Source: an optimization exercise on an open RTL-to-GDS flow (aim: small area). Production flows keep margins and buffers that such runs may drop.
The RTL was checked by simulation tests, not by an equivalence proof against the original design.
Some runs may be left out. An edit can pass the tests and still lose a function that they never use.

Figure 1. Cells colored by class (run 1).
Bar = 200 um. Fill, decap, tap and diode cells in gray.
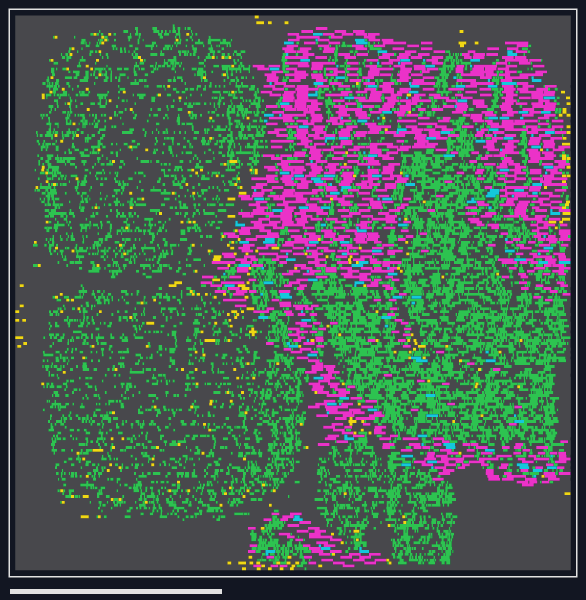
Figure 2. Routed clock nets over the placement (run 1).
Bar = 200 um.
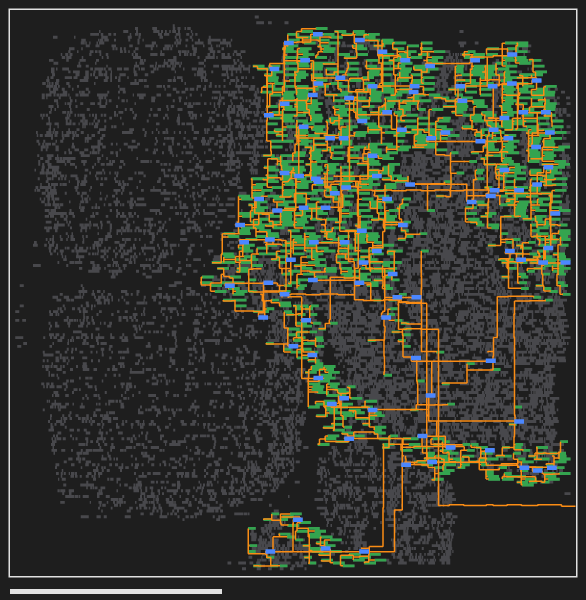
Figure 3. Met2 routing (run 1).
Bar = 200 um.
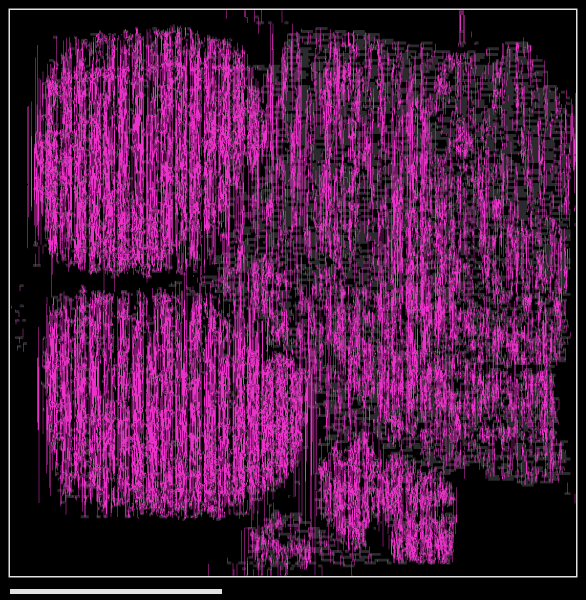
## config.mk

```make
export PLATFORM = sky130hd
export DESIGN_NAME = process_r
export DESIGN_NICKNAME = process_r
export VERILOG_FILES = /design/flow/design.v
export SDC_FILE = /design/flow/constraint.sdc
export NUM_CORES = 4
export LEC_CHECK = 0
export CAP_MARGIN = 20
export CORE_MARGIN = 5
export CORE_UTILIZATION = 35
export SLEW_MARGIN = 20
export SYNTH_MEMORY_MAX_BITS = 32768
```

## constraint.sdc

```tcl
create_clock -name core_clock -period 9.0 [get_ports {ap_clk}]
set_input_delay 1.8000 -clock core_clock [delete_from_list [all_inputs] [get_ports {ap_clk}]]
set_output_delay 1.8000 -clock core_clock [all_outputs]
set_load 0.01 [all_outputs]
```

## design.v

```verilog
`timescale 1 ns / 1 ps
module process_r_dds_0_cbkb_rom (
addr0, ce0, q0, addr1, ce1, q1, clk);
parameter DWIDTH = 17;
parameter AWIDTH = 10;
parameter MEM_SIZE = 1024;
input[AWIDTH-1:0] addr0;
input ce0;
output reg[DWIDTH-1:0] q0;
input[AWIDTH-1:0] addr1;
input ce1;
output reg[DWIDTH-1:0] q1;
input clk;
reg [DWIDTH-1:0] ram[0:MEM_SIZE-1];
initial begin
    $readmemh("process_r_dds_0_cbkb_rom.dat", ram);
end
always @(posedge clk)  
begin 
    if (ce0) 
    begin
        q0 <= ram[addr0];
    end
end
always @(posedge clk)  
begin 
    if (ce1) 
    begin
        q1 <= ram[addr1];
    end
end
endmodule
`timescale 1 ns / 1 ps
module process_r_dds_0_cbkb(
    reset,
    clk,
    address0,
    ce0,
    q0,
    address1,
    ce1,
    q1);
parameter DataWidth = 32'd17;
parameter AddressRange = 32'd1024;
parameter AddressWidth = 32'd10;
input reset;
input clk;
input[AddressWidth - 1:0] address0;
input ce0;
output[DataWidth - 1:0] q0;
input[AddressWidth - 1:0] address1;
input ce1;
output[DataWidth - 1:0] q1;
process_r_dds_0_cbkb_rom process_r_dds_0_cbkb_rom_U(
    .clk( clk ),
    .addr0( address0 ),
    .ce0( ce0 ),
    .q0( q0 ),
    .addr1( address1 ),
    .ce1( ce1 ),
    .q1( q1 ));
endmodule
`timescale 1 ns / 1 ps
module process_r_dds_0_fcud_rom (
addr0, ce0, q0, clk);
parameter DWIDTH = 16;
parameter AWIDTH = 9;
parameter MEM_SIZE = 512;
input[AWIDTH-1:0] addr0;
input ce0;
output reg[DWIDTH-1:0] q0;
input clk;
reg [DWIDTH-1:0] ram[0:MEM_SIZE-1];
initial begin
    $readmemh("process_r_dds_0_fcud_rom.dat", ram);
end
always @(posedge clk)  
begin 
    if (ce0) 
    begin
        q0 <= ram[addr0];
    end
end
endmodule
`timescale 1 ns / 1 ps
module process_r_dds_0_fcud(
    reset,
    clk,
    address0,
    ce0,
    q0);
parameter DataWidth = 32'd16;
parameter AddressRange = 32'd512;
parameter AddressWidth = 32'd9;
input reset;
input clk;
input[AddressWidth - 1:0] address0;
input ce0;
output[DataWidth - 1:0] q0;
process_r_dds_0_fcud_rom process_r_dds_0_fcud_rom_U(
    .clk( clk ),
    .addr0( address0 ),
    .ce0( ce0 ),
    .q0( q0 ));
endmodule
`timescale 1 ns / 1 ps
module dds_mac_muladd_16eOg_DSP48_1(
    input clk,
    input rst,
    input ce,
    input  [16 - 1:0] in0,
    input  [18 - 1:0] in1,
    input  [43 - 1:0] in2,
    output [44 - 1:0]  dout);
wire signed [27 - 1:0]     a;
wire signed [18 - 1:0]     b;
wire signed [48 - 1:0]     c;
wire signed [45 - 1:0]     m;
wire signed [48 - 1:0]     p;
reg  signed [45 - 1:0]     m_reg;
reg  signed [27 - 1:0]     a_reg;
reg  signed [18 - 1:0]     b_reg;
reg  signed [48 - 1:0]     p_reg;
assign a  = $unsigned(in0);
assign b  = $signed(in1);
assign c  = $signed(in2);
assign m  = a_reg * b_reg;
assign p  = m_reg + c;
always @(posedge clk) begin
    if (rst) begin
        m_reg  <= 0;
        a_reg  <= 0;
        b_reg  <= 0;
        p_reg  <= 0;
    end else if (ce) begin
        m_reg  <= m;
        a_reg  <= a;
        b_reg  <= b;
        p_reg  <= p;
    end
end
assign dout = p_reg;
endmodule
`timescale 1 ns / 1 ps
module dds_mac_muladd_16eOg(
    clk,
    reset,
    ce,
    din0,
    din1,
    din2,
    dout);
parameter ID = 32'd1;
parameter NUM_STAGE = 32'd1;
parameter din0_WIDTH = 32'd1;
parameter din1_WIDTH = 32'd1;
parameter din2_WIDTH = 32'd1;
parameter dout_WIDTH = 32'd1;
input clk;
input reset;
input ce;
input[din0_WIDTH - 1:0] din0;
input[din1_WIDTH - 1:0] din1;
input[din2_WIDTH - 1:0] din2;
output[dout_WIDTH - 1:0] dout;
dds_mac_muladd_16eOg_DSP48_1 dds_mac_muladd_16eOg_DSP48_1_U(
    .clk( clk ),
    .rst( reset ),
    .ce( ce ),
    .in0( din0 ),
    .in1( din1 ),
    .in2( din2 ),
    .dout( dout ));
endmodule
`timescale 1 ns / 1 ps
module dds_mac_mulsub_18dEe_DSP48_0(
    input clk,
    input rst,
    input ce,
    input  [18 - 1:0] in0,
    input  [16 - 1:0] in1,
    input  [43 - 1:0] in2,
    output [44 - 1:0]  dout);
wire signed [27 - 1:0]     a;
wire signed [18 - 1:0]     b;
wire signed [48 - 1:0]     c;
wire signed [45 - 1:0]     m;
wire signed [48 - 1:0]     p;
reg  signed [45 - 1:0]     m_reg;
reg  signed [27 - 1:0]     a_reg;
reg  signed [18 - 1:0]     b_reg;
reg  signed [48 - 1:0]     p_reg;
assign a  = $signed(in0);
assign b  = $unsigned(in1);
assign c  = $signed(in2);
assign m  = a_reg * b_reg;
assign p  = c - m_reg;
always @(posedge clk) begin
    if (rst) begin
        m_reg  <= 0;
        a_reg  <= 0;
        b_reg  <= 0;
        p_reg  <= 0;
    end else if (ce) begin
        m_reg  <= m;
        a_reg  <= a;
        b_reg  <= b;
        p_reg  <= p;
    end
end
assign dout = p_reg;
endmodule
`timescale 1 ns / 1 ps
module dds_mac_mulsub_18dEe(
    clk,
    reset,
    ce,
    din0,
    din1,
    din2,
    dout);
parameter ID = 32'd1;
parameter NUM_STAGE = 32'd1;
parameter din0_WIDTH = 32'd1;
parameter din1_WIDTH = 32'd1;
parameter din2_WIDTH = 32'd1;
parameter dout_WIDTH = 32'd1;
input clk;
input reset;
input ce;
input[din0_WIDTH - 1:0] din0;
input[din1_WIDTH - 1:0] din1;
input[din2_WIDTH - 1:0] din2;
output[dout_WIDTH - 1:0] dout;
dds_mac_mulsub_18dEe_DSP48_0 dds_mac_mulsub_18dEe_DSP48_0_U(
    .clk( clk ),
    .rst( reset ),
    .ce( ce ),
    .in0( din0 ),
    .in1( din1 ),
    .in2( din2 ),
    .dout( dout ));
endmodule
`timescale 1 ns / 1 ps 
module process_r (
        ap_clk,
        ap_rst,
        ap_start,
        ap_done,
        ap_idle,
        ap_ready,
        ap_ce,
        incr_V,
        ap_return_0,
        ap_return_1
);
parameter    ap_ST_fsm_pp0_stage0 = 1'b1;
parameter    ap_const_lv32_0 = 32'b00000000000000000000000000000000;
parameter    ap_const_lv32_1E = 32'b11110;
parameter    ap_const_lv32_1F = 32'b11111;
parameter    ap_const_lv32_14 = 32'b10100;
parameter    ap_const_lv32_1D = 32'b11101;
parameter    ap_const_lv32_B = 32'b1011;
parameter    ap_const_lv32_13 = 32'b10011;
parameter    ap_const_lv10_0 = 10'b0000000000;
parameter    ap_const_lv18_0 = 18'b000000000000000000;
parameter    ap_const_lv32_11 = 32'b10001;
parameter    ap_const_lv2_0 = 2'b00;
parameter    ap_const_lv2_1 = 2'b1;
parameter    ap_const_lv2_3 = 2'b11;
parameter    ap_const_lv17_0 = 17'b00000000000000000;
parameter    ap_const_lv18_1FFFF = 18'b11111111111111111;
parameter    ap_const_lv18_20001 = 18'b100000000000000001;
parameter    ap_const_lv25_0 = 25'b0000000000000000000000000;
parameter    ap_const_lv32_2B = 32'b101011;
parameter    ap_const_lv32_2A = 32'b101010;
parameter    ap_const_lv26_0 = 26'b00000000000000000000000000;
parameter    ap_const_lv32_1B = 32'b11011;
parameter    ap_const_lv32_1A = 32'b11010;
parameter    ap_const_lv32_F = 32'b1111;
parameter    ap_const_lv15_0 = 15'b000000000000000;
parameter    ap_const_lv16_7FFF = 16'b111111111111111;
parameter    ap_const_lv16_8001 = 16'b1000000000000001;
input   ap_clk;
input   ap_rst;
input   ap_start;
output   ap_done;
output   ap_idle;
output   ap_ready;
input   ap_ce;
input  [31:0] incr_V;
output  [15:0] ap_return_0;
output  [15:0] ap_return_1;
reg ap_done;
reg ap_idle;
reg ap_ready;
(* fsm_encoding = "none" *) reg   [0:0] ap_CS_fsm;
wire   [0:0] ap_CS_fsm_pp0_stage0;
wire    ap_enable_reg_pp0_iter0;
reg    ap_enable_reg_pp0_iter1;
reg    ap_enable_reg_pp0_iter2;
reg    ap_enable_reg_pp0_iter3;
reg    ap_enable_reg_pp0_iter4;
reg    ap_enable_reg_pp0_iter5;
reg    ap_enable_reg_pp0_iter6;
reg    ap_enable_reg_pp0_iter7;
reg    ap_enable_reg_pp0_iter8;
reg    ap_enable_reg_pp0_iter9;
reg    ap_enable_reg_pp0_iter10;
reg    ap_enable_reg_pp0_iter11;
reg    ap_enable_reg_pp0_iter12;
reg    ap_enable_reg_pp0_iter13;
reg    ap_enable_reg_pp0_iter14;
reg    ap_enable_reg_pp0_iter15;
reg    ap_enable_reg_pp0_iter16;
reg    ap_enable_reg_pp0_iter17;
reg   [31:0] dds_0_acc_V;
wire   [9:0] dds_0_cos_lut_V_address0;
reg    dds_0_cos_lut_V_ce0;
wire   [16:0] dds_0_cos_lut_V_q0;
wire   [9:0] dds_0_cos_lut_V_address1;
reg    dds_0_cos_lut_V_ce1;
wire   [16:0] dds_0_cos_lut_V_q1;
wire   [8:0] dds_0_fine_lut_V_address0;
reg    dds_0_fine_lut_V_ce0;
wire   [15:0] dds_0_fine_lut_V_q0;
reg   [1:0] msb_V_reg_952;
reg   [1:0] ap_pipeline_reg_pp0_iter1_msb_V_reg_952;
reg   [1:0] ap_pipeline_reg_pp0_iter2_msb_V_reg_952;
reg   [1:0] ap_pipeline_reg_pp0_iter3_msb_V_reg_952;
reg   [1:0] ap_pipeline_reg_pp0_iter4_msb_V_reg_952;
reg   [9:0] lsb_V_reg_959;
reg   [9:0] ap_pipeline_reg_pp0_iter1_lsb_V_reg_959;
reg   [8:0] p_Result_8_reg_966;
reg   [8:0] ap_pipeline_reg_pp0_iter1_p_Result_8_reg_966;
reg   [8:0] ap_pipeline_reg_pp0_iter2_p_Result_8_reg_966;
reg   [8:0] ap_pipeline_reg_pp0_iter3_p_Result_8_reg_966;
reg   [8:0] ap_pipeline_reg_pp0_iter4_p_Result_8_reg_966;
reg   [8:0] ap_pipeline_reg_pp0_iter5_p_Result_8_reg_966;
reg   [8:0] ap_pipeline_reg_pp0_iter6_p_Result_8_reg_966;
wire   [9:0] sin_adr_V_fu_169_p2;
reg   [9:0] sin_adr_V_reg_971;
wire   [0:0] tmp_2_fu_178_p2;
reg   [0:0] tmp_2_reg_981;
reg   [0:0] ap_pipeline_reg_pp0_iter3_tmp_2_reg_981;
reg   [0:0] ap_pipeline_reg_pp0_iter4_tmp_2_reg_981;
reg   [0:0] ap_pipeline_reg_pp0_iter5_tmp_2_reg_981;
reg   [16:0] p_Val2_6_reg_996;
reg   [16:0] p_Val2_4_reg_1001;
reg   [16:0] ap_pipeline_reg_pp0_iter4_p_Val2_4_reg_1001;
reg   [16:0] ap_pipeline_reg_pp0_iter5_p_Val2_4_reg_1001;
wire   [17:0] dds_0_cos_lut_V_load_fu_187_p1;
reg   [17:0] dds_0_cos_lut_V_load_reg_1007;
reg   [17:0] ap_pipeline_reg_pp0_iter5_dds_0_cos_lut_V_load_reg_1007;
reg   [17:0] ap_pipeline_reg_pp0_iter6_dds_0_cos_lut_V_load_reg_1007;
wire   [17:0] dds_0_cos_lut_V_load_2_fu_190_p1;
reg   [17:0] dds_0_cos_lut_V_load_2_reg_1014;
reg   [17:0] ap_pipeline_reg_pp0_iter5_dds_0_cos_lut_V_load_2_reg_1014;
wire   [17:0] p_Val2_5_fu_193_p2;
reg   [17:0] p_Val2_5_reg_1019;
reg   [17:0] ap_pipeline_reg_pp0_iter5_p_Val2_5_reg_1019;
reg   [0:0] isneg_reg_1025;
wire   [17:0] p_Val2_7_fu_207_p2;
reg   [17:0] p_Val2_7_reg_1030;
reg   [17:0] ap_pipeline_reg_pp0_iter5_p_Val2_7_reg_1030;
reg   [17:0] ap_pipeline_reg_pp0_iter6_p_Val2_7_reg_1030;
reg   [0:0] isneg_1_reg_1036;
wire   [16:0] tmp_27_fu_221_p1;
reg   [16:0] tmp_27_reg_1041;
wire   [16:0] tmp_28_fu_225_p1;
reg   [16:0] tmp_28_reg_1046;
wire   [0:0] tmp_s_fu_229_p2;
reg   [0:0] tmp_s_reg_1051;
wire   [0:0] tmp_3_fu_234_p2;
reg   [0:0] tmp_3_reg_1058;
wire   [0:0] tmp_6_fu_239_p2;
reg   [0:0] tmp_6_reg_1063;
wire   [0:0] underflow_fu_249_p2;
reg   [0:0] underflow_reg_1069;
wire   [0:0] underflow_1_fu_259_p2;
reg   [0:0] underflow_1_reg_1076;
reg   [0:0] ap_pipeline_reg_pp0_iter6_underflow_1_reg_1076;
wire   [0:0] sel_tmp1_fu_264_p2;
reg   [0:0] sel_tmp1_reg_1084;
wire   [0:0] sel_tmp18_demorgan_fu_269_p2;
reg   [0:0] sel_tmp18_demorgan_reg_1090;
wire   [17:0] p_Val2_74_mux_fu_280_p3;
reg   [17:0] p_Val2_74_mux_reg_1096;
wire   [16:0] p_Val2_0_i_i_fu_286_p3;
reg   [16:0] p_Val2_0_i_i_reg_1101;
wire   [17:0] p_Val2_1_fu_303_p3;
reg   [17:0] p_Val2_1_reg_1106;
reg   [17:0] ap_pipeline_reg_pp0_iter7_p_Val2_1_reg_1106;
wire   [17:0] p_Val2_0_i_i1_fu_321_p3;
reg   [17:0] p_Val2_0_i_i1_reg_1114;
wire   [0:0] sel_tmp9_fu_329_p2;
reg   [0:0] sel_tmp9_reg_1119;
wire   [0:0] sel_tmp5_fu_338_p2;
reg   [0:0] sel_tmp5_reg_1124;
wire   [0:0] sel_tmp7_fu_343_p2;
reg   [0:0] sel_tmp7_reg_1129;
wire   [0:0] sel_tmp12_fu_357_p2;
reg   [0:0] sel_tmp12_reg_1134;
wire   [0:0] sel_tmp14_fu_362_p2;
reg   [0:0] sel_tmp14_reg_1140;
reg   [0:0] ap_pipeline_reg_pp0_iter7_sel_tmp14_reg_1140;
wire   [0:0] sel_tmp17_fu_378_p2;
reg   [0:0] sel_tmp17_reg_1146;
reg   [0:0] ap_pipeline_reg_pp0_iter7_sel_tmp17_reg_1146;
wire   [0:0] sel_tmp20_fu_394_p2;
reg   [0:0] sel_tmp20_reg_1152;
reg   [0:0] ap_pipeline_reg_pp0_iter7_sel_tmp20_reg_1152;
wire   [17:0] sel_tmp23_fu_414_p3;
reg   [17:0] sel_tmp23_reg_1158;
wire   [17:0] p_Val2_0_i_i_cast_fu_422_p1;
reg   [17:0] p_Val2_0_i_i_cast_reg_1163;
wire   [17:0] sel_tmp13_fu_448_p3;
reg   [17:0] sel_tmp13_reg_1168;
wire   [17:0] p_Val2_1_8_fu_474_p3;
reg   [17:0] p_Val2_1_8_reg_1173;
reg  signed [17:0] ap_pipeline_reg_pp0_iter8_p_Val2_1_8_reg_1173;
reg   [17:0] ap_pipeline_reg_pp0_iter9_p_Val2_1_8_reg_1173;
reg   [17:0] ap_pipeline_reg_pp0_iter10_p_Val2_1_8_reg_1173;
wire   [17:0] p_Val2_8_fu_495_p3;
reg  signed [17:0] p_Val2_8_reg_1184;
reg   [17:0] ap_pipeline_reg_pp0_iter9_p_Val2_8_reg_1184;
reg   [17:0] ap_pipeline_reg_pp0_iter10_p_Val2_8_reg_1184;
reg   [15:0] fine_word_V_reg_1190;
wire   [33:0] OP2_V_cast_fu_504_p1;
wire  signed [43:0] grp_fu_930_p3;
reg  signed [43:0] p_Val2_9_reg_1221;
reg  signed [43:0] ap_pipeline_reg_pp0_iter13_p_Val2_9_reg_1221;
reg   [0:0] signbit_reg_1228;
reg   [0:0] ap_pipeline_reg_pp0_iter13_signbit_reg_1228;
reg   [0:0] ap_pipeline_reg_pp0_iter14_signbit_reg_1228;
reg   [0:0] ap_pipeline_reg_pp0_iter15_signbit_reg_1228;
wire   [25:0] tmp_31_fu_539_p1;
reg   [25:0] tmp_31_reg_1236;
reg   [0:0] tmp_32_reg_1241;
reg   [0:0] ap_pipeline_reg_pp0_iter13_tmp_32_reg_1241;
reg   [0:0] ap_pipeline_reg_pp0_iter14_tmp_32_reg_1241;
reg   [0:0] ap_pipeline_reg_pp0_iter15_tmp_32_reg_1241;
wire  signed [43:0] grp_fu_941_p3;
reg  signed [43:0] p_Val2_13_reg_1247;
reg  signed [43:0] ap_pipeline_reg_pp0_iter13_p_Val2_13_reg_1247;
reg   [0:0] signbit_1_reg_1254;
reg   [0:0] ap_pipeline_reg_pp0_iter13_signbit_1_reg_1254;
reg   [0:0] ap_pipeline_reg_pp0_iter14_signbit_1_reg_1254;
reg   [0:0] ap_pipeline_reg_pp0_iter15_signbit_1_reg_1254;
wire   [25:0] tmp_38_fu_556_p1;
reg   [25:0] tmp_38_reg_1262;
reg   [0:0] tmp_39_reg_1267;
reg   [0:0] ap_pipeline_reg_pp0_iter13_tmp_39_reg_1267;
reg   [0:0] ap_pipeline_reg_pp0_iter14_tmp_39_reg_1267;
reg   [0:0] ap_pipeline_reg_pp0_iter15_tmp_39_reg_1267;
wire   [0:0] r_fu_566_p2;
reg   [0:0] r_reg_1273;
wire   [0:0] r_1_fu_571_p2;
reg   [0:0] r_1_reg_1278;
wire   [15:0] p_Val2_11_fu_614_p2;
reg   [15:0] p_Val2_11_reg_1283;
reg   [15:0] ap_pipeline_reg_pp0_iter15_p_Val2_11_reg_1283;
reg   [15:0] ap_pipeline_reg_pp0_iter16_p_Val2_11_reg_1283;
reg   [0:0] newsignbit_reg_1289;
reg   [0:0] ap_pipeline_reg_pp0_iter15_newsignbit_reg_1289;
wire   [14:0] tmp_35_fu_628_p1;
reg   [14:0] tmp_35_reg_1297;
wire   [15:0] p_Val2_15_fu_670_p2;
reg   [15:0] p_Val2_15_reg_1302;
reg   [15:0] ap_pipeline_reg_pp0_iter15_p_Val2_15_reg_1302;
reg   [15:0] ap_pipeline_reg_pp0_iter16_p_Val2_15_reg_1302;
reg   [0:0] newsignbit_1_reg_1308;
reg   [0:0] ap_pipeline_reg_pp0_iter15_newsignbit_1_reg_1308;
wire   [14:0] tmp_42_fu_684_p1;
reg   [14:0] tmp_42_reg_1316;
wire   [0:0] overflow_fu_720_p2;
reg   [0:0] overflow_reg_1321;
reg   [0:0] ap_pipeline_reg_pp0_iter16_overflow_reg_1321;
wire   [0:0] tmp_16_fu_742_p2;
reg   [0:0] tmp_16_reg_1327;
wire   [0:0] overflow_1_fu_780_p2;
reg   [0:0] overflow_1_reg_1332;
reg   [0:0] ap_pipeline_reg_pp0_iter16_overflow_1_reg_1332;
wire   [0:0] tmp_24_fu_802_p2;
reg   [0:0] tmp_24_reg_1338;
wire   [0:0] underflow_2_fu_823_p2;
reg   [0:0] underflow_2_reg_1343;
wire   [0:0] underflow_3_fu_843_p2;
reg   [0:0] underflow_3_reg_1350;
wire   [31:0] tmp_1_fu_174_p1;
wire   [31:0] tmp_4_fu_183_p1;
wire   [31:0] tmp_8_fu_480_p1;
wire   [31:0] p_Val2_3_fu_127_p2;
wire   [0:0] tmp_5_fu_244_p2;
wire   [0:0] tmp_7_fu_254_p2;
wire   [17:0] p_Val2_s_7_fu_297_p3;
wire   [0:0] underflow_12_not_fu_275_p2;
wire   [0:0] sel_tmp2_fu_316_p2;
wire   [17:0] sel_tmp_fu_309_p3;
wire   [0:0] sel_tmp4_fu_333_p2;
wire   [0:0] sel_tmp10_fu_347_p2;
wire   [0:0] sel_tmp11_fu_352_p2;
wire   [0:0] underflow_14_not_fu_292_p2;
wire   [0:0] sel_tmp33_demorgan_fu_368_p2;
wire   [0:0] sel_tmp16_fu_372_p2;
wire   [0:0] sel_tmp42_demorgan_fu_383_p2;
wire   [0:0] sel_tmp19_fu_388_p2;
wire   [17:0] sel_tmp21_fu_400_p3;
wire   [17:0] sel_tmp22_fu_407_p3;
wire   [17:0] sel_tmp3_fu_431_p3;
wire   [17:0] sel_tmp6_fu_436_p3;
wire   [17:0] sel_tmp8_fu_442_p3;
wire   [17:0] p_Val2_77_mux_fu_425_p3;
wire   [17:0] sel_tmp24_fu_455_p3;
wire   [17:0] sel_tmp25_fu_460_p3;
wire   [17:0] sel_tmp26_fu_467_p3;
wire   [17:0] sel_tmp15_fu_484_p3;
wire   [17:0] sel_tmp18_fu_489_p3;
wire  signed [42:0] tmp_9_fu_510_p3;
wire  signed [42:0] tmp_17_fu_521_p3;
wire   [0:0] tmp_33_fu_592_p3;
wire   [0:0] r_i_i_fu_599_p2;
wire   [0:0] qbit_fu_585_p3;
wire   [0:0] qb_assign_1_fu_604_p2;
wire   [15:0] tmp_11_fu_610_p1;
wire   [15:0] p_Val2_10_fu_576_p4;
wire   [0:0] tmp_40_fu_648_p3;
wire   [0:0] r_i_i1_fu_655_p2;
wire   [0:0] qbit_1_fu_641_p3;
wire   [0:0] qb_assign_3_fu_660_p2;
wire   [15:0] tmp_19_fu_666_p1;
wire   [15:0] p_Val2_14_fu_632_p4;
wire   [0:0] tmp_12_fu_688_p2;
wire   [0:0] carry_fu_693_p2;
wire   [0:0] tmp_13_fu_698_p2;
wire   [0:0] p_not_i_fu_710_p2;
wire   [0:0] brmerge_i4_fu_715_p2;
wire   [0:0] deleted_ones_fu_703_p3;
wire   [0:0] brmerge40_demorgan_i_fu_726_p2;
wire   [0:0] tmp_15_fu_737_p2;
wire   [0:0] brmerge40_i_fu_731_p2;
wire   [0:0] tmp_20_fu_748_p2;
wire   [0:0] carry_1_fu_753_p2;
wire   [0:0] tmp_21_fu_758_p2;
wire   [0:0] p_not_i1_fu_770_p2;
wire   [0:0] brmerge_i5_fu_775_p2;
wire   [0:0] deleted_ones_1_fu_763_p3;
wire   [0:0] brmerge40_demorgan_i_1_fu_786_p2;
wire   [0:0] tmp_23_fu_797_p2;
wire   [0:0] brmerge40_i1_fu_791_p2;
wire   [0:0] p_Result_2_not_fu_808_p2;
wire   [0:0] tmp_14_fu_813_p2;
wire   [0:0] tmp_fu_818_p2;
wire   [0:0] p_Result_11_not_fu_828_p2;
wire   [0:0] tmp_22_fu_833_p2;
wire   [0:0] tmp9_fu_838_p2;
wire   [0:0] underflow_16_not_fu_852_p2;
wire   [0:0] brmerge_i_i4_fu_848_p2;
wire   [0:0] brmerge6_fu_857_p2;
wire   [15:0] p_Val2_87_mux_fu_862_p3;
wire   [15:0] p_Val2_4_9_fu_869_p3;
wire   [0:0] underflow_17_not_fu_887_p2;
wire   [0:0] brmerge_i_i5_fu_883_p2;
wire   [0:0] brmerge7_fu_892_p2;
wire   [15:0] p_Val2_91_mux_fu_897_p3;
wire   [15:0] p_Val2_5_10_fu_904_p3;
wire   [15:0] cos_dds_V_fu_875_p3;
wire   [15:0] sin_dds_V_fu_910_p3;
wire   [15:0] grp_fu_930_p1;
wire   [15:0] grp_fu_941_p0;
reg    grp_fu_930_ce;
reg    grp_fu_941_ce;
reg   [0:0] ap_NS_fsm;
reg    ap_pipeline_idle_pp0;
process_r_dds_0_cbkb #(
    .DataWidth( 17 ),
    .AddressRange( 1024 ),
    .AddressWidth( 10 ))
dds_0_cos_lut_V_U(
    .clk(ap_clk),
    .reset(ap_rst),
    .address0(dds_0_cos_lut_V_address0),
    .ce0(dds_0_cos_lut_V_ce0),
    .q0(dds_0_cos_lut_V_q0),
    .address1(dds_0_cos_lut_V_address1),
    .ce1(dds_0_cos_lut_V_ce1),
    .q1(dds_0_cos_lut_V_q1)
);
process_r_dds_0_fcud #(
    .DataWidth( 16 ),
    .AddressRange( 512 ),
    .AddressWidth( 9 ))
dds_0_fine_lut_V_U(
    .clk(ap_clk),
    .reset(ap_rst),
    .address0(dds_0_fine_lut_V_address0),
    .ce0(dds_0_fine_lut_V_ce0),
    .q0(dds_0_fine_lut_V_q0)
);
dds_mac_mulsub_18dEe #(
    .ID( 1 ),
    .NUM_STAGE( 4 ),
    .din0_WIDTH( 18 ),
    .din1_WIDTH( 16 ),
    .din2_WIDTH( 43 ),
    .dout_WIDTH( 44 ))
dds_mac_mulsub_18dEe_U0(
    .clk(ap_clk),
    .reset(ap_rst),
    .din0(ap_pipeline_reg_pp0_iter8_p_Val2_1_8_reg_1173),
    .din1(grp_fu_930_p1),
    .din2(tmp_9_fu_510_p3),
    .ce(grp_fu_930_ce),
    .dout(grp_fu_930_p3)
);
dds_mac_muladd_16eOg #(
    .ID( 1 ),
    .NUM_STAGE( 4 ),
    .din0_WIDTH( 16 ),
    .din1_WIDTH( 18 ),
    .din2_WIDTH( 43 ),
    .dout_WIDTH( 44 ))
dds_mac_muladd_16eOg_U1(
    .clk(ap_clk),
    .reset(ap_rst),
    .din0(grp_fu_941_p0),
    .din1(p_Val2_8_reg_1184),
    .din2(tmp_17_fu_521_p3),
    .ce(grp_fu_941_ce),
    .dout(grp_fu_941_p3)
);
always @ (posedge ap_clk) begin
    if (ap_rst == 1'b1) begin
        ap_CS_fsm <= ap_ST_fsm_pp0_stage0;
    end else begin
        ap_CS_fsm <= ap_NS_fsm;
    end
end
always @ (posedge ap_clk) begin
    if (ap_rst == 1'b1) begin
        ap_enable_reg_pp0_iter1 <= 1'b0;
    end else begin
        if (((ap_CS_fsm_pp0_stage0 == 1'b1) & ~(((1'b1 == ap_enable_reg_pp0_iter0) & (ap_start == 1'b0)) | ~(1'b1 == ap_ce)))) begin
            ap_enable_reg_pp0_iter1 <= ap_start;
        end
    end
end
always @ (posedge ap_clk) begin
    if (ap_rst == 1'b1) begin
        ap_enable_reg_pp0_iter10 <= 1'b0;
    end else begin
        if (~(((1'b1 == ap_enable_reg_pp0_iter0) & (ap_start == 1'b0)) | ~(1'b1 == ap_ce))) begin
            ap_enable_reg_pp0_iter10 <= ap_enable_reg_pp0_iter9;
        end
    end
end
always @ (posedge ap_clk) begin
    if (ap_rst == 1'b1) begin
        ap_enable_reg_pp0_iter11 <= 1'b0;
    end else begin
        if (~(((1'b1 == ap_enable_reg_pp0_iter0) & (ap_start == 1'b0)) | ~(1'b1 == ap_ce))) begin
            ap_enable_reg_pp0_iter11 <= ap_enable_reg_pp0_iter10;
        end
    end
end
always @ (posedge ap_clk) begin
    if (ap_rst == 1'b1) begin
        ap_enable_reg_pp0_iter12 <= 1'b0;
    end else begin
        if (~(((1'b1 == ap_enable_reg_pp0_iter0) & (ap_start == 1'b0)) | ~(1'b1 == ap_ce))) begin
            ap_enable_reg_pp0_iter12 <= ap_enable_reg_pp0_iter11;
        end
    end
end
always @ (posedge ap_clk) begin
    if (ap_rst == 1'b1) begin
        ap_enable_reg_pp0_iter13 <= 1'b0;
    end else begin
        if (~(((1'b1 == ap_enable_reg_pp0_iter0) & (ap_start == 1'b0)) | ~(1'b1 == ap_ce))) begin
            ap_enable_reg_pp0_iter13 <= ap_enable_reg_pp0_iter12;
        end
    end
end
always @ (posedge ap_clk) begin
    if (ap_rst == 1'b1) begin
        ap_enable_reg_pp0_iter14 <= 1'b0;
    end else begin
        if (~(((1'b1 == ap_enable_reg_pp0_iter0) & (ap_start == 1'b0)) | ~(1'b1 == ap_ce))) begin
            ap_enable_reg_pp0_iter14 <= ap_enable_reg_pp0_iter13;
        end
    end
end
always @ (posedge ap_clk) begin
    if (ap_rst == 1'b1) begin
        ap_enable_reg_pp0_iter15 <= 1'b0;
    end else begin
        if (~(((1'b1 == ap_enable_reg_pp0_iter0) & (ap_start == 1'b0)) | ~(1'b1 == ap_ce))) begin
            ap_enable_reg_pp0_iter15 <= ap_enable_reg_pp0_iter14;
        end
    end
end
always @ (posedge ap_clk) begin
    if (ap_rst == 1'b1) begin
        ap_enable_reg_pp0_iter16 <= 1'b0;
    end else begin
        if (~(((1'b1 == ap_enable_reg_pp0_iter0) & (ap_start == 1'b0)) | ~(1'b1 == ap_ce))) begin
            ap_enable_reg_pp0_iter16 <= ap_enable_reg_pp0_iter15;
        end
    end
end
always @ (posedge ap_clk) begin
    if (ap_rst == 1'b1) begin
        ap_enable_reg_pp0_iter17 <= 1'b0;
    end else begin
        if (~(((1'b1 == ap_enable_reg_pp0_iter0) & (ap_start == 1'b0)) | ~(1'b1 == ap_ce))) begin
            ap_enable_reg_pp0_iter17 <= ap_enable_reg_pp0_iter16;
        end
    end
end
always @ (posedge ap_clk) begin
    if (ap_rst == 1'b1) begin
        ap_enable_reg_pp0_iter2 <= 1'b0;
    end else begin
        if (~(((1'b1 == ap_enable_reg_pp0_iter0) & (ap_start == 1'b0)) | ~(1'b1 == ap_ce))) begin
            ap_enable_reg_pp0_iter2 <= ap_enable_reg_pp0_iter1;
        end
    end
end
always @ (posedge ap_clk) begin
    if (ap_rst == 1'b1) begin
        ap_enable_reg_pp0_iter3 <= 1'b0;
    end else begin
        if (~(((1'b1 == ap_enable_reg_pp0_iter0) & (ap_start == 1'b0)) | ~(1'b1 == ap_ce))) begin
            ap_enable_reg_pp0_iter3 <= ap_enable_reg_pp0_iter2;
        end
    end
end
always @ (posedge ap_clk) begin
    if (ap_rst == 1'b1) begin
        ap_enable_reg_pp0_iter4 <= 1'b0;
    end else begin
        if (~(((1'b1 == ap_enable_reg_pp0_iter0) & (ap_start == 1'b0)) | ~(1'b1 == ap_ce))) begin
            ap_enable_reg_pp0_iter4 <= ap_enable_reg_pp0_iter3;
        end
    end
end
always @ (posedge ap_clk) begin
    if (ap_rst == 1'b1) begin
        ap_enable_reg_pp0_iter5 <= 1'b0;
    end else begin
        if (~(((1'b1 == ap_enable_reg_pp0_iter0) & (ap_start == 1'b0)) | ~(1'b1 == ap_ce))) begin
            ap_enable_reg_pp0_iter5 <= ap_enable_reg_pp0_iter4;
        end
    end
end
always @ (posedge ap_clk) begin
    if (ap_rst == 1'b1) begin
        ap_enable_reg_pp0_iter6 <= 1'b0;
    end else begin
        if (~(((1'b1 == ap_enable_reg_pp0_iter0) & (ap_start == 1'b0)) | ~(1'b1 == ap_ce))) begin
            ap_enable_reg_pp0_iter6 <= ap_enable_reg_pp0_iter5;
        end
    end
end
always @ (posedge ap_clk) begin
    if (ap_rst == 1'b1) begin
        ap_enable_reg_pp0_iter7 <= 1'b0;
    end else begin
        if (~(((1'b1 == ap_enable_reg_pp0_iter0) & (ap_start == 1'b0)) | ~(1'b1 == ap_ce))) begin
            ap_enable_reg_pp0_iter7 <= ap_enable_reg_pp0_iter6;
        end
    end
end
always @ (posedge ap_clk) begin
    if (ap_rst == 1'b1) begin
        ap_enable_reg_pp0_iter8 <= 1'b0;
    end else begin
        if (~(((1'b1 == ap_enable_reg_pp0_iter0) & (ap_start == 1'b0)) | ~(1'b1 == ap_ce))) begin
            ap_enable_reg_pp0_iter8 <= ap_enable_reg_pp0_iter7;
        end
    end
end
always @ (posedge ap_clk) begin
    if (ap_rst == 1'b1) begin
        ap_enable_reg_pp0_iter9 <= 1'b0;
    end else begin
        if (~(((1'b1 == ap_enable_reg_pp0_iter0) & (ap_start == 1'b0)) | ~(1'b1 == ap_ce))) begin
            ap_enable_reg_pp0_iter9 <= ap_enable_reg_pp0_iter8;
        end
    end
end
always @ (posedge ap_clk) begin
    if ((~((1'b1 == ap_enable_reg_pp0_iter0) & (ap_start == 1'b0)) & (1'b1 == ap_ce))) begin
        ap_pipeline_reg_pp0_iter10_p_Val2_1_8_reg_1173 <= ap_pipeline_reg_pp0_iter9_p_Val2_1_8_reg_1173;
        ap_pipeline_reg_pp0_iter10_p_Val2_8_reg_1184 <= ap_pipeline_reg_pp0_iter9_p_Val2_8_reg_1184;
        ap_pipeline_reg_pp0_iter13_p_Val2_13_reg_1247 <= p_Val2_13_reg_1247;
        ap_pipeline_reg_pp0_iter13_p_Val2_9_reg_1221 <= p_Val2_9_reg_1221;
        ap_pipeline_reg_pp0_iter13_signbit_1_reg_1254 <= signbit_1_reg_1254;
        ap_pipeline_reg_pp0_iter13_signbit_reg_1228 <= signbit_reg_1228;
        ap_pipeline_reg_pp0_iter13_tmp_32_reg_1241 <= tmp_32_reg_1241;
        ap_pipeline_reg_pp0_iter13_tmp_39_reg_1267 <= tmp_39_reg_1267;
        ap_pipeline_reg_pp0_iter14_signbit_1_reg_1254 <= ap_pipeline_reg_pp0_iter13_signbit_1_reg_1254;
        ap_pipeline_reg_pp0_iter14_signbit_reg_1228 <= ap_pipeline_reg_pp0_iter13_signbit_reg_1228;
        ap_pipeline_reg_pp0_iter14_tmp_32_reg_1241 <= ap_pipeline_reg_pp0_iter13_tmp_32_reg_1241;
        ap_pipeline_reg_pp0_iter14_tmp_39_reg_1267 <= ap_pipeline_reg_pp0_iter13_tmp_39_reg_1267;
        ap_pipeline_reg_pp0_iter15_newsignbit_1_reg_1308 <= newsignbit_1_reg_1308;
        ap_pipeline_reg_pp0_iter15_newsignbit_reg_1289 <= newsignbit_reg_1289;
        ap_pipeline_reg_pp0_iter15_p_Val2_11_reg_1283 <= p_Val2_11_reg_1283;
        ap_pipeline_reg_pp0_iter15_p_Val2_15_reg_1302 <= p_Val2_15_reg_1302;
        ap_pipeline_reg_pp0_iter15_signbit_1_reg_1254 <= ap_pipeline_reg_pp0_iter14_signbit_1_reg_1254;
        ap_pipeline_reg_pp0_iter15_signbit_reg_1228 <= ap_pipeline_reg_pp0_iter14_signbit_reg_1228;
        ap_pipeline_reg_pp0_iter15_tmp_32_reg_1241 <= ap_pipeline_reg_pp0_iter14_tmp_32_reg_1241;
        ap_pipeline_reg_pp0_iter15_tmp_39_reg_1267 <= ap_pipeline_reg_pp0_iter14_tmp_39_reg_1267;
        ap_pipeline_reg_pp0_iter16_overflow_1_reg_1332 <= overflow_1_reg_1332;
        ap_pipeline_reg_pp0_iter16_overflow_reg_1321 <= overflow_reg_1321;
        ap_pipeline_reg_pp0_iter16_p_Val2_11_reg_1283 <= ap_pipeline_reg_pp0_iter15_p_Val2_11_reg_1283;
        ap_pipeline_reg_pp0_iter16_p_Val2_15_reg_1302 <= ap_pipeline_reg_pp0_iter15_p_Val2_15_reg_1302;
        ap_pipeline_reg_pp0_iter2_msb_V_reg_952 <= ap_pipeline_reg_pp0_iter1_msb_V_reg_952;
        ap_pipeline_reg_pp0_iter2_p_Result_8_reg_966 <= ap_pipeline_reg_pp0_iter1_p_Result_8_reg_966;
        ap_pipeline_reg_pp0_iter3_msb_V_reg_952 <= ap_pipeline_reg_pp0_iter2_msb_V_reg_952;
        ap_pipeline_reg_pp0_iter3_p_Result_8_reg_966 <= ap_pipeline_reg_pp0_iter2_p_Result_8_reg_966;
        ap_pipeline_reg_pp0_iter3_tmp_2_reg_981 <= tmp_2_reg_981;
        ap_pipeline_reg_pp0_iter4_msb_V_reg_952 <= ap_pipeline_reg_pp0_iter3_msb_V_reg_952;
        ap_pipeline_reg_pp0_iter4_p_Result_8_reg_966 <= ap_pipeline_reg_pp0_iter3_p_Result_8_reg_966;
        ap_pipeline_reg_pp0_iter4_p_Val2_4_reg_1001 <= p_Val2_4_reg_1001;
        ap_pipeline_reg_pp0_iter4_tmp_2_reg_981 <= ap_pipeline_reg_pp0_iter3_tmp_2_reg_981;
        ap_pipeline_reg_pp0_iter5_dds_0_cos_lut_V_load_2_reg_1014[16 : 0] <= dds_0_cos_lut_V_load_2_reg_1014[16 : 0];
        ap_pipeline_reg_pp0_iter5_dds_0_cos_lut_V_load_reg_1007[16 : 0] <= dds_0_cos_lut_V_load_reg_1007[16 : 0];
        ap_pipeline_reg_pp0_iter5_p_Result_8_reg_966 <= ap_pipeline_reg_pp0_iter4_p_Result_8_reg_966;
        ap_pipeline_reg_pp0_iter5_p_Val2_4_reg_1001 <= ap_pipeline_reg_pp0_iter4_p_Val2_4_reg_1001;
        ap_pipeline_reg_pp0_iter5_p_Val2_5_reg_1019 <= p_Val2_5_reg_1019;
        ap_pipeline_reg_pp0_iter5_p_Val2_7_reg_1030 <= p_Val2_7_reg_1030;
        ap_pipeline_reg_pp0_iter5_tmp_2_reg_981 <= ap_pipeline_reg_pp0_iter4_tmp_2_reg_981;
        ap_pipeline_reg_pp0_iter6_dds_0_cos_lut_V_load_reg_1007[16 : 0] <= ap_pipeline_reg_pp0_iter5_dds_0_cos_lut_V_load_reg_1007[16 : 0];
        ap_pipeline_reg_pp0_iter6_p_Result_8_reg_966 <= ap_pipeline_reg_pp0_iter5_p_Result_8_reg_966;
        ap_pipeline_reg_pp0_iter6_p_Val2_7_reg_1030 <= ap_pipeline_reg_pp0_iter5_p_Val2_7_reg_1030;
        ap_pipeline_reg_pp0_iter6_underflow_1_reg_1076 <= underflow_1_reg_1076;
        ap_pipeline_reg_pp0_iter7_p_Val2_1_reg_1106 <= p_Val2_1_reg_1106;
        ap_pipeline_reg_pp0_iter7_sel_tmp14_reg_1140 <= sel_tmp14_reg_1140;
        ap_pipeline_reg_pp0_iter7_sel_tmp17_reg_1146 <= sel_tmp17_reg_1146;
        ap_pipeline_reg_pp0_iter7_sel_tmp20_reg_1152 <= sel_tmp20_reg_1152;
        ap_pipeline_reg_pp0_iter8_p_Val2_1_8_reg_1173 <= p_Val2_1_8_reg_1173;
        ap_pipeline_reg_pp0_iter9_p_Val2_1_8_reg_1173 <= ap_pipeline_reg_pp0_iter8_p_Val2_1_8_reg_1173;
        ap_pipeline_reg_pp0_iter9_p_Val2_8_reg_1184 <= p_Val2_8_reg_1184;
        dds_0_cos_lut_V_load_2_reg_1014[16 : 0] <= dds_0_cos_lut_V_load_2_fu_190_p1[16 : 0];
        dds_0_cos_lut_V_load_reg_1007[16 : 0] <= dds_0_cos_lut_V_load_fu_187_p1[16 : 0];
        fine_word_V_reg_1190 <= dds_0_fine_lut_V_q0;
        isneg_1_reg_1036 <= p_Val2_7_fu_207_p2[ap_const_lv32_11];
        isneg_reg_1025 <= p_Val2_5_fu_193_p2[ap_const_lv32_11];
        newsignbit_1_reg_1308 <= p_Val2_15_fu_670_p2[ap_const_lv32_F];
        newsignbit_reg_1289 <= p_Val2_11_fu_614_p2[ap_const_lv32_F];
        overflow_1_reg_1332 <= overflow_1_fu_780_p2;
        overflow_reg_1321 <= overflow_fu_720_p2;
        p_Val2_0_i_i1_reg_1114 <= p_Val2_0_i_i1_fu_321_p3;
        p_Val2_0_i_i_reg_1101 <= p_Val2_0_i_i_fu_286_p3;
        p_Val2_11_reg_1283 <= p_Val2_11_fu_614_p2;
        p_Val2_15_reg_1302 <= p_Val2_15_fu_670_p2;
        p_Val2_1_8_reg_1173 <= p_Val2_1_8_fu_474_p3;
        p_Val2_1_reg_1106 <= p_Val2_1_fu_303_p3;
        p_Val2_5_reg_1019 <= p_Val2_5_fu_193_p2;
        p_Val2_74_mux_reg_1096 <= p_Val2_74_mux_fu_280_p3;
        p_Val2_7_reg_1030 <= p_Val2_7_fu_207_p2;
        p_Val2_8_reg_1184 <= p_Val2_8_fu_495_p3;
        r_1_reg_1278 <= r_1_fu_571_p2;
        r_reg_1273 <= r_fu_566_p2;
        sel_tmp12_reg_1134 <= sel_tmp12_fu_357_p2;
        sel_tmp14_reg_1140 <= sel_tmp14_fu_362_p2;
        sel_tmp17_reg_1146 <= sel_tmp17_fu_378_p2;
        sel_tmp18_demorgan_reg_1090 <= sel_tmp18_demorgan_fu_269_p2;
        sel_tmp1_reg_1084 <= sel_tmp1_fu_264_p2;
        sel_tmp20_reg_1152 <= sel_tmp20_fu_394_p2;
        sel_tmp23_reg_1158 <= sel_tmp23_fu_414_p3;
        sel_tmp5_reg_1124 <= sel_tmp5_fu_338_p2;
        sel_tmp7_reg_1129 <= sel_tmp7_fu_343_p2;
        sel_tmp9_reg_1119 <= sel_tmp9_fu_329_p2;
        signbit_1_reg_1254 <= grp_fu_941_p3[ap_const_lv32_2B];
        signbit_reg_1228 <= grp_fu_930_p3[ap_const_lv32_2B];
        tmp_16_reg_1327 <= tmp_16_fu_742_p2;
        tmp_24_reg_1338 <= tmp_24_fu_802_p2;
        tmp_27_reg_1041 <= tmp_27_fu_221_p1;
        tmp_28_reg_1046 <= tmp_28_fu_225_p1;
        tmp_2_reg_981 <= tmp_2_fu_178_p2;
        tmp_31_reg_1236 <= tmp_31_fu_539_p1;
        tmp_32_reg_1241 <= grp_fu_930_p3[ap_const_lv32_2A];
        tmp_35_reg_1297 <= tmp_35_fu_628_p1;
        tmp_38_reg_1262 <= tmp_38_fu_556_p1;
        tmp_39_reg_1267 <= grp_fu_941_p3[ap_const_lv32_2A];
        tmp_3_reg_1058 <= tmp_3_fu_234_p2;
        tmp_42_reg_1316 <= tmp_42_fu_684_p1;
        tmp_6_reg_1063 <= tmp_6_fu_239_p2;
        tmp_s_reg_1051 <= tmp_s_fu_229_p2;
        underflow_1_reg_1076 <= underflow_1_fu_259_p2;
        underflow_2_reg_1343 <= underflow_2_fu_823_p2;
        underflow_3_reg_1350 <= underflow_3_fu_843_p2;
        underflow_reg_1069 <= underflow_fu_249_p2;
    end
end
always @ (posedge ap_clk) begin
    if (((ap_CS_fsm_pp0_stage0 == 1'b1) & ~((1'b1 == ap_enable_reg_pp0_iter0) & (ap_start == 1'b0)) & (1'b1 == ap_ce))) begin
        ap_pipeline_reg_pp0_iter1_lsb_V_reg_959 <= lsb_V_reg_959;
        ap_pipeline_reg_pp0_iter1_msb_V_reg_952 <= msb_V_reg_952;
        ap_pipeline_reg_pp0_iter1_p_Result_8_reg_966 <= p_Result_8_reg_966;
        lsb_V_reg_959 <= {{p_Val2_3_fu_127_p2[ap_const_lv32_1D : ap_const_lv32_14]}};
        msb_V_reg_952 <= {{p_Val2_3_fu_127_p2[ap_const_lv32_1F : ap_const_lv32_1E]}};
        p_Result_8_reg_966 <= {{p_Val2_3_fu_127_p2[ap_const_lv32_13 : ap_const_lv32_B]}};
        sin_adr_V_reg_971 <= sin_adr_V_fu_169_p2;
    end
end
always @ (posedge ap_clk) begin
    if (ap_rst == 1'b1) begin
        dds_0_acc_V <= 32'b00000000000000000000000000000000;
    end else if (((ap_CS_fsm_pp0_stage0 == 1'b1) & (1'b1 == ap_enable_reg_pp0_iter0) & ~((1'b1 == ap_enable_reg_pp0_iter0) & (ap_start == 1'b0)) & (1'b1 == ap_ce))) begin
        dds_0_acc_V <= p_Val2_3_fu_127_p2;
    end
end
always @ (posedge ap_clk) begin
    if ((~((1'b1 == ap_enable_reg_pp0_iter0) & (ap_start == 1'b0)) & (1'b1 == ap_ce) & (sel_tmp17_reg_1146 == 1'b0) & (sel_tmp20_reg_1152 == 1'b0))) begin
        p_Val2_0_i_i_cast_reg_1163[16 : 0] <= p_Val2_0_i_i_cast_fu_422_p1[16 : 0];
    end
end
always @ (posedge ap_clk) begin
    if ((~((1'b1 == ap_enable_reg_pp0_iter0) & (ap_start == 1'b0)) & (1'b1 == ap_ce) & (1'b1 == ap_enable_reg_pp0_iter12))) begin
        p_Val2_13_reg_1247 <= grp_fu_941_p3;
        p_Val2_9_reg_1221 <= grp_fu_930_p3;
    end
end
always @ (posedge ap_clk) begin
    if ((~((1'b1 == ap_enable_reg_pp0_iter0) & (ap_start == 1'b0)) & (1'b1 == ap_ce) & (1'b1 == ap_enable_reg_pp0_iter3))) begin
        p_Val2_4_reg_1001 <= dds_0_cos_lut_V_q1;
        p_Val2_6_reg_996 <= dds_0_cos_lut_V_q0;
    end
end
always @ (posedge ap_clk) begin
    if ((~((1'b1 == ap_enable_reg_pp0_iter0) & (ap_start == 1'b0)) & (1'b1 == ap_ce) & (sel_tmp17_reg_1146 == 1'b0) & (sel_tmp20_reg_1152 == 1'b0) & (sel_tmp14_reg_1140 == 1'b0))) begin
        sel_tmp13_reg_1168 <= sel_tmp13_fu_448_p3;
    end
end
always @ (*) begin
    if ((((1'b0 == ap_start) & (ap_CS_fsm_pp0_stage0 == 1'b1) & (1'b1 == ap_enable_reg_pp0_iter0)) | (~((1'b1 == ap_enable_reg_pp0_iter0) & (ap_start == 1'b0)) & (1'b1 == ap_ce) & (1'b1 == ap_enable_reg_pp0_iter17)))) begin
        ap_done = 1'b1;
    end else begin
        ap_done = 1'b0;
    end
end
always @ (*) begin
    if (((1'b0 == ap_start) & (ap_CS_fsm_pp0_stage0 == 1'b1) & (1'b0 == ap_enable_reg_pp0_iter0) & (1'b0 == ap_enable_reg_pp0_iter1) & (1'b0 == ap_enable_reg_pp0_iter2) & (1'b0 == ap_enable_reg_pp0_iter3) & (1'b0 == ap_enable_reg_pp0_iter4) & (1'b0 == ap_enable_reg_pp0_iter5) & (1'b0 == ap_enable_reg_pp0_iter6) & (1'b0 == ap_enable_reg_pp0_iter7) & (1'b0 == ap_enable_reg_pp0_iter8) & (1'b0 == ap_enable_reg_pp0_iter9) & (1'b0 == ap_enable_reg_pp0_iter10) & (1'b0 == ap_enable_reg_pp0_iter11) & (1'b0 == ap_enable_reg_pp0_iter12) & (1'b0 == ap_enable_reg_pp0_iter13) & (1'b0 == ap_enable_reg_pp0_iter14) & (1'b0 == ap_enable_reg_pp0_iter15) & (1'b0 == ap_enable_reg_pp0_iter16) & (1'b0 == ap_enable_reg_pp0_iter17))) begin
        ap_idle = 1'b1;
    end else begin
        ap_idle = 1'b0;
    end
end
always @ (*) begin
    if (((1'b0 == ap_start) & (1'b0 == ap_enable_reg_pp0_iter0) & (1'b0 == ap_enable_reg_pp0_iter1) & (1'b0 == ap_enable_reg_pp0_iter2) & (1'b0 == ap_enable_reg_pp0_iter3) & (1'b0 == ap_enable_reg_pp0_iter4) & (1'b0 == ap_enable_reg_pp0_iter5) & (1'b0 == ap_enable_reg_pp0_iter6) & (1'b0 == ap_enable_reg_pp0_iter7) & (1'b0 == ap_enable_reg_pp0_iter8) & (1'b0 == ap_enable_reg_pp0_iter9) & (1'b0 == ap_enable_reg_pp0_iter10) & (1'b0 == ap_enable_reg_pp0_iter11) & (1'b0 == ap_enable_reg_pp0_iter12) & (1'b0 == ap_enable_reg_pp0_iter13) & (1'b0 == ap_enable_reg_pp0_iter14) & (1'b0 == ap_enable_reg_pp0_iter15) & (1'b0 == ap_enable_reg_pp0_iter16))) begin
        ap_pipeline_idle_pp0 = 1'b1;
    end else begin
        ap_pipeline_idle_pp0 = 1'b0;
    end
end
always @ (*) begin
    if (((ap_CS_fsm_pp0_stage0 == 1'b1) & (1'b1 == ap_enable_reg_pp0_iter0) & ~((1'b1 == ap_enable_reg_pp0_iter0) & (ap_start == 1'b0)) & (1'b1 == ap_ce))) begin
        ap_ready = 1'b1;
    end else begin
        ap_ready = 1'b0;
    end
end
always @ (*) begin
    if ((~((1'b1 == ap_enable_reg_pp0_iter0) & (ap_start == 1'b0)) & (1'b1 == ap_ce) & (1'b1 == ap_enable_reg_pp0_iter2))) begin
        dds_0_cos_lut_V_ce0 = 1'b1;
    end else begin
        dds_0_cos_lut_V_ce0 = 1'b0;
    end
end
always @ (*) begin
    if ((~((1'b1 == ap_enable_reg_pp0_iter0) & (ap_start == 1'b0)) & (1'b1 == ap_ce) & (1'b1 == ap_enable_reg_pp0_iter2))) begin
        dds_0_cos_lut_V_ce1 = 1'b1;
    end else begin
        dds_0_cos_lut_V_ce1 = 1'b0;
    end
end
always @ (*) begin
    if ((~((1'b1 == ap_enable_reg_pp0_iter0) & (ap_start == 1'b0)) & (1'b1 == ap_ce) & (1'b1 == ap_enable_reg_pp0_iter7))) begin
        dds_0_fine_lut_V_ce0 = 1'b1;
    end else begin
        dds_0_fine_lut_V_ce0 = 1'b0;
    end
end
always @ (*) begin
    if (((ap_CS_fsm_pp0_stage0 == 1'b1) & ~((1'b1 == ap_enable_reg_pp0_iter0) & (ap_start == 1'b0)) & (1'b1 == ap_ce))) begin
        grp_fu_930_ce = 1'b1;
    end else begin
        grp_fu_930_ce = 1'b0;
    end
end
always @ (*) begin
    if (((ap_CS_fsm_pp0_stage0 == 1'b1) & ~((1'b1 == ap_enable_reg_pp0_iter0) & (ap_start == 1'b0)) & (1'b1 == ap_ce))) begin
        grp_fu_941_ce = 1'b1;
    end else begin
        grp_fu_941_ce = 1'b0;
    end
end
always @ (*) begin
    case (ap_CS_fsm)
        ap_ST_fsm_pp0_stage0 : begin
            ap_NS_fsm = ap_ST_fsm_pp0_stage0;
        end
        default : begin
            ap_NS_fsm = 'bx;
        end
    endcase
end
assign OP2_V_cast_fu_504_p1 = fine_word_V_reg_1190;
assign ap_CS_fsm_pp0_stage0 = ap_CS_fsm[ap_const_lv32_0];
assign ap_enable_reg_pp0_iter0 = ap_start;
assign ap_return_0 = cos_dds_V_fu_875_p3;
assign ap_return_1 = sin_dds_V_fu_910_p3;
assign brmerge40_demorgan_i_1_fu_786_p2 = (newsignbit_1_reg_1308 & deleted_ones_1_fu_763_p3);
assign brmerge40_demorgan_i_fu_726_p2 = (newsignbit_reg_1289 & deleted_ones_fu_703_p3);
assign brmerge40_i1_fu_791_p2 = (brmerge40_demorgan_i_1_fu_786_p2 ^ 1'b1);
assign brmerge40_i_fu_731_p2 = (brmerge40_demorgan_i_fu_726_p2 ^ 1'b1);
assign brmerge6_fu_857_p2 = (ap_pipeline_reg_pp0_iter16_overflow_reg_1321 | underflow_16_not_fu_852_p2);
assign brmerge7_fu_892_p2 = (ap_pipeline_reg_pp0_iter16_overflow_1_reg_1332 | underflow_17_not_fu_887_p2);
assign brmerge_i4_fu_715_p2 = (newsignbit_reg_1289 | p_not_i_fu_710_p2);
assign brmerge_i5_fu_775_p2 = (newsignbit_1_reg_1308 | p_not_i1_fu_770_p2);
assign brmerge_i_i4_fu_848_p2 = (underflow_2_reg_1343 | ap_pipeline_reg_pp0_iter16_overflow_reg_1321);
assign brmerge_i_i5_fu_883_p2 = (underflow_3_reg_1350 | ap_pipeline_reg_pp0_iter16_overflow_1_reg_1332);
assign carry_1_fu_753_p2 = (ap_pipeline_reg_pp0_iter14_tmp_39_reg_1267 & tmp_20_fu_748_p2);
assign carry_fu_693_p2 = (ap_pipeline_reg_pp0_iter14_tmp_32_reg_1241 & tmp_12_fu_688_p2);
assign cos_dds_V_fu_875_p3 = ((brmerge6_fu_857_p2[0:0] === 1'b1) ? p_Val2_87_mux_fu_862_p3 : p_Val2_4_9_fu_869_p3);
assign dds_0_cos_lut_V_address0 = tmp_1_fu_174_p1;
assign dds_0_cos_lut_V_address1 = tmp_4_fu_183_p1;
assign dds_0_cos_lut_V_load_2_fu_190_p1 = p_Val2_4_reg_1001;
assign dds_0_cos_lut_V_load_fu_187_p1 = p_Val2_6_reg_996;
assign dds_0_fine_lut_V_address0 = tmp_8_fu_480_p1;
assign deleted_ones_1_fu_763_p3 = ((carry_1_fu_753_p2[0:0] === 1'b1) ? tmp_21_fu_758_p2 : ap_pipeline_reg_pp0_iter14_signbit_1_reg_1254);
assign deleted_ones_fu_703_p3 = ((carry_fu_693_p2[0:0] === 1'b1) ? tmp_13_fu_698_p2 : ap_pipeline_reg_pp0_iter14_signbit_reg_1228);
assign grp_fu_930_p1 = OP2_V_cast_fu_504_p1;
assign grp_fu_941_p0 = OP2_V_cast_fu_504_p1;
assign overflow_1_fu_780_p2 = (brmerge_i5_fu_775_p2 & tmp_21_fu_758_p2);
assign overflow_fu_720_p2 = (brmerge_i4_fu_715_p2 & tmp_13_fu_698_p2);
assign p_Result_11_not_fu_828_p2 = (ap_pipeline_reg_pp0_iter15_tmp_39_reg_1267 ^ 1'b1);
assign p_Result_2_not_fu_808_p2 = (ap_pipeline_reg_pp0_iter15_tmp_32_reg_1241 ^ 1'b1);
assign p_Val2_0_i_i1_fu_321_p3 = ((sel_tmp2_fu_316_p2[0:0] === 1'b1) ? p_Val2_74_mux_fu_280_p3 : sel_tmp_fu_309_p3);
assign p_Val2_0_i_i_cast_fu_422_p1 = p_Val2_0_i_i_reg_1101;
assign p_Val2_0_i_i_fu_286_p3 = ((ap_pipeline_reg_pp0_iter5_tmp_2_reg_981[0:0] === 1'b1) ? ap_const_lv17_0 : ap_pipeline_reg_pp0_iter5_p_Val2_4_reg_1001);
assign p_Val2_10_fu_576_p4 = {{ap_pipeline_reg_pp0_iter13_p_Val2_9_reg_1221[ap_const_lv32_2A : ap_const_lv32_1B]}};
assign p_Val2_11_fu_614_p2 = (tmp_11_fu_610_p1 + p_Val2_10_fu_576_p4);
assign p_Val2_14_fu_632_p4 = {{ap_pipeline_reg_pp0_iter13_p_Val2_13_reg_1247[ap_const_lv32_2A : ap_const_lv32_1B]}};
assign p_Val2_15_fu_670_p2 = (tmp_19_fu_666_p1 + p_Val2_14_fu_632_p4);
assign p_Val2_1_8_fu_474_p3 = ((sel_tmp20_reg_1152[0:0] === 1'b1) ? p_Val2_74_mux_reg_1096 : sel_tmp26_fu_467_p3);
assign p_Val2_1_fu_303_p3 = ((underflow_1_reg_1076[0:0] === 1'b1) ? ap_const_lv18_20001 : ap_pipeline_reg_pp0_iter5_p_Val2_7_reg_1030);
assign p_Val2_3_fu_127_p2 = (incr_V + dds_0_acc_V);
assign p_Val2_4_9_fu_869_p3 = ((underflow_2_reg_1343[0:0] === 1'b1) ? ap_const_lv16_8001 : ap_pipeline_reg_pp0_iter16_p_Val2_11_reg_1283);
assign p_Val2_5_10_fu_904_p3 = ((underflow_3_reg_1350[0:0] === 1'b1) ? ap_const_lv16_8001 : ap_pipeline_reg_pp0_iter16_p_Val2_15_reg_1302);
assign p_Val2_5_fu_193_p2 = (ap_const_lv18_0 - dds_0_cos_lut_V_load_2_fu_190_p1);
assign p_Val2_74_mux_fu_280_p3 = ((underflow_reg_1069[0:0] === 1'b1) ? ap_const_lv18_1FFFF : ap_pipeline_reg_pp0_iter5_p_Val2_5_reg_1019);
assign p_Val2_77_mux_fu_425_p3 = ((ap_pipeline_reg_pp0_iter6_underflow_1_reg_1076[0:0] === 1'b1) ? ap_const_lv18_1FFFF : ap_pipeline_reg_pp0_iter6_p_Val2_7_reg_1030);
assign p_Val2_7_fu_207_p2 = (ap_const_lv18_0 - dds_0_cos_lut_V_load_fu_187_p1);
assign p_Val2_87_mux_fu_862_p3 = ((brmerge_i_i4_fu_848_p2[0:0] === 1'b1) ? ap_const_lv16_7FFF : ap_pipeline_reg_pp0_iter16_p_Val2_11_reg_1283);
assign p_Val2_8_fu_495_p3 = ((ap_pipeline_reg_pp0_iter7_sel_tmp20_reg_1152[0:0] === 1'b1) ? ap_pipeline_reg_pp0_iter7_p_Val2_1_reg_1106 : sel_tmp18_fu_489_p3);
assign p_Val2_91_mux_fu_897_p3 = ((brmerge_i_i5_fu_883_p2[0:0] === 1'b1) ? ap_const_lv16_7FFF : ap_pipeline_reg_pp0_iter16_p_Val2_15_reg_1302);
assign p_Val2_s_7_fu_297_p3 = ((underflow_reg_1069[0:0] === 1'b1) ? ap_const_lv18_20001 : ap_pipeline_reg_pp0_iter5_p_Val2_5_reg_1019);
assign p_not_i1_fu_770_p2 = (ap_pipeline_reg_pp0_iter14_signbit_1_reg_1254 ^ carry_1_fu_753_p2);
assign p_not_i_fu_710_p2 = (ap_pipeline_reg_pp0_iter14_signbit_reg_1228 ^ carry_fu_693_p2);
assign qb_assign_1_fu_604_p2 = (r_i_i_fu_599_p2 & qbit_fu_585_p3);
assign qb_assign_3_fu_660_p2 = (r_i_i1_fu_655_p2 & qbit_1_fu_641_p3);
assign qbit_1_fu_641_p3 = ap_pipeline_reg_pp0_iter13_p_Val2_13_reg_1247[ap_const_lv32_1A];
assign qbit_fu_585_p3 = ap_pipeline_reg_pp0_iter13_p_Val2_9_reg_1221[ap_const_lv32_1A];
assign r_1_fu_571_p2 = ((tmp_38_reg_1262 != ap_const_lv26_0) ? 1'b1 : 1'b0);
assign r_fu_566_p2 = ((tmp_31_reg_1236 != ap_const_lv26_0) ? 1'b1 : 1'b0);
assign r_i_i1_fu_655_p2 = (tmp_40_fu_648_p3 | r_1_reg_1278);
assign r_i_i_fu_599_p2 = (tmp_33_fu_592_p3 | r_reg_1273);
assign sel_tmp10_fu_347_p2 = (sel_tmp18_demorgan_reg_1090 ^ 1'b1);
assign sel_tmp11_fu_352_p2 = (tmp_6_reg_1063 & sel_tmp10_fu_347_p2);
assign sel_tmp12_fu_357_p2 = (sel_tmp11_fu_352_p2 & underflow_1_reg_1076);
assign sel_tmp13_fu_448_p3 = ((sel_tmp12_reg_1134[0:0] === 1'b1) ? p_Val2_0_i_i_cast_fu_422_p1 : sel_tmp8_fu_442_p3);
assign sel_tmp14_fu_362_p2 = (sel_tmp11_fu_352_p2 & underflow_14_not_fu_292_p2);
assign sel_tmp15_fu_484_p3 = ((ap_pipeline_reg_pp0_iter7_sel_tmp14_reg_1140[0:0] === 1'b1) ? p_Val2_0_i_i_cast_reg_1163 : sel_tmp13_reg_1168);
assign sel_tmp16_fu_372_p2 = (sel_tmp33_demorgan_fu_368_p2 ^ 1'b1);
assign sel_tmp17_fu_378_p2 = (ap_pipeline_reg_pp0_iter5_tmp_2_reg_981 & sel_tmp16_fu_372_p2);
assign sel_tmp18_demorgan_fu_269_p2 = (tmp_s_fu_229_p2 | tmp_3_fu_234_p2);
assign sel_tmp18_fu_489_p3 = ((ap_pipeline_reg_pp0_iter7_sel_tmp17_reg_1146[0:0] === 1'b1) ? ap_pipeline_reg_pp0_iter7_p_Val2_1_reg_1106 : sel_tmp15_fu_484_p3);
assign sel_tmp19_fu_388_p2 = (sel_tmp42_demorgan_fu_383_p2 ^ 1'b1);
assign sel_tmp1_fu_264_p2 = (ap_pipeline_reg_pp0_iter4_tmp_2_reg_981 ^ 1'b1);
assign sel_tmp20_fu_394_p2 = (underflow_12_not_fu_275_p2 & sel_tmp19_fu_388_p2);
assign sel_tmp21_fu_400_p3 = ((sel_tmp9_fu_329_p2[0:0] === 1'b1) ? ap_pipeline_reg_pp0_iter5_dds_0_cos_lut_V_load_2_reg_1014 : p_Val2_s_7_fu_297_p3);
assign sel_tmp22_fu_407_p3 = ((sel_tmp5_fu_338_p2[0:0] === 1'b1) ? ap_pipeline_reg_pp0_iter5_dds_0_cos_lut_V_load_reg_1007 : sel_tmp21_fu_400_p3);
assign sel_tmp23_fu_414_p3 = ((sel_tmp7_fu_343_p2[0:0] === 1'b1) ? ap_const_lv18_0 : sel_tmp22_fu_407_p3);
assign sel_tmp24_fu_455_p3 = ((sel_tmp12_reg_1134[0:0] === 1'b1) ? p_Val2_1_reg_1106 : sel_tmp23_reg_1158);
assign sel_tmp25_fu_460_p3 = ((sel_tmp14_reg_1140[0:0] === 1'b1) ? p_Val2_77_mux_fu_425_p3 : sel_tmp24_fu_455_p3);
assign sel_tmp26_fu_467_p3 = ((sel_tmp17_reg_1146[0:0] === 1'b1) ? ap_const_lv18_0 : sel_tmp25_fu_460_p3);
assign sel_tmp2_fu_316_p2 = (underflow_12_not_fu_275_p2 & sel_tmp1_reg_1084);
assign sel_tmp33_demorgan_fu_368_p2 = (sel_tmp18_demorgan_reg_1090 | tmp_6_reg_1063);
assign sel_tmp3_fu_431_p3 = ((sel_tmp9_reg_1119[0:0] === 1'b1) ? ap_pipeline_reg_pp0_iter6_dds_0_cos_lut_V_load_reg_1007 : p_Val2_1_reg_1106);
assign sel_tmp42_demorgan_fu_383_p2 = (sel_tmp33_demorgan_fu_368_p2 | ap_pipeline_reg_pp0_iter5_tmp_2_reg_981);
assign sel_tmp4_fu_333_p2 = (tmp_s_reg_1051 ^ 1'b1);
assign sel_tmp5_fu_338_p2 = (tmp_3_reg_1058 & sel_tmp4_fu_333_p2);
assign sel_tmp6_fu_436_p3 = ((sel_tmp5_reg_1124[0:0] === 1'b1) ? p_Val2_0_i_i1_reg_1114 : sel_tmp3_fu_431_p3);
assign sel_tmp7_fu_343_p2 = (tmp_s_reg_1051 & ap_pipeline_reg_pp0_iter5_tmp_2_reg_981);
assign sel_tmp8_fu_442_p3 = ((sel_tmp7_reg_1129[0:0] === 1'b1) ? ap_pipeline_reg_pp0_iter6_dds_0_cos_lut_V_load_reg_1007 : sel_tmp6_fu_436_p3);
assign sel_tmp9_fu_329_p2 = (tmp_s_reg_1051 & sel_tmp1_reg_1084);
assign sel_tmp_fu_309_p3 = ((ap_pipeline_reg_pp0_iter5_tmp_2_reg_981[0:0] === 1'b1) ? ap_const_lv18_0 : p_Val2_s_7_fu_297_p3);
assign sin_adr_V_fu_169_p2 = (ap_const_lv10_0 - lsb_V_reg_959);
assign sin_dds_V_fu_910_p3 = ((brmerge7_fu_892_p2[0:0] === 1'b1) ? p_Val2_91_mux_fu_897_p3 : p_Val2_5_10_fu_904_p3);
assign tmp9_fu_838_p2 = (tmp_22_fu_833_p2 & tmp_24_reg_1338);
assign tmp_11_fu_610_p1 = qb_assign_1_fu_604_p2;
assign tmp_12_fu_688_p2 = (newsignbit_reg_1289 ^ 1'b1);
assign tmp_13_fu_698_p2 = (ap_pipeline_reg_pp0_iter14_signbit_reg_1228 ^ 1'b1);
assign tmp_14_fu_813_p2 = (ap_pipeline_reg_pp0_iter15_newsignbit_reg_1289 | p_Result_2_not_fu_808_p2);
assign tmp_15_fu_737_p2 = ((tmp_35_reg_1297 == ap_const_lv15_0) ? 1'b1 : 1'b0);
assign tmp_16_fu_742_p2 = (tmp_15_fu_737_p2 | brmerge40_i_fu_731_p2);
assign tmp_17_fu_521_p3 = {{ap_pipeline_reg_pp0_iter10_p_Val2_1_8_reg_1173}, {ap_const_lv25_0}};
assign tmp_19_fu_666_p1 = qb_assign_3_fu_660_p2;
assign tmp_1_fu_174_p1 = ap_pipeline_reg_pp0_iter1_lsb_V_reg_959;
assign tmp_20_fu_748_p2 = (newsignbit_1_reg_1308 ^ 1'b1);
assign tmp_21_fu_758_p2 = (ap_pipeline_reg_pp0_iter14_signbit_1_reg_1254 ^ 1'b1);
assign tmp_22_fu_833_p2 = (ap_pipeline_reg_pp0_iter15_newsignbit_1_reg_1308 | p_Result_11_not_fu_828_p2);
assign tmp_23_fu_797_p2 = ((tmp_42_reg_1316 == ap_const_lv15_0) ? 1'b1 : 1'b0);
assign tmp_24_fu_802_p2 = (tmp_23_fu_797_p2 | brmerge40_i1_fu_791_p2);
assign tmp_27_fu_221_p1 = p_Val2_5_fu_193_p2[16:0];
assign tmp_28_fu_225_p1 = p_Val2_7_fu_207_p2[16:0];
assign tmp_2_fu_178_p2 = ((ap_pipeline_reg_pp0_iter1_lsb_V_reg_959 == ap_const_lv10_0) ? 1'b1 : 1'b0);
assign tmp_31_fu_539_p1 = grp_fu_930_p3[25:0];
assign tmp_33_fu_592_p3 = ap_pipeline_reg_pp0_iter13_p_Val2_9_reg_1221[ap_const_lv32_1B];
assign tmp_35_fu_628_p1 = p_Val2_11_fu_614_p2[14:0];
assign tmp_38_fu_556_p1 = grp_fu_941_p3[25:0];
assign tmp_3_fu_234_p2 = ((ap_pipeline_reg_pp0_iter4_msb_V_reg_952 == ap_const_lv2_1) ? 1'b1 : 1'b0);
assign tmp_40_fu_648_p3 = ap_pipeline_reg_pp0_iter13_p_Val2_13_reg_1247[ap_const_lv32_1B];
assign tmp_42_fu_684_p1 = p_Val2_15_fu_670_p2[14:0];
assign tmp_4_fu_183_p1 = sin_adr_V_reg_971;
assign tmp_5_fu_244_p2 = ((tmp_27_reg_1041 == ap_const_lv17_0) ? 1'b1 : 1'b0);
assign tmp_6_fu_239_p2 = ((ap_pipeline_reg_pp0_iter4_msb_V_reg_952 == ap_const_lv2_3) ? 1'b1 : 1'b0);
assign tmp_7_fu_254_p2 = ((tmp_28_reg_1046 == ap_const_lv17_0) ? 1'b1 : 1'b0);
assign tmp_8_fu_480_p1 = ap_pipeline_reg_pp0_iter6_p_Result_8_reg_966;
assign tmp_9_fu_510_p3 = {{ap_pipeline_reg_pp0_iter10_p_Val2_8_reg_1184}, {ap_const_lv25_0}};
assign tmp_fu_818_p2 = (tmp_14_fu_813_p2 & tmp_16_reg_1327);
assign tmp_s_fu_229_p2 = ((ap_pipeline_reg_pp0_iter4_msb_V_reg_952 == ap_const_lv2_0) ? 1'b1 : 1'b0);
assign underflow_12_not_fu_275_p2 = (underflow_reg_1069 ^ 1'b1);
assign underflow_14_not_fu_292_p2 = (underflow_1_reg_1076 ^ 1'b1);
assign underflow_16_not_fu_852_p2 = (underflow_2_reg_1343 ^ 1'b1);
assign underflow_17_not_fu_887_p2 = (underflow_3_reg_1350 ^ 1'b1);
assign underflow_1_fu_259_p2 = (isneg_1_reg_1036 & tmp_7_fu_254_p2);
assign underflow_2_fu_823_p2 = (tmp_fu_818_p2 & ap_pipeline_reg_pp0_iter15_signbit_reg_1228);
assign underflow_3_fu_843_p2 = (tmp9_fu_838_p2 & ap_pipeline_reg_pp0_iter15_signbit_1_reg_1254);
assign underflow_fu_249_p2 = (isneg_reg_1025 & tmp_5_fu_244_p2);
always @ (posedge ap_clk) begin
    dds_0_cos_lut_V_load_reg_1007[17] <= 1'b0;
    ap_pipeline_reg_pp0_iter5_dds_0_cos_lut_V_load_reg_1007[17] <= 1'b0;
    ap_pipeline_reg_pp0_iter6_dds_0_cos_lut_V_load_reg_1007[17] <= 1'b0;
    dds_0_cos_lut_V_load_2_reg_1014[17] <= 1'b0;
    ap_pipeline_reg_pp0_iter5_dds_0_cos_lut_V_load_2_reg_1014[17] <= 1'b0;
    p_Val2_0_i_i_cast_reg_1163[17] <= 1'b0;
end
endmodule  
```

## process_r_dds_0_cbkb_rom.dat

```
1FFFF
1FFFF
1FFFF
1FFFF
1FFFE
1FFFC
1FFFA
1FFF8
1FFF6
1FFF4
1FFF1
1FFED
1FFEA
1FFE6
1FFE2
1FFDD
1FFD9
1FFD3
1FFCE
1FFC8
1FFC2
1FFBC
1FFB5
1FFAE
1FFA7
1FFA0
1FF98
1FF90
1FF87
1FF7E
1FF75
1FF6C
1FF62
1FF58
1FF4E
1FF43
1FF38
1FF2D
1FF21
1FF16
1FF09
1FEFD
1FEF0
1FEE3
1FED6
1FEC8
1FEBA
1FEAB
1FE9D
1FE8E
1FE7F
1FE6F
1FE5F
1FE4F
1FE3F
1FE2E
1FE1D
1FE0B
1FDFA
1FDE8
1FDD5
1FDC3
1FDB0
1FD9C
1FD89
1FD75
1FD61
1FD4C
1FD38
1FD22
1FD0D
1FCF7
1FCE1
1FCCB
1FCB4
1FC9E
1FC86
1FC6F
1FC57
1FC3F
1FC26
1FC0E
1FBF4
1FBDB
1FBC1
1FBA7
1FB8D
1FB72
1FB58
1FB3C
1FB21
1FB05
1FAE9
1FACC
1FAB0
1FA93
1FA75
1FA58
1FA3A
1FA1B
1F9FD
1F9DE
1F9BF
1F99F
1F980
1F95F
1F93F
1F91E
1F8FD
1F8DC
1F8BA
1F899
1F876
1F854
1F831
1F80E
1F7EA
1F7C7
1F7A3
1F77E
1F75A
1F735
1F70F
1F6EA
1F6C4
1F69E
1F677
1F651
1F629
1F602
1F5DA
1F5B2
1F58A
1F562
1F539
1F510
1F4E6
1F4BC
1F492
1F468
1F43D
1F412
1F3E7
1F3BB
1F38F
1F363
1F337
1F30A
1F2DD
1F2AF
1F281
1F253
1F225
1F1F7
1F1C8
1F198
1F169
1F139
1F109
1F0D9
1F0A8
1F077
1F046
1F014
1EFE2
1EFB0
1EF7D
1EF4B
1EF18
1EEE4
1EEB0
1EE7C
1EE48
1EE14
1EDDF
1EDAA
1ED74
1ED3E
1ED08
1ECD2
1EC9B
1EC64
1EC2D
1EBF5
1EBBE
1EB85
1EB4D
1EB14
1EADB
1EAA2
1EA68
1EA2E
1E9F4
1E9BA
1E97F
1E944
1E908
1E8CD
1E891
1E854
1E818
1E7DB
1E79E
1E760
1E722
1E6E4
1E6A6
1E667
1E629
1E5E9
1E5AA
1E56A
1E52A
1E4EA
1E4A9
1E468
1E427
1E3E5
1E3A3
1E361
1E31F
1E2DC
1E299
1E256
1E212
1E1CE
1E18A
1E146
1E101
1E0BC
1E076
1E031
1DFEB
1DFA5
1DF5E
1DF17
1DED0
1DE89
1DE41
1DDF9
1DDB1
1DD69
1DD20
1DCD7
1DC8D
1DC44
1DBFA
1DBB0
1DB65
1DB1A
1DACF
1DA84
1DA38
1D9EC
1D9A0
1D954
1D907
1D8BA
1D86C
1D81F
1D7D1
1D782
1D734
1D6E5
1D696
1D647
1D5F7
1D5A7
1D557
1D506
1D4B6
1D465
1D413
1D3C2
1D370
1D31E
1D2CB
1D278
1D225
1D1D2
1D17E
1D12B
1D0D6
1D082
1D02D
1CFD8
1CF83
1CF2E
1CED8
1CE82
1CE2B
1CDD5
1CD7E
1CD26
1CCCF
1CC77
1CC1F
1CBC7
1CB6E
1CB15
1CABC
1CA63
1CA09
1C9AF
1C955
1C8FA
1C89F
1C844
1C7E9
1C78D
1C731
1C6D5
1C679
1C61C
1C5BF
1C562
1C504
1C4A6
1C448
1C3EA
1C38B
1C32C
1C2CD
1C26E
1C20E
1C1AE
1C14E
1C0ED
1C08C
1C02B
1BFCA
1BF68
1BF06
1BEA4
1BE42
1BDDF
1BD7C
1BD19
1BCB5
1BC52
1BBED
1BB89
1BB25
1BAC0
1BA5B
1B9F5
1B990
1B92A
1B8C4
1B85D
1B7F6
1B78F
1B728
1B6C1
1B659
1B5F1
1B589
1B520
1B4B7
1B44E
1B3E5
1B37B
1B311
1B2A7
1B23D
1B1D2
1B167
1B0FC
1B091
1B025
1AFB9
1AF4D
1AEE0
1AE74
1AE07
1AD99
1AD2C
1ACBE
1AC50
1ABE2
1AB73
1AB04
1AA95
1AA26
1A9B6
1A947
1A8D6
1A866
1A7F6
1A785
1A714
1A6A2
1A631
1A5BF
1A54D
1A4DA
1A468
1A3F5
1A382
1A30E
1A29A
1A227
1A1B2
1A13E
1A0C9
1A054
19FDF
19F6A
19EF4
19E7E
19E08
19D92
19D1B
19CA4
19C2D
19BB6
19B3E
19AC6
19A4E
199D6
1995D
198E4
1986B
197F2
19778
196FE
19684
1960A
1958F
19514
19499
1941E
193A2
19326
192AA
1922E
191B1
19135
190B8
1903A
18FBD
18F3F
18EC1
18E43
18DC4
18D46
18CC7
18C47
18BC8
18B48
18AC8
18A48
189C8
18947
188C6
18845
187C4
18742
186C1
1863F
185BC
1853A
184B7
18434
183B1
1832D
182AA
18226
181A2
1811D
18099
18014
17F8F
17F0A
17E84
17DFE
17D78
17CF2
17C6C
17BE5
17B5E
17AD7
17A4F
179C8
17940
178B8
17830
177A7
1771E
17696
1760C
17583
174F9
1746F
173E5
1735B
172D1
17246
171BB
17130
170A4
17019
16F8D
16F01
16E74
16DE8
16D5B
16CCE
16C41
16BB3
16B26
16A98
16A0A
1697C
168ED
1685E
167CF
16740
166B1
16621
16592
16502
16471
163E1
16350
162BF
1622E
1619D
1610B
1607A
15FE8
15F56
15EC3
15E31
15D9E
15D0B
15C78
15BE4
15B51
15ABD
15A29
15995
15900
1586B
157D7
15741
156AC
15617
15581
154EB
15455
153BF
15328
15291
151FB
15163
150CC
15035
14F9D
14F05
14E6D
14DD4
14D3C
14CA3
14C0A
14B71
14AD8
14A3E
149A4
1490A
14870
147D6
1473B
146A1
14606
1456B
144CF
14434
14398
142FC
14260
141C4
14127
1408A
13FEE
13F51
13EB3
13E16
13D78
13CDA
13C3C
13B9E
13B00
13A61
139C2
13923
13884
137E5
13745
136A5
13606
13565
134C5
13425
13384
132E3
13242
131A1
130FF
1305E
12FBC
12F1A
12E78
12DD6
12D33
12C91
12BEE
12B4B
12AA7
12A04
12960
128BD
12819
12775
126D0
1262C
12587
124E2
1243D
12398
122F3
1224D
121A8
12102
1205C
11FB5
11F0F
11E68
11DC2
11D1B
11C74
11BCC
11B25
11A7D
119D6
1192E
11886
117DD
11735
1168C
115E3
1153A
11491
113E8
1133F
11295
111EB
11141
11097
10FED
10F42
10E98
10DED
10D42
10C97
10BEC
10B40
10A95
109E9
1093D
10891
107E5
10738
1068C
105DF
10532
10485
103D8
1032B
1027D
101D0
10122
10074
0FFC6
0FF18
0FE69
0FDBB
0FD0C
0FC5D
0FBAE
0FAFF
0FA50
0F9A0
0F8F1
0F841
0F791
0F6E1
0F631
0F580
0F4D0
0F41F
0F36E
0F2BD
0F20C
0F15B
0F0AA
0EFF8
0EF46
0EE94
0EDE3
0ED30
0EC7E
0EBCC
0EB19
0EA67
0E9B4
0E901
0E84E
0E79A
0E6E7
0E633
0E580
0E4CC
0E418
0E364
0E2B0
0E1FB
0E147
0E092
0DFDE
0DF29
0DE74
0DDBE
0DD09
0DC54
0DB9E
0DAE9
0DA33
0D97D
0D8C7
0D810
0D75A
0D6A4
0D5ED
0D536
0D47F
0D3C8
0D311
0D25A
0D1A3
0D0EB
0D034
0CF7C
0CEC4
0CE0C
0CD54
0CC9C
0CBE3
0CB2B
0CA72
0C9B9
0C900
0C847
0C78E
0C6D5
0C61C
0C562
0C4A9
0C3EF
0C335
0C27B
0C1C1
0C107
0C04D
0BF92
0BED8
0BE1D
0BD63
0BCA8
0BBED
0BB32
0BA76
0B9BB
0B900
0B844
0B789
0B6CD
0B611
0B555
0B499
0B3DD
0B320
0B264
0B1A7
0B0EB
0B02E
0AF71
0AEB4
0ADF7
0AD3A
0AC7D
0ABBF
0AB02
0AA44
0A987
0A8C9
0A80B
0A74D
0A68F
0A5D1
0A513
0A454
0A396
0A2D7
0A219
0A15A
0A09B
09FDC
09F1D
09E5E
09D9E
09CDF
09C20
09B60
09AA1
099E1
09921
09861
097A1
096E1
09621
09561
094A0
093E0
0931F
0925F
0919E
090DD
0901C
08F5B
08E9A
08DD9
08D18
08C56
08B95
08AD4
08A12
08950
0888F
087CD
0870B
08649
08587
084C5
08402
08340
0827E
081BB
080F9
08036
07F73
07EB1
07DEE
07D2B
07C68
07BA5
07AE2
07A1E
0795B
07898
077D4
07711
0764D
0758A
074C6
07402
0733E
0727A
071B6
070F2
0702E
06F6A
06EA6
06DE1
06D1D
06C58
06B94
06ACF
06A0B
06946
06881
067BC
066F7
06632
0656D
064A8
063E3
0631E
06258
06193
060CE
06008
05F43
05E7D
05DB7
05CF2
05C2C
05B66
05AA0
059DA
05914
0584E
05788
056C2
055FC
05536
0546F
053A9
052E3
0521C
05156
0508F
04FC9
04F02
04E3B
04D75
04CAE
04BE7
04B20
04A59
04992
048CB
04804
0473D
04676
045AF
044E8
04421
04359
04292
041CB
04103
0403C
03F74
03EAD
03DE5
03D1D
03C56
03B8E
03AC6
039FF
03937
0386F
037A7
036DF
03617
0354F
03487
033BF
032F7
0322F
03167
0309F
02FD7
02F0F
02E46
02D7E
02CB6
02BEE
02B25
02A5D
02995
028CC
02804
0273B
02673
025AA
024E2
02419
02351
02288
021BF
020F7
0202E
01F65
01E9D
01DD4
01D0B
01C43
01B7A
01AB1
019E8
0191F
01857
0178E
016C5
015FC
01533
0146A
013A1
012D8
0120F
01147
0107E
00FB5
00EEC
00E23
00D5A
00C91
00BC8
00AFF
00A36
0096D
008A4
007DB
00711
00648
0057F
004B6
003ED
00324
0025B
00192
000C9

```

## process_r_dds_0_fcud_rom.dat

```
0000
0064
00C9
012D
0192
01F6
025B
02BF
0324
0388
03ED
0451
04B6
051A
057F
05E3
0648
06AD
0711
0776
07DA
083F
08A3
0908
096C
09D1
0A35
0A9A
0AFE
0B63
0BC7
0C2C
0C90
0CF5
0D5A
0DBE
0E23
0E87
0EEC
0F50
0FB5
1019
107E
10E2
1147
11AB
1210
1274
12D9
133E
13A2
1407
146B
14D0
1534
1599
15FD
1662
16C6
172B
178F
17F4
1858
18BD
1921
1986
19EB
1A4F
1AB4
1B18
1B7D
1BE1
1C46
1CAA
1D0F
1D73
1DD8
1E3C
1EA1
1F05
1F6A
1FCF
2033
2098
20FC
2161
21C5
222A
228E
22F3
2357
23BC
2420
2485
24E9
254E
25B2
2617
267C
26E0
2745
27A9
280E
2872
28D7
293B
29A0
2A04
2A69
2ACD
2B32
2B96
2BFB
2C5F
2CC4
2D29
2D8D
2DF2
2E56
2EBB
2F1F
2F84
2FE8
304D
30B1
3116
317A
31DF
3243
32A8
330D
3371
33D6
343A
349F
3503
3568
35CC
3631
3695
36FA
375E
37C3
3827
388C
38F0
3955
39BA
3A1E
3A83
3AE7
3B4C
3BB0
3C15
3C79
3CDE
3D42
3DA7
3E0B
3E70
3ED4
3F39
3F9E
4002
4067
40CB
4130
4194
41F9
425D
42C2
4326
438B
43EF
4454
44B8
451D
4581
45E6
464B
46AF
4714
4778
47DD
4841
48A6
490A
496F
49D3
4A38
4A9C
4B01
4B65
4BCA
4C2F
4C93
4CF8
4D5C
4DC1
4E25
4E8A
4EEE
4F53
4FB7
501C
5080
50E5
5149
51AE
5212
5277
52DC
5340
53A5
5409
546E
54D2
5537
559B
5600
5664
56C9
572D
5792
57F6
585B
58BF
5924
5989
59ED
5A52
5AB6
5B1B
5B7F
5BE4
5C48
5CAD
5D11
5D76
5DDA
5E3F
5EA3
5F08
5F6D
5FD1
6036
609A
60FF
6163
61C8
622C
6291
62F5
635A
63BE
6423
6487
64EC
6550
65B5
661A
667E
66E3
6747
67AC
6810
6875
68D9
693E
69A2
6A07
6A6B
6AD0
6B34
6B99
6BFE
6C62
6CC7
6D2B
6D90
6DF4
6E59
6EBD
6F22
6F86
6FEB
704F
70B4
7118
717D
71E1
7246
72AB
730F
7374
73D8
743D
74A1
7506
756A
75CF
7633
7698
76FC
7761
77C5
782A
788F
78F3
7958
79BC
7A21
7A85
7AEA
7B4E
7BB3
7C17
7C7C
7CE0
7D45
7DA9
7E0E
7E72
7ED7
7F3C
7FA0
8005
8069
80CE
8132
8197
81FB
8260
82C4
8329
838D
83F2
8456
84BB
851F
8584
85E9
864D
86B2
8716
877B
87DF
8844
88A8
890D
8971
89D6
8A3A
8A9F
8B03
8B68
8BCD
8C31
8C96
8CFA
8D5F
8DC3
8E28
8E8C
8EF1
8F55
8FBA
901E
9083
90E7
914C
91B0
9215
927A
92DE
9343
93A7
940C
9470
94D5
9539
959E
9602
9667
96CB
9730
9794
97F9
985E
98C2
9927
998B
99F0
9A54
9AB9
9B1D
9B82
9BE6
9C4B
9CAF
9D14
9D78
9DDD
9E41
9EA6
9F0B
9F6F
9FD4
A038
A09D
A101
A166
A1CA
A22F
A293
A2F8
A35C
A3C1
A425
A48A
A4EE
A553
A5B8
A61C
A681
A6E5
A74A
A7AE
A813
A877
A8DC
A940
A9A5
AA09
AA6E
AAD2
AB37
AB9C
AC00
AC65
ACC9
AD2E
AD92
ADF7
AE5B
AEC0
AF24
AF89
AFED
B052
B0B6
B11B
B17F
B1E4
B249
B2AD
B312
B376
B3DB
B43F
B4A4
B508
B56D
B5D1
B636
B69A
B6FF
B763
B7C8
B82D
B891
B8F6
B95A
B9BF
BA23
BA88
BAEC
BB51
BBB5
BC1A
BC7E
BCE3
BD47
BDAC
BE10
BE75
BEDA
BF3E
BFA3
C007
C06C
C0D0
C135
C199
C1FE
C262
C2C7
C32B
C390
C3F4
C459
C4BD
C522
C587
C5EB
C650
C6B4
C719
C77D
C7E2
C846
C8AB

```

## run.sh

```bash
#!/bin/bash
# synth_recipe.tcl (not shown) runs the flow's synth.tcl, then flattens the netlist and writes it again
# the make line also repeats each setting of config.mk as NAME=value (left out here)
make -C /OpenROAD-flow-scripts/flow DESIGN_CONFIG=/design/flow/config.mk WORK_HOME=/design/flow/orfs CLKGATE_MAP_FILE= SYNTH_SCRIPT=/design/flow/synth_recipe.tcl finish
```

==> out/summary.txt, run 1 <==
Status = timing/DRC/antenna clean
Critical Path, Cell by Cell = buf_4 > nand2_1 > fa_1 > fa_1 > inv_1 > fa_1 > fa_1 > fa_1 > inv_1 > fa_1 > inv_1 > ha_1 > a21o_1 > a211o_1 > a211oi_1 > o32a_1 > a21oi_1 > o41ai_2 > a21oi_1 > or3_1 > a32o_1
Reg2Reg Setup Slack = 1.69 ns
Final Worst Setup Slack = 1.695 ns
Critical path's slowest cell = fa_1
Max Transition Viols Final = 0
DP Wirelength = 319600 um
Root Driver = clkbuf_16
DR WL/cell = 31.86 um
Nonclk buf count = 369
Worst Path Arrival = 7.93 ns
Layout area overhead = 8.365%
Hold-fix buffers at CTS = 0
Cells after synthesis = 10680
Metal3 WL = 42870 um
Clock Path Buffers = 3
Final Cycle Share = 81.17%
Crit Path Max Fanout = 27
Drt drc = 0
Place WS = 1.713 ns
First-pass GRT wire length = 635100 um
HP Start = ap_pipeline_reg_pp0_iter1_msb_V_reg_952[0]$_DFFE_PP_
Total grt overflow = 0
Slew at the pin closest to its max-slew limit = 1.426 ns
Design area = 103700 um2
RSZ-0062 raised after global routing = false
Vias in the first global route = 85860
Seq_cells = 1163
Share of the synthesized area in the top cell type = 28.37%
Flops & latches, synth = 1163
Total track usage = 30.27%
Seq/Total Area, Yosys = 33.78%
CTS clock-pin slew for the worst setup and hold paths = 0.07 ns
Antenna Cells = 19
Fraction of registers with async set/reset = 0%
# Taps = 3589
Post-CTS setup buffer count = 0
Post-synth top area cell = edfxtp_1
Finished Layout Cells = 14000
Layout filler cell count = 27350
EDFF count, synth = 904
Synth warn = 5
Uppermost layer routed = met5
Hold Path Sink = ap_pipeline_reg_pp0_iter2_msb_V_reg_952[0]$_DFFE_PP_
Crit path largest cell delay = 0.77 ns
Met1 Routed Length = 174700 um
## Picture notes: Figure 1
class	color	cells	share of their area
other buffers and delay cells	yellow	369	3.2%
all other logic	green	8647	60%
flip-flops	magenta	1163	33%
clock drivers and dummy loads	cyan	208	3.7%
core footprint: 272900 um2
sequential share of cell area: 31.18%
row cnt: 192

## Picture notes: Figure 2
[flip-flops] green | count: 1163
[cells driving clock nets] blue | count: 111
[clock wires] orange | length: 14700 um
routed clock nets	112
Worst Clk Skew: 0.05665 ns
Clk Latency, worst-skew pair: 0.75 ns

## Picture notes: Figure 3
longest straight run	220 um
share of all routed wire	44%
M2 GR Usage: 46.57%
WL final: 445800 um
via count: 87370

## Run 2: files that changed since run 1, shown whole
removed: process_r_dds_0_cbkb_rom.dat
removed: process_r_dds_0_fcud_rom.dat
==> design.v <==
`timescale 1 ns / 1 ps
module process_r_dds_0_cbkb_cos (
    input  [9:0] a,
    output reg [16:0] q
);
always @(*) begin
    case (a)
    10'd0: q = 17'd131071;
    10'd1: q = 17'd131071;
    10'd2: q = 17'd131071;
    10'd3: q = 17'd131071;
    10'd4: q = 17'd131070;
    10'd5: q = 17'd131068;
    10'd6: q = 17'd131066;
    10'd7: q = 17'd131064;
    10'd8: q = 17'd131062;
    10'd9: q = 17'd131060;
    10'd10: q = 17'd131057;
    10'd11: q = 17'd131053;
    10'd12: q = 17'd131050;
    10'd13: q = 17'd131046;
    10'd14: q = 17'd131042;
    10'd15: q = 17'd131037;
    10'd16: q = 17'd131033;
    10'd17: q = 17'd131027;
    10'd18: q = 17'd131022;
    10'd19: q = 17'd131016;
    10'd20: q = 17'd131010;
    10'd21: q = 17'd131004;
    10'd22: q = 17'd130997;
    10'd23: q = 17'd130990;
    10'd24: q = 17'd130983;
    10'd25: q = 17'd130976;
    10'd26: q = 17'd130968;
    10'd27: q = 17'd130960;
    10'd28: q = 17'd130951;
    10'd29: q = 17'd130942;
    10'd30: q = 17'd130933;
    10'd31: q = 17'd130924;
    10'd32: q = 17'd130914;
    10'd33: q = 17'd130904;
    10'd34: q = 17'd130894;
    10'd35: q = 17'd130883;
    10'd36: q = 17'd130872;
    10'd37: q = 17'd130861;
    10'd38: q = 17'd130849;
    10'd39: q = 17'd130838;
    10'd40: q = 17'd130825;
    10'd41: q = 17'd130813;
    10'd42: q = 17'd130800;
    10'd43: q = 17'd130787;
    10'd44: q = 17'd130774;
    10'd45: q = 17'd130760;
    10'd46: q = 17'd130746;
    10'd47: q = 17'd130731;
    10'd48: q = 17'd130717;
    10'd49: q = 17'd130702;
    10'd50: q = 17'd130687;
    10'd51: q = 17'd130671;
    10'd52: q = 17'd130655;
    10'd53: q = 17'd130639;
    10'd54: q = 17'd130623;
    10'd55: q = 17'd130606;
    10'd56: q = 17'd130589;
    10'd57: q = 17'd130571;
    10'd58: q = 17'd130554;
    10'd59: q = 17'd130536;
    10'd60: q = 17'd130517;
    10'd61: q = 17'd130499;
    10'd62: q = 17'd130480;
    10'd63: q = 17'd130460;
    10'd64: q = 17'd130441;
    10'd65: q = 17'd130421;
    10'd66: q = 17'd130401;
    10'd67: q = 17'd130380;
    10'd68: q = 17'd130360;
    10'd69: q = 17'd130338;
    10'd70: q = 17'd130317;
    10'd71: q = 17'd130295;
    10'd72: q = 17'd130273;
    10'd73: q = 17'd130251;
    10'd74: q = 17'd130228;
    10'd75: q = 17'd130206;
    10'd76: q = 17'd130182;
    10'd77: q = 17'd130159;
    10'd78: q = 17'd130135;
    10'd79: q = 17'd130111;
    10'd80: q = 17'd130086;
    10'd81: q = 17'd130062;
    10'd82: q = 17'd130036;
    10'd83: q = 17'd130011;
    10'd84: q = 17'd129985;
    10'd85: q = 17'd129959;
    10'd86: q = 17'd129933;
    10'd87: q = 17'd129906;
    10'd88: q = 17'd129880;
    10'd89: q = 17'd129852;
    10'd90: q = 17'd129825;
    10'd91: q = 17'd129797;
    10'd92: q = 17'd129769;
    10'd93: q = 17'd129740;
    10'd94: q = 17'd129712;
    10'd95: q = 17'd129683;
    10'd96: q = 17'd129653;
    10'd97: q = 17'd129624;
    10'd98: q = 17'd129594;
    10'd99: q = 17'd129563;
    10'd100: q = 17'd129533;
    10'd101: q = 17'd129502;
    10'd102: q = 17'd129471;
    10'd103: q = 17'd129439;
    10'd104: q = 17'd129408;
    10'd105: q = 17'd129375;
    10'd106: q = 17'd129343;
    10'd107: q = 17'd129310;
    10'd108: q = 17'd129277;
    10'd109: q = 17'd129244;
    10'd110: q = 17'd129210;
    10'd111: q = 17'd129177;
    10'd112: q = 17'd129142;
    10'd113: q = 17'd129108;
    10'd114: q = 17'd129073;
    10'd115: q = 17'd129038;
    10'd116: q = 17'd129002;
    10'd117: q = 17'd128967;
    10'd118: q = 17'd128931;
    10'd119: q = 17'd128894;
    10'd120: q = 17'd128858;
    10'd121: q = 17'd128821;
    10'd122: q = 17'd128783;
    10'd123: q = 17'd128746;
    10'd124: q = 17'd128708;
    10'd125: q = 17'd128670;
    10'd126: q = 17'd128631;
    10'd127: q = 17'd128593;
    10'd128: q = 17'd128553;
    10'd129: q = 17'd128514;
    10'd130: q = 17'd128474;
    10'd131: q = 17'd128434;
    10'd132: q = 17'd128394;
    10'd133: q = 17'd128354;
    10'd134: q = 17'd128313;
    10'd135: q = 17'd128272;
    10'd136: q = 17'd128230;
    10'd137: q = 17'd128188;
    10'd138: q = 17'd128146;
    10'd139: q = 17'd128104;
    10'd140: q = 17'd128061;
    10'd141: q = 17'd128018;
    10'd142: q = 17'd127975;
    10'd143: q = 17'd127931;
    10'd144: q = 17'd127887;
    10'd145: q = 17'd127843;
    10'd146: q = 17'd127799;
    10'd147: q = 17'd127754;
    10'd148: q = 17'd127709;
    10'd149: q = 17'd127663;
    10'd150: q = 17'd127617;
    10'd151: q = 17'd127571;
    10'd152: q = 17'd127525;
    10'd153: q = 17'd127479;
    10'd154: q = 17'd127432;
    10'd155: q = 17'd127384;
    10'd156: q = 17'd127337;
    10'd157: q = 17'd127289;
    10'd158: q = 17'd127241;
    10'd159: q = 17'd127193;
    10'd160: q = 17'd127144;
    10'd161: q = 17'd127095;
    10'd162: q = 17'd127046;
    10'd163: q = 17'd126996;
    10'd164: q = 17'd126946;
    10'd165: q = 17'd126896;
    10'd166: q = 17'd126845;
    10'd167: q = 17'd126795;
    10'd168: q = 17'd126744;
    10'd169: q = 17'd126692;
    10'd170: q = 17'd126640;
    10'd171: q = 17'd126588;
    10'd172: q = 17'd126536;
    10'd173: q = 17'd126484;
    10'd174: q = 17'd126431;
    10'd175: q = 17'd126378;
    10'd176: q = 17'd126324;
    10'd177: q = 17'd126270;
    10'd178: q = 17'd126216;
    10'd179: q = 17'd126162;
    10'd180: q = 17'd126107;
    10'd181: q = 17'd126052;
    10'd182: q = 17'd125997;
    10'd183: q = 17'd125941;
    10'd184: q = 17'd125886;
    10'd185: q = 17'd125829;
    10'd186: q = 17'd125773;
    10'd187: q = 17'd125716;
    10'd188: q = 17'd125659;
    10'd189: q = 17'd125602;
    10'd190: q = 17'd125544;
    10'd191: q = 17'd125486;
    10'd192: q = 17'd125428;
    10'd193: q = 17'd125370;
    10'd194: q = 17'd125311;
    10'd195: q = 17'd125252;
    10'd196: q = 17'd125192;
    10'd197: q = 17'd125133;
    10'd198: q = 17'd125073;
    10'd199: q = 17'd125012;
    10'd200: q = 17'd124952;
    10'd201: q = 17'd124891;
    10'd202: q = 17'd124830;
    10'd203: q = 17'd124768;
    10'd204: q = 17'd124706;
    10'd205: q = 17'd124644;
    10'd206: q = 17'd124582;
    10'd207: q = 17'd124519;
    10'd208: q = 17'd124457;
    10'd209: q = 17'd124393;
    10'd210: q = 17'd124330;
    10'd211: q = 17'd124266;
    10'd212: q = 17'd124202;
    10'd213: q = 17'd124138;
    10'd214: q = 17'd124073;
    10'd215: q = 17'd124008;
    10'd216: q = 17'd123943;
    10'd217: q = 17'd123877;
    10'd218: q = 17'd123811;
    10'd219: q = 17'd123745;
    10'd220: q = 17'd123679;
    10'd221: q = 17'd123612;
    10'd222: q = 17'd123545;
    10'd223: q = 17'd123478;
    10'd224: q = 17'd123410;
    10'd225: q = 17'd123342;
    10'd226: q = 17'd123274;
    10'd227: q = 17'd123206;
    10'd228: q = 17'd123137;
    10'd229: q = 17'd123068;
    10'd230: q = 17'd122998;
    10'd231: q = 17'd122929;
    10'd232: q = 17'd122859;
    10'd233: q = 17'd122789;
    10'd234: q = 17'd122718;
    10'd235: q = 17'd122647;
    10'd236: q = 17'd122576;
    10'd237: q = 17'd122505;
    10'd238: q = 17'd122433;
    10'd239: q = 17'd122361;
    10'd240: q = 17'd122289;
    10'd241: q = 17'd122217;
    10'd242: q = 17'd122144;
    10'd243: q = 17'd122071;
    10'd244: q = 17'd121997;
    10'd245: q = 17'd121924;
    10'd246: q = 17'd121850;
    10'd247: q = 17'd121776;
    10'd248: q = 17'd121701;
    10'd249: q = 17'd121626;
    10'd250: q = 17'd121551;
    10'd251: q = 17'd121476;
    10'd252: q = 17'd121400;
    10'd253: q = 17'd121324;
    10'd254: q = 17'd121248;
    10'd255: q = 17'd121172;
    10'd256: q = 17'd121095;
    10'd257: q = 17'd121018;
    10'd258: q = 17'd120940;
    10'd259: q = 17'd120863;
    10'd260: q = 17'd120785;
    10'd261: q = 17'd120706;
    10'd262: q = 17'd120628;
    10'd263: q = 17'd120549;
    10'd264: q = 17'd120470;
    10'd265: q = 17'd120391;
    10'd266: q = 17'd120311;
    10'd267: q = 17'd120231;
    10'd268: q = 17'd120151;
    10'd269: q = 17'd120070;
    10'd270: q = 17'd119990;
    10'd271: q = 17'd119909;
    10'd272: q = 17'd119827;
    10'd273: q = 17'd119746;
    10'd274: q = 17'd119664;
    10'd275: q = 17'd119582;
    10'd276: q = 17'd119499;
    10'd277: q = 17'd119416;
    10'd278: q = 17'd119333;
    10'd279: q = 17'd119250;
    10'd280: q = 17'd119166;
    10'd281: q = 17'd119083;
    10'd282: q = 17'd118998;
    10'd283: q = 17'd118914;
    10'd284: q = 17'd118829;
    10'd285: q = 17'd118744;
    10'd286: q = 17'd118659;
    10'd287: q = 17'd118574;
    10'd288: q = 17'd118488;
    10'd289: q = 17'd118402;
    10'd290: q = 17'd118315;
    10'd291: q = 17'd118229;
    10'd292: q = 17'd118142;
    10'd293: q = 17'd118054;
    10'd294: q = 17'd117967;
    10'd295: q = 17'd117879;
    10'd296: q = 17'd117791;
    10'd297: q = 17'd117703;
    10'd298: q = 17'd117614;
    10'd299: q = 17'd117525;
    10'd300: q = 17'd117436;
    10'd301: q = 17'd117347;
    10'd302: q = 17'd117257;
    10'd303: q = 17'd117167;
    10'd304: q = 17'd117077;
    10'd305: q = 17'd116986;
    10'd306: q = 17'd116895;
    10'd307: q = 17'd116804;
    10'd308: q = 17'd116713;
    10'd309: q = 17'd116621;
    10'd310: q = 17'd116529;
    10'd311: q = 17'd116437;
    10'd312: q = 17'd116345;
    10'd313: q = 17'd116252;
    10'd314: q = 17'd116159;
    10'd315: q = 17'd116066;
    10'd316: q = 17'd115972;
    10'd317: q = 17'd115878;
    10'd318: q = 17'd115784;
    10'd319: q = 17'd115690;
    10'd320: q = 17'd115595;
    10'd321: q = 17'd115500;
    10'd322: q = 17'd115405;
    10'd323: q = 17'd115310;
    10'd324: q = 17'd115214;
    10'd325: q = 17'd115118;
    10'd326: q = 17'd115022;
    10'd327: q = 17'd114925;
    10'd328: q = 17'd114828;
    10'd329: q = 17'd114731;
    10'd330: q = 17'd114634;
    10'd331: q = 17'd114536;
    10'd332: q = 17'd114438;
    10'd333: q = 17'd114340;
    10'd334: q = 17'd114242;
    10'd335: q = 17'd114143;
    10'd336: q = 17'd114044;
    10'd337: q = 17'd113945;
    10'd338: q = 17'd113845;
    10'd339: q = 17'd113746;
    10'd340: q = 17'd113645;
    10'd341: q = 17'd113545;
    10'd342: q = 17'd113445;
    10'd343: q = 17'd113344;
    10'd344: q = 17'd113243;
    10'd345: q = 17'd113141;
    10'd346: q = 17'd113040;
    10'd347: q = 17'd112938;
    10'd348: q = 17'd112836;
    10'd349: q = 17'd112733;
    10'd350: q = 17'd112630;
    10'd351: q = 17'd112527;
    10'd352: q = 17'd112424;
    10'd353: q = 17'd112321;
    10'd354: q = 17'd112217;
    10'd355: q = 17'd112113;
    10'd356: q = 17'd112009;
    10'd357: q = 17'd111904;
    10'd358: q = 17'd111799;
    10'd359: q = 17'd111694;
    10'd360: q = 17'd111589;
    10'd361: q = 17'd111483;
    10'd362: q = 17'd111377;
    10'd363: q = 17'd111271;
    10'd364: q = 17'd111165;
    10'd365: q = 17'd111058;
    10'd366: q = 17'd110951;
    10'd367: q = 17'd110844;
    10'd368: q = 17'd110737;
    10'd369: q = 17'd110629;
    10'd370: q = 17'd110521;
    10'd371: q = 17'd110413;
    10'd372: q = 17'd110304;
    10'd373: q = 17'd110196;
    10'd374: q = 17'd110087;
    10'd375: q = 17'd109977;
    10'd376: q = 17'd109868;
    10'd377: q = 17'd109758;
    10'd378: q = 17'd109648;
    10'd379: q = 17'd109538;
    10'd380: q = 17'd109427;
    10'd381: q = 17'd109316;
    10'd382: q = 17'd109205;
    10'd383: q = 17'd109094;
    10'd384: q = 17'd108982;
    10'd385: q = 17'd108871;
    10'd386: q = 17'd108758;
    10'd387: q = 17'd108646;
    10'd388: q = 17'd108534;
    10'd389: q = 17'd108421;
    10'd390: q = 17'd108308;
    10'd391: q = 17'd108194;
    10'd392: q = 17'd108081;
    10'd393: q = 17'd107967;
    10'd394: q = 17'd107853;
    10'd395: q = 17'd107738;
    10'd396: q = 17'd107624;
    10'd397: q = 17'd107509;
    10'd398: q = 17'd107394;
    10'd399: q = 17'd107278;
    10'd400: q = 17'd107162;
    10'd401: q = 17'd107047;
    10'd402: q = 17'd106930;
    10'd403: q = 17'd106814;
    10'd404: q = 17'd106697;
    10'd405: q = 17'd106580;
    10'd406: q = 17'd106463;
    10'd407: q = 17'd106346;
    10'd408: q = 17'd106228;
    10'd409: q = 17'd106110;
    10'd410: q = 17'd105992;
    10'd411: q = 17'd105874;
    10'd412: q = 17'd105755;
    10'd413: q = 17'd105636;
    10'd414: q = 17'd105517;
    10'd415: q = 17'd105398;
    10'd416: q = 17'd105278;
    10'd417: q = 17'd105158;
    10'd418: q = 17'd105038;
    10'd419: q = 17'd104918;
    10'd420: q = 17'd104797;
    10'd421: q = 17'd104676;
    10'd422: q = 17'd104555;
    10'd423: q = 17'd104434;
    10'd424: q = 17'd104312;
    10'd425: q = 17'd104190;
    10'd426: q = 17'd104068;
    10'd427: q = 17'd103946;
    10'd428: q = 17'd103823;
    10'd429: q = 17'd103700;
    10'd430: q = 17'd103577;
    10'd431: q = 17'd103454;
    10'd432: q = 17'd103330;
    10'd433: q = 17'd103206;
    10'd434: q = 17'd103082;
    10'd435: q = 17'd102958;
    10'd436: q = 17'd102833;
    10'd437: q = 17'd102709;
    10'd438: q = 17'd102584;
    10'd439: q = 17'd102458;
    10'd440: q = 17'd102333;
    10'd441: q = 17'd102207;
    10'd442: q = 17'd102081;
    10'd443: q = 17'd101955;
    10'd444: q = 17'd101828;
    10'd445: q = 17'd101702;
    10'd446: q = 17'd101575;
    10'd447: q = 17'd101447;
    10'd448: q = 17'd101320;
    10'd449: q = 17'd101192;
    10'd450: q = 17'd101064;
    10'd451: q = 17'd100936;
    10'd452: q = 17'd100808;
    10'd453: q = 17'd100679;
    10'd454: q = 17'd100550;
    10'd455: q = 17'd100421;
    10'd456: q = 17'd100292;
    10'd457: q = 17'd100162;
    10'd458: q = 17'd100033;
    10'd459: q = 17'd99903;
    10'd460: q = 17'd99772;
    10'd461: q = 17'd99642;
    10'd462: q = 17'd99511;
    10'd463: q = 17'd99380;
    10'd464: q = 17'd99249;
    10'd465: q = 17'd99117;
    10'd466: q = 17'd98986;
    10'd467: q = 17'd98854;
    10'd468: q = 17'd98722;
    10'd469: q = 17'd98589;
    10'd470: q = 17'd98457;
    10'd471: q = 17'd98324;
    10'd472: q = 17'd98191;
    10'd473: q = 17'd98058;
    10'd474: q = 17'd97924;
    10'd475: q = 17'd97790;
    10'd476: q = 17'd97656;
    10'd477: q = 17'd97522;
    10'd478: q = 17'd97388;
    10'd479: q = 17'd97253;
    10'd480: q = 17'd97118;
    10'd481: q = 17'd96983;
    10'd482: q = 17'd96847;
    10'd483: q = 17'd96712;
    10'd484: q = 17'd96576;
    10'd485: q = 17'd96440;
    10'd486: q = 17'd96304;
    10'd487: q = 17'd96167;
    10'd488: q = 17'd96030;
    10'd489: q = 17'd95894;
    10'd490: q = 17'd95756;
    10'd491: q = 17'd95619;
    10'd492: q = 17'd95481;
    10'd493: q = 17'd95343;
    10'd494: q = 17'd95205;
    10'd495: q = 17'd95067;
    10'd496: q = 17'd94929;
    10'd497: q = 17'd94790;
    10'd498: q = 17'd94651;
    10'd499: q = 17'd94512;
    10'd500: q = 17'd94372;
    10'd501: q = 17'd94233;
    10'd502: q = 17'd94093;
    10'd503: q = 17'd93953;
    10'd504: q = 17'd93812;
    10'd505: q = 17'd93672;
    10'd506: q = 17'd93531;
    10'd507: q = 17'd93390;
    10'd508: q = 17'd93249;
    10'd509: q = 17'd93107;
    10'd510: q = 17'd92966;
    10'd511: q = 17'd92824;
    default: q = 17'd92682;
    endcase
end
endmodule
module process_r_dds_0_cbkb_sin (
    input  [9:0] a,
    output reg [16:0] q
);
always @(*) begin
    case (a)
    10'd0: q = 17'd0;
    10'd1: q = 17'd201;
    10'd2: q = 17'd402;
    10'd3: q = 17'd603;
    10'd4: q = 17'd804;
    10'd5: q = 17'd1005;
    10'd6: q = 17'd1206;
    10'd7: q = 17'd1407;
    10'd8: q = 17'd1608;
    10'd9: q = 17'd1809;
    10'd10: q = 17'd2011;
    10'd11: q = 17'd2212;
    10'd12: q = 17'd2413;
    10'd13: q = 17'd2614;
    10'd14: q = 17'd2815;
    10'd15: q = 17'd3016;
    10'd16: q = 17'd3217;
    10'd17: q = 17'd3418;
    10'd18: q = 17'd3619;
    10'd19: q = 17'd3820;
    10'd20: q = 17'd4021;
    10'd21: q = 17'd4222;
    10'd22: q = 17'd4423;
    10'd23: q = 17'd4623;
    10'd24: q = 17'd4824;
    10'd25: q = 17'd5025;
    10'd26: q = 17'd5226;
    10'd27: q = 17'd5427;
    10'd28: q = 17'd5628;
    10'd29: q = 17'd5829;
    10'd30: q = 17'd6030;
    10'd31: q = 17'd6231;
    10'd32: q = 17'd6431;
    10'd33: q = 17'd6632;
    10'd34: q = 17'd6833;
    10'd35: q = 17'd7034;
    10'd36: q = 17'd7235;
    10'd37: q = 17'd7435;
    10'd38: q = 17'd7636;
    10'd39: q = 17'd7837;
    10'd40: q = 17'd8037;
    10'd41: q = 17'd8238;
    10'd42: q = 17'd8439;
    10'd43: q = 17'd8639;
    10'd44: q = 17'd8840;
    10'd45: q = 17'd9041;
    10'd46: q = 17'd9241;
    10'd47: q = 17'd9442;
    10'd48: q = 17'd9642;
    10'd49: q = 17'd9843;
    10'd50: q = 17'd10043;
    10'd51: q = 17'd10244;
    10'd52: q = 17'd10444;
    10'd53: q = 17'd10645;
    10'd54: q = 17'd10845;
    10'd55: q = 17'd11045;
    10'd56: q = 17'd11246;
    10'd57: q = 17'd11446;
    10'd58: q = 17'd11646;
    10'd59: q = 17'd11846;
    10'd60: q = 17'd12047;
    10'd61: q = 17'd12247;
    10'd62: q = 17'd12447;
    10'd63: q = 17'd12647;
    10'd64: q = 17'd12847;
    10'd65: q = 17'd13047;
    10'd66: q = 17'd13247;
    10'd67: q = 17'd13447;
    10'd68: q = 17'd13647;
    10'd69: q = 17'd13847;
    10'd70: q = 17'd14047;
    10'd71: q = 17'd14247;
    10'd72: q = 17'd14447;
    10'd73: q = 17'd14647;
    10'd74: q = 17'd14847;
    10'd75: q = 17'd15046;
    10'd76: q = 17'd15246;
    10'd77: q = 17'd15446;
    10'd78: q = 17'd15645;
    10'd79: q = 17'd15845;
    10'd80: q = 17'd16045;
    10'd81: q = 17'd16244;
    10'd82: q = 17'd16444;
    10'd83: q = 17'd16643;
    10'd84: q = 17'd16843;
    10'd85: q = 17'd17042;
    10'd86: q = 17'd17241;
    10'd87: q = 17'd17441;
    10'd88: q = 17'd17640;
    10'd89: q = 17'd17839;
    10'd90: q = 17'd18038;
    10'd91: q = 17'd18237;
    10'd92: q = 17'd18436;
    10'd93: q = 17'd18635;
    10'd94: q = 17'd18834;
    10'd95: q = 17'd19033;
    10'd96: q = 17'd19232;
    10'd97: q = 17'd19431;
    10'd98: q = 17'd19630;
    10'd99: q = 17'd19829;
    10'd100: q = 17'd20027;
    10'd101: q = 17'd20226;
    10'd102: q = 17'd20425;
    10'd103: q = 17'd20623;
    10'd104: q = 17'd20822;
    10'd105: q = 17'd21020;
    10'd106: q = 17'd21219;
    10'd107: q = 17'd21417;
    10'd108: q = 17'd21615;
    10'd109: q = 17'd21814;
    10'd110: q = 17'd22012;
    10'd111: q = 17'd22210;
    10'd112: q = 17'd22408;
    10'd113: q = 17'd22606;
    10'd114: q = 17'd22804;
    10'd115: q = 17'd23002;
    10'd116: q = 17'd23200;
    10'd117: q = 17'd23398;
    10'd118: q = 17'd23596;
    10'd119: q = 17'd23794;
    10'd120: q = 17'd23991;
    10'd121: q = 17'd24189;
    10'd122: q = 17'd24387;
    10'd123: q = 17'd24584;
    10'd124: q = 17'd24782;
    10'd125: q = 17'd24979;
    10'd126: q = 17'd25176;
    10'd127: q = 17'd25374;
    10'd128: q = 17'd25571;
    10'd129: q = 17'd25768;
    10'd130: q = 17'd25965;
    10'd131: q = 17'd26162;
    10'd132: q = 17'd26359;
    10'd133: q = 17'd26556;
    10'd134: q = 17'd26753;
    10'd135: q = 17'd26950;
    10'd136: q = 17'd27147;
    10'd137: q = 17'd27343;
    10'd138: q = 17'd27540;
    10'd139: q = 17'd27736;
    10'd140: q = 17'd27933;
    10'd141: q = 17'd28129;
    10'd142: q = 17'd28326;
    10'd143: q = 17'd28522;
    10'd144: q = 17'd28718;
    10'd145: q = 17'd28914;
    10'd146: q = 17'd29110;
    10'd147: q = 17'd29306;
    10'd148: q = 17'd29502;
    10'd149: q = 17'd29698;
    10'd150: q = 17'd29894;
    10'd151: q = 17'd30090;
    10'd152: q = 17'd30285;
    10'd153: q = 17'd30481;
    10'd154: q = 17'd30676;
    10'd155: q = 17'd30872;
    10'd156: q = 17'd31067;
    10'd157: q = 17'd31262;
    10'd158: q = 17'd31458;
    10'd159: q = 17'd31653;
    10'd160: q = 17'd31848;
    10'd161: q = 17'd32043;
    10'd162: q = 17'd32238;
    10'd163: q = 17'd32433;
    10'd164: q = 17'd32627;
    10'd165: q = 17'd32822;
    10'd166: q = 17'd33017;
    10'd167: q = 17'd33211;
    10'd168: q = 17'd33406;
    10'd169: q = 17'd33600;
    10'd170: q = 17'd33794;
    10'd171: q = 17'd33989;
    10'd172: q = 17'd34183;
    10'd173: q = 17'd34377;
    10'd174: q = 17'd34571;
    10'd175: q = 17'd34765;
    10'd176: q = 17'd34959;
    10'd177: q = 17'd35152;
    10'd178: q = 17'd35346;
    10'd179: q = 17'd35540;
    10'd180: q = 17'd35733;
    10'd181: q = 17'd35926;
    10'd182: q = 17'd36120;
    10'd183: q = 17'd36313;
    10'd184: q = 17'd36506;
    10'd185: q = 17'd36699;
    10'd186: q = 17'd36892;
    10'd187: q = 17'd37085;
    10'd188: q = 17'd37278;
    10'd189: q = 17'd37471;
    10'd190: q = 17'd37663;
    10'd191: q = 17'd37856;
    10'd192: q = 17'd38048;
    10'd193: q = 17'd38241;
    10'd194: q = 17'd38433;
    10'd195: q = 17'd38625;
    10'd196: q = 17'd38817;
    10'd197: q = 17'd39009;
    10'd198: q = 17'd39201;
    10'd199: q = 17'd39393;
    10'd200: q = 17'd39585;
    10'd201: q = 17'd39776;
    10'd202: q = 17'd39968;
    10'd203: q = 17'd40159;
    10'd204: q = 17'd40350;
    10'd205: q = 17'd40542;
    10'd206: q = 17'd40733;
    10'd207: q = 17'd40924;
    10'd208: q = 17'd41115;
    10'd209: q = 17'd41306;
    10'd210: q = 17'd41497;
    10'd211: q = 17'd41687;
    10'd212: q = 17'd41878;
    10'd213: q = 17'd42068;
    10'd214: q = 17'd42259;
    10'd215: q = 17'd42449;
    10'd216: q = 17'd42639;
    10'd217: q = 17'd42829;
    10'd218: q = 17'd43019;
    10'd219: q = 17'd43209;
    10'd220: q = 17'd43399;
    10'd221: q = 17'd43588;
    10'd222: q = 17'd43778;
    10'd223: q = 17'd43967;
    10'd224: q = 17'd44157;
    10'd225: q = 17'd44346;
    10'd226: q = 17'd44535;
    10'd227: q = 17'd44724;
    10'd228: q = 17'd44913;
    10'd229: q = 17'd45102;
    10'd230: q = 17'd45291;
    10'd231: q = 17'd45479;
    10'd232: q = 17'd45668;
    10'd233: q = 17'd45856;
    10'd234: q = 17'd46045;
    10'd235: q = 17'd46233;
    10'd236: q = 17'd46421;
    10'd237: q = 17'd46609;
    10'd238: q = 17'd46797;
    10'd239: q = 17'd46985;
    10'd240: q = 17'd47172;
    10'd241: q = 17'd47360;
    10'd242: q = 17'd47547;
    10'd243: q = 17'd47734;
    10'd244: q = 17'd47922;
    10'd245: q = 17'd48109;
    10'd246: q = 17'd48296;
    10'd247: q = 17'd48483;
    10'd248: q = 17'd48669;
    10'd249: q = 17'd48856;
    10'd250: q = 17'd49042;
    10'd251: q = 17'd49229;
    10'd252: q = 17'd49415;
    10'd253: q = 17'd49601;
    10'd254: q = 17'd49787;
    10'd255: q = 17'd49973;
    10'd256: q = 17'd50159;
    10'd257: q = 17'd50345;
    10'd258: q = 17'd50530;
    10'd259: q = 17'd50716;
    10'd260: q = 17'd50901;
    10'd261: q = 17'd51086;
    10'd262: q = 17'd51271;
    10'd263: q = 17'd51456;
    10'd264: q = 17'd51641;
    10'd265: q = 17'd51826;
    10'd266: q = 17'd52011;
    10'd267: q = 17'd52195;
    10'd268: q = 17'd52380;
    10'd269: q = 17'd52564;
    10'd270: q = 17'd52748;
    10'd271: q = 17'd52932;
    10'd272: q = 17'd53116;
    10'd273: q = 17'd53300;
    10'd274: q = 17'd53483;
    10'd275: q = 17'd53667;
    10'd276: q = 17'd53850;
    10'd277: q = 17'd54033;
    10'd278: q = 17'd54216;
    10'd279: q = 17'd54399;
    10'd280: q = 17'd54582;
    10'd281: q = 17'd54765;
    10'd282: q = 17'd54948;
    10'd283: q = 17'd55130;
    10'd284: q = 17'd55312;
    10'd285: q = 17'd55495;
    10'd286: q = 17'd55677;
    10'd287: q = 17'd55859;
    10'd288: q = 17'd56041;
    10'd289: q = 17'd56222;
    10'd290: q = 17'd56404;
    10'd291: q = 17'd56585;
    10'd292: q = 17'd56766;
    10'd293: q = 17'd56948;
    10'd294: q = 17'd57129;
    10'd295: q = 17'd57310;
    10'd296: q = 17'd57490;
    10'd297: q = 17'd57671;
    10'd298: q = 17'd57851;
    10'd299: q = 17'd58032;
    10'd300: q = 17'd58212;
    10'd301: q = 17'd58392;
    10'd302: q = 17'd58572;
    10'd303: q = 17'd58752;
    10'd304: q = 17'd58931;
    10'd305: q = 17'd59111;
    10'd306: q = 17'd59290;
    10'd307: q = 17'd59470;
    10'd308: q = 17'd59649;
    10'd309: q = 17'd59828;
    10'd310: q = 17'd60007;
    10'd311: q = 17'd60185;
    10'd312: q = 17'd60364;
    10'd313: q = 17'd60542;
    10'd314: q = 17'd60720;
    10'd315: q = 17'd60899;
    10'd316: q = 17'd61076;
    10'd317: q = 17'd61254;
    10'd318: q = 17'd61432;
    10'd319: q = 17'd61610;
    10'd320: q = 17'd61787;
    10'd321: q = 17'd61964;
    10'd322: q = 17'd62141;
    10'd323: q = 17'd62318;
    10'd324: q = 17'd62495;
    10'd325: q = 17'd62672;
    10'd326: q = 17'd62848;
    10'd327: q = 17'd63025;
    10'd328: q = 17'd63201;
    10'd329: q = 17'd63377;
    10'd330: q = 17'd63553;
    10'd331: q = 17'd63729;
    10'd332: q = 17'd63904;
    10'd333: q = 17'd64080;
    10'd334: q = 17'd64255;
    10'd335: q = 17'd64430;
    10'd336: q = 17'd64605;
    10'd337: q = 17'd64780;
    10'd338: q = 17'd64955;
    10'd339: q = 17'd65129;
    10'd340: q = 17'd65304;
    10'd341: q = 17'd65478;
    10'd342: q = 17'd65652;
    10'd343: q = 17'd65826;
    10'd344: q = 17'd66000;
    10'd345: q = 17'd66173;
    10'd346: q = 17'd66347;
    10'd347: q = 17'd66520;
    10'd348: q = 17'd66693;
    10'd349: q = 17'd66866;
    10'd350: q = 17'd67039;
    10'd351: q = 17'd67212;
    10'd352: q = 17'd67384;
    10'd353: q = 17'd67557;
    10'd354: q = 17'd67729;
    10'd355: q = 17'd67901;
    10'd356: q = 17'd68073;
    10'd357: q = 17'd68245;
    10'd358: q = 17'd68416;
    10'd359: q = 17'd68588;
    10'd360: q = 17'd68759;
    10'd361: q = 17'd68930;
    10'd362: q = 17'd69101;
    10'd363: q = 17'd69272;
    10'd364: q = 17'd69442;
    10'd365: q = 17'd69613;
    10'd366: q = 17'd69783;
    10'd367: q = 17'd69953;
    10'd368: q = 17'd70123;
    10'd369: q = 17'd70293;
    10'd370: q = 17'd70463;
    10'd371: q = 17'd70632;
    10'd372: q = 17'd70801;
    10'd373: q = 17'd70970;
    10'd374: q = 17'd71139;
    10'd375: q = 17'd71308;
    10'd376: q = 17'd71477;
    10'd377: q = 17'd71645;
    10'd378: q = 17'd71814;
    10'd379: q = 17'd71982;
    10'd380: q = 17'd72150;
    10'd381: q = 17'd72317;
    10'd382: q = 17'd72485;
    10'd383: q = 17'd72652;
    10'd384: q = 17'd72820;
    10'd385: q = 17'd72987;
    10'd386: q = 17'd73154;
    10'd387: q = 17'd73320;
    10'd388: q = 17'd73487;
    10'd389: q = 17'd73653;
    10'd390: q = 17'd73820;
    10'd391: q = 17'd73986;
    10'd392: q = 17'd74152;
    10'd393: q = 17'd74317;
    10'd394: q = 17'd74483;
    10'd395: q = 17'd74648;
    10'd396: q = 17'd74813;
    10'd397: q = 17'd74978;
    10'd398: q = 17'd75143;
    10'd399: q = 17'd75308;
    10'd400: q = 17'd75472;
    10'd401: q = 17'd75637;
    10'd402: q = 17'd75801;
    10'd403: q = 17'd75965;
    10'd404: q = 17'd76128;
    10'd405: q = 17'd76292;
    10'd406: q = 17'd76455;
    10'd407: q = 17'd76619;
    10'd408: q = 17'd76782;
    10'd409: q = 17'd76945;
    10'd410: q = 17'd77107;
    10'd411: q = 17'd77270;
    10'd412: q = 17'd77432;
    10'd413: q = 17'd77594;
    10'd414: q = 17'd77756;
    10'd415: q = 17'd77918;
    10'd416: q = 17'd78079;
    10'd417: q = 17'd78241;
    10'd418: q = 17'd78402;
    10'd419: q = 17'd78563;
    10'd420: q = 17'd78724;
    10'd421: q = 17'd78885;
    10'd422: q = 17'd79045;
    10'd423: q = 17'd79205;
    10'd424: q = 17'd79366;
    10'd425: q = 17'd79525;
    10'd426: q = 17'd79685;
    10'd427: q = 17'd79845;
    10'd428: q = 17'd80004;
    10'd429: q = 17'd80163;
    10'd430: q = 17'd80322;
    10'd431: q = 17'd80481;
    10'd432: q = 17'd80640;
    10'd433: q = 17'd80798;
    10'd434: q = 17'd80956;
    10'd435: q = 17'd81114;
    10'd436: q = 17'd81272;
    10'd437: q = 17'd81430;
    10'd438: q = 17'd81587;
    10'd439: q = 17'd81745;
    10'd440: q = 17'd81902;
    10'd441: q = 17'd82058;
    10'd442: q = 17'd82215;
    10'd443: q = 17'd82372;
    10'd444: q = 17'd82528;
    10'd445: q = 17'd82684;
    10'd446: q = 17'd82840;
    10'd447: q = 17'd82996;
    10'd448: q = 17'd83151;
    10'd449: q = 17'd83307;
    10'd450: q = 17'd83462;
    10'd451: q = 17'd83617;
    10'd452: q = 17'd83771;
    10'd453: q = 17'd83926;
    10'd454: q = 17'd84080;
    10'd455: q = 17'd84234;
    10'd456: q = 17'd84388;
    10'd457: q = 17'd84542;
    10'd458: q = 17'd84696;
    10'd459: q = 17'd84849;
    10'd460: q = 17'd85002;
    10'd461: q = 17'd85155;
    10'd462: q = 17'd85308;
    10'd463: q = 17'd85460;
    10'd464: q = 17'd85613;
    10'd465: q = 17'd85765;
    10'd466: q = 17'd85917;
    10'd467: q = 17'd86069;
    10'd468: q = 17'd86220;
    10'd469: q = 17'd86371;
    10'd470: q = 17'd86523;
    10'd471: q = 17'd86673;
    10'd472: q = 17'd86824;
    10'd473: q = 17'd86975;
    10'd474: q = 17'd87125;
    10'd475: q = 17'd87275;
    10'd476: q = 17'd87425;
    10'd477: q = 17'd87575;
    10'd478: q = 17'd87724;
    10'd479: q = 17'd87873;
    10'd480: q = 17'd88023;
    10'd481: q = 17'd88171;
    10'd482: q = 17'd88320;
    10'd483: q = 17'd88469;
    10'd484: q = 17'd88617;
    10'd485: q = 17'd88765;
    10'd486: q = 17'd88913;
    10'd487: q = 17'd89060;
    10'd488: q = 17'd89208;
    10'd489: q = 17'd89355;
    10'd490: q = 17'd89502;
    10'd491: q = 17'd89649;
    10'd492: q = 17'd89795;
    10'd493: q = 17'd89942;
    10'd494: q = 17'd90088;
    10'd495: q = 17'd90234;
    10'd496: q = 17'd90379;
    10'd497: q = 17'd90525;
    10'd498: q = 17'd90670;
    10'd499: q = 17'd90815;
    10'd500: q = 17'd90960;
    10'd501: q = 17'd91105;
    10'd502: q = 17'd91249;
    10'd503: q = 17'd91394;
    10'd504: q = 17'd91538;
    10'd505: q = 17'd91681;
    10'd506: q = 17'd91825;
    10'd507: q = 17'd91968;
    10'd508: q = 17'd92111;
    10'd509: q = 17'd92254;
    10'd510: q = 17'd92397;
    10'd511: q = 17'd92540;
    default: q = 17'd92682;
    endcase
end
endmodule
`timescale 1 ns / 1 ps
module process_r_dds_0_fcud (
    input  [8:0]  a,
    output [15:0] q
);
wire [29:0] g = ({a, 21'd0} - {a, 19'd0}) + ({a, 16'd0} + {a, 13'd0})
              + ({a, 9'd0} - {a, 2'd0} - {21'd0, a});
assign q = g[29:14] ^ {14'd0, {2{a == 9'd501}}};
endmodule
`timescale 1 ns / 1 ps
module process_r (
        ap_clk,
        ap_rst,
        ap_start,
        ap_done,
        ap_idle,
        ap_ready,
        ap_ce,
        incr_V,
        ap_return_0,
        ap_return_1
);
input   ap_clk;
input   ap_rst;
input   ap_start;
output  ap_done;
output  ap_idle;
output  ap_ready;
input   ap_ce;
input  [31:0] incr_V;
output  [15:0] ap_return_0;
output  [15:0] ap_return_1;
reg  [17:1] vld;
reg  [31:0] acc;
reg  [20:0] ph [2:15];
integer k;
always @(posedge ap_clk) begin
    if (ap_rst) begin
        vld <= 17'd0;
        acc <= 32'd0;
    end else if (ap_ce) begin
        vld <= {vld[16:1], ap_start};
        if (ap_start)
            acc <= acc + incr_V;
    end
end
always @(posedge ap_clk) begin
    if (ap_ce) begin
        ph[2] <= acc[31:11];
        for (k = 3; k <= 15; k = k + 1)
            ph[k] <= ph[k-1];
    end
end
assign ap_ready = ap_start & ap_ce;
assign ap_done  = ap_ce & vld[17];
assign ap_idle  = ~ap_start & ~(|vld);
wire [1:0] quad = ph[15][20:19];
wire [9:0] lsb  = ph[15][18:9];
wire [8:0] fi   = ph[15][8:0];
wire       swap = lsb[9] & (|lsb[8:0]);
wire [9:0] m    = lsb[9] ? (10'd0 - lsb) : lsb;
wire [16:0] tc, ts;
wire [15:0] fw;
process_r_dds_0_cbkb_cos cos_rom (.a(m), .q(tc));
process_r_dds_0_cbkb_sin sin_rom (.a(m), .q(ts));
process_r_dds_0_fcud     fine_rom (.a(fi), .q(fw));
reg  [16:0] c0_q, c1_q;
reg  [15:0] fw_q;
reg  [1:0]  quad_q;
reg         fnz_q, lnz_q;
always @(posedge ap_clk) begin
    if (ap_ce) begin
        c0_q   <= swap ? ts : tc;
        c1_q   <= swap ? tc : ts;
        fw_q   <= fw;
        quad_q <= quad;
        fnz_q  <= |fi;
        lnz_q  <= |lsb;
    end
end
wire [41:0] x = {c0_q, 25'd0} - c1_q * fw_q;
wire [41:0] y = {c1_q, 25'd0} + c0_q * fw_q;
wire stx = fnz_q & lnz_q;
wire sty = fnz_q;
wire [14:0] kx = x[41:27];
wire [14:0] ky = y[41:27];
wire upx = x[26] & (x[25] | stx | kx[0]) & ~(&kx);
wire upy = y[26] & (y[25] | sty | ky[0]) & ~(&ky);
reg  [14:0] kx_q, ky_q;
reg         upx_q, upy_q;
reg  [1:0]  quad_r;
always @(posedge ap_clk) begin
    if (ap_ce) begin
        kx_q   <= kx;
        ky_q   <= ky;
        upx_q  <= upx;
        upy_q  <= upy;
        quad_r <= quad_q;
    end
end
wire [14:0] kc  = quad_r[0] ? ky_q  : kx_q;
wire        upc = quad_r[0] ? upy_q : upx_q;
wire [14:0] ks  = quad_r[0] ? kx_q  : ky_q;
wire        ups = quad_r[0] ? upx_q : upy_q;
wire negc = quad_r[1] ^ quad_r[0];
wire negs = quad_r[1];
assign ap_return_0 = {negc, kc ^ {15{negc}}} + {15'd0, upc ^ negc};
assign ap_return_1 = {negs, ks ^ {15{negs}}} + {15'd0, ups ^ negs};
endmodule
==> out/summary.txt, run 2 <==
M2 GR Usage = 41.74% (-4.8 points)
Layout filler cell count = 14560 (-47%)
RSZ-0062 raised after global routing = false
Crit Path Max Fanout = 20 (-26%)
Reg2Reg Setup Slack = 1.20 ns (-0.50 ns)
Area of the multi-input gates = 33770 um2
DP Wirelength = 154700 um (-52%)
Root Driver = clkbuf_16
Status = timing/DRC/antenna clean
Final Worst Setup Slack = 1.199 ns (-0.4954 ns)
Input/output buffers = 70
Synth Area in Adders = 27.77%
Crit path largest cell delay = 0.89 ns (+0.12 ns)
Via count = 45610 (-48%)
Layout area overhead = 9.011%
Total track usage = 27.25% (-3.0 points)
RePlAce Congestion = 1.075
Die Ht = 389.6 um
Post-CTS setup buffer count = 0 (unchanged)
Seq_cells = 431 (-63%)
Antenna Cells = 9 (-10)
Fraction of registers with async set/reset = 0% (unchanged)
Clock buffer count from CTS = 48
WL final = 212100 um (-52%)
Total grt overflow = 0 (unchanged)
Critical path origin = fw_q[2]$_DFFE_PP_
CP delay by family, top = adder cells
Critical path's slowest cell = a2111oi_1
R2R Path Start = fw_q[2]$_DFFE_PP_
Clock Path Buffers = 3 (unchanged)
Finished Layout Cells = 7505 (-46%)
CTS tree = yes
Worst Path Arrival = 8.15 ns (+0.22 ns)
Instance count on the critical path = 22
Metal3 WL = 21420 um (-50%)
Clk sink count = 431
Synth warn = 4 (-1)
First-pass GRT wire length = 310500 um (-51%)
DR WL/cell = 28.26 um (-11%)
Cells after synthesis = 5655 (-47%)
HP Class = reg2reg
Nonclk buf count = 242 (-34%)
Largest Register = ph
# Taps = 1903 (-47%)
Final Cycle Share = 86.68% (+5.5 points)
DR WL met2 = 91210 um
EDFF count, synth = 382 (-58%)
Finish-stage setup viols = 0
Synth unique cells = 113
Critical Path, Cell by Cell = buf_4 > nand2_1 > fa_1 > fa_1 > inv_1 > fa_1 > fa_1 > fa_1 > inv_1 > fa_1 > inv_1 > ha_1 > a21oi_1 > o21ai_0 > a21oi_1 > nor3b_1 > a41o_1 > a2111oi_1 > mux2i_1 > o2111a_1 > nand4_1 > o31a_1
Vias in the first global route = 45300 (-47%)
Commonest cells after routing, fill and taps aside = inv_1 (667), nand2_1 (619), fa_1 (457), ha_1 (388), edfxtp_1 (382)
Slew at the pin closest to its max-slew limit = 1.211 ns (-0.2149 ns)
HP Start = ph[14][0]$_DFFE_PP_
Uppermost layer routed = met5
Place WS = 1.126 ns (-0.5870 ns)
Hold-fix buffers at CTS = 0 (unchanged)
Seq/Total Area, Yosys = 24.69% (-9.1 points)
Share of the synthesized area in the top cell type = 22.75% (-5.6 points)
Hold Path Sink = ph[15][0]$_DFFE_PP_
Drt drc = 0 (unchanged)
Post-synth top area cell = edfxtp_1
CTS clock-pin slew for the worst setup and hold paths = 0.07 ns (about the same)
Fmax = 128.2 MHz
Met1 Routed Length = 82470 um (-53%)
Flops & latches, synth = 431 (-63%)
Max Transition Viols Final = 0 (unchanged)
Figure 4. Register map, names as in the netlist (run 2).
Bar = 100 um. Other sequential cells in the stronger gray, the rest of the logic in the fainter gray.
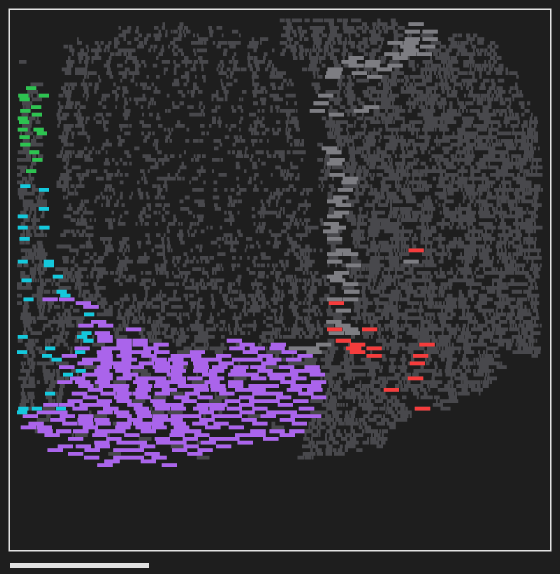
signal	color	placed flops
fw_q	red	16
ph	purple	294
acc	cyan	32
vld	green	17
not colored	72
Finished Core Util: 38.32%
sequential share of cell area: 22.65%
FF/Latch Area: 12450 um2

Figure 5. Routed clock nets over the placement (run 2).
Bar = 100 um.
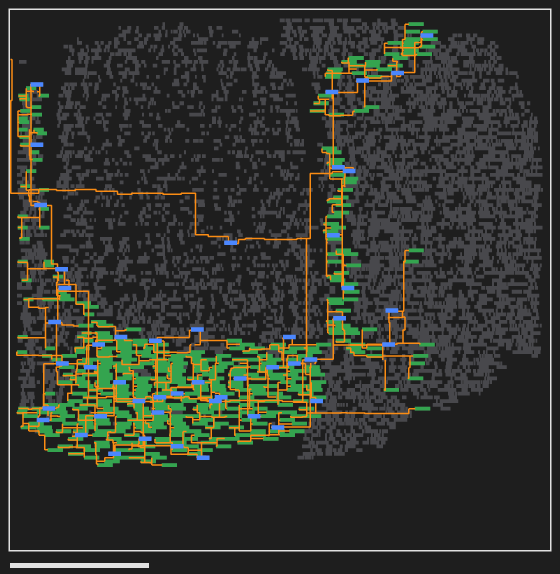
[cells driving clock nets] blue | count: 48
[flip-flops] green | count: 431
[clock wires] orange | length: 5980 um
routed clock nets	49
Worst Clk Skew: 0.03849 ns
Clk Latency, worst-skew pair: 0.63 ns

Figure 6. Cells colored by class (run 2).
Bar = 100 um. Fill, decap, tap and diode cells in gray.
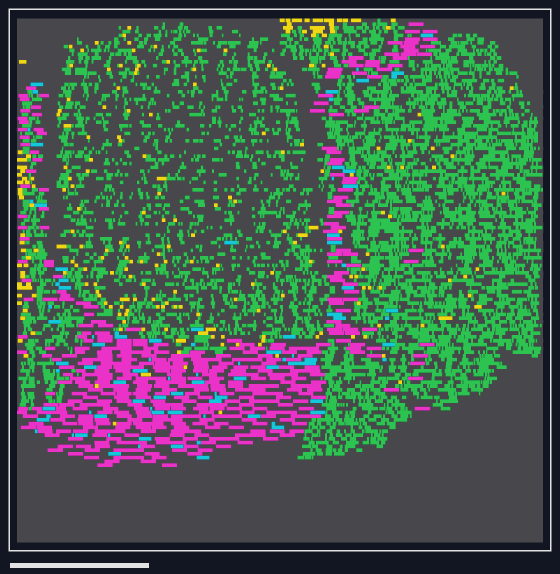
class	color	cells	share of their area
other buffers and delay cells	yellow	242	4.1%
clock drivers and dummy loads	cyan	90	3.2%
all other logic	green	4830	69%
flip-flops	magenta	431	24%
core footprint: 143500 um2
row cnt: 139
design area: 54980 um2

Figure 7. Cell outlines without signal wires (run 2).
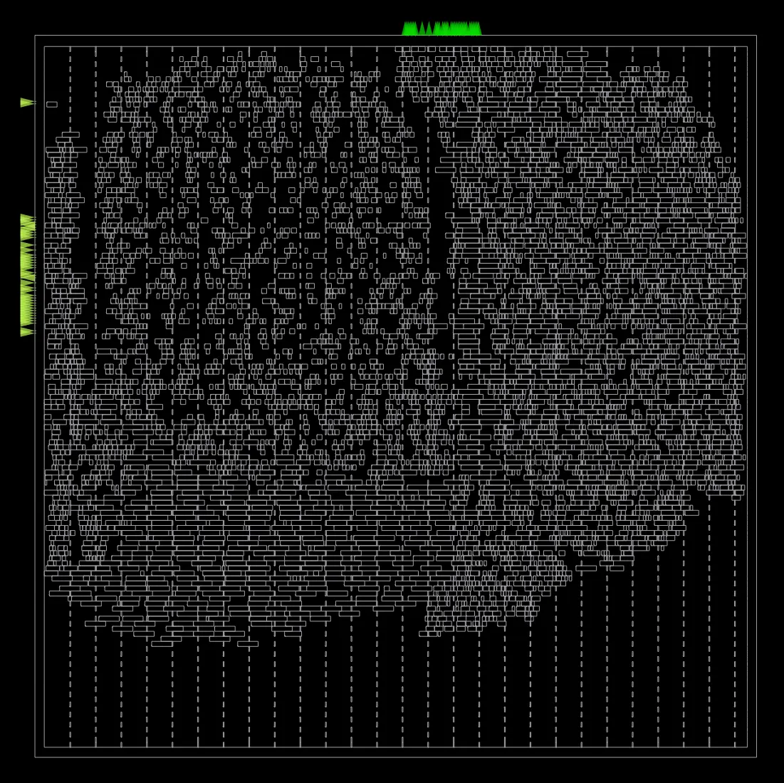

--- run 3: outline of the changes from run 2 ---
design.v: 1154 -> 2146 lines; modules unchanged: 2
  process_r_dds_0_fcud: edited, 8 -> 71 lines
  dds_mac_muladd_16eOg: new, 451 lines
  dds_mac_mulsub_18dEe: new, 475 lines
  process_r: edited, 99 -> 100 lines
==> module process_r_dds_0_fcud as of run 3 <==
module process_r_dds_0_fcud (
    input  [8:0]  a,
    output [15:0] q
);
wire f1 = a[7] ^ a[3];
wire f2 = a[7] & a[3];
wire f3 = a[8] ^ a[4] ^ a[1];
wire f4 = (a[8] & a[4]) | (a[8] & a[1]) | (a[4] & a[1]);
wire f5 = a[5] ^ a[2];
wire f6 = a[5] & a[2];
wire f7 = a[6] ^ a[3];
wire f8 = a[6] & a[3];
wire f9 = a[7] ^ a[4];
wire f10 = a[7] & a[4];
wire f11 = a[8] ^ a[5] ^ ~a[2];
wire f12 = (a[8] & a[5]) | (a[8] & ~a[2]) | (a[5] & ~a[2]);
wire f13 = a[6] ^ ~a[3];
wire f14 = a[6] & ~a[3];
wire f15 = a[7] ^ ~a[4];
wire f16 = a[7] & ~a[4];
wire f17 = a[8] ^ ~a[5];
wire f18 = a[8] & ~a[5];
wire f19 = ~a[6] ^ ~a[4];
wire f20 = ~a[6] & ~a[4];
wire f21 = ~a[7] ^ ~a[5];
wire f22 = ~a[7] & ~a[5];
wire f23 = ~a[8] ^ ~a[6];
wire f24 = ~a[8] & ~a[6];
wire f25 = ~a[7] ^ a[0] ^ 1'b1;
wire f26 = (~a[7] & a[0]) | (~a[7] & 1'b1) | (a[0] & 1'b1);
wire f27 = ~a[8] ^ a[1] ^ 1'b1;
wire f28 = (~a[8] & a[1]) | (~a[8] & 1'b1) | (a[1] & 1'b1);
wire f29 = a[4] ^ a[0];
wire f30 = a[4] & a[0];
wire f31 = a[5] ^ a[1] ^ 1'b1;
wire f32 = (a[5] & a[1]) | (a[5] & 1'b1) | (a[1] & 1'b1);
wire f33 = a[6] ^ a[2] ^ 1'b1;
wire f34 = (a[6] & a[2]) | (a[6] & 1'b1) | (a[2] & 1'b1);
wire f35 = a[0] ^ 1'b1 ^ f1;
wire f36 = (a[0] & 1'b1) | (a[0] & f1) | (1'b1 & f1);
wire f37 = 1'b1 ^ f2 ^ f3;
wire f38 = (1'b1 & f2) | (1'b1 & f3) | (f2 & f3);
wire f39 = 1'b1 ^ f4 ^ f5;
wire f40 = (1'b1 & f4) | (1'b1 & f5) | (f4 & f5);
wire f41 = ~a[0] ^ f6 ^ f7;
wire f42 = (~a[0] & f6) | (~a[0] & f7) | (f6 & f7);
wire f43 = ~a[1] ^ f8 ^ f9;
wire f44 = (~a[1] & f8) | (~a[1] & f9) | (f8 & f9);
wire f45 = a[0] ^ f10 ^ f11;
wire f46 = (a[0] & f10) | (a[0] & f11) | (f10 & f11);
wire f47 = a[1] ^ f12 ^ f13;
wire f48 = (a[1] & f12) | (a[1] & f13) | (f12 & f13);
wire f49 = a[2] ^ f14 ^ f15;
wire f50 = (a[2] & f14) | (a[2] & f15) | (f14 & f15);
wire f51 = a[3] ^ f16 ^ f17;
wire f52 = (a[3] & f16) | (a[3] & f17) | (f16 & f17);
wire f53 = ~a[6] ^ a[4] ^ f18;
wire f54 = (~a[6] & a[4]) | (~a[6] & f18) | (a[4] & f18);
wire f55 = ~a[7] ^ a[5];
wire f56 = ~a[7] & a[5];
wire f57 = ~a[8] ^ a[6];
wire f58 = ~a[8] & a[6];
wire f59 = a[7] ^ 1'b1;
wire f60 = a[7] & 1'b1;
wire f61 = a[8] ^ 1'b1;
wire f62 = a[8] & 1'b1;
wire [24:0] ra = {f60, f58, f56, f54, f52, f50, f48, f46, f44, f42, f40, f38, f36, f34, f32, f30, 1'b1, a[3], a[2], f26, f24, f22, f20, 1'b1, ~a[5]};
wire [24:0] rb = {f61, f59, f57, f55, f53, f51, f49, f47, f45, f43, f41, f39, f37, f35, f33, f31, f29, 1'b1, f28, f27, f25, f23, f21, f19, ~a[3]};
wire [24:0] g = ra + rb;
assign q = g[24:9] ^ {14'd0, {2{a == 9'd501}}};
endmodule
==> module process_r as of run 3 <==
module process_r (
        ap_clk,
        ap_rst,
        ap_start,
        ap_done,
        ap_idle,
        ap_ready,
        ap_ce,
        incr_V,
        ap_return_0,
        ap_return_1
);
input   ap_clk;
input   ap_rst;
input   ap_start;
output  ap_done;
output  ap_idle;
output  ap_ready;
input   ap_ce;
input  [31:0] incr_V;
output  [15:0] ap_return_0;
output  [15:0] ap_return_1;
reg  [17:1] vld;
reg  [31:0] acc;
reg  [20:0] ph [2:15];
integer k;
always @(posedge ap_clk) begin
    if (ap_rst) begin
        vld <= 17'd0;
        acc <= 32'd0;
    end else if (ap_ce) begin
        vld <= {vld[16:1], ap_start};
        if (ap_start)
            acc <= acc + incr_V;
    end
end
always @(posedge ap_clk) begin
    if (ap_ce) begin
        ph[2] <= acc[31:11];
        for (k = 3; k <= 15; k = k + 1)
            ph[k] <= ph[k-1];
    end
end
assign ap_ready = ap_start & ap_ce;
assign ap_done  = ap_ce & vld[17];
assign ap_idle  = ~ap_start & ~(|vld);
wire [1:0] quad = ph[15][20:19];
wire [9:0] lsb  = ph[15][18:9];
wire [8:0] fi   = ph[15][8:0];
wire       swap = lsb[9] & (|lsb[8:0]);
wire [9:0] m    = lsb[9] ? (10'd0 - lsb) : lsb;
wire [16:0] tc, ts;
wire [15:0] fw;
process_r_dds_0_cbkb_cos cos_rom (.a(m), .q(tc));
process_r_dds_0_cbkb_sin sin_rom (.a(m), .q(ts));
process_r_dds_0_fcud     fine_rom (.a(fi), .q(fw));
reg  [16:0] c0_q, c1_q;
reg  [15:0] fw_q;
reg  [1:0]  quad_q;
reg         fnz_q, lnz_q;
always @(posedge ap_clk) begin
    if (ap_ce) begin
        c0_q   <= swap ? ts : tc;
        c1_q   <= swap ? tc : ts;
        fw_q   <= fw;
        quad_q <= quad;
        fnz_q  <= |fi;
        lnz_q  <= |lsb;
    end
end
wire [16:0] xh, yh;
dds_mac_mulsub_18dEe mul_x (.a(c1_q), .b(fw_q), .c(c0_q), .hi(xh));
dds_mac_muladd_16eOg mul_y (.a(c0_q), .b(fw_q), .c(c1_q), .hi(yh));
wire stx = fnz_q & lnz_q;
wire sty = fnz_q;
wire [14:0] kx = xh[16:2];
wire [14:0] ky = yh[16:2];
wire upx = xh[1] & (xh[0] | stx | kx[0]) & ~(&kx);
wire upy = yh[1] & (yh[0] | sty | ky[0]) & ~(&ky);
reg  [14:0] kx_q, ky_q;
reg         upx_q, upy_q;
reg  [1:0]  quad_r;
always @(posedge ap_clk) begin
    if (ap_ce) begin
        kx_q   <= kx;
        ky_q   <= ky;
        upx_q  <= upx;
        upy_q  <= upy;
        quad_r <= quad_q;
    end
end
wire [14:0] kc  = quad_r[0] ? ky_q  : kx_q;
wire        upc = quad_r[0] ? upy_q : upx_q;
wire [14:0] ks  = quad_r[0] ? kx_q  : ky_q;
wire        ups = quad_r[0] ? upx_q : upy_q;
wire negc = quad_r[1] ^ quad_r[0];
wire negs = quad_r[1];
assign ap_return_0 = {negc, kc ^ {15{negc}}} + {15'd0, upc ^ negc};
assign ap_return_1 = {negs, ks ^ {15{negs}}} + {15'd0, ups ^ negs};
endmodule
Figure 8. Cell outlines without signal wires (run 3).
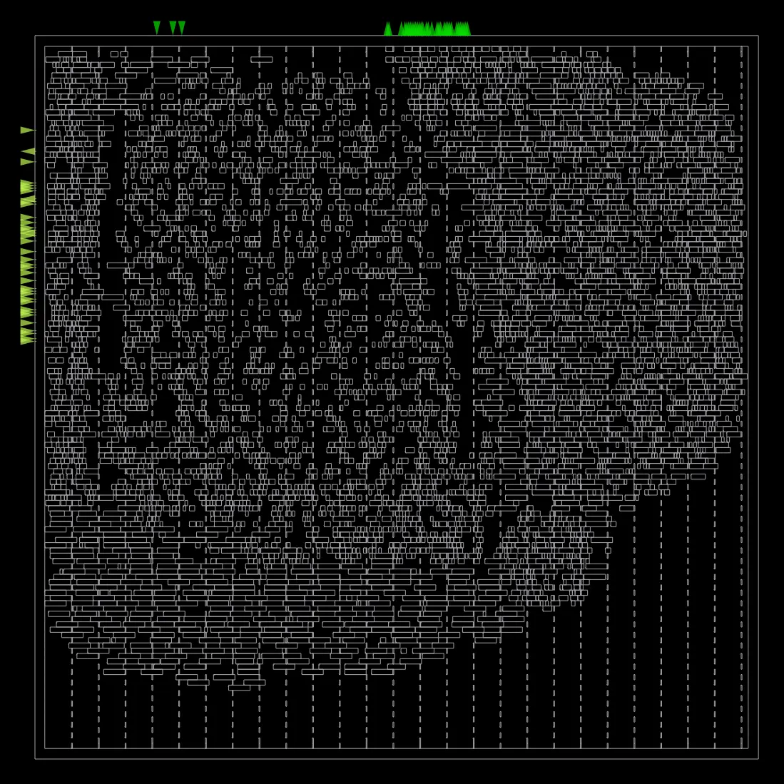
sequential share of cell area: 24.62%
seq_cells: 431

Figure 9. Met2 routing (run 3).
Bar = 100 um.
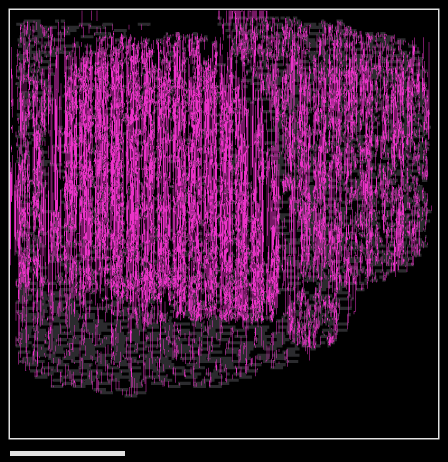
share of all routed wire	43%
wire length on this layer	92.1 mm
via count: 42550
M2 GR Usage: 45.29%

==> out/summary.txt, run 3 <==
Root Driver = clkbuf_16
Critical Path, Cell by Cell = buf_4 > and2_1 > fa_1 > inv_1 > fa_1 > fa_1 > inv_1 > fa_1 > fa_1 > fa_1 > ha_1 > nand2_1 > nor2_1 > o21ai_0 > a311oi_1 > o21a_1 > o22ai_1 > or4_1 > o41ai_1 > nand2_1
Seq/Total Area, Yosys = 27.03% (+2.3 points)
Finish-stage setup viols = 0 (unchanged)
Fmax = 131.9 MHz (+2.9%)
Status = timing/DRC/antenna clean
HP Start = ph[8][7]$_DFFE_PP_
Commonest cells after routing, fill and taps aside = nand2_1 (551), inv_1 (522), fa_1 (418), edfxtp_1 (382), o21ai_0 (279)
Flops & latches, synth = 431 (unchanged)
WL final = 216300 um (+2.0%)
Max Transition Viols Final = 0 (unchanged)
CTS tree = yes
Clk sink count = 431 (unchanged)
Die Ht = 372.8 um (-4.3%)
DP Wirelength = 156100 um (+0.91%)
Hold-fix buffers at CTS = 0 (unchanged)
Metal3 WL = 23770 um (+11%)
Synth Area in Adders = 23.71% (-4.1 points)
Row cnt = 133 (-4.3%)
Clock buffer count from CTS = 47 (-2.1%)
Slew at the pin closest to its max-slew limit = 1.311 ns (+0.1003 ns)
Crit path largest cell delay = 0.66 ns (-0.23 ns)
Post-synth top area cell = edfxtp_1
Layout area overhead = 9.809%
First-pass GRT wire length = 307000 um (-1.1%)
Worst Clk Skew = 0.04456 ns (+0.006066 ns)
Synth unique cells = 115 (+1.8%)
Worst Path Arrival = 7.98 ns (-0.17 ns)
Final Worst Setup Slack = 1.419 ns (+0.2196 ns)
Fraction of registers with async set/reset = 0% (unchanged)
Antenna Cells = 13 (+4)
Crit Path Max Fanout = 20 (unchanged)
RSZ-0062 raised after global routing = false
FF/Latch Area = 12450 um2 (unchanged)
Drt drc = 0 (unchanged)
Design area = 50580 um2 (-8.0%)
Uppermost layer routed = met5
Input/output buffers = 70 (unchanged)
Total grt overflow = 0 (unchanged)
Place WS = 1.333 ns (+0.2065 ns)
EDFF count, synth = 382 (unchanged)
RePlAce Congestion = 1.117 (+3.9%)
Reg2Reg Setup Slack = 1.42 ns (+0.22 ns)
DR WL met2 = 92150 um (+1.0%)
Instance count on the critical path = 20 (-9.1%)
Nonclk buf count = 272 (+12%)
R2R Path Start = fw_q[9]$_DFFE_PP_
Total track usage = 30.01% (+2.8 points)
Figure 10. Register map, names as in the netlist (run 3).
Bar = 100 um. Other sequential cells in the stronger gray, the rest of the logic in the fainter gray.
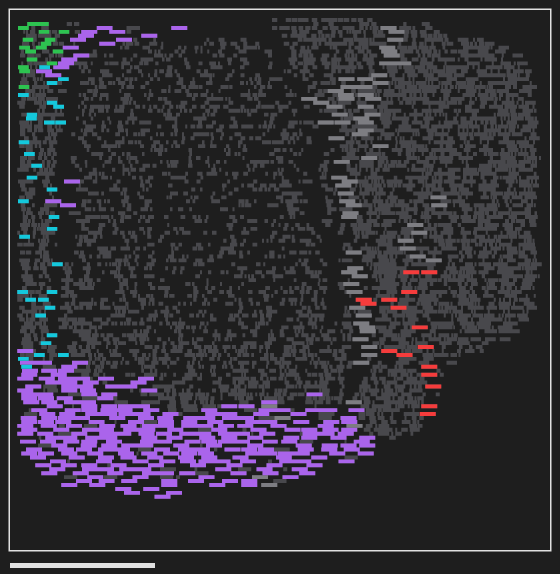
signal	color	placed flops
acc	cyan	32
ph	purple	294
vld	green	17
fw_q	red	16
not colored	72
Finished Core Util: 38.57%

==> run 3 -> run 4 <==
==> flow/run.sh (new file) <==
#!/bin/bash
# Own flow: the standard layout (standard.sh), with the synthesis
# script replaced by flow/my_synth.tcl (area-oriented ABC mapping).
set -euo pipefail
here=$(pwd)
export FLOW_FLOW_ABC_SCRIPT=$here/flow/abc_area.script
sed "s#SYNTH_SCRIPT=[^ ]*#SYNTH_SCRIPT=$here/flow/my_synth.tcl#" standard.sh > my_standard.sh
grep -q "SYNTH_SCRIPT=$here/flow/my_synth.tcl" my_standard.sh
bash my_standard.sh > flow_make.log 2>&1
==> flow/abc_area.script (new file) <==
strash
ifraig
dc2
strash
&get -n
&dch -f
&nf -R 1000
&put
topo
stime -c
buffer -c
upsize -c
dnsize -c
==> flow/my_synth.tcl (new file) <==
# The standard synthesis (synth_recipe.tcl), except that the final ABC
# mapping uses flow/abc_area.script: area-oriented mapping followed by
# ABC's buffering and sizing. Registers are mapped exactly as in the
# standard synthesis; only the combinational mapping differs.
proc synth {args} { yosys synth -nofsm -noshare {*}$args }
proc abc {args} {
  set i [lsearch -exact $args -script]
  if { $i >= 0 } {
    lset args [expr {$i + 1}] $::env(FLOW_FLOW_ABC_SCRIPT)
  }
  yosys abc {*}$args
}
source $::env(SCRIPTS_DIR)/synth.tcl
# left out here: clear keep_hierarchy, flatten, clean up, hide names made inside functions, write 1_2_yosys.v
==> standard.sh (new file) <==
#!/bin/bash
# synth_recipe.tcl (not shown) runs the flow's synth.tcl, then flattens the netlist and writes it again
# the make line also repeats each setting of config.mk as NAME=value (left out here)
make -C /OpenROAD-flow-scripts/flow DESIGN_CONFIG=/design/flow/config.mk WORK_HOME=/design/flow/orfs CLKGATE_MAP_FILE= SYNTH_SCRIPT=/design/flow/synth_recipe.tcl "${@:-finish}"
removed: run.sh
Figure 11. Register map, names as in the netlist (run 4).
Bar = 100 um. Other sequential cells in the stronger gray, the rest of the logic in the fainter gray.
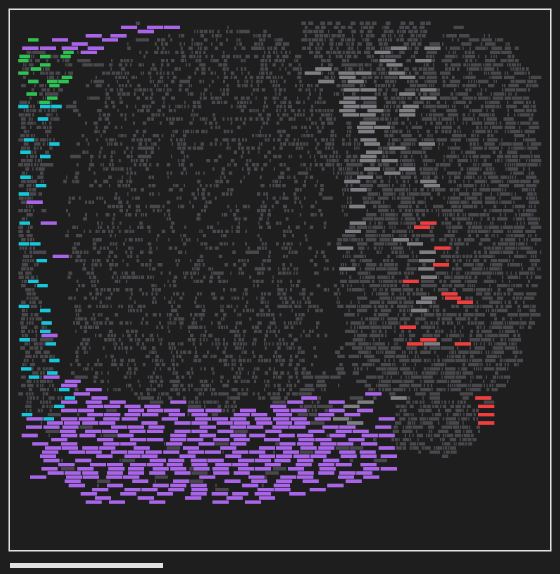
signal	color	placed flops
vld	green	17
acc	cyan	32
fw_q	red	16
ph	purple	294
not colored	72
Finished Core Util: 42.14%

Figure 12. Routed clock nets over the placement (run 4).
Bar = 100 um.
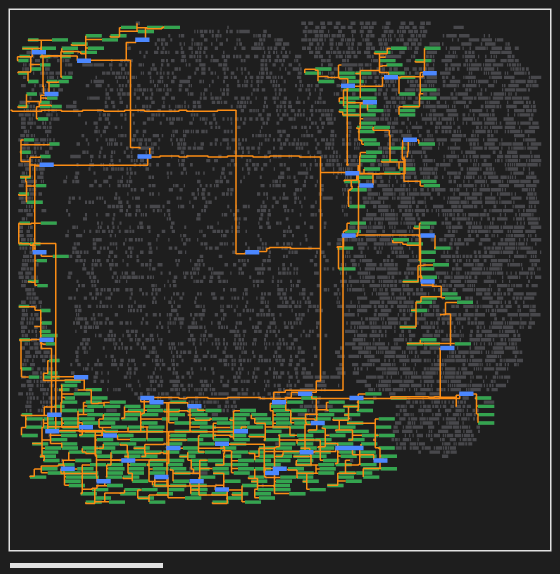
[flip-flops] green | count: 431
[clock wires] orange | length: 6090 um
[cells driving clock nets] blue | count: 48
flops lie	all over the die
Clk Latency, worst-skew pair: 0.66 ns
Worst Clk Skew: 0.03118 ns

==> out/summary.txt, run 4 <==
Status = timing/DRC/antenna clean
Fin Hold WS = 0.4052 ns
Post-Synth XOR/XNOR Area = 2.408%
Number of iterations in the first detailed-routing pass = 6
Reg2Reg Setup Slack = 0.59 ns (-0.82 ns)
RSZ-0062 raised after global routing = false
Antenna Cells = 7 (-6)
Seq/Total Area, Yosys = 30.29% (+3.3 points)
Root Driver = clkbuf_16
EDFF count, synth = 382 (unchanged)
Crit path largest cell delay = 0.59 ns (-0.07 ns)
Max Transition Viols Final = 0 (unchanged)
RePlAce Congestion = 1.106 (-1.0%)
Die ar. = 124400 um2
Metal3 WL = 19330 um (-19%)
Flops & latches, synth = 431 (unchanged)
Fraction of registers with async set/reset = 0% (unchanged)
Crit end category = register
Post-synth top area cell = edfxtp_1
Instance count on the critical path = 35 (+75%)
Place WS = 0.6084 ns (-0.7243 ns)
CTS tree = yes
Synth Area in Adders = 26.57% (+2.9 points)
Clock network share of area = 3.383%
Die Ht = 352.7 um (-5.4%)
Design area = 49040 um2 (-3.0%)
Finish-stage setup viols = 0 (unchanged)
Row cnt = 125 (-6.0%)
Synth unique cells = 71 (-38%)
DP Wirelength = 148000 um (-5.2%)
Nonclk buf count = 642 (+140%)
Total grt overflow = 0 (unchanged)
Crit start category = register
FF/Latch Area = 12450 um2 (unchanged)
Clock buffer count from CTS = 48 (+2.1%)
Layout filler cell count = 11560
Commonest cells after routing, fill and taps aside = buf_4 (548), nand2_1 (541), inv_1 (522), fa_1 (418), edfxtp_1 (382)
Multi-In Gates = 3323
First-pass GRT wire length = 276500 um (-9.9%)
R2R Path Start = fw_q[7]$_DFFE_PP_
Slew at the pin closest to its max-slew limit = 1.163 ns (-0.1479 ns)
Sequential share of cell area = 25.39% (+0.77 points)
Input/output buffers = 70 (unchanged)
Resized Gates After CTS = 0
Seq_cells = 431 (unchanged)
Fmax = 119.0 MHz (-9.8%)
Final Worst Setup Slack = 0.5942 ns (-0.8246 ns)
Total track usage = 30.30% (+0.29 points)
Hold-fix buffers at CTS = 0 (unchanged)
Uppermost layer routed = met5
Figure 13. Met2 routing (run 4).
Bar = 100 um.
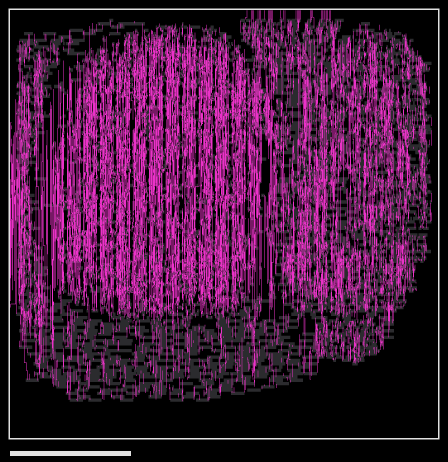
longest straight run	152 um
share of all routed wire	43%
nets with wire on the layer	4642
wire length on this layer	83.8 mm
main direction	vertical
via count: 38290
M2 GR Usage: 46.67%
WL final: 192900 um

Figure 14. Cells colored by class (run 4).
Bar = 100 um. Fill, decap, tap and diode cells in gray.
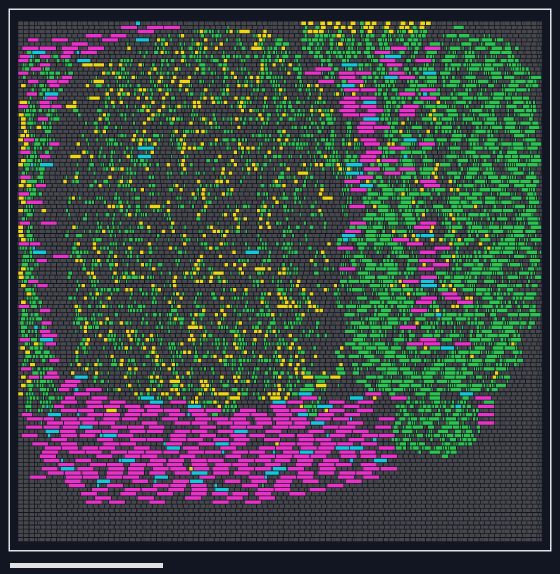

==> run 5: too many edits to list; what changed since run 4 <==
design.v: 2146 -> 1900 lines; modules unchanged: 4
  dds_mac_muladd_16eOg: edited, 451 -> 319 lines
  dds_mac_mulsub_18dEe: edited, 475 -> 361 lines
--- a/flow/run.sh
+++ b/flow/run.sh
@@ -1,5 +1,6 @@
 #!/bin/bash
 # Own flow: the standard layout (standard.sh), with the synthesis
-# script replaced by flow/my_synth.tcl (area-oriented ABC mapping).
+# script replaced by flow/my_synth.tcl (no early generic ABC pass, so that
+# full adders are extracted with their polarity; area-oriented ABC mapping).
 set -euo pipefail
 here=$(pwd)
==> flow/abc_area.script (replaced) <==
strash
ifraig
dc2
strash
&get -n
&dch -f
&nf
&put
topo
stime -c
buffer -c
upsize -c
dnsize -c
--- a/flow/my_synth.tcl
+++ b/flow/my_synth.tcl
@@ -1,7 +1,8 @@
-# The standard synthesis (synth_recipe.tcl), except that the final ABC
+# The standard synthesis (synth_recipe.tcl), except that yosys synth skips
+# its early generic ABC pass (-noabc), and the final ABC
 # mapping uses flow/abc_area.script: area-oriented mapping followed by
 # ABC's buffering and sizing. Registers are mapped exactly as in the
 # standard synthesis; only the combinational mapping differs.
-proc synth {args} { yosys synth -nofsm -noshare {*}$args }
+proc synth {args} { yosys synth -nofsm -noshare -noabc {*}$args }
 proc abc {args} {
   set i [lsearch -exact $args -script]
--- a/config.mk
+++ b/config.mk
@@ -6,7 +6,9 @@
 export NUM_CORES = 4
 export LEC_CHECK = 0
-export CAP_MARGIN = 20
+export CAP_MARGIN = 40
 export CORE_MARGIN = 5
 export CORE_UTILIZATION = 35
-export SLEW_MARGIN = 20
+export GPL_TIMING_DRIVEN = 0
+export SETUP_SLACK_MARGIN = 0.3
+export SLEW_MARGIN = 40
 export SYNTH_MEMORY_MAX_BITS = 32768
Figure 15. Cells colored by class (run 5).
Bar = 100 um. Fill, decap, tap and diode cells in gray.
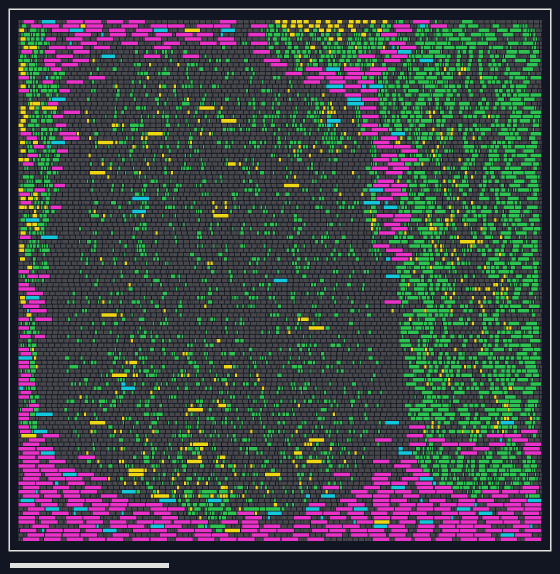
class	color	cells	share of their area
flip-flops	magenta	431	30%
clock drivers and dummy loads	cyan	88	3.8%
all other logic	green	3360	59%
other buffers and delay cells	yellow	448	7.3%
sequential share of cell area: 28.27%
Finished Core Util: 40.52%
core footprint: 108700 um2
design area: 44040 um2

Figure 16. Cell outlines without signal wires (run 5).
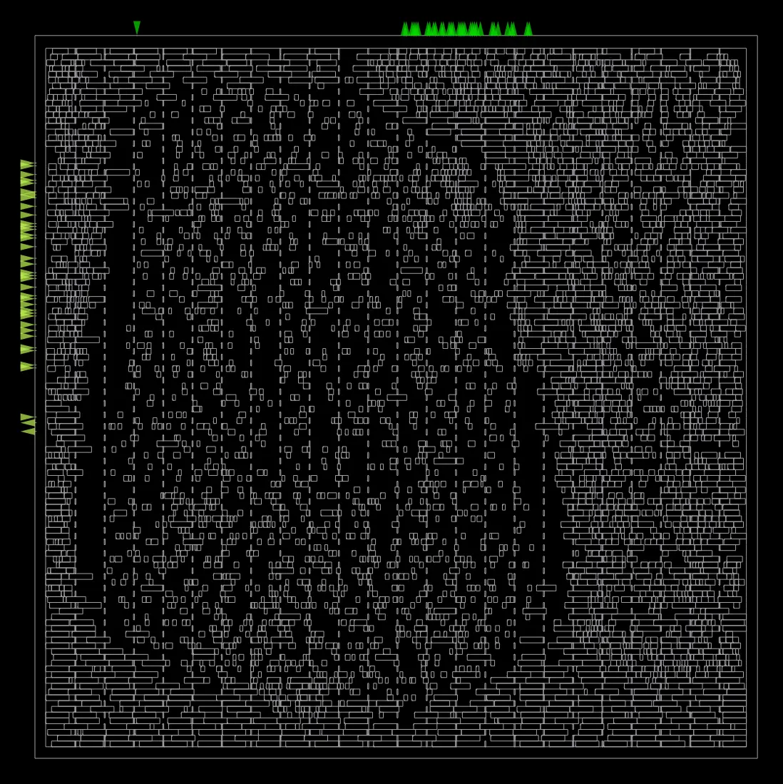
layout filler cell count: 10970
# Taps: 1414
row cnt: 121

==> out/summary.txt, run 5 <==
Uppermost layer routed = met5
Layout area overhead = 15.15%
CTS tree = yes
Initial antenna violation count = 42
Via count = 39370 (+2.8%)
Status = timing/DRC/antenna clean
Antenna Cells = 30 (+23)
Hold-fix buffers at CTS = 0 (unchanged)
Worst Clk Skew = 0.03829 ns (+0.007108 ns)
R2R Path Start = ph[15][9]$_DFFE_PP_
Fin Hold WS = 0.4134 ns (+0.008185 ns)
Max Transition Viols Final = 0 (unchanged)
Final Worst Setup Slack = 0.5181 ns (-0.07604 ns)
EDFF count, synth = 382 (unchanged)
M2 GR Usage = 64.16% (+17 points)
Synth unique cells = 77 (+8.5%)
Total grt overflow = 0 (unchanged)
Clock network share of area = 3.616% (+0.23 points)
Number of iterations in the first detailed-routing pass = 12 (+6)
Clock buffer count from CTS = 48 (unchanged)
Root Driver = clkbuf_16
FF/Latch Area = 12450 um2 (unchanged)
Synth Net Count = 4605
Starting density of the core = 35.18%
Met1 usage = 47.84%
Multi-In Gates = 3145 (-5.4%)
Finish-stage setup viols = 0 (unchanged)
Post-synth top area cell = edfxtp_1
DR WL/cell = 45.18 um
Fraction of registers with async set/reset = 0% (unchanged)
Crit path largest cell delay = 0.84 ns (+0.25 ns)
Commonest cells after routing, fill and taps aside = edfxtp_1 (382), nand2_1 (334), a21oi_1 (317), xnor2_1 (314), o21ai_0 (283)
DP Wirelength = 198100 um (+34%)
Crit start category = register
Metal3 WL = 30450 um (+58%)
Worst Path Arrival = 8.93 ns
Instance count on the critical path = 18 (-49%)
Area contributors post-synth = edfxtp_1 (30%), fa_1 (12%), xnor2_1 (7.3%), ha_1 (6.8%), a21oi_1 (4.2%)
Resized Gates After CTS = 0 (unchanged)
First-pass GRT wire length = 345900 um (+25%)
RSZ-0062 raised after global routing = true
Reg2Reg Setup Slack = 0.52 ns (-0.08 ns)
Synth Area in Adders = 19.24% (-7.3 points)
Clk Latency, worst-skew pair = 0.66 ns (about the same)
RePlAce Congestion = 1.156 (+4.6%)
Post-Synth XOR/XNOR Area = 8.290% (+5.9 points)
WL final = 260700 um (+35%)
Total track usage = 43.88% (+14 points)
Input/output buffers = 69 (-1.4%)
DR WL met2 = 107300 um
Slew at the pin closest to its max-slew limit = 1.107 ns (-0.05646 ns)
Crit end category = register
Die Ht = 340.6 um (-3.4%)
Seq_cells = 431 (unchanged)
Nonclk buf count = 448 (-30%)
Share of the synthesized area in the top cell type = 29.99%
Cells after synthesis = 4123
Die ar. = 116000 um2 (-6.8%)
NonClk Buf Share = 7.009%
Place WS = 0.3866 ns (-0.2218 ns)
Fmax = 117.9 MHz (-0.90%)
Seq/Total Area, Yosys = 32.56% (+2.3 points)
Figure 17. Register map, names as in the netlist (run 5).
Bar = 100 um. Other sequential cells in the stronger gray, the rest of the logic in the fainter gray.
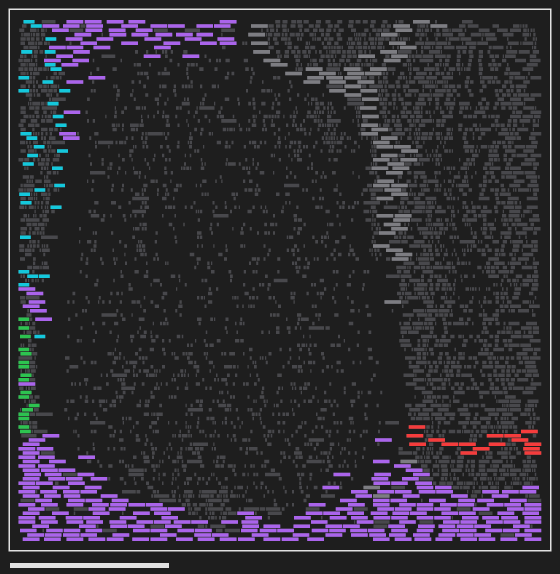
signal	color	placed flops
fw_q	red	16
ph	purple	294
vld	green	17
acc	cyan	32
not colored	72

==> run 5 -> run 6 <==
--- a/config.mk
+++ b/config.mk
@@ -9,4 +9,3 @@
 export CORE_MARGIN = 5
-export CORE_UTILIZATION = 35
-export GPL_TIMING_DRIVEN = 0
+export CORE_UTILIZATION = 40
 export SETUP_SLACK_MARGIN = 0.3
Figure 18. Met2 routing (run 6).
Bar = 100 um.
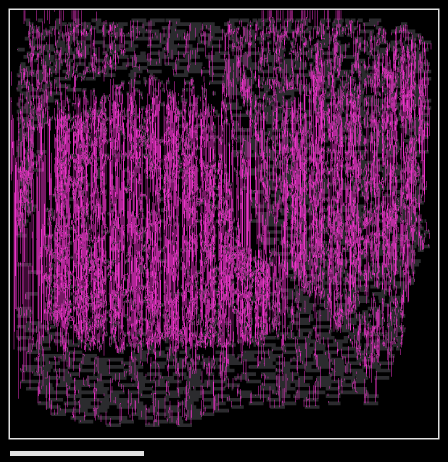
longest straight run	171 um
share of all routed wire	43%
nets with wire on the layer	3727
wire length on this layer	73.6 mm
via count: 35210
WL final: 173200 um
M2 GR Usage: 49.17%

Figure 19. Register map, names as in the netlist (run 6).
Bar = 100 um. Other sequential cells in the stronger gray, the rest of the logic in the fainter gray.
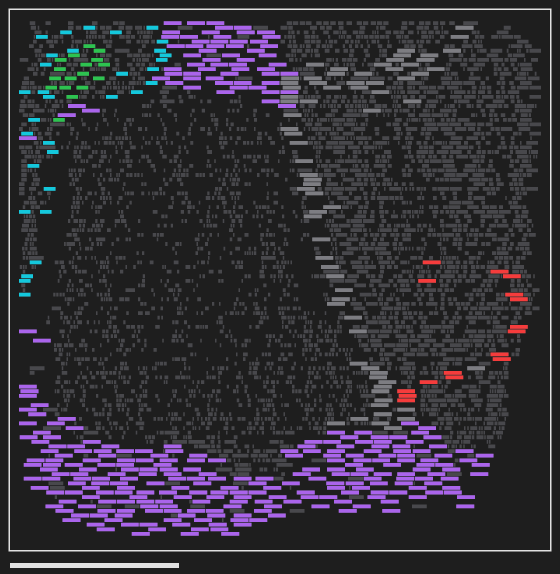
signal	color	placed flops
fw_q	red	16
acc	cyan	32
vld	green	17
ph	purple	294
Finished Core Util: 44.90%
sequential share of cell area: 29.19%

Figure 20. Cells colored by class (run 6).
Bar = 100 um. Fill, decap, tap and diode cells in gray.
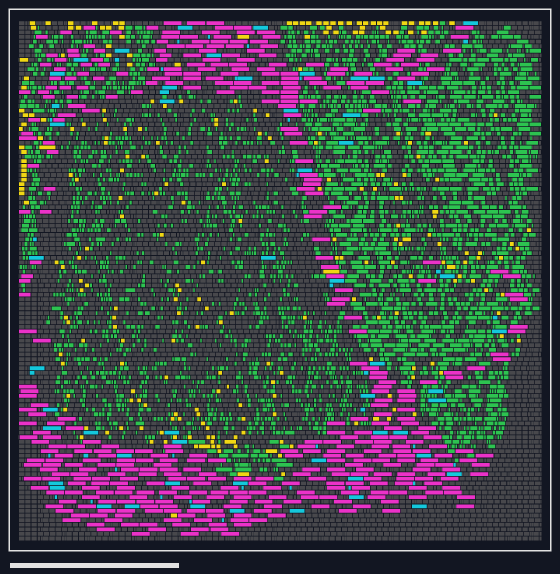
class	color	cells	share of their area
flip-flops	magenta	431	30%
clock drivers and dummy loads	cyan	88	3.7%
other buffers and delay cells	yellow	256	5.4%
all other logic	green	3360	61%
design area: 42660 um2
row cnt: 113
core footprint: 95010 um2

==> out/summary.txt, run 6 <==
Total track usage = 32.95% (-11 points)
Share of the synthesized area in the top cell type = 29.99% (unchanged)
Instance count on the critical path = 29 (+11)
Crit path largest cell delay = 0.52 ns (-0.32 ns)
Layout area overhead = 11.53%
Slew at the pin closest to its max-slew limit = 0.9967 ns (-0.1103 ns)
DR WL/cell = 32.05 um (-29%)
Hold-fix buffers at CTS = 0 (unchanged)
DP Wirelength = 125100 um (-37%)
Synth Area in Adders = 19.24% (unchanged)
FF/Latch Area = 12450 um2 (unchanged)
Resized Gates After CTS = 0 (unchanged)
Place WS = 1.089 ns (+0.7019 ns)
Uppermost layer routed = met5
Initial antenna violation count = 6 (-86%)
Reg2Reg Setup Slack = 1.09 ns (+0.57 ns)
Clock buffer count from CTS = 48 (unchanged)
Final Worst Setup Slack = 1.086 ns (+0.5682 ns)
Nonclk buf count = 256 (-43%)
Synth unique cells = 77 (unchanged)
Layout filler cell count = 9324 (-15%)
Met1 usage = 40.86% (-7.0 points)
Commonest cells after routing, fill and taps aside = edfxtp_1 (382), nand2_1 (336), a21oi_1 (320), xnor2_1 (310), nor2_1 (302)
Crit end category = register
Seq/Total Area, Yosys = 32.56% (unchanged)
Antenna Cells = 4 (-87%)
Die Ht = 319.2 um (-6.3%)
Status = timing/DRC/antenna clean
First-pass GRT wire length = 248600 um (-28%)
Input/output buffers = 70 (+1.4%)
Crit start category = register
Clk Latency, worst-skew pair = 0.63 ns (-0.03 ns)
Clock network share of area = 3.596% (-0.021 points)
Die ar. = 101900 um2 (-12%)
Worst Path Arrival = 8.27 ns (-0.66 ns)
Synth Net Count = 4605 (unchanged)
RePlAce Congestion = 1.062 (-8.2%)
Starting density of the core = 40.25% (+5.1 points)
Finish-stage setup viols = 0 (unchanged)
==> run 6 -> run 7 <==
--- a/config.mk
+++ b/config.mk
@@ -10,2 +10,4 @@
 export CORE_UTILIZATION = 40
+export CTS_CLUSTER_DIAMETER = 100
+export CTS_CLUSTER_SIZE = 30
 export SETUP_SLACK_MARGIN = 0.3
==> out/summary.txt, run 7 <==
Status = timing/DRC/antenna clean
Drt drc = 0
Seq_cells = 431
Largest net degree at the start of global routing = 142
Design area = 42060 um2 (-1.4%)
Antenna Cells = 7 (+3)
Finish-stage setup viols = 0 (unchanged)
Resized Gates After CTS = 0 (unchanged)
Uppermost layer routed = met5
Layout area overhead = 9.958%
Post-CTS setup buffer count = 0
EDFF count, synth = 382
Die Ht = 319.2 um (unchanged)
Met1 usage = 40.51% (-0.35 points)
Fin Hold WS = 0.3940 ns
Crit Path Max Fanout = 18
Final Worst Setup Slack = 1.122 ns (+0.03587 ns)
R2R cell count = 29
Crit end category = register
Proportion of layout cells with a drive suffix above 1 = 7.433%
DR WL/cell = 32.14 um (+0.28%)
Post-DRT Antenna Nets = 0
Most used cell, CP = o21a_1
First-pass GRT wire length = 247700 um (-0.38%)
Total track usage = 32.69% (-0.26 points)
Rel. slew slack = 30.07%
Count leader, synth = edfxtp_1
Max reg flops = 294
Crit path to = upx_q$_DFFE_PP_
Clock buffers = 31
TNS Setup = 0 ns
Share of the synthesized area in the top cell type = 29.99% (unchanged)
Seq/Total Area, Yosys = 32.56% (unchanged)
Instance count on the critical path = 29 (unchanged)
Core footprint = 95010 um2 (unchanged)
Crit path largest cell delay = 0.52 ns (about the same)
Avg Cell Area, Syn = 9.276 um2
Synth Area in Adders = 19.24% (unchanged)
Clock network share of area = 2.202% (-1.4 points)
DP Wirelength = 125100 um (unchanged)
Compound-Gate Fraction of Synth Area = 22.11%
Most common cell after layout, fill and taps aside = edfxtp_1
Post-synthesis mux area share = 1.243%
Fraction of registers with async set/reset = 0%
Hold Path Sink = ph[3][14]$_DFFE_PP_
Largest cell class = multi-input gates
Nonclk buf count = 256 (unchanged)
Die ar. = 101900 um2 (unchanged)
Die Width = 319.2 um
Area contributors post-synth = edfxtp_1 (30%), fa_1 (12%), xnor2_1 (7.3%), ha_1 (6.8%), a21oi_1 (4.2%)
Initial antenna violation count = 9 (+3)
Synth Area in Simple Gates = 11.18%
RSZ-0062 raised after global routing = false
Synth unique cells = 77 (unchanged)
Root Driver = clkbuf_16
Clk sink count = 431
# Taps = 1265
Number of iterations in the first detailed-routing pass = 9
Row cnt = 113 (unchanged)
Max Cap Viol = 0
Final Cycle Share = 87.53%
Metal3 WL = 18020 um
HP Class = reg2reg
Reg2Reg Setup Slack = 1.12 ns (+0.04 ns)
Commonest cells after routing, fill and taps aside = edfxtp_1 (382), nand2_1 (336), a21oi_1 (320), xnor2_1 (310), nor2_1 (303)
RePlAce Congestion = 1.062 (unchanged)
Netlist Area Pre-Place = 38250 um2
Largest Register = ph
Input/output buffers = 70 (unchanged)
DR WL met2 = 73170 um
Hold-fix buffers at CTS = 0 (unchanged)
WP data required = 9.35 ns
FF/Latch Area = 12450 um2 (unchanged)
Starting density of the core = 40.25% (unchanged)
Post-synth top area cell = edfxtp_1
Place WS = 1.089 ns (unchanged)
Synth cell count leaders = edfxtp_1 (382), nand2_1 (340), a21oi_1 (321), xnor2_1 (317), nor2_1 (315)
FF-to-FF End = upx_q$_DFFE_PP_
Synth Net Count = 4605 (unchanged)
Worst Path Arrival = 8.23 ns (-0.04 ns)
Slew at the pin closest to its max-slew limit = 1.042 ns (+0.04522 ns)
Critical path origin = fw_q[7]$_DFFE_PP_
Crit start category = register
NonClk Buf Share = 5.311%
Vias in the first global route = 34300
Clock buffer count from CTS = 25 (-48%)
CTS tree = yes
Figure 21. Met2 routing (run 7).
Bar = 100 um.
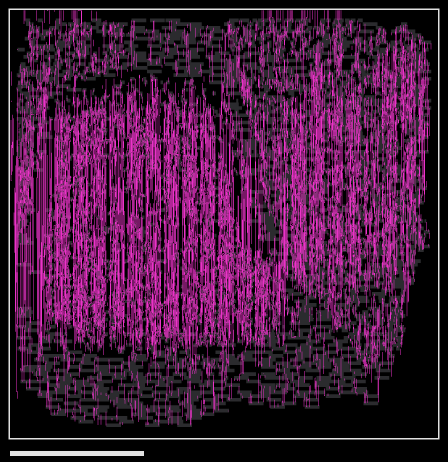
wire length on this layer	73.2 mm
nets with wire on the layer	3692
share of all routed wire	42%
main direction	vertical
via count: 35060
WL final: 172300 um
M2 GR Usage: 48.99%

Figure 22. Cell outlines without signal wires (run 7).
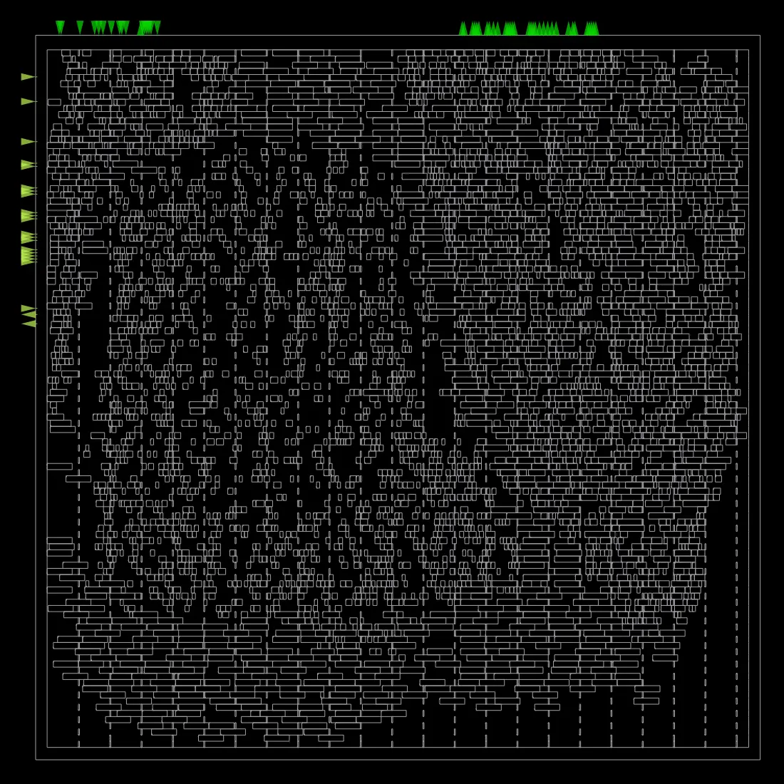
sequential share of cell area: 29.61%
Finished Layout Cells: 5362
Finished Core Util: 44.26%
layout filler cell count: 9361

Figure 23. Routed clock nets over the placement (run 7).
Bar = 100 um.
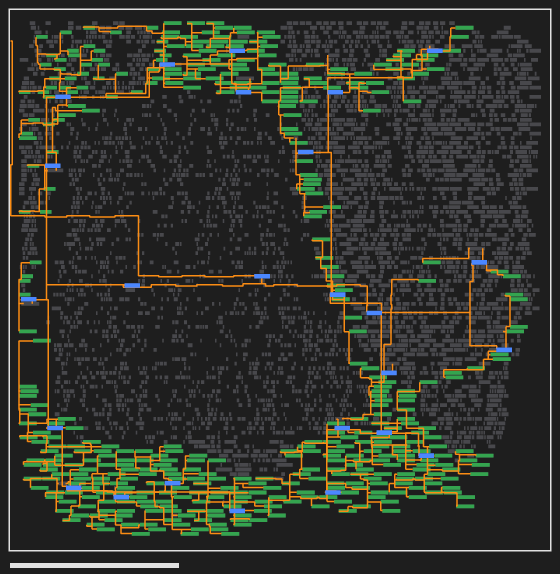
[cells driving clock nets] blue | count: 25
[clock wires] orange | length: 5440 um
[flip-flops] green | count: 431
routed clock nets	26
flops lie	all over the die
Clk Latency, worst-skew pair: 0.63 ns
Worst Clk Skew: 0.03564 ns

Figure 24. Register map, names as in the netlist (run 7).
Bar = 100 um. Other sequential cells in the stronger gray, the rest of the logic in the fainter gray.
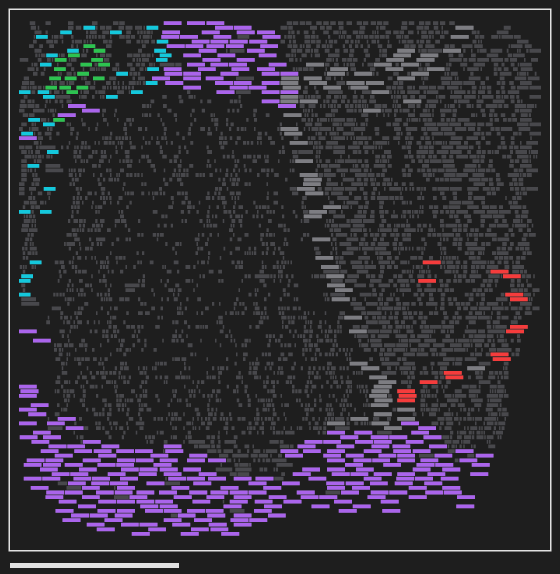

==> run 7 -> run 8 <==
==> config.mk (replaced) <==
export PLATFORM = sky130hd
export DESIGN_NAME = process_r
export DESIGN_NICKNAME = process_r
export VERILOG_FILES = /design/flow/design.v
export SDC_FILE = /design/flow/constraint.sdc
export NUM_CORES = 4
export LEC_CHECK = 0
export CAP_MARGIN = 30
export CORE_MARGIN = 5
export CORE_UTILIZATION = 45
export SLEW_MARGIN = 30
export SYNTH_MEMORY_MAX_BITS = 32768
Figure 25. Register map, names as in the netlist (run 8).
Bar = 100 um. Other sequential cells in the stronger gray, the rest of the logic in the fainter gray.
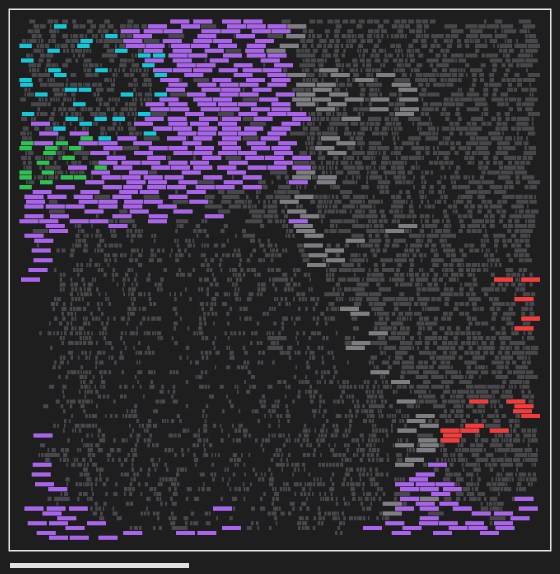
signal	color	placed flops	where
fw_q	red	16	lower right
vld	green	17	upper left
acc	cyan	32	upper left
ph	purple	294	all over the die
Finished Core Util: 49.89%
sequential share of cell area: 29.45%

Figure 26. Met2 routing (run 8).
Bar = 100 um.
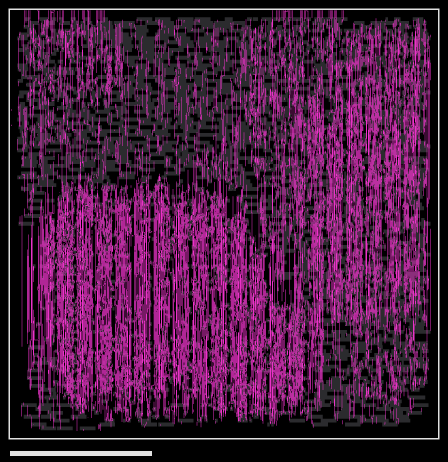
main direction	vertical
share of all routed wire	42%
longest straight run	121 um
wire length on this layer	70.6 mm
via count: 35280
WL final: 167900 um

==> out/summary.txt, run 8 <==
Status = timing/DRC/antenna clean
RePlAce Congestion = 1.101 (+3.7%)
Slew at the pin closest to its max-slew limit = 1.147 ns (+0.1051 ns)
Share of the synthesized area in the top cell type = 29.99% (unchanged)
Vias in the first global route = 34420 (+0.35%)
Place WS = 1.080 ns (-0.008470 ns)
FF/Latch Area = 12450 um2 (unchanged)
Area contributors post-synth = edfxtp_1 (30%), fa_1 (12%), xnor2_1 (7.3%), ha_1 (6.8%), a21oi_1 (4.2%)
Clock buffer count from CTS = 50 (+100%)
Die Ht = 301.5 um (-5.5%)
Layout area overhead = 10.55%
Compound-Gate Fraction of Synth Area = 22.11% (unchanged)
CTS tree = yes
Most used cell, CP = o21a_1
Max Cap Viol = 0 (unchanged)
Hold-fix buffers at CTS = 0 (unchanged)
FF-to-FF End = upx_q$_DFFE_PP_
Antenna Cells = 5 (-2)
Commonest cells after routing, fill and taps aside = edfxtp_1 (382), nand2_1 (336), a21oi_1 (321), xnor2_1 (310), nor2_1 (301)
Worst Path Arrival = 8.33 ns (+0.10 ns)
Initial antenna violation count = 12 (+3)
Crit Path Max Fanout = 31 (+13)
DR WL/cell = 31.96 um (-0.55%)
Seq/Total Area, Yosys = 32.56% (unchanged)
Post-CTS setup buffer count = 0 (unchanged)
WP data required = 9.32 ns (-0.03 ns)
Die Width = 301.5 um (-5.5%)
# Taps = 1144 (-9.6%)
Hold Path Sink = quad_q[1]$_DFFE_PP_
DP Wirelength = 119400 um (-4.6%)
Synth Area in Adders = 19.24% (unchanged)
R2R cell count = 31 (+6.9%)
Met1 usage = 46.17% (+5.7 points)
Input/output buffers = 70 (unchanged)
Instance count on the critical path = 31 (+6.9%)
Core footprint = 84750 um2 (-11%)
Row cnt = 107 (-5.3%)
Layout filler cell count = 7989 (-15%)
Nonclk buf count = 219 (-14%)
Max reg flops = 294 (unchanged)
Fin Hold WS = 0.3651 ns (-0.02884 ns)
Reg2Reg Setup Slack = 0.99 ns (-0.14 ns)
Largest Register = ph
Number of iterations in the first detailed-routing pass = 8 (-1)
Netlist Area Pre-Place = 38250 um2 (unchanged)
Crit path to = upx_q$_DFFE_PP_
Finish-stage setup viols = 0 (unchanged)
NonClk Buf Share = 4.519% (-0.79 points)
Post-synth top area cell = edfxtp_1
Clock network share of area = 3.965% (+1.8 points)
Crit path largest cell delay = 0.74 ns (+0.22 ns)
M2 GR Usage = 53.04% (+4.1 points)
Largest net degree at the start of global routing = 143 (+0.70%)
Clock buffers = 60 (+94%)
DR WL met2 = 70580 um (-3.5%)
Largest cell class = multi-input gates
Resized Gates After CTS = 0 (unchanged)
Finished Layout Cells = 5253 (-2.0%)
Figure 27. Routed clock nets over the placement (run 8).
Bar = 100 um.
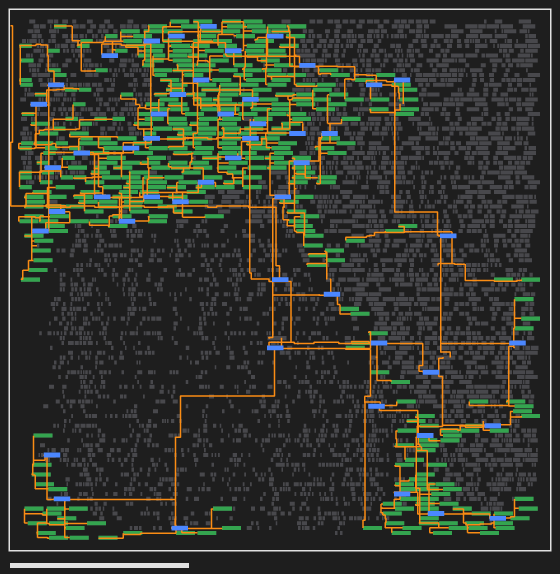
[flip-flops] green | count: 431
[cells driving clock nets] blue | count: 50
[clock wires] orange | length: 6230 um
flops lie	all over the die
routed clock nets	51
Clk Latency, worst-skew pair: 0.65 ns
Worst Clk Skew: 0.06659 ns

==> run 8 -> run 9 <==
--- a/config.mk
+++ b/config.mk
@@ -10,2 +10,4 @@
 export CORE_UTILIZATION = 45
+export CTS_CLUSTER_DIAMETER = 80
+export CTS_CLUSTER_SIZE = 25
 export SLEW_MARGIN = 30
Figure 28. Met2 routing (run 9).
Bar = 100 um.
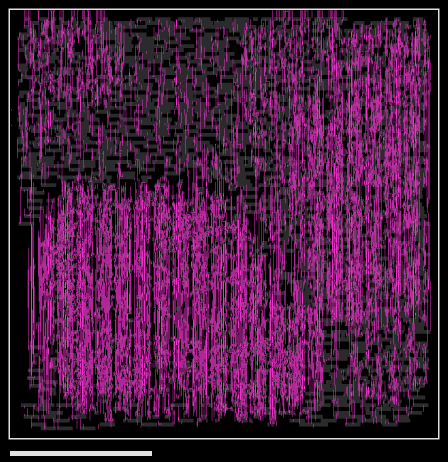
longest straight run	121 um
share of all routed wire	42%
WL final: 166900 um
via count: 35130
M2 GR Usage: 52.68%

Figure 29. Register map, names as in the netlist (run 9).
Bar = 100 um. Other sequential cells in the stronger gray, the rest of the logic in the fainter gray.
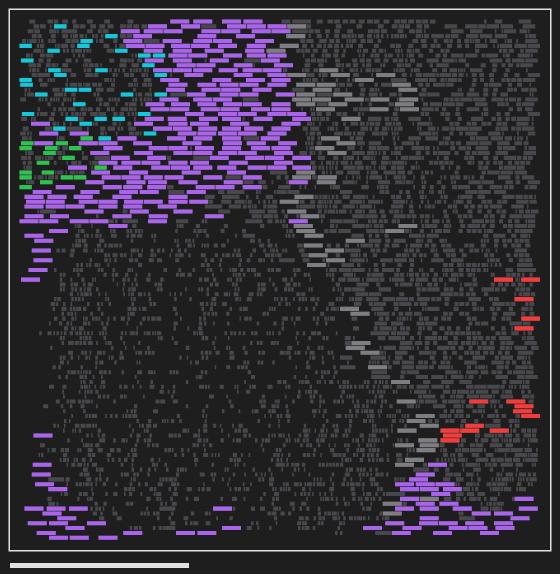
signal	color	placed flops	where
vld	green	17	upper left
acc	cyan	32	upper left
ph	purple	294	all over the die
fw_q	red	16	lower right
not colored	72
sequential share of cell area: 29.80%
Finished Core Util: 49.30%

Figure 30. Routed clock nets over the placement (run 9).
Bar = 100 um.
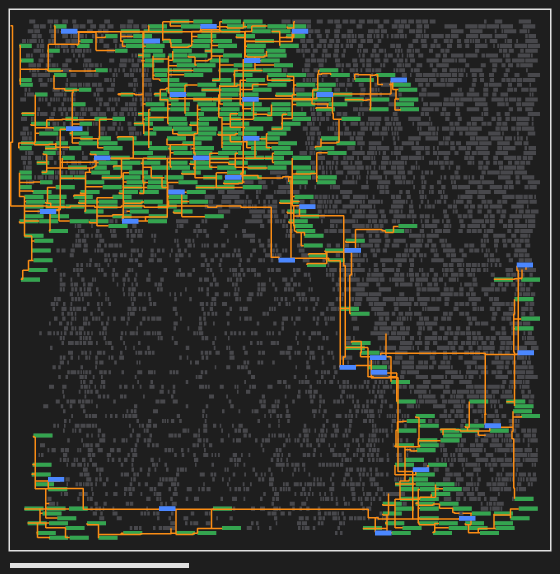
[flip-flops] green | count: 431
[clock wires] orange | length: 5550 um
[cells driving clock nets] blue | count: 31
routed clock nets	32
flops lie	all over the die
Worst Clk Skew: 0.05407 ns
Clk Latency, worst-skew pair: 0.67 ns

==> out/summary.txt, run 9 <==
Post-synthesis mux area share = 1.243%
Core footprint = 84750 um2 (unchanged)
Instance count on the critical path = 31 (unchanged)
Max reg flops = 294 (unchanged)
Vias in the first global route = 34020 (-1.2%)
Worst Path Arrival = 8.34 ns (about the same)
Multi-input combinational area share = 57.42%
Finish-stage setup viols = 0 (unchanged)
RePlAce Congestion = 1.101 (unchanged)
Count leader, synth = edfxtp_1
DR WL/cell = 31.99 um (+0.10%)
Largest cell class = multi-input gates
Clock network share of area = 2.797% (-1.2 points)
Metal3 WL = 19410 um
Crit path to = upx_q$_DFFE_PP_
Commonest cells after routing, fill and taps aside = edfxtp_1 (382), nand2_1 (336), a21oi_1 (321), xnor2_1 (310), nor2_1 (302)
Synth Area in Adders = 19.24% (unchanged)
Non-clock inverters = 215
FF-to-FF End = upx_q$_DFFE_PP_
Post-synth top area cell = edfxtp_1
Crit end category = register
Max Cap Viol = 0 (unchanged)
Reg2Reg Setup Slack = 1.04 ns (+0.06 ns)
R2R cell count = 31 (unchanged)
# Taps = 1144 (unchanged)
Largest net degree at the start of global routing = 143 (unchanged)
Post-DRT Antenna Nets = 0
Input/output buffers = 70 (unchanged)
Clock buffers = 38 (-37%)
FF/Latch Area = 12450 um2 (unchanged)
Clock buffer count from CTS = 31 (-38%)
Max Transition Viols Final = 0
DR WL met2 = 69920 um (-0.94%)
EDFF count, synth = 382
Compound-Gate Fraction of Synth Area = 22.11% (unchanged)
Crit path largest cell delay = 0.75 ns (about the same)
Multi-In Gates = 3145
Share of the synthesized area in the top cell type = 29.99% (unchanged)
Slew at the pin closest to its max-slew limit = 1.185 ns (+0.03759 ns)
RSZ-0062 raised after global routing = false
WP data required = 9.38 ns (+0.06 ns)
Seq/Total Area, Yosys = 32.56% (unchanged)
Area contributors post-synth = edfxtp_1 (30%), fa_1 (12%), xnor2_1 (7.3%), ha_1 (6.8%), a21oi_1 (4.2%)
Fmax = 125.6 MHz
Layout filler cell count = 8047 (+0.73%)
Synth Net Count = 4605
Status = timing/DRC/antenna clean
Netlist Area Pre-Place = 38250 um2 (unchanged)
Met1 usage = 45.75% (-0.42 points)
Synth warn = 4
First-pass GRT wire length = 239800 um
NonClk Buf Share = 4.600% (+0.081 points)
Clk sink count = 431
Finished Layout Cells = 5217 (-0.69%)
Row cnt = 107 (unchanged)
Avg Cell Area, Syn = 9.276 um2
HP Class = reg2reg
Fin Hold WS = 0.3894 ns (+0.02431 ns)
Critical path buffers and inverters = 3
Drt drc = 0
Number of iterations in the first detailed-routing pass = 13 (+5)
Met1 Routed Length = 63350 um
Final Worst Setup Slack = 1.041 ns
TNS Setup = 0 ns
Layout area overhead = 9.238%
Critical path origin = fw_q[5]$_DFFE_PP_
Seq_cells = 431
Final Cycle Share = 88.43%
I/O pin cnt = 71
CTS clock-pin slew for the worst setup and hold paths = 0.10 ns
Antenna Cells = 4 (-1)
Total track usage = 35.78%
Hold-fix buffers at CTS = 0 (unchanged)
CTS tree = yes
Resized Gates After CTS = 0 (unchanged)
Most used cell, CP = o21a_1
Die Ht = 301.5 um (unchanged)
Post-CTS setup buffer count = 0 (unchanged)
Die Width = 301.5 um (unchanged)
DP Wirelength = 119400 um (unchanged)
DP Area = 40560 um2
Hold Path Sink = ph[9][4]$_DFFE_PP_
WS Path Type = reg2reg
Place WS = 1.080 ns (unchanged)
Initial antenna violation count = 9 (-3)
Crit Path Max Fanout = 31 (unchanged)
Largest Register = ph
Nonclk buf count = 220 (+0.46%)
Figure 31. Cell outlines without signal wires (run 9).
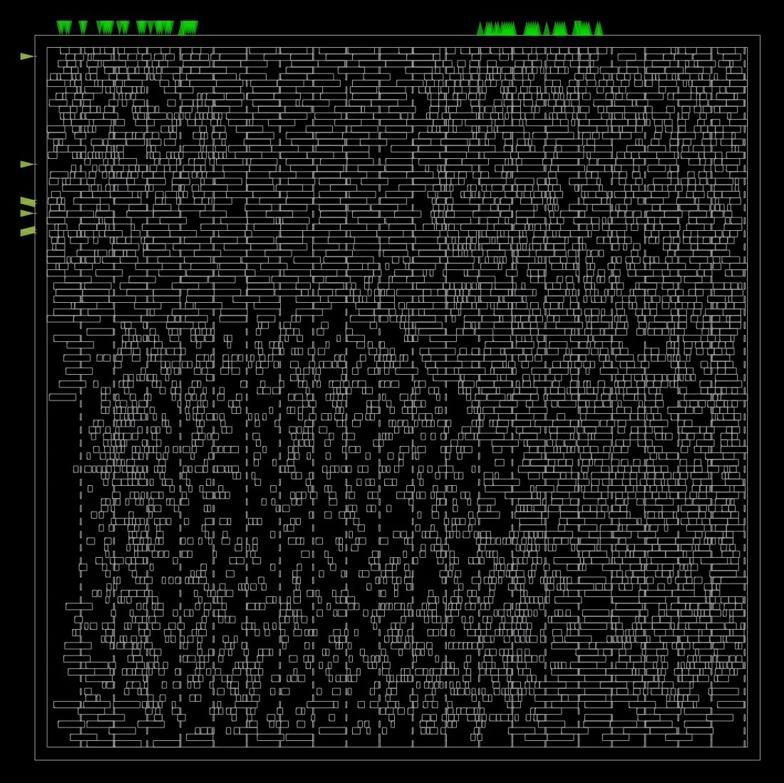

==> run 9 -> run 10 <==
--- a/config.mk
+++ b/config.mk
@@ -9,3 +9,3 @@
 export CORE_MARGIN = 5
-export CORE_UTILIZATION = 45
+export CORE_UTILIZATION = 50
 export CTS_CLUSTER_DIAMETER = 80
Figure 32. Cell outlines without signal wires (run 10).
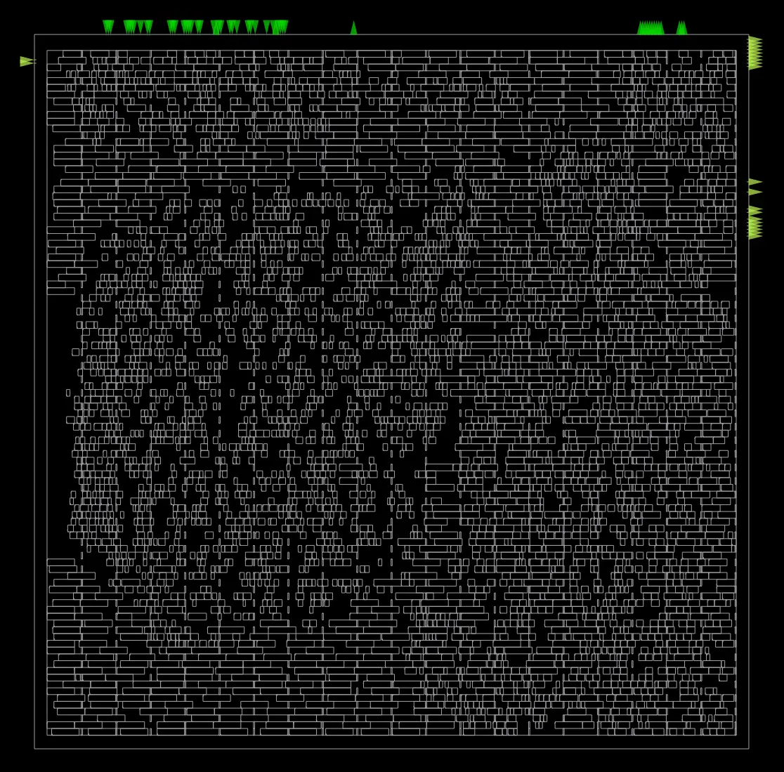
Finished Layout Cells: 5130
# Taps: 1030
row cnt: 101
sequential share of cell area: 29.91%
core footprint: 75950 um2

Figure 33. Cells colored by class (run 10).
Bar = 100 um. Fill, decap, tap and diode cells in gray.
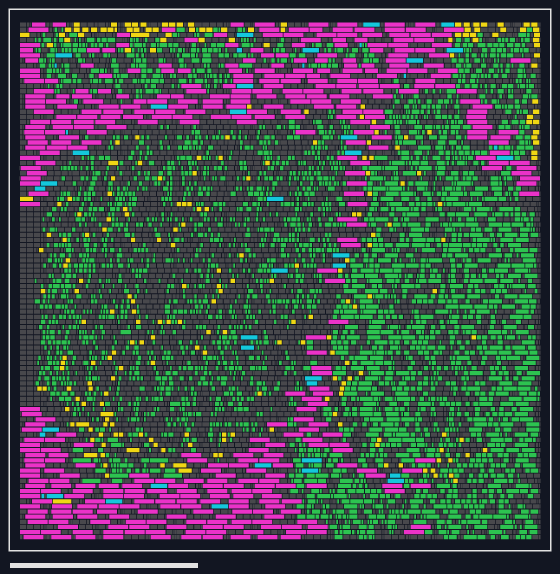
class	color	cells	share of their area
clock drivers and dummy loads	cyan	43	2.1%
all other logic	green	3360	61%
other buffers and delay cells	yellow	255	5.5%
flip-flops	magenta	431	31%
Finished Core Util: 54.82%
design area: 41630 um2

==> out/summary.txt, run 10 <==
Antenna Cells = 11 (+7)
Largest cell class = multi-input gates
Metal3 WL = 21600 um (+11%)
Max Transition Viols Final = 0 (unchanged)
Netlist Area Pre-Place = 38250 um2 (unchanged)
Place WS = 1.347 ns (+0.2673 ns)
Commonest cells after routing, fill and taps aside = edfxtp_1 (382), nand2_1 (336), a21oi_1 (321), xnor2_1 (311), nor2_1 (306)
FF-to-FF End = upx_q$_DFFE_PP_
Post-synthesis mux area share = 1.243% (unchanged)
Non-clock inverters = 215 (unchanged)
Finish-stage setup viols = 0 (unchanged)
Largest net degree at the start of global routing = 174 (+22%)
RePlAce Congestion = 1.170 (+6.3%)
Layout area overhead = 8.856%
Total track usage = 38.11% (+2.3 points)
Fin Hold WS = 0.4155 ns (+0.02608 ns)
Die Width = 286.6 um (-5.0%)
Clk sink count = 431 (unchanged)
Nonclk buf count = 255 (+16%)
DR WL met2 = 64690 um (-7.5%)
Drt drc = 0 (unchanged)
Worst Path Arrival = 8.02 ns (-0.32 ns)
Max Cap Viol = 0 (unchanged)
Seq/Total Area, Yosys = 32.56% (unchanged)
Clock buffer count from CTS = 25 (-19%)
Reg2Reg Setup Slack = 1.32 ns (+0.28 ns)
WL final = 160700 um (-3.7%)
I/O pin cnt = 71 (unchanged)
Post-CTS setup buffer count = 0 (unchanged)
Critical path origin = fw_q[5]$_DFFE_PP_
Synth Net Count = 4605 (unchanged)
EDFF count, synth = 382 (unchanged)
Status = timing/DRC/antenna clean
Synth warn = 4 (unchanged)
NonClk Buf Share = 5.343% (+0.74 points)
Crit path to = upx_q$_DFFE_PP_
Final Worst Setup Slack = 1.319 ns (+0.2778 ns)
Critical path buffers and inverters = 3 (unchanged)
Hold-fix buffers at CTS = 0 (unchanged)
DR WL/cell = 31.33 um (-2.1%)
Clock buffers = 32 (-16%)
R2R cell count = 31 (unchanged)
Layout filler cell count = 6953 (-14%)
Compound-Gate Fraction of Synth Area = 22.11% (unchanged)
Initial antenna violation count = 15 (+6)
Multi-input combinational area share = 57.58% (+0.16 points)
Crit end category = register
Clock network share of area = 2.071% (-0.73 points)
CTS clock-pin slew for the worst setup and hold paths = 0.09 ns (about the same)
Multi-In Gates = 3145 (unchanged)
Resized Gates After CTS = 0 (unchanged)
WS Path Type = reg2reg
First-pass GRT wire length = 233700 um (-2.5%)
DP Wirelength = 113700 um (-4.7%)
Post-DRT Antenna Nets = 0 (unchanged)
Final Cycle Share = 85.34% (-3.1 points)
Met1 usage = 46.15% (+0.40 points)
Synth Area in Adders = 19.24% (unchanged)
CTS tree = yes
Largest Register = ph
FF/Latch Area = 12450 um2 (unchanged)
Figure 34. Met2 routing (run 10).
Bar = 100 um.
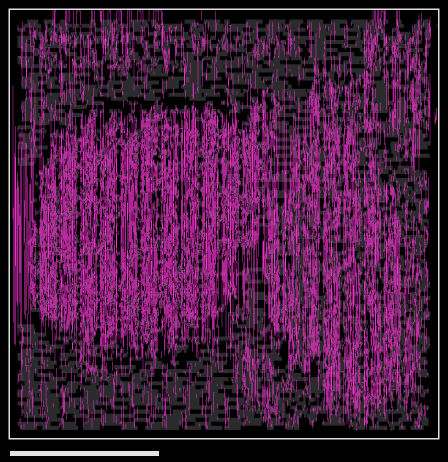
nets with wire on the layer	3719
longest straight run	128 um
wire length on this layer	64.7 mm
share of all routed wire	40%
main direction	vertical
via count: 35400
M2 GR Usage: 54.11%

Figure 35. Routed clock nets over the placement (run 10).
Bar = 100 um.
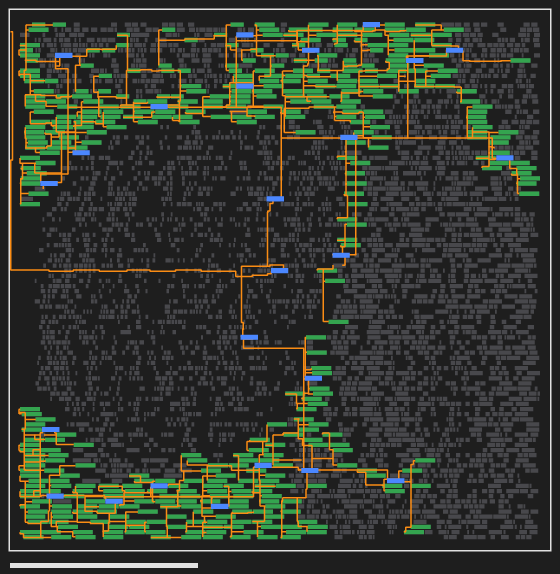

==> run 10 -> run 11 <==
==> flow/abc_area.script (replaced) <==
strash
ifraig
dc2
strash
&get -n
&dch -f
&nf
&put
--- a/flow/my_synth.tcl
+++ b/flow/my_synth.tcl
@@ -2,4 +2,4 @@
 # its early generic ABC pass (-noabc), and the final ABC
-# mapping uses flow/abc_area.script: area-oriented mapping followed by
-# ABC's buffering and sizing. Registers are mapped exactly as in the
+# mapping uses flow/abc_area.script: area-oriented mapping only (the
+# layout flow buffers and sizes). Registers are mapped exactly as in the
 # standard synthesis; only the combinational mapping differs.
--- a/config.mk
+++ b/config.mk
@@ -7,8 +7,7 @@
 export LEC_CHECK = 0
-export CAP_MARGIN = 30
+export CAP_MARGIN = 40
 export CORE_MARGIN = 5
-export CORE_UTILIZATION = 50
-export CTS_CLUSTER_DIAMETER = 80
-export CTS_CLUSTER_SIZE = 25
-export SLEW_MARGIN = 30
+export CORE_UTILIZATION = 40
+export SETUP_SLACK_MARGIN = 0.3
+export SLEW_MARGIN = 40
 export SYNTH_MEMORY_MAX_BITS = 32768
Figure 36. Routed clock nets over the placement (run 11).
Bar = 100 um.
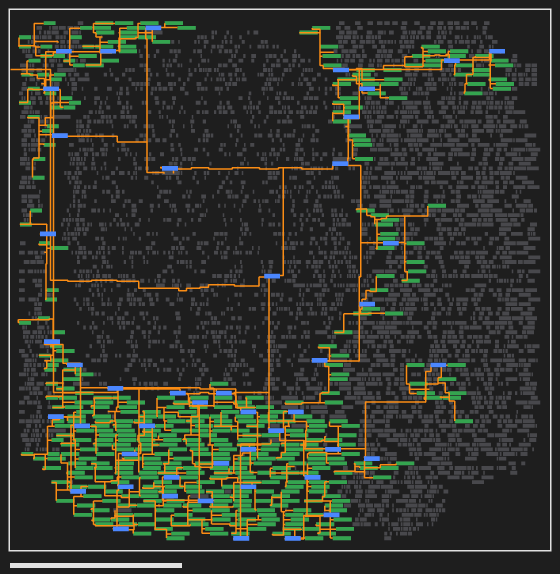
[flip-flops] green | count: 431
[cells driving clock nets] blue | count: 46
[clock wires] orange | length: 5660 um
routed clock nets	47
Clk Latency, worst-skew pair: 0.64 ns

Figure 37. Cell outlines without signal wires (run 11).
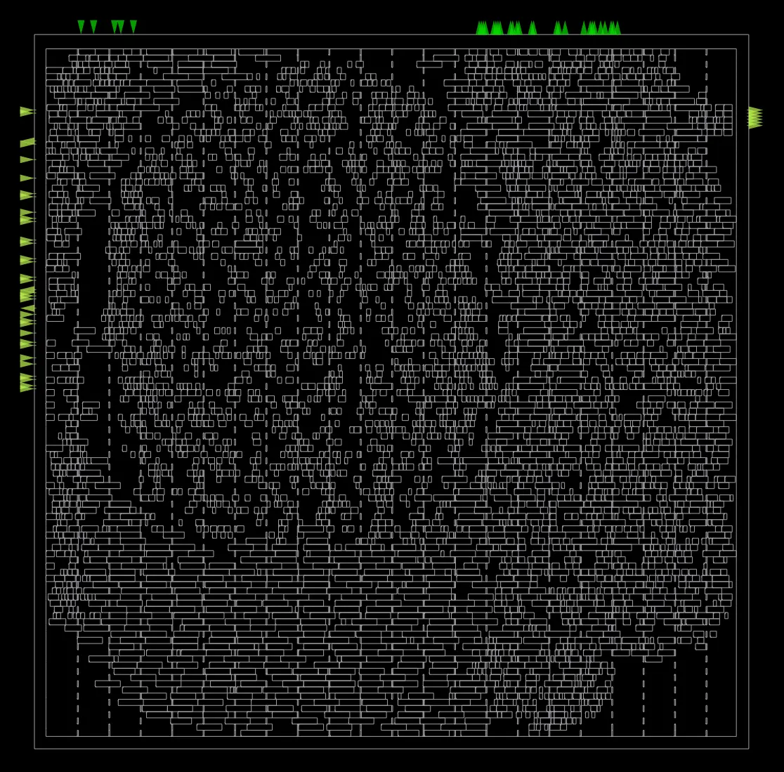
sequential share of cell area: 28.63%
row cnt: 111
Finished Core Util: 47.52%
layout filler cell count: 8775

Figure 38. Register map, names as in the netlist (run 11).
Bar = 100 um. Other sequential cells in the stronger gray, the rest of the logic in the fainter gray.
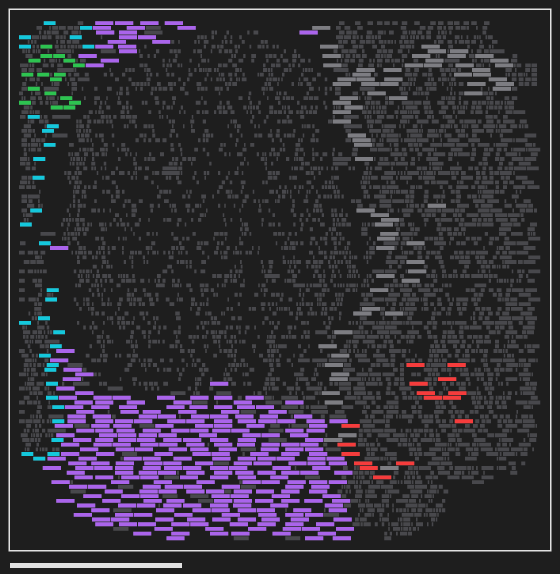
signal	color	placed flops
fw_q	red	16
vld	green	17
acc	cyan	32
ph	purple	294
not colored	72

==> out/summary.txt, run 11 <==
Via count = 35590 (+0.53%)
Drt drc = 0 (unchanged)
EDFF count, synth = 382 (unchanged)
Final Worst Setup Slack = 0.8620 ns (-0.4570 ns)
Nonclk buf count = 385 (+51%)
Clk sink count = 431 (unchanged)
Post-CTS setup buffer count = 0 (unchanged)
DR WL/cell = 31.76 um (+1.4%)
Met1 usage = 42.20% (-3.9 points)
DR WL met2 = 74110 um (+15%)
FF-to-FF End = upy_q$_DFFE_PP_
Crit end category = register
WS Path Type = reg2reg
Clock buffers = 51 (+59%)
Clock buffer count from CTS = 46 (+84%)
Crit path largest cell delay = 0.58 ns
Critical path origin = fw_q[7]$_DFFE_PP_
Synth Area in Adders = 19.95% (+0.71 points)
Initial antenna violation count = 9 (-6)
Compound-Gate Fraction of Synth Area = 22.64% (+0.53 points)
Layout area overhead = 17.92%
Largest net degree at the start of global routing = 110 (-37%)
Multi-input combinational area share = 55.02% (-2.6 points)
Area contributors post-synth = edfxtp_1 (31%), fa_1 (13%), xnor2_1 (7.5%), ha_1 (7.1%), a21oi_1 (4.4%)
Avg Cell Area, Syn = 9.729 um2
Post-DRT Antenna Nets = 0 (unchanged)
Non-clock inverters = 215 (unchanged)
Post-synthesis mux area share = 1.289% (+0.046 points)
Critical path buffers and inverters = 2 (-1)
Finish-stage setup viols = 0 (unchanged)
First-pass GRT wire length = 250600 um (+7.2%)
Die Width = 313.7 um (+9.4%)
Largest Register = ph
Finished Layout Cells = 5453 (+6.3%)
Commonest cells after routing, fill and taps aside = edfxtp_1 (382), nand2_1 (335), a21oi_1 (324), xnor2_1 (311), buf_4 (303)
I/O pin cnt = 71 (unchanged)
M2 GR Usage = 51.82% (-2.3 points)
Hold-fix buffers at CTS = 0 (unchanged)
Place WS = 0.5307 ns (-0.8166 ns)
Clock network share of area = 3.668% (+1.6 points)
Fin Hold WS = 0.3994 ns (-0.01611 ns)
CTS tree = yes
R2R Path Start = fw_q[7]$_DFFE_PP_
Seq/Total Area, Yosys = 33.76% (+1.2 points)
Multi-In Gates = 3145 (unchanged)
Status = timing/DRC/antenna clean
RePlAce Congestion = 1.096 (-6.4%)
Worst Path Arrival = 8.48 ns (+0.46 ns)
Crit path to = upy_q$_DFFE_PP_
Netlist Area Pre-Place = 36880 um2 (-3.6%)
Reg2Reg Setup Slack = 0.86 ns (-0.46 ns)
R2R cell count = 32 (+3.2%)
Total track usage = 34.50% (-3.6 points)
Antenna Cells = 6 (-5)
Design area = 43490 um2 (+4.5%)
Max Transition Viols Final = 0 (unchanged)
Metal3 WL = 17010 um (-21%)
DP Wirelength = 129000 um (+13%)
WL final = 173200 um (+7.8%)
Max Cap Viol = 0 (unchanged)
Core footprint = 91520 um2 (+21%)
--- run 12: outline of the changes from run 11 ---
design.v: 1900 -> 1872 lines; modules unchanged: 4
  dds_mac_muladd_16eOg: edited, 319 -> 319 lines
  dds_mac_mulsub_18dEe: edited, 361 -> 333 lines
==> flow/abc_area.script (replaced) <==
strash
ifraig
dc2
strash
&get -n
&dch -f
&nf
&put
topo
stime -c
buffer -c
upsize -c
dnsize -c
--- a/flow/my_synth.tcl
+++ b/flow/my_synth.tcl
@@ -1,6 +1,6 @@
 # The standard synthesis (synth_recipe.tcl), except that yosys synth skips
 # its early generic ABC pass (-noabc), and the final ABC
-# mapping uses flow/abc_area.script: area-oriented mapping only (the
-# layout flow buffers and sizes). Registers are mapped exactly as in the
+# mapping uses flow/abc_area.script: area-oriented mapping followed by
+# ABC's buffering and sizing. Registers are mapped exactly as in the
 # standard synthesis; only the combinational mapping differs.
 proc synth {args} { yosys synth -nofsm -noshare -noabc {*}$args }
--- a/config.mk
+++ b/config.mk
@@ -6,8 +6,9 @@
 export NUM_CORES = 4
 export LEC_CHECK = 0
-export CAP_MARGIN = 40
+export CAP_MARGIN = 30
 export CORE_MARGIN = 5
-export CORE_UTILIZATION = 40
-export SETUP_SLACK_MARGIN = 0.3
-export SLEW_MARGIN = 40
+export CORE_UTILIZATION = 45
+export CTS_CLUSTER_DIAMETER = 80
+export CTS_CLUSTER_SIZE = 25
+export SLEW_MARGIN = 30
 export SYNTH_MEMORY_MAX_BITS = 32768
Figure 39. Met2 routing (run 12).
Bar = 100 um.
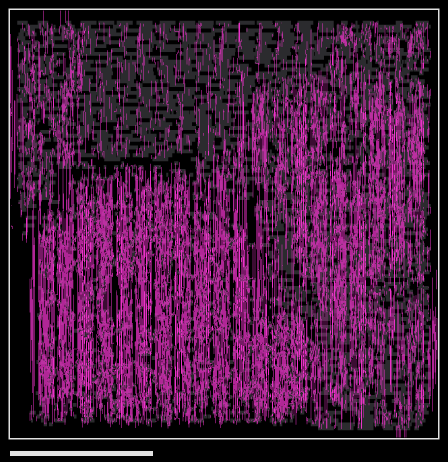
wire length on this layer	68.9 mm
longest straight run	131 um
share of all routed wire	42%
main direction	vertical
via count: 34070
WL final: 162900 um
M2 GR Usage: 52.87%

Figure 40. Cell outlines without signal wires (run 12).
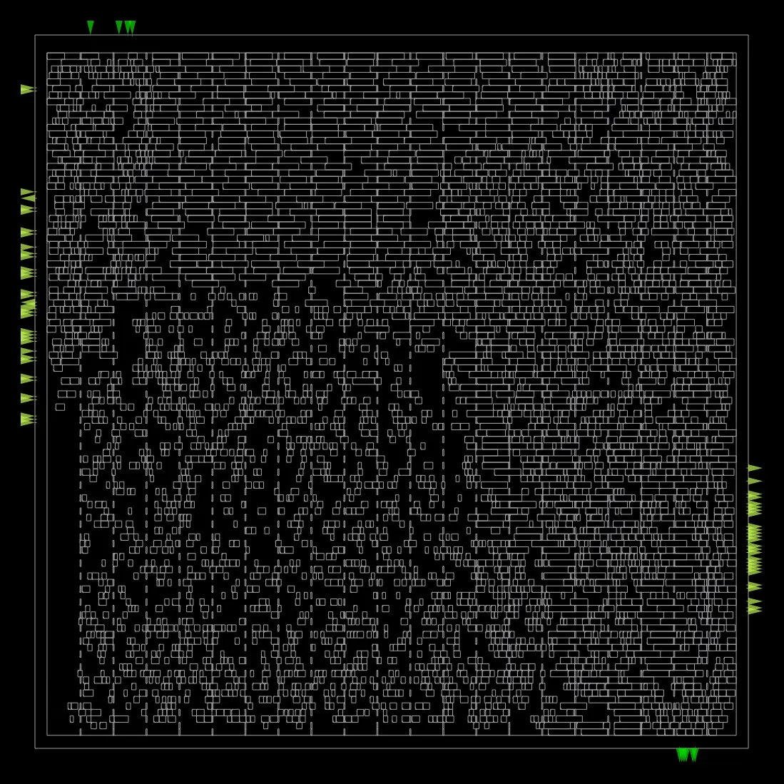
row cnt: 105
Finished Core Util: 49.69%
sequential share of cell area: 30.42%
Finished Layout Cells: 5054

Figure 41. Register map, names as in the netlist (run 12).
Bar = 100 um. Other sequential cells in the stronger gray, the rest of the logic in the fainter gray.
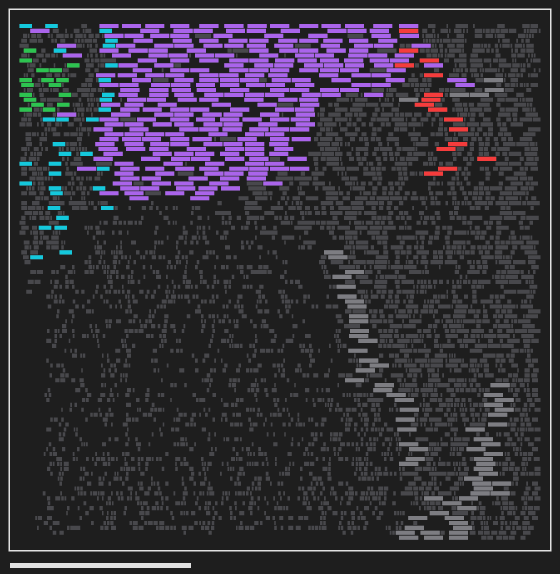
signal	color	placed flops
acc	cyan	32
fw_q	red	16
vld	green	17
ph	purple	294
not colored	72

==> out/summary.txt, run 12 <==
Multi-In Gates = 3066 (-2.5%)
Clk Latency, worst-skew pair = 0.59 ns (-0.05 ns)
Clock buffer count from CTS = 26 (-43%)
I/O pin cnt = 71 (unchanged)
Reg2Reg Setup Slack = 1.19 ns (+0.33 ns)
Place WS = 1.177 ns (+0.6466 ns)
DP Wirelength = 119200 um (-7.5%)
Crit path to = upx_q$_DFFE_PP_
Area contributors post-synth = edfxtp_1 (31%), fa_1 (12%), xnor2_1 (7.0%), ha_1 (6.7%), a21oi_1 (4.3%)
Clock network share of area = 2.183% (-1.5 points)
Synth Area in Adders = 18.79% (-1.2 points)
Max Transition Viols Final = 0 (unchanged)
R2R cell count = 28 (-13%)
Crit path largest cell delay = 0.55 ns (-0.03 ns)
Finish-stage setup viols = 0 (unchanged)
Multi-input combinational area share = 57.18% (+2.2 points)
Layout area overhead = 9.252%
Crit end category = register
Clock buffers = 35 (-31%)
Critical path origin = fw_q[7]$_DFFE_PP_
Largest net degree at the start of global routing = 134 (+22%)
Layout filler cell count = 7832 (-11%)
Met1 usage = 44.47% (+2.3 points)
Total track usage = 35.22% (+0.72 points)
Metal3 WL = 18460 um (+8.5%)
Post-CTS setup buffer count = 0 (unchanged)
Max Cap Viol = 0 (unchanged)
Final Worst Setup Slack = 1.188 ns (+0.3258 ns)
Worst Path Arrival = 8.16 ns (-0.32 ns)
Non-clock inverters = 190 (-12%)
Status = timing/DRC/antenna clean
Avg Cell Area, Syn = 9.361 um2 (-3.8%)
WS Path Type = reg2reg
Core footprint = 82370 um2 (-10%)
Clk sink count = 431 (unchanged)
Commonest cells after routing, fill and taps aside = edfxtp_1 (382), a21oi_1 (322), nand2_1 (320), nor2_1 (294), xnor2_1 (294)
Drt drc = 0 (unchanged)
RePlAce Congestion = 1.081 (-1.3%)
CTS tree = yes
Netlist Area Pre-Place = 37460 um2 (+1.6%)
Fin Hold WS = 0.4132 ns (+0.01378 ns)
Hold-fix buffers at CTS = 0 (unchanged)
Critical path buffers and inverters = 2 (unchanged)
==> run 12 -> run 13 <==
--- a/config.mk
+++ b/config.mk
@@ -10,4 +10,4 @@
 export CORE_UTILIZATION = 45
-export CTS_CLUSTER_DIAMETER = 80
-export CTS_CLUSTER_SIZE = 25
+export CTS_CLUSTER_DIAMETER = 100
+export CTS_CLUSTER_SIZE = 30
 export SLEW_MARGIN = 30
Figure 42. Routed clock nets over the placement (run 13).
Bar = 100 um.
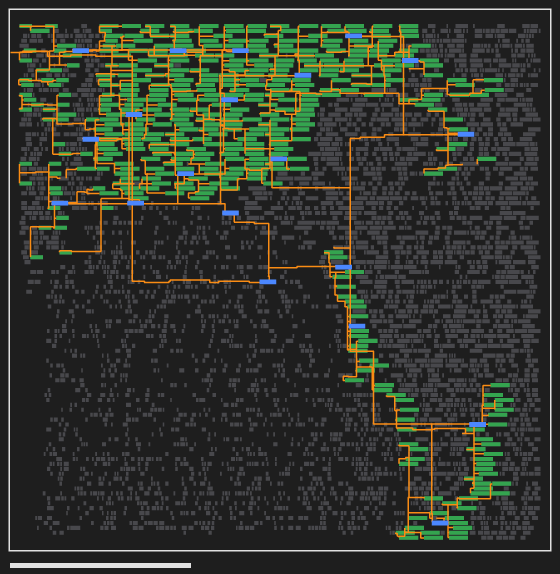
[clock wires] orange | length: 4550 um
[cells driving clock nets] blue | count: 20
[flip-flops] green | count: 431
flops lie	all over the die
Worst Clk Skew: 0.02076 ns

Figure 43. Met2 routing (run 13).
Bar = 100 um.
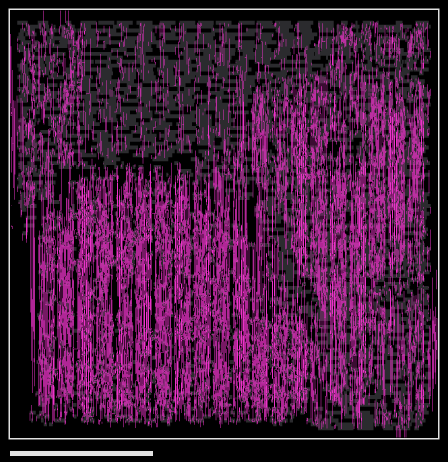
share of all routed wire	42%
main direction	vertical
longest straight run	131 um
via count: 33960
M2 GR Usage: 52.60%
WL final: 162400 um

==> out/summary.txt, run 13 <==
DR WL met2 = 68550 um
Netlist Area Pre-Place = 37460 um2 (unchanged)
Non-clock inverters = 190 (unchanged)
Hold depth = 0
Resized Gates After CTS = 0
Hold-fix buffers at CTS = 0 (unchanged)
Drt drc = 0 (unchanged)
Core footprint = 82370 um2 (unchanged)
Total grt overflow = 0
Layout area overhead = 8.553%
CTS tree = yes
H-tree Lvls = 1
Fin Hold WS = 0.4124 ns (-0.0007600 ns)
Clk Latency, worst-skew pair = 0.58 ns (about the same)
Multi-In Gates = 3066 (unchanged)
Row cnt = 105 (unchanged)
Metal3 WL = 17940 um (-2.8%)
RePlAce Congestion = 1.081 (unchanged)
NonClk Buf Share = 5.197%
Clk sink count = 431 (unchanged)
Max Transition Viols Final = 0 (unchanged)
Reg2Reg Setup Slack = 1.22 ns (+0.03 ns)
Synth cell count leaders = edfxtp_1 (382), nand2_1 (324), a21oi_1 (323), nor2_1 (308), xnor2_1 (300)
Number of iterations in the first detailed-routing pass = 8
Critical path origin = fw_q[7]$_DFFE_PP_
Total track usage = 35.15% (-0.073 points)
Status = timing/DRC/antenna clean
Largest net degree at the start of global routing = 134 (unchanged)
I/O pin cnt = 71 (unchanged)
Clock buffer count from CTS = 20 (-23%)
Area contributors post-synth = edfxtp_1 (31%), fa_1 (12%), xnor2_1 (7.0%), ha_1 (6.7%), a21oi_1 (4.3%)
CP delay by family, top = compound AO/OA/AOI/OAI gates
Finished Layout Cells = 5039 (-0.30%)
WS Path Type = reg2reg
Seq/Total Area, Yosys = 33.24%
Worst Path Arrival = 8.11 ns (-0.05 ns)
Final Worst Setup Slack = 1.216 ns (+0.02823 ns)
Avg Cell Area, Syn = 9.361 um2 (unchanged)
Final Cycle Share = 86.49%
Inst Count DP = 5000
Critical path buffers and inverters = 2 (unchanged)
Fin. Hold Viols = 0
# Taps = 1070
Clock buffers = 27 (-23%)
Max Cap Viol = 0 (unchanged)
Crit path to = upx_q$_DFFE_PP_
Post-Synth XOR/XNOR Area = 8.042%
Most common cell after layout, fill and taps aside = edfxtp_1
Met3 usage = 10.79%
DP Wirelength = 119200 um (unchanged)
Clock network share of area = 1.566% (-0.62 points)
Post-CTS setup buffer count = 0 (unchanged)
Met1 Routed Length = 62170 um
Met1 usage = 44.41% (-0.061 points)
Place WS = 1.177 ns (unchanged)
Layout filler cell count = 7861 (+0.37%)
Commonest cells after routing, fill and taps aside = edfxtp_1 (382), a21oi_1 (322), nand2_1 (320), nor2_1 (294), xnor2_1 (294)
Crit end category = register
R2R cell count = 28 (unchanged)
Uppermost layer routed = met5
Finish-stage setup viols = 0 (unchanged)
Multi-input combinational area share = 57.55% (+0.37 points)
DP Area = 40000 um2
Crit path largest cell delay = 0.54 ns (about the same)
Synth Area in Adders = 18.79% (unchanged)
Figure 44. Register map, names as in the netlist (run 13).
Bar = 100 um. Other sequential cells in the stronger gray, the rest of the logic in the fainter gray.
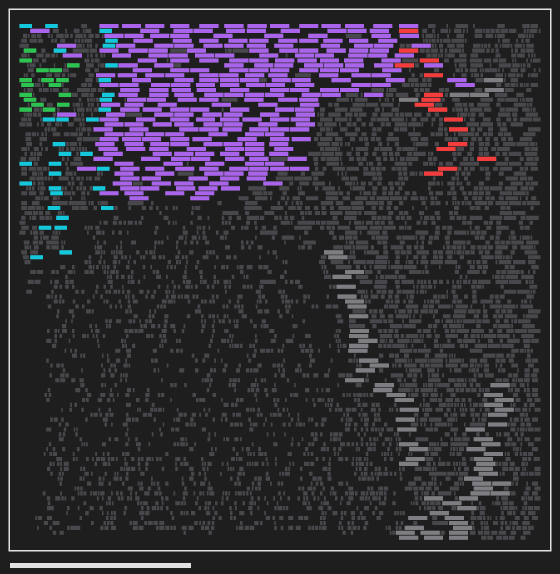
signal	color	placed flops
acc	cyan	32
vld	green	17
fw_q	red	16
ph	purple	294
not colored	72
sequential share of cell area: 30.62%
Finished Core Util: 49.37%

Figure 45. Cell outlines without signal wires (run 13).
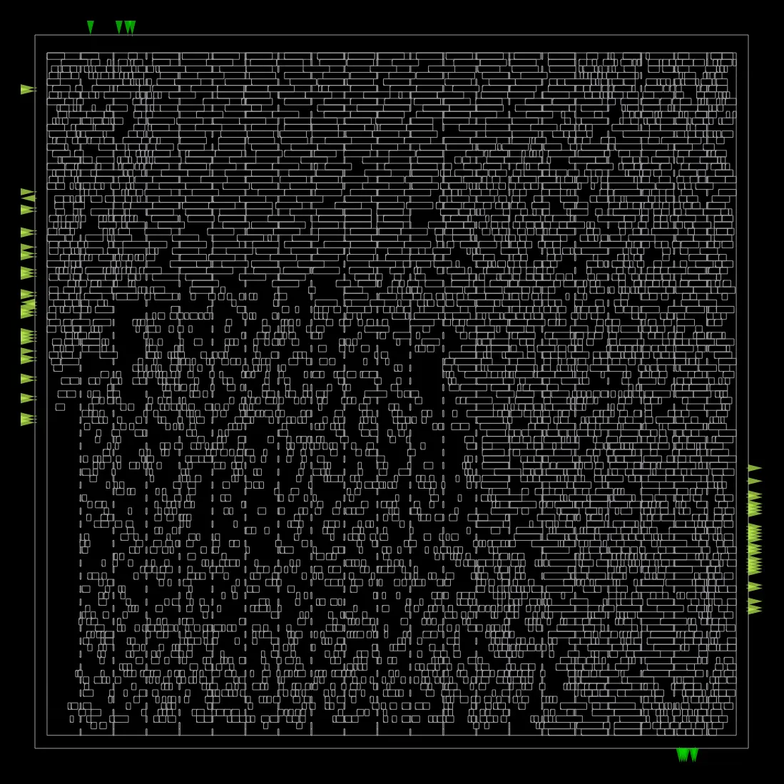

==> run 13 -> run 14 <==
--- a/config.mk
+++ b/config.mk
@@ -7,3 +7,3 @@
 export LEC_CHECK = 0
-export CAP_MARGIN = 30
+export CAP_MARGIN = 25
 export CORE_MARGIN = 5
@@ -12,3 +12,3 @@
 export CTS_CLUSTER_SIZE = 30
-export SLEW_MARGIN = 30
+export SLEW_MARGIN = 25
 export SYNTH_MEMORY_MAX_BITS = 32768
Figure 46. Cell outlines without signal wires (run 14).
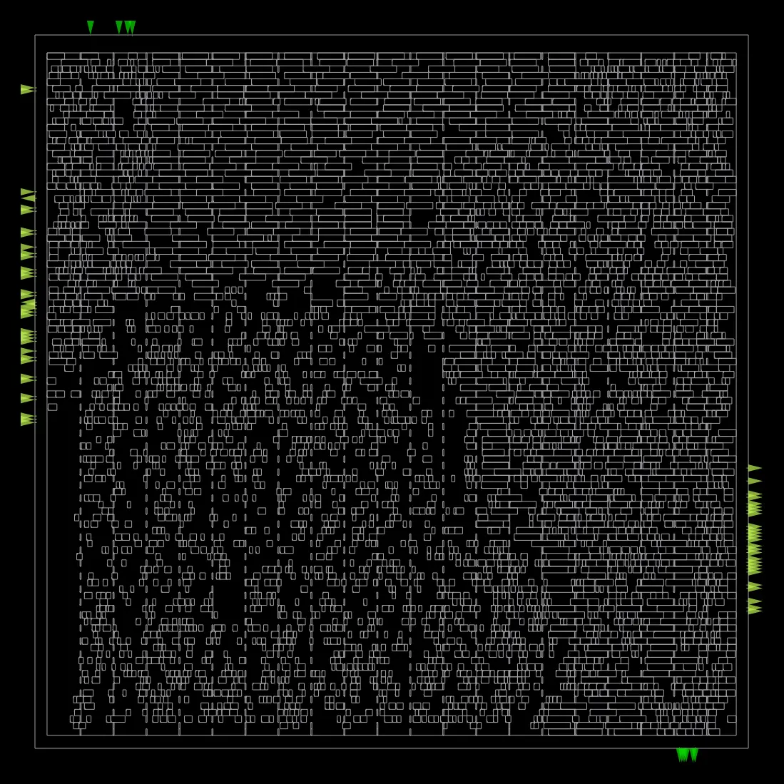
Finished Core Util: 49.34%
sequential share of cell area: 30.64%
core footprint: 82370 um2
Finished Layout Cells: 5043

Figure 47. Register map, names as in the netlist (run 14).
Bar = 100 um. Other sequential cells in the stronger gray, the rest of the logic in the fainter gray.
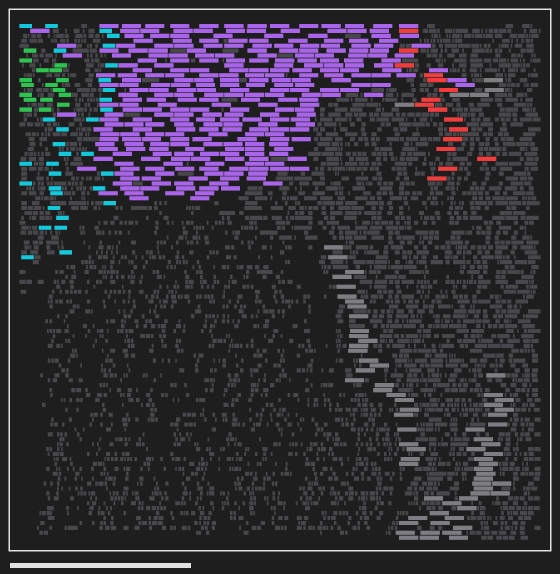
signal	color	placed flops
ph	purple	294
fw_q	red	16
vld	green	17
acc	cyan	32

==> out/summary.txt, run 14 <==
Status = timing/DRC/antenna clean
Total track usage = 35.28% (+0.13 points)
Max reg flops = 294
Met1 usage = 44.45% (+0.045 points)
# Taps = 1070 (unchanged)
Clock buffer count from CTS = 20 (unchanged)
Row cnt = 105 (unchanged)
RePlAce Congestion = 1.081 (unchanged)
Place WS = 1.117 ns (-0.06022 ns)
Uppermost layer routed = met5
DP Area = 39930 um2 (-0.16%)
Avg Cell Area, Syn = 9.361 um2 (unchanged)
Crit Path Max Fanout = 29
CP delay by family, top = compound AO/OA/AOI/OAI gates
Clk sink count = 431 (unchanged)
Multi-input combinational area share = 57.51% (about the same)
Layout filler cell count = 7899 (+0.48%)
Starting density of the core = 45.48%
Critical path origin = fw_q[7]$_DFFE_PP_
Most used flip-flop cell after synthesis = edfxtp_1
Final Critical Period = 7.902 ns
Largest net degree at the start of global routing = 134 (unchanged)
Finish-stage setup viols = 0 (unchanged)
Critical path buffers and inverters = 2 (unchanged)
Number of iterations in the first detailed-routing pass = 8 (unchanged)
CTS tree = yes
Instance count on the critical path = 28
Met1 Routed Length = 61740 um (-0.68%)
H-tree Lvls = 1 (unchanged)
Clk Latency, worst-skew pair = 0.58 ns (about the same)
R2R Path Start = fw_q[7]$_DFFE_PP_
Crit end category = register
Resized Gates After CTS = 0 (unchanged)
Seq/Total Area, Yosys = 33.24% (unchanged)
Reg2Reg Setup Slack = 1.10 ns (-0.12 ns)
Final Worst Setup Slack = 1.098 ns (-0.1182 ns)
Synth Area in Adders = 18.79% (unchanged)
HP Start = ph[10][1]$_DFFE_PP_
Crit path largest cell delay = 0.54 ns (about the same)
Area contributors post-synth = edfxtp_1 (31%), fa_1 (12%), xnor2_1 (7.0%), ha_1 (6.7%), a21oi_1 (4.3%)
Max Cap Viol = 0 (unchanged)
WL final = 163400 um (+0.61%)
Crit path to = upx_q$_DFFE_PP_
Clock buffers = 28 (+3.7%)
R2R cell count = 28 (unchanged)
I/O pin cnt = 71 (unchanged)
Metal3 WL = 19480 um (+8.6%)
Synth cell count leaders = edfxtp_1 (382), nand2_1 (324), a21oi_1 (323), nor2_1 (308), xnor2_1 (300)
Fin. Hold Viols = 0 (unchanged)
Hold depth = 0 (unchanged)
Die ar. = 89120 um2
Hold-fix buffers at CTS = 0 (unchanged)
Inst Count DP = 4996 (-0.080%)
Post-synthesis mux area share = 1.216%
NonClk Buf Share = 5.157% (-0.040 points)
Worst Path Arrival = 8.23 ns (+0.12 ns)
Post-Synth XOR/XNOR Area = 8.042% (unchanged)
Max Transition Viols Final = 0 (unchanged)
Commonest cells after routing, fill and taps aside = edfxtp_1 (382), a21oi_1 (322), nand2_1 (320), nor2_1 (296), xnor2_1 (294)
Multi-In Gates = 3066 (unchanged)
Post-CTS setup buffer count = 0 (unchanged)
First-pass GRT wire length = 234100 um
Most common cell after layout, fill and taps aside = edfxtp_1
Fin Hold WS = 0.4136 ns (+0.001215 ns)
Via count = 34150 (+0.55%)
M2 GR Usage = 52.84% (+0.24 points)
DR WL met2 = 69280 um (+1.1%)
Total grt overflow = 0 (unchanged)
Non-clock inverters = 190 (unchanged)
Final Cycle Share = 87.80% (+1.3 points)
Area of the multi-input gates = 23370 um2
Clock network share of area = 1.576% (+0.010 points)
Drt drc = 0 (unchanged)
TNS Setup = 0 ns
Worst Clk Skew = 0.02160 ns (+0.0008382 ns)
RSZ-0062 raised after global routing = false
Layout area overhead = 8.490% (about the same)
Netlist Area Pre-Place = 37460 um2 (unchanged)
Met3 usage = 11.76% (+0.97 points)
WS Path Type = reg2reg
Die Ht = 298.5 um
Flops & latches, synth = 431
DP Wirelength = 119300 um (about the same)
Figure 48. Cells colored by class (run 14).
Bar = 100 um. Fill, decap, tap and diode cells in gray.
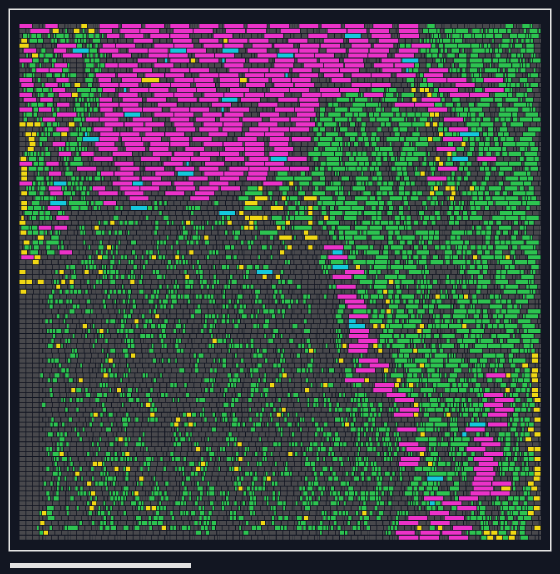
class	color	cells	share of their area
other buffers and delay cells	yellow	240	5.3%
flip-flops	magenta	431	32%
all other logic	green	3256	61%
clock drivers and dummy loads	cyan	35	1.6%
design area: 40640 um2


## Gallery

Met2 routing.
Bar = 100 um.
shot_01.png
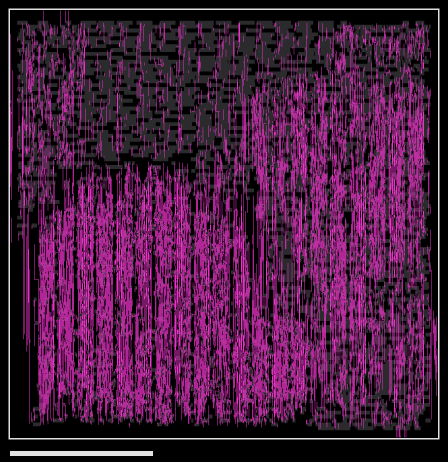
shot_02.png
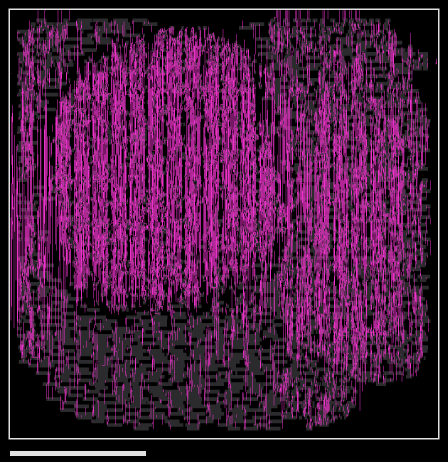
shot_03.png
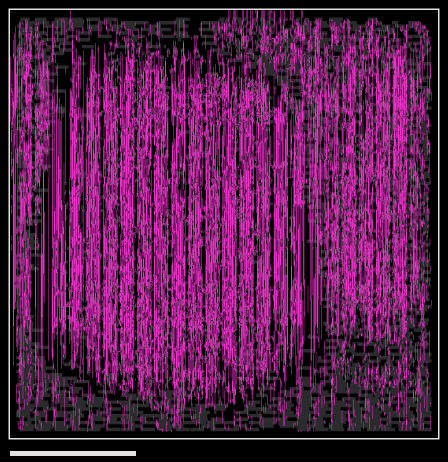
shot_04.png
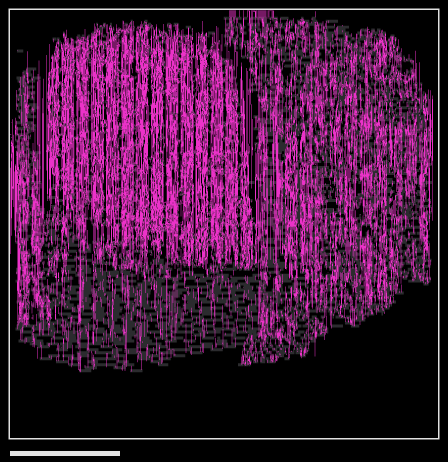
shot_03.png -> run 5
shot_02.png -> run 11
shot_04.png -> run 2
shot_01.png -> run 14
- largest die: shot_04.png

Key to shot_01.png:
share of all routed wire	42%
main direction	vertical
longest straight run	128 um
wire length on this layer	69.3 mm
nets with wire on the layer	3590


==> layout pictures side by side <==
Routed clock nets over the placement.
Bar = 100 um.
(a)
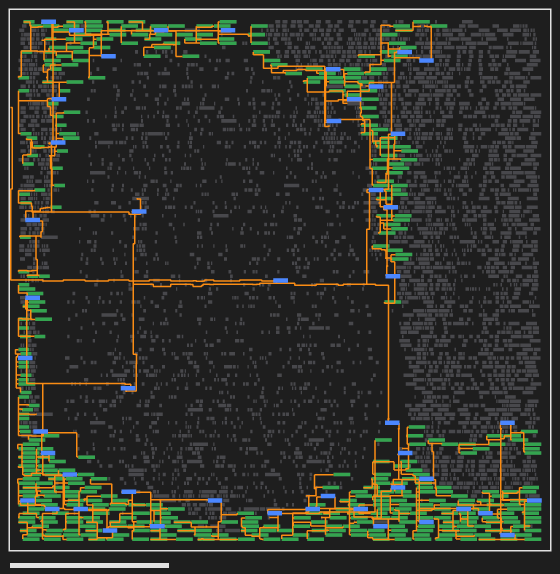
(b)
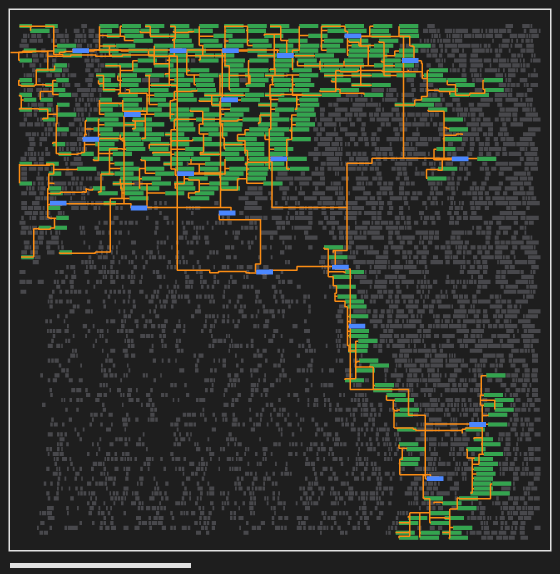
(c)
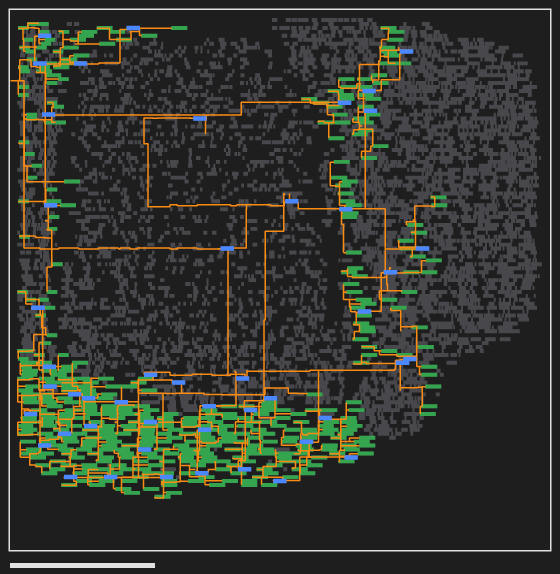
(d)
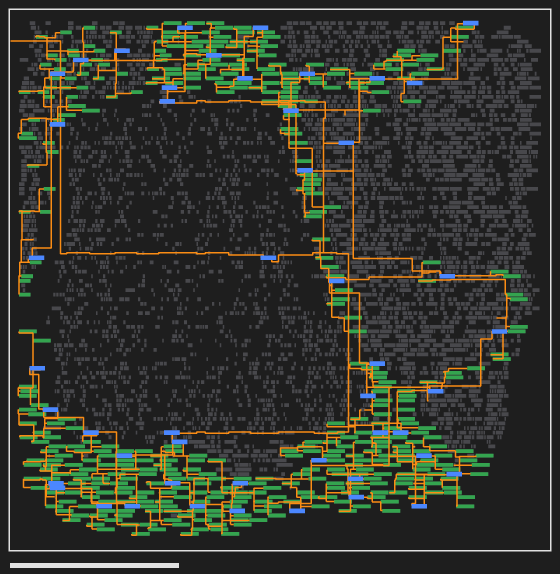
- (b) = run 14
- (a) = run 5
- (d) = run 6
- (c) = run 3
Of these, largest die: (c)

Key to (a):
[clock wires] orange | length: 6030 um
[cells driving clock nets] blue | count: 48
[flip-flops] green | count: 431
routed clock nets	49

-- re-timing with driven ports --
In the flow no input, the clock included, has a driving cell. The finished layouts below were timed again as built, in two steps.
Step 1: set_driving_cell puts a clkbuf_16 on ap_clk and a buf_2 on each other input, an assumption about the parent block.
Step 2 adds t to the input delays and takes it off the output delays; t is the mean of the earliest and latest rising clock arrival at the registers after step 1. Input paths then give back, and output paths get back, about the clock's delay inside the block.
Slacks: no drivers / after step 1 / after step 2; pairs: no drivers / after step 1.
run	shift t [ns]	slack for setup (ns)	worst setup path at the end	slew at the worst register clock pin (ns)
run 1	0.804	1.694 / 1.695 / 1.695	register to register	0.08 / 0.08
run 2	0.696	1.199 / 1.199 / 1.199	register to register	0.07 / 0.07
run 3	0.726	1.419 / 1.419 / 1.419	register to register	0.08 / 0.08
run 4	0.716	0.594 / 0.594 / 0.594	register to register	0.07 / 0.07
run 5	0.715	0.518 / 0.518 / 0.518	register to register	0.07 / 0.07
run 6	0.698	1.086 / 1.086 / 1.086	register to register	0.06 / 0.06
run 7	0.677	1.122 / 1.122 / 1.122	register to register	0.12 / 0.12
run 8	0.675	0.985 / 0.985 / 0.985	register to register	0.07 / 0.07
run 9	0.704	1.041 / 1.041 / 1.041	register to register	0.10 / 0.10
run 10	0.660	1.319 / 1.319 / 1.319	register to register	0.10 / 0.10
run 11	0.695	0.862 / 0.862 / 0.862	register to register	0.06 / 0.06
run 12	0.641	1.188 / 1.188 / 1.188	register to register	0.09 / 0.09
run 13	0.631	1.216 / 1.216 / 1.216	register to register	0.11 / 0.11
run 14	0.629	1.098 / 1.098 / 1.098	register to register	0.11 / 0.11
After both steps setup and hold are still met in every run listed.
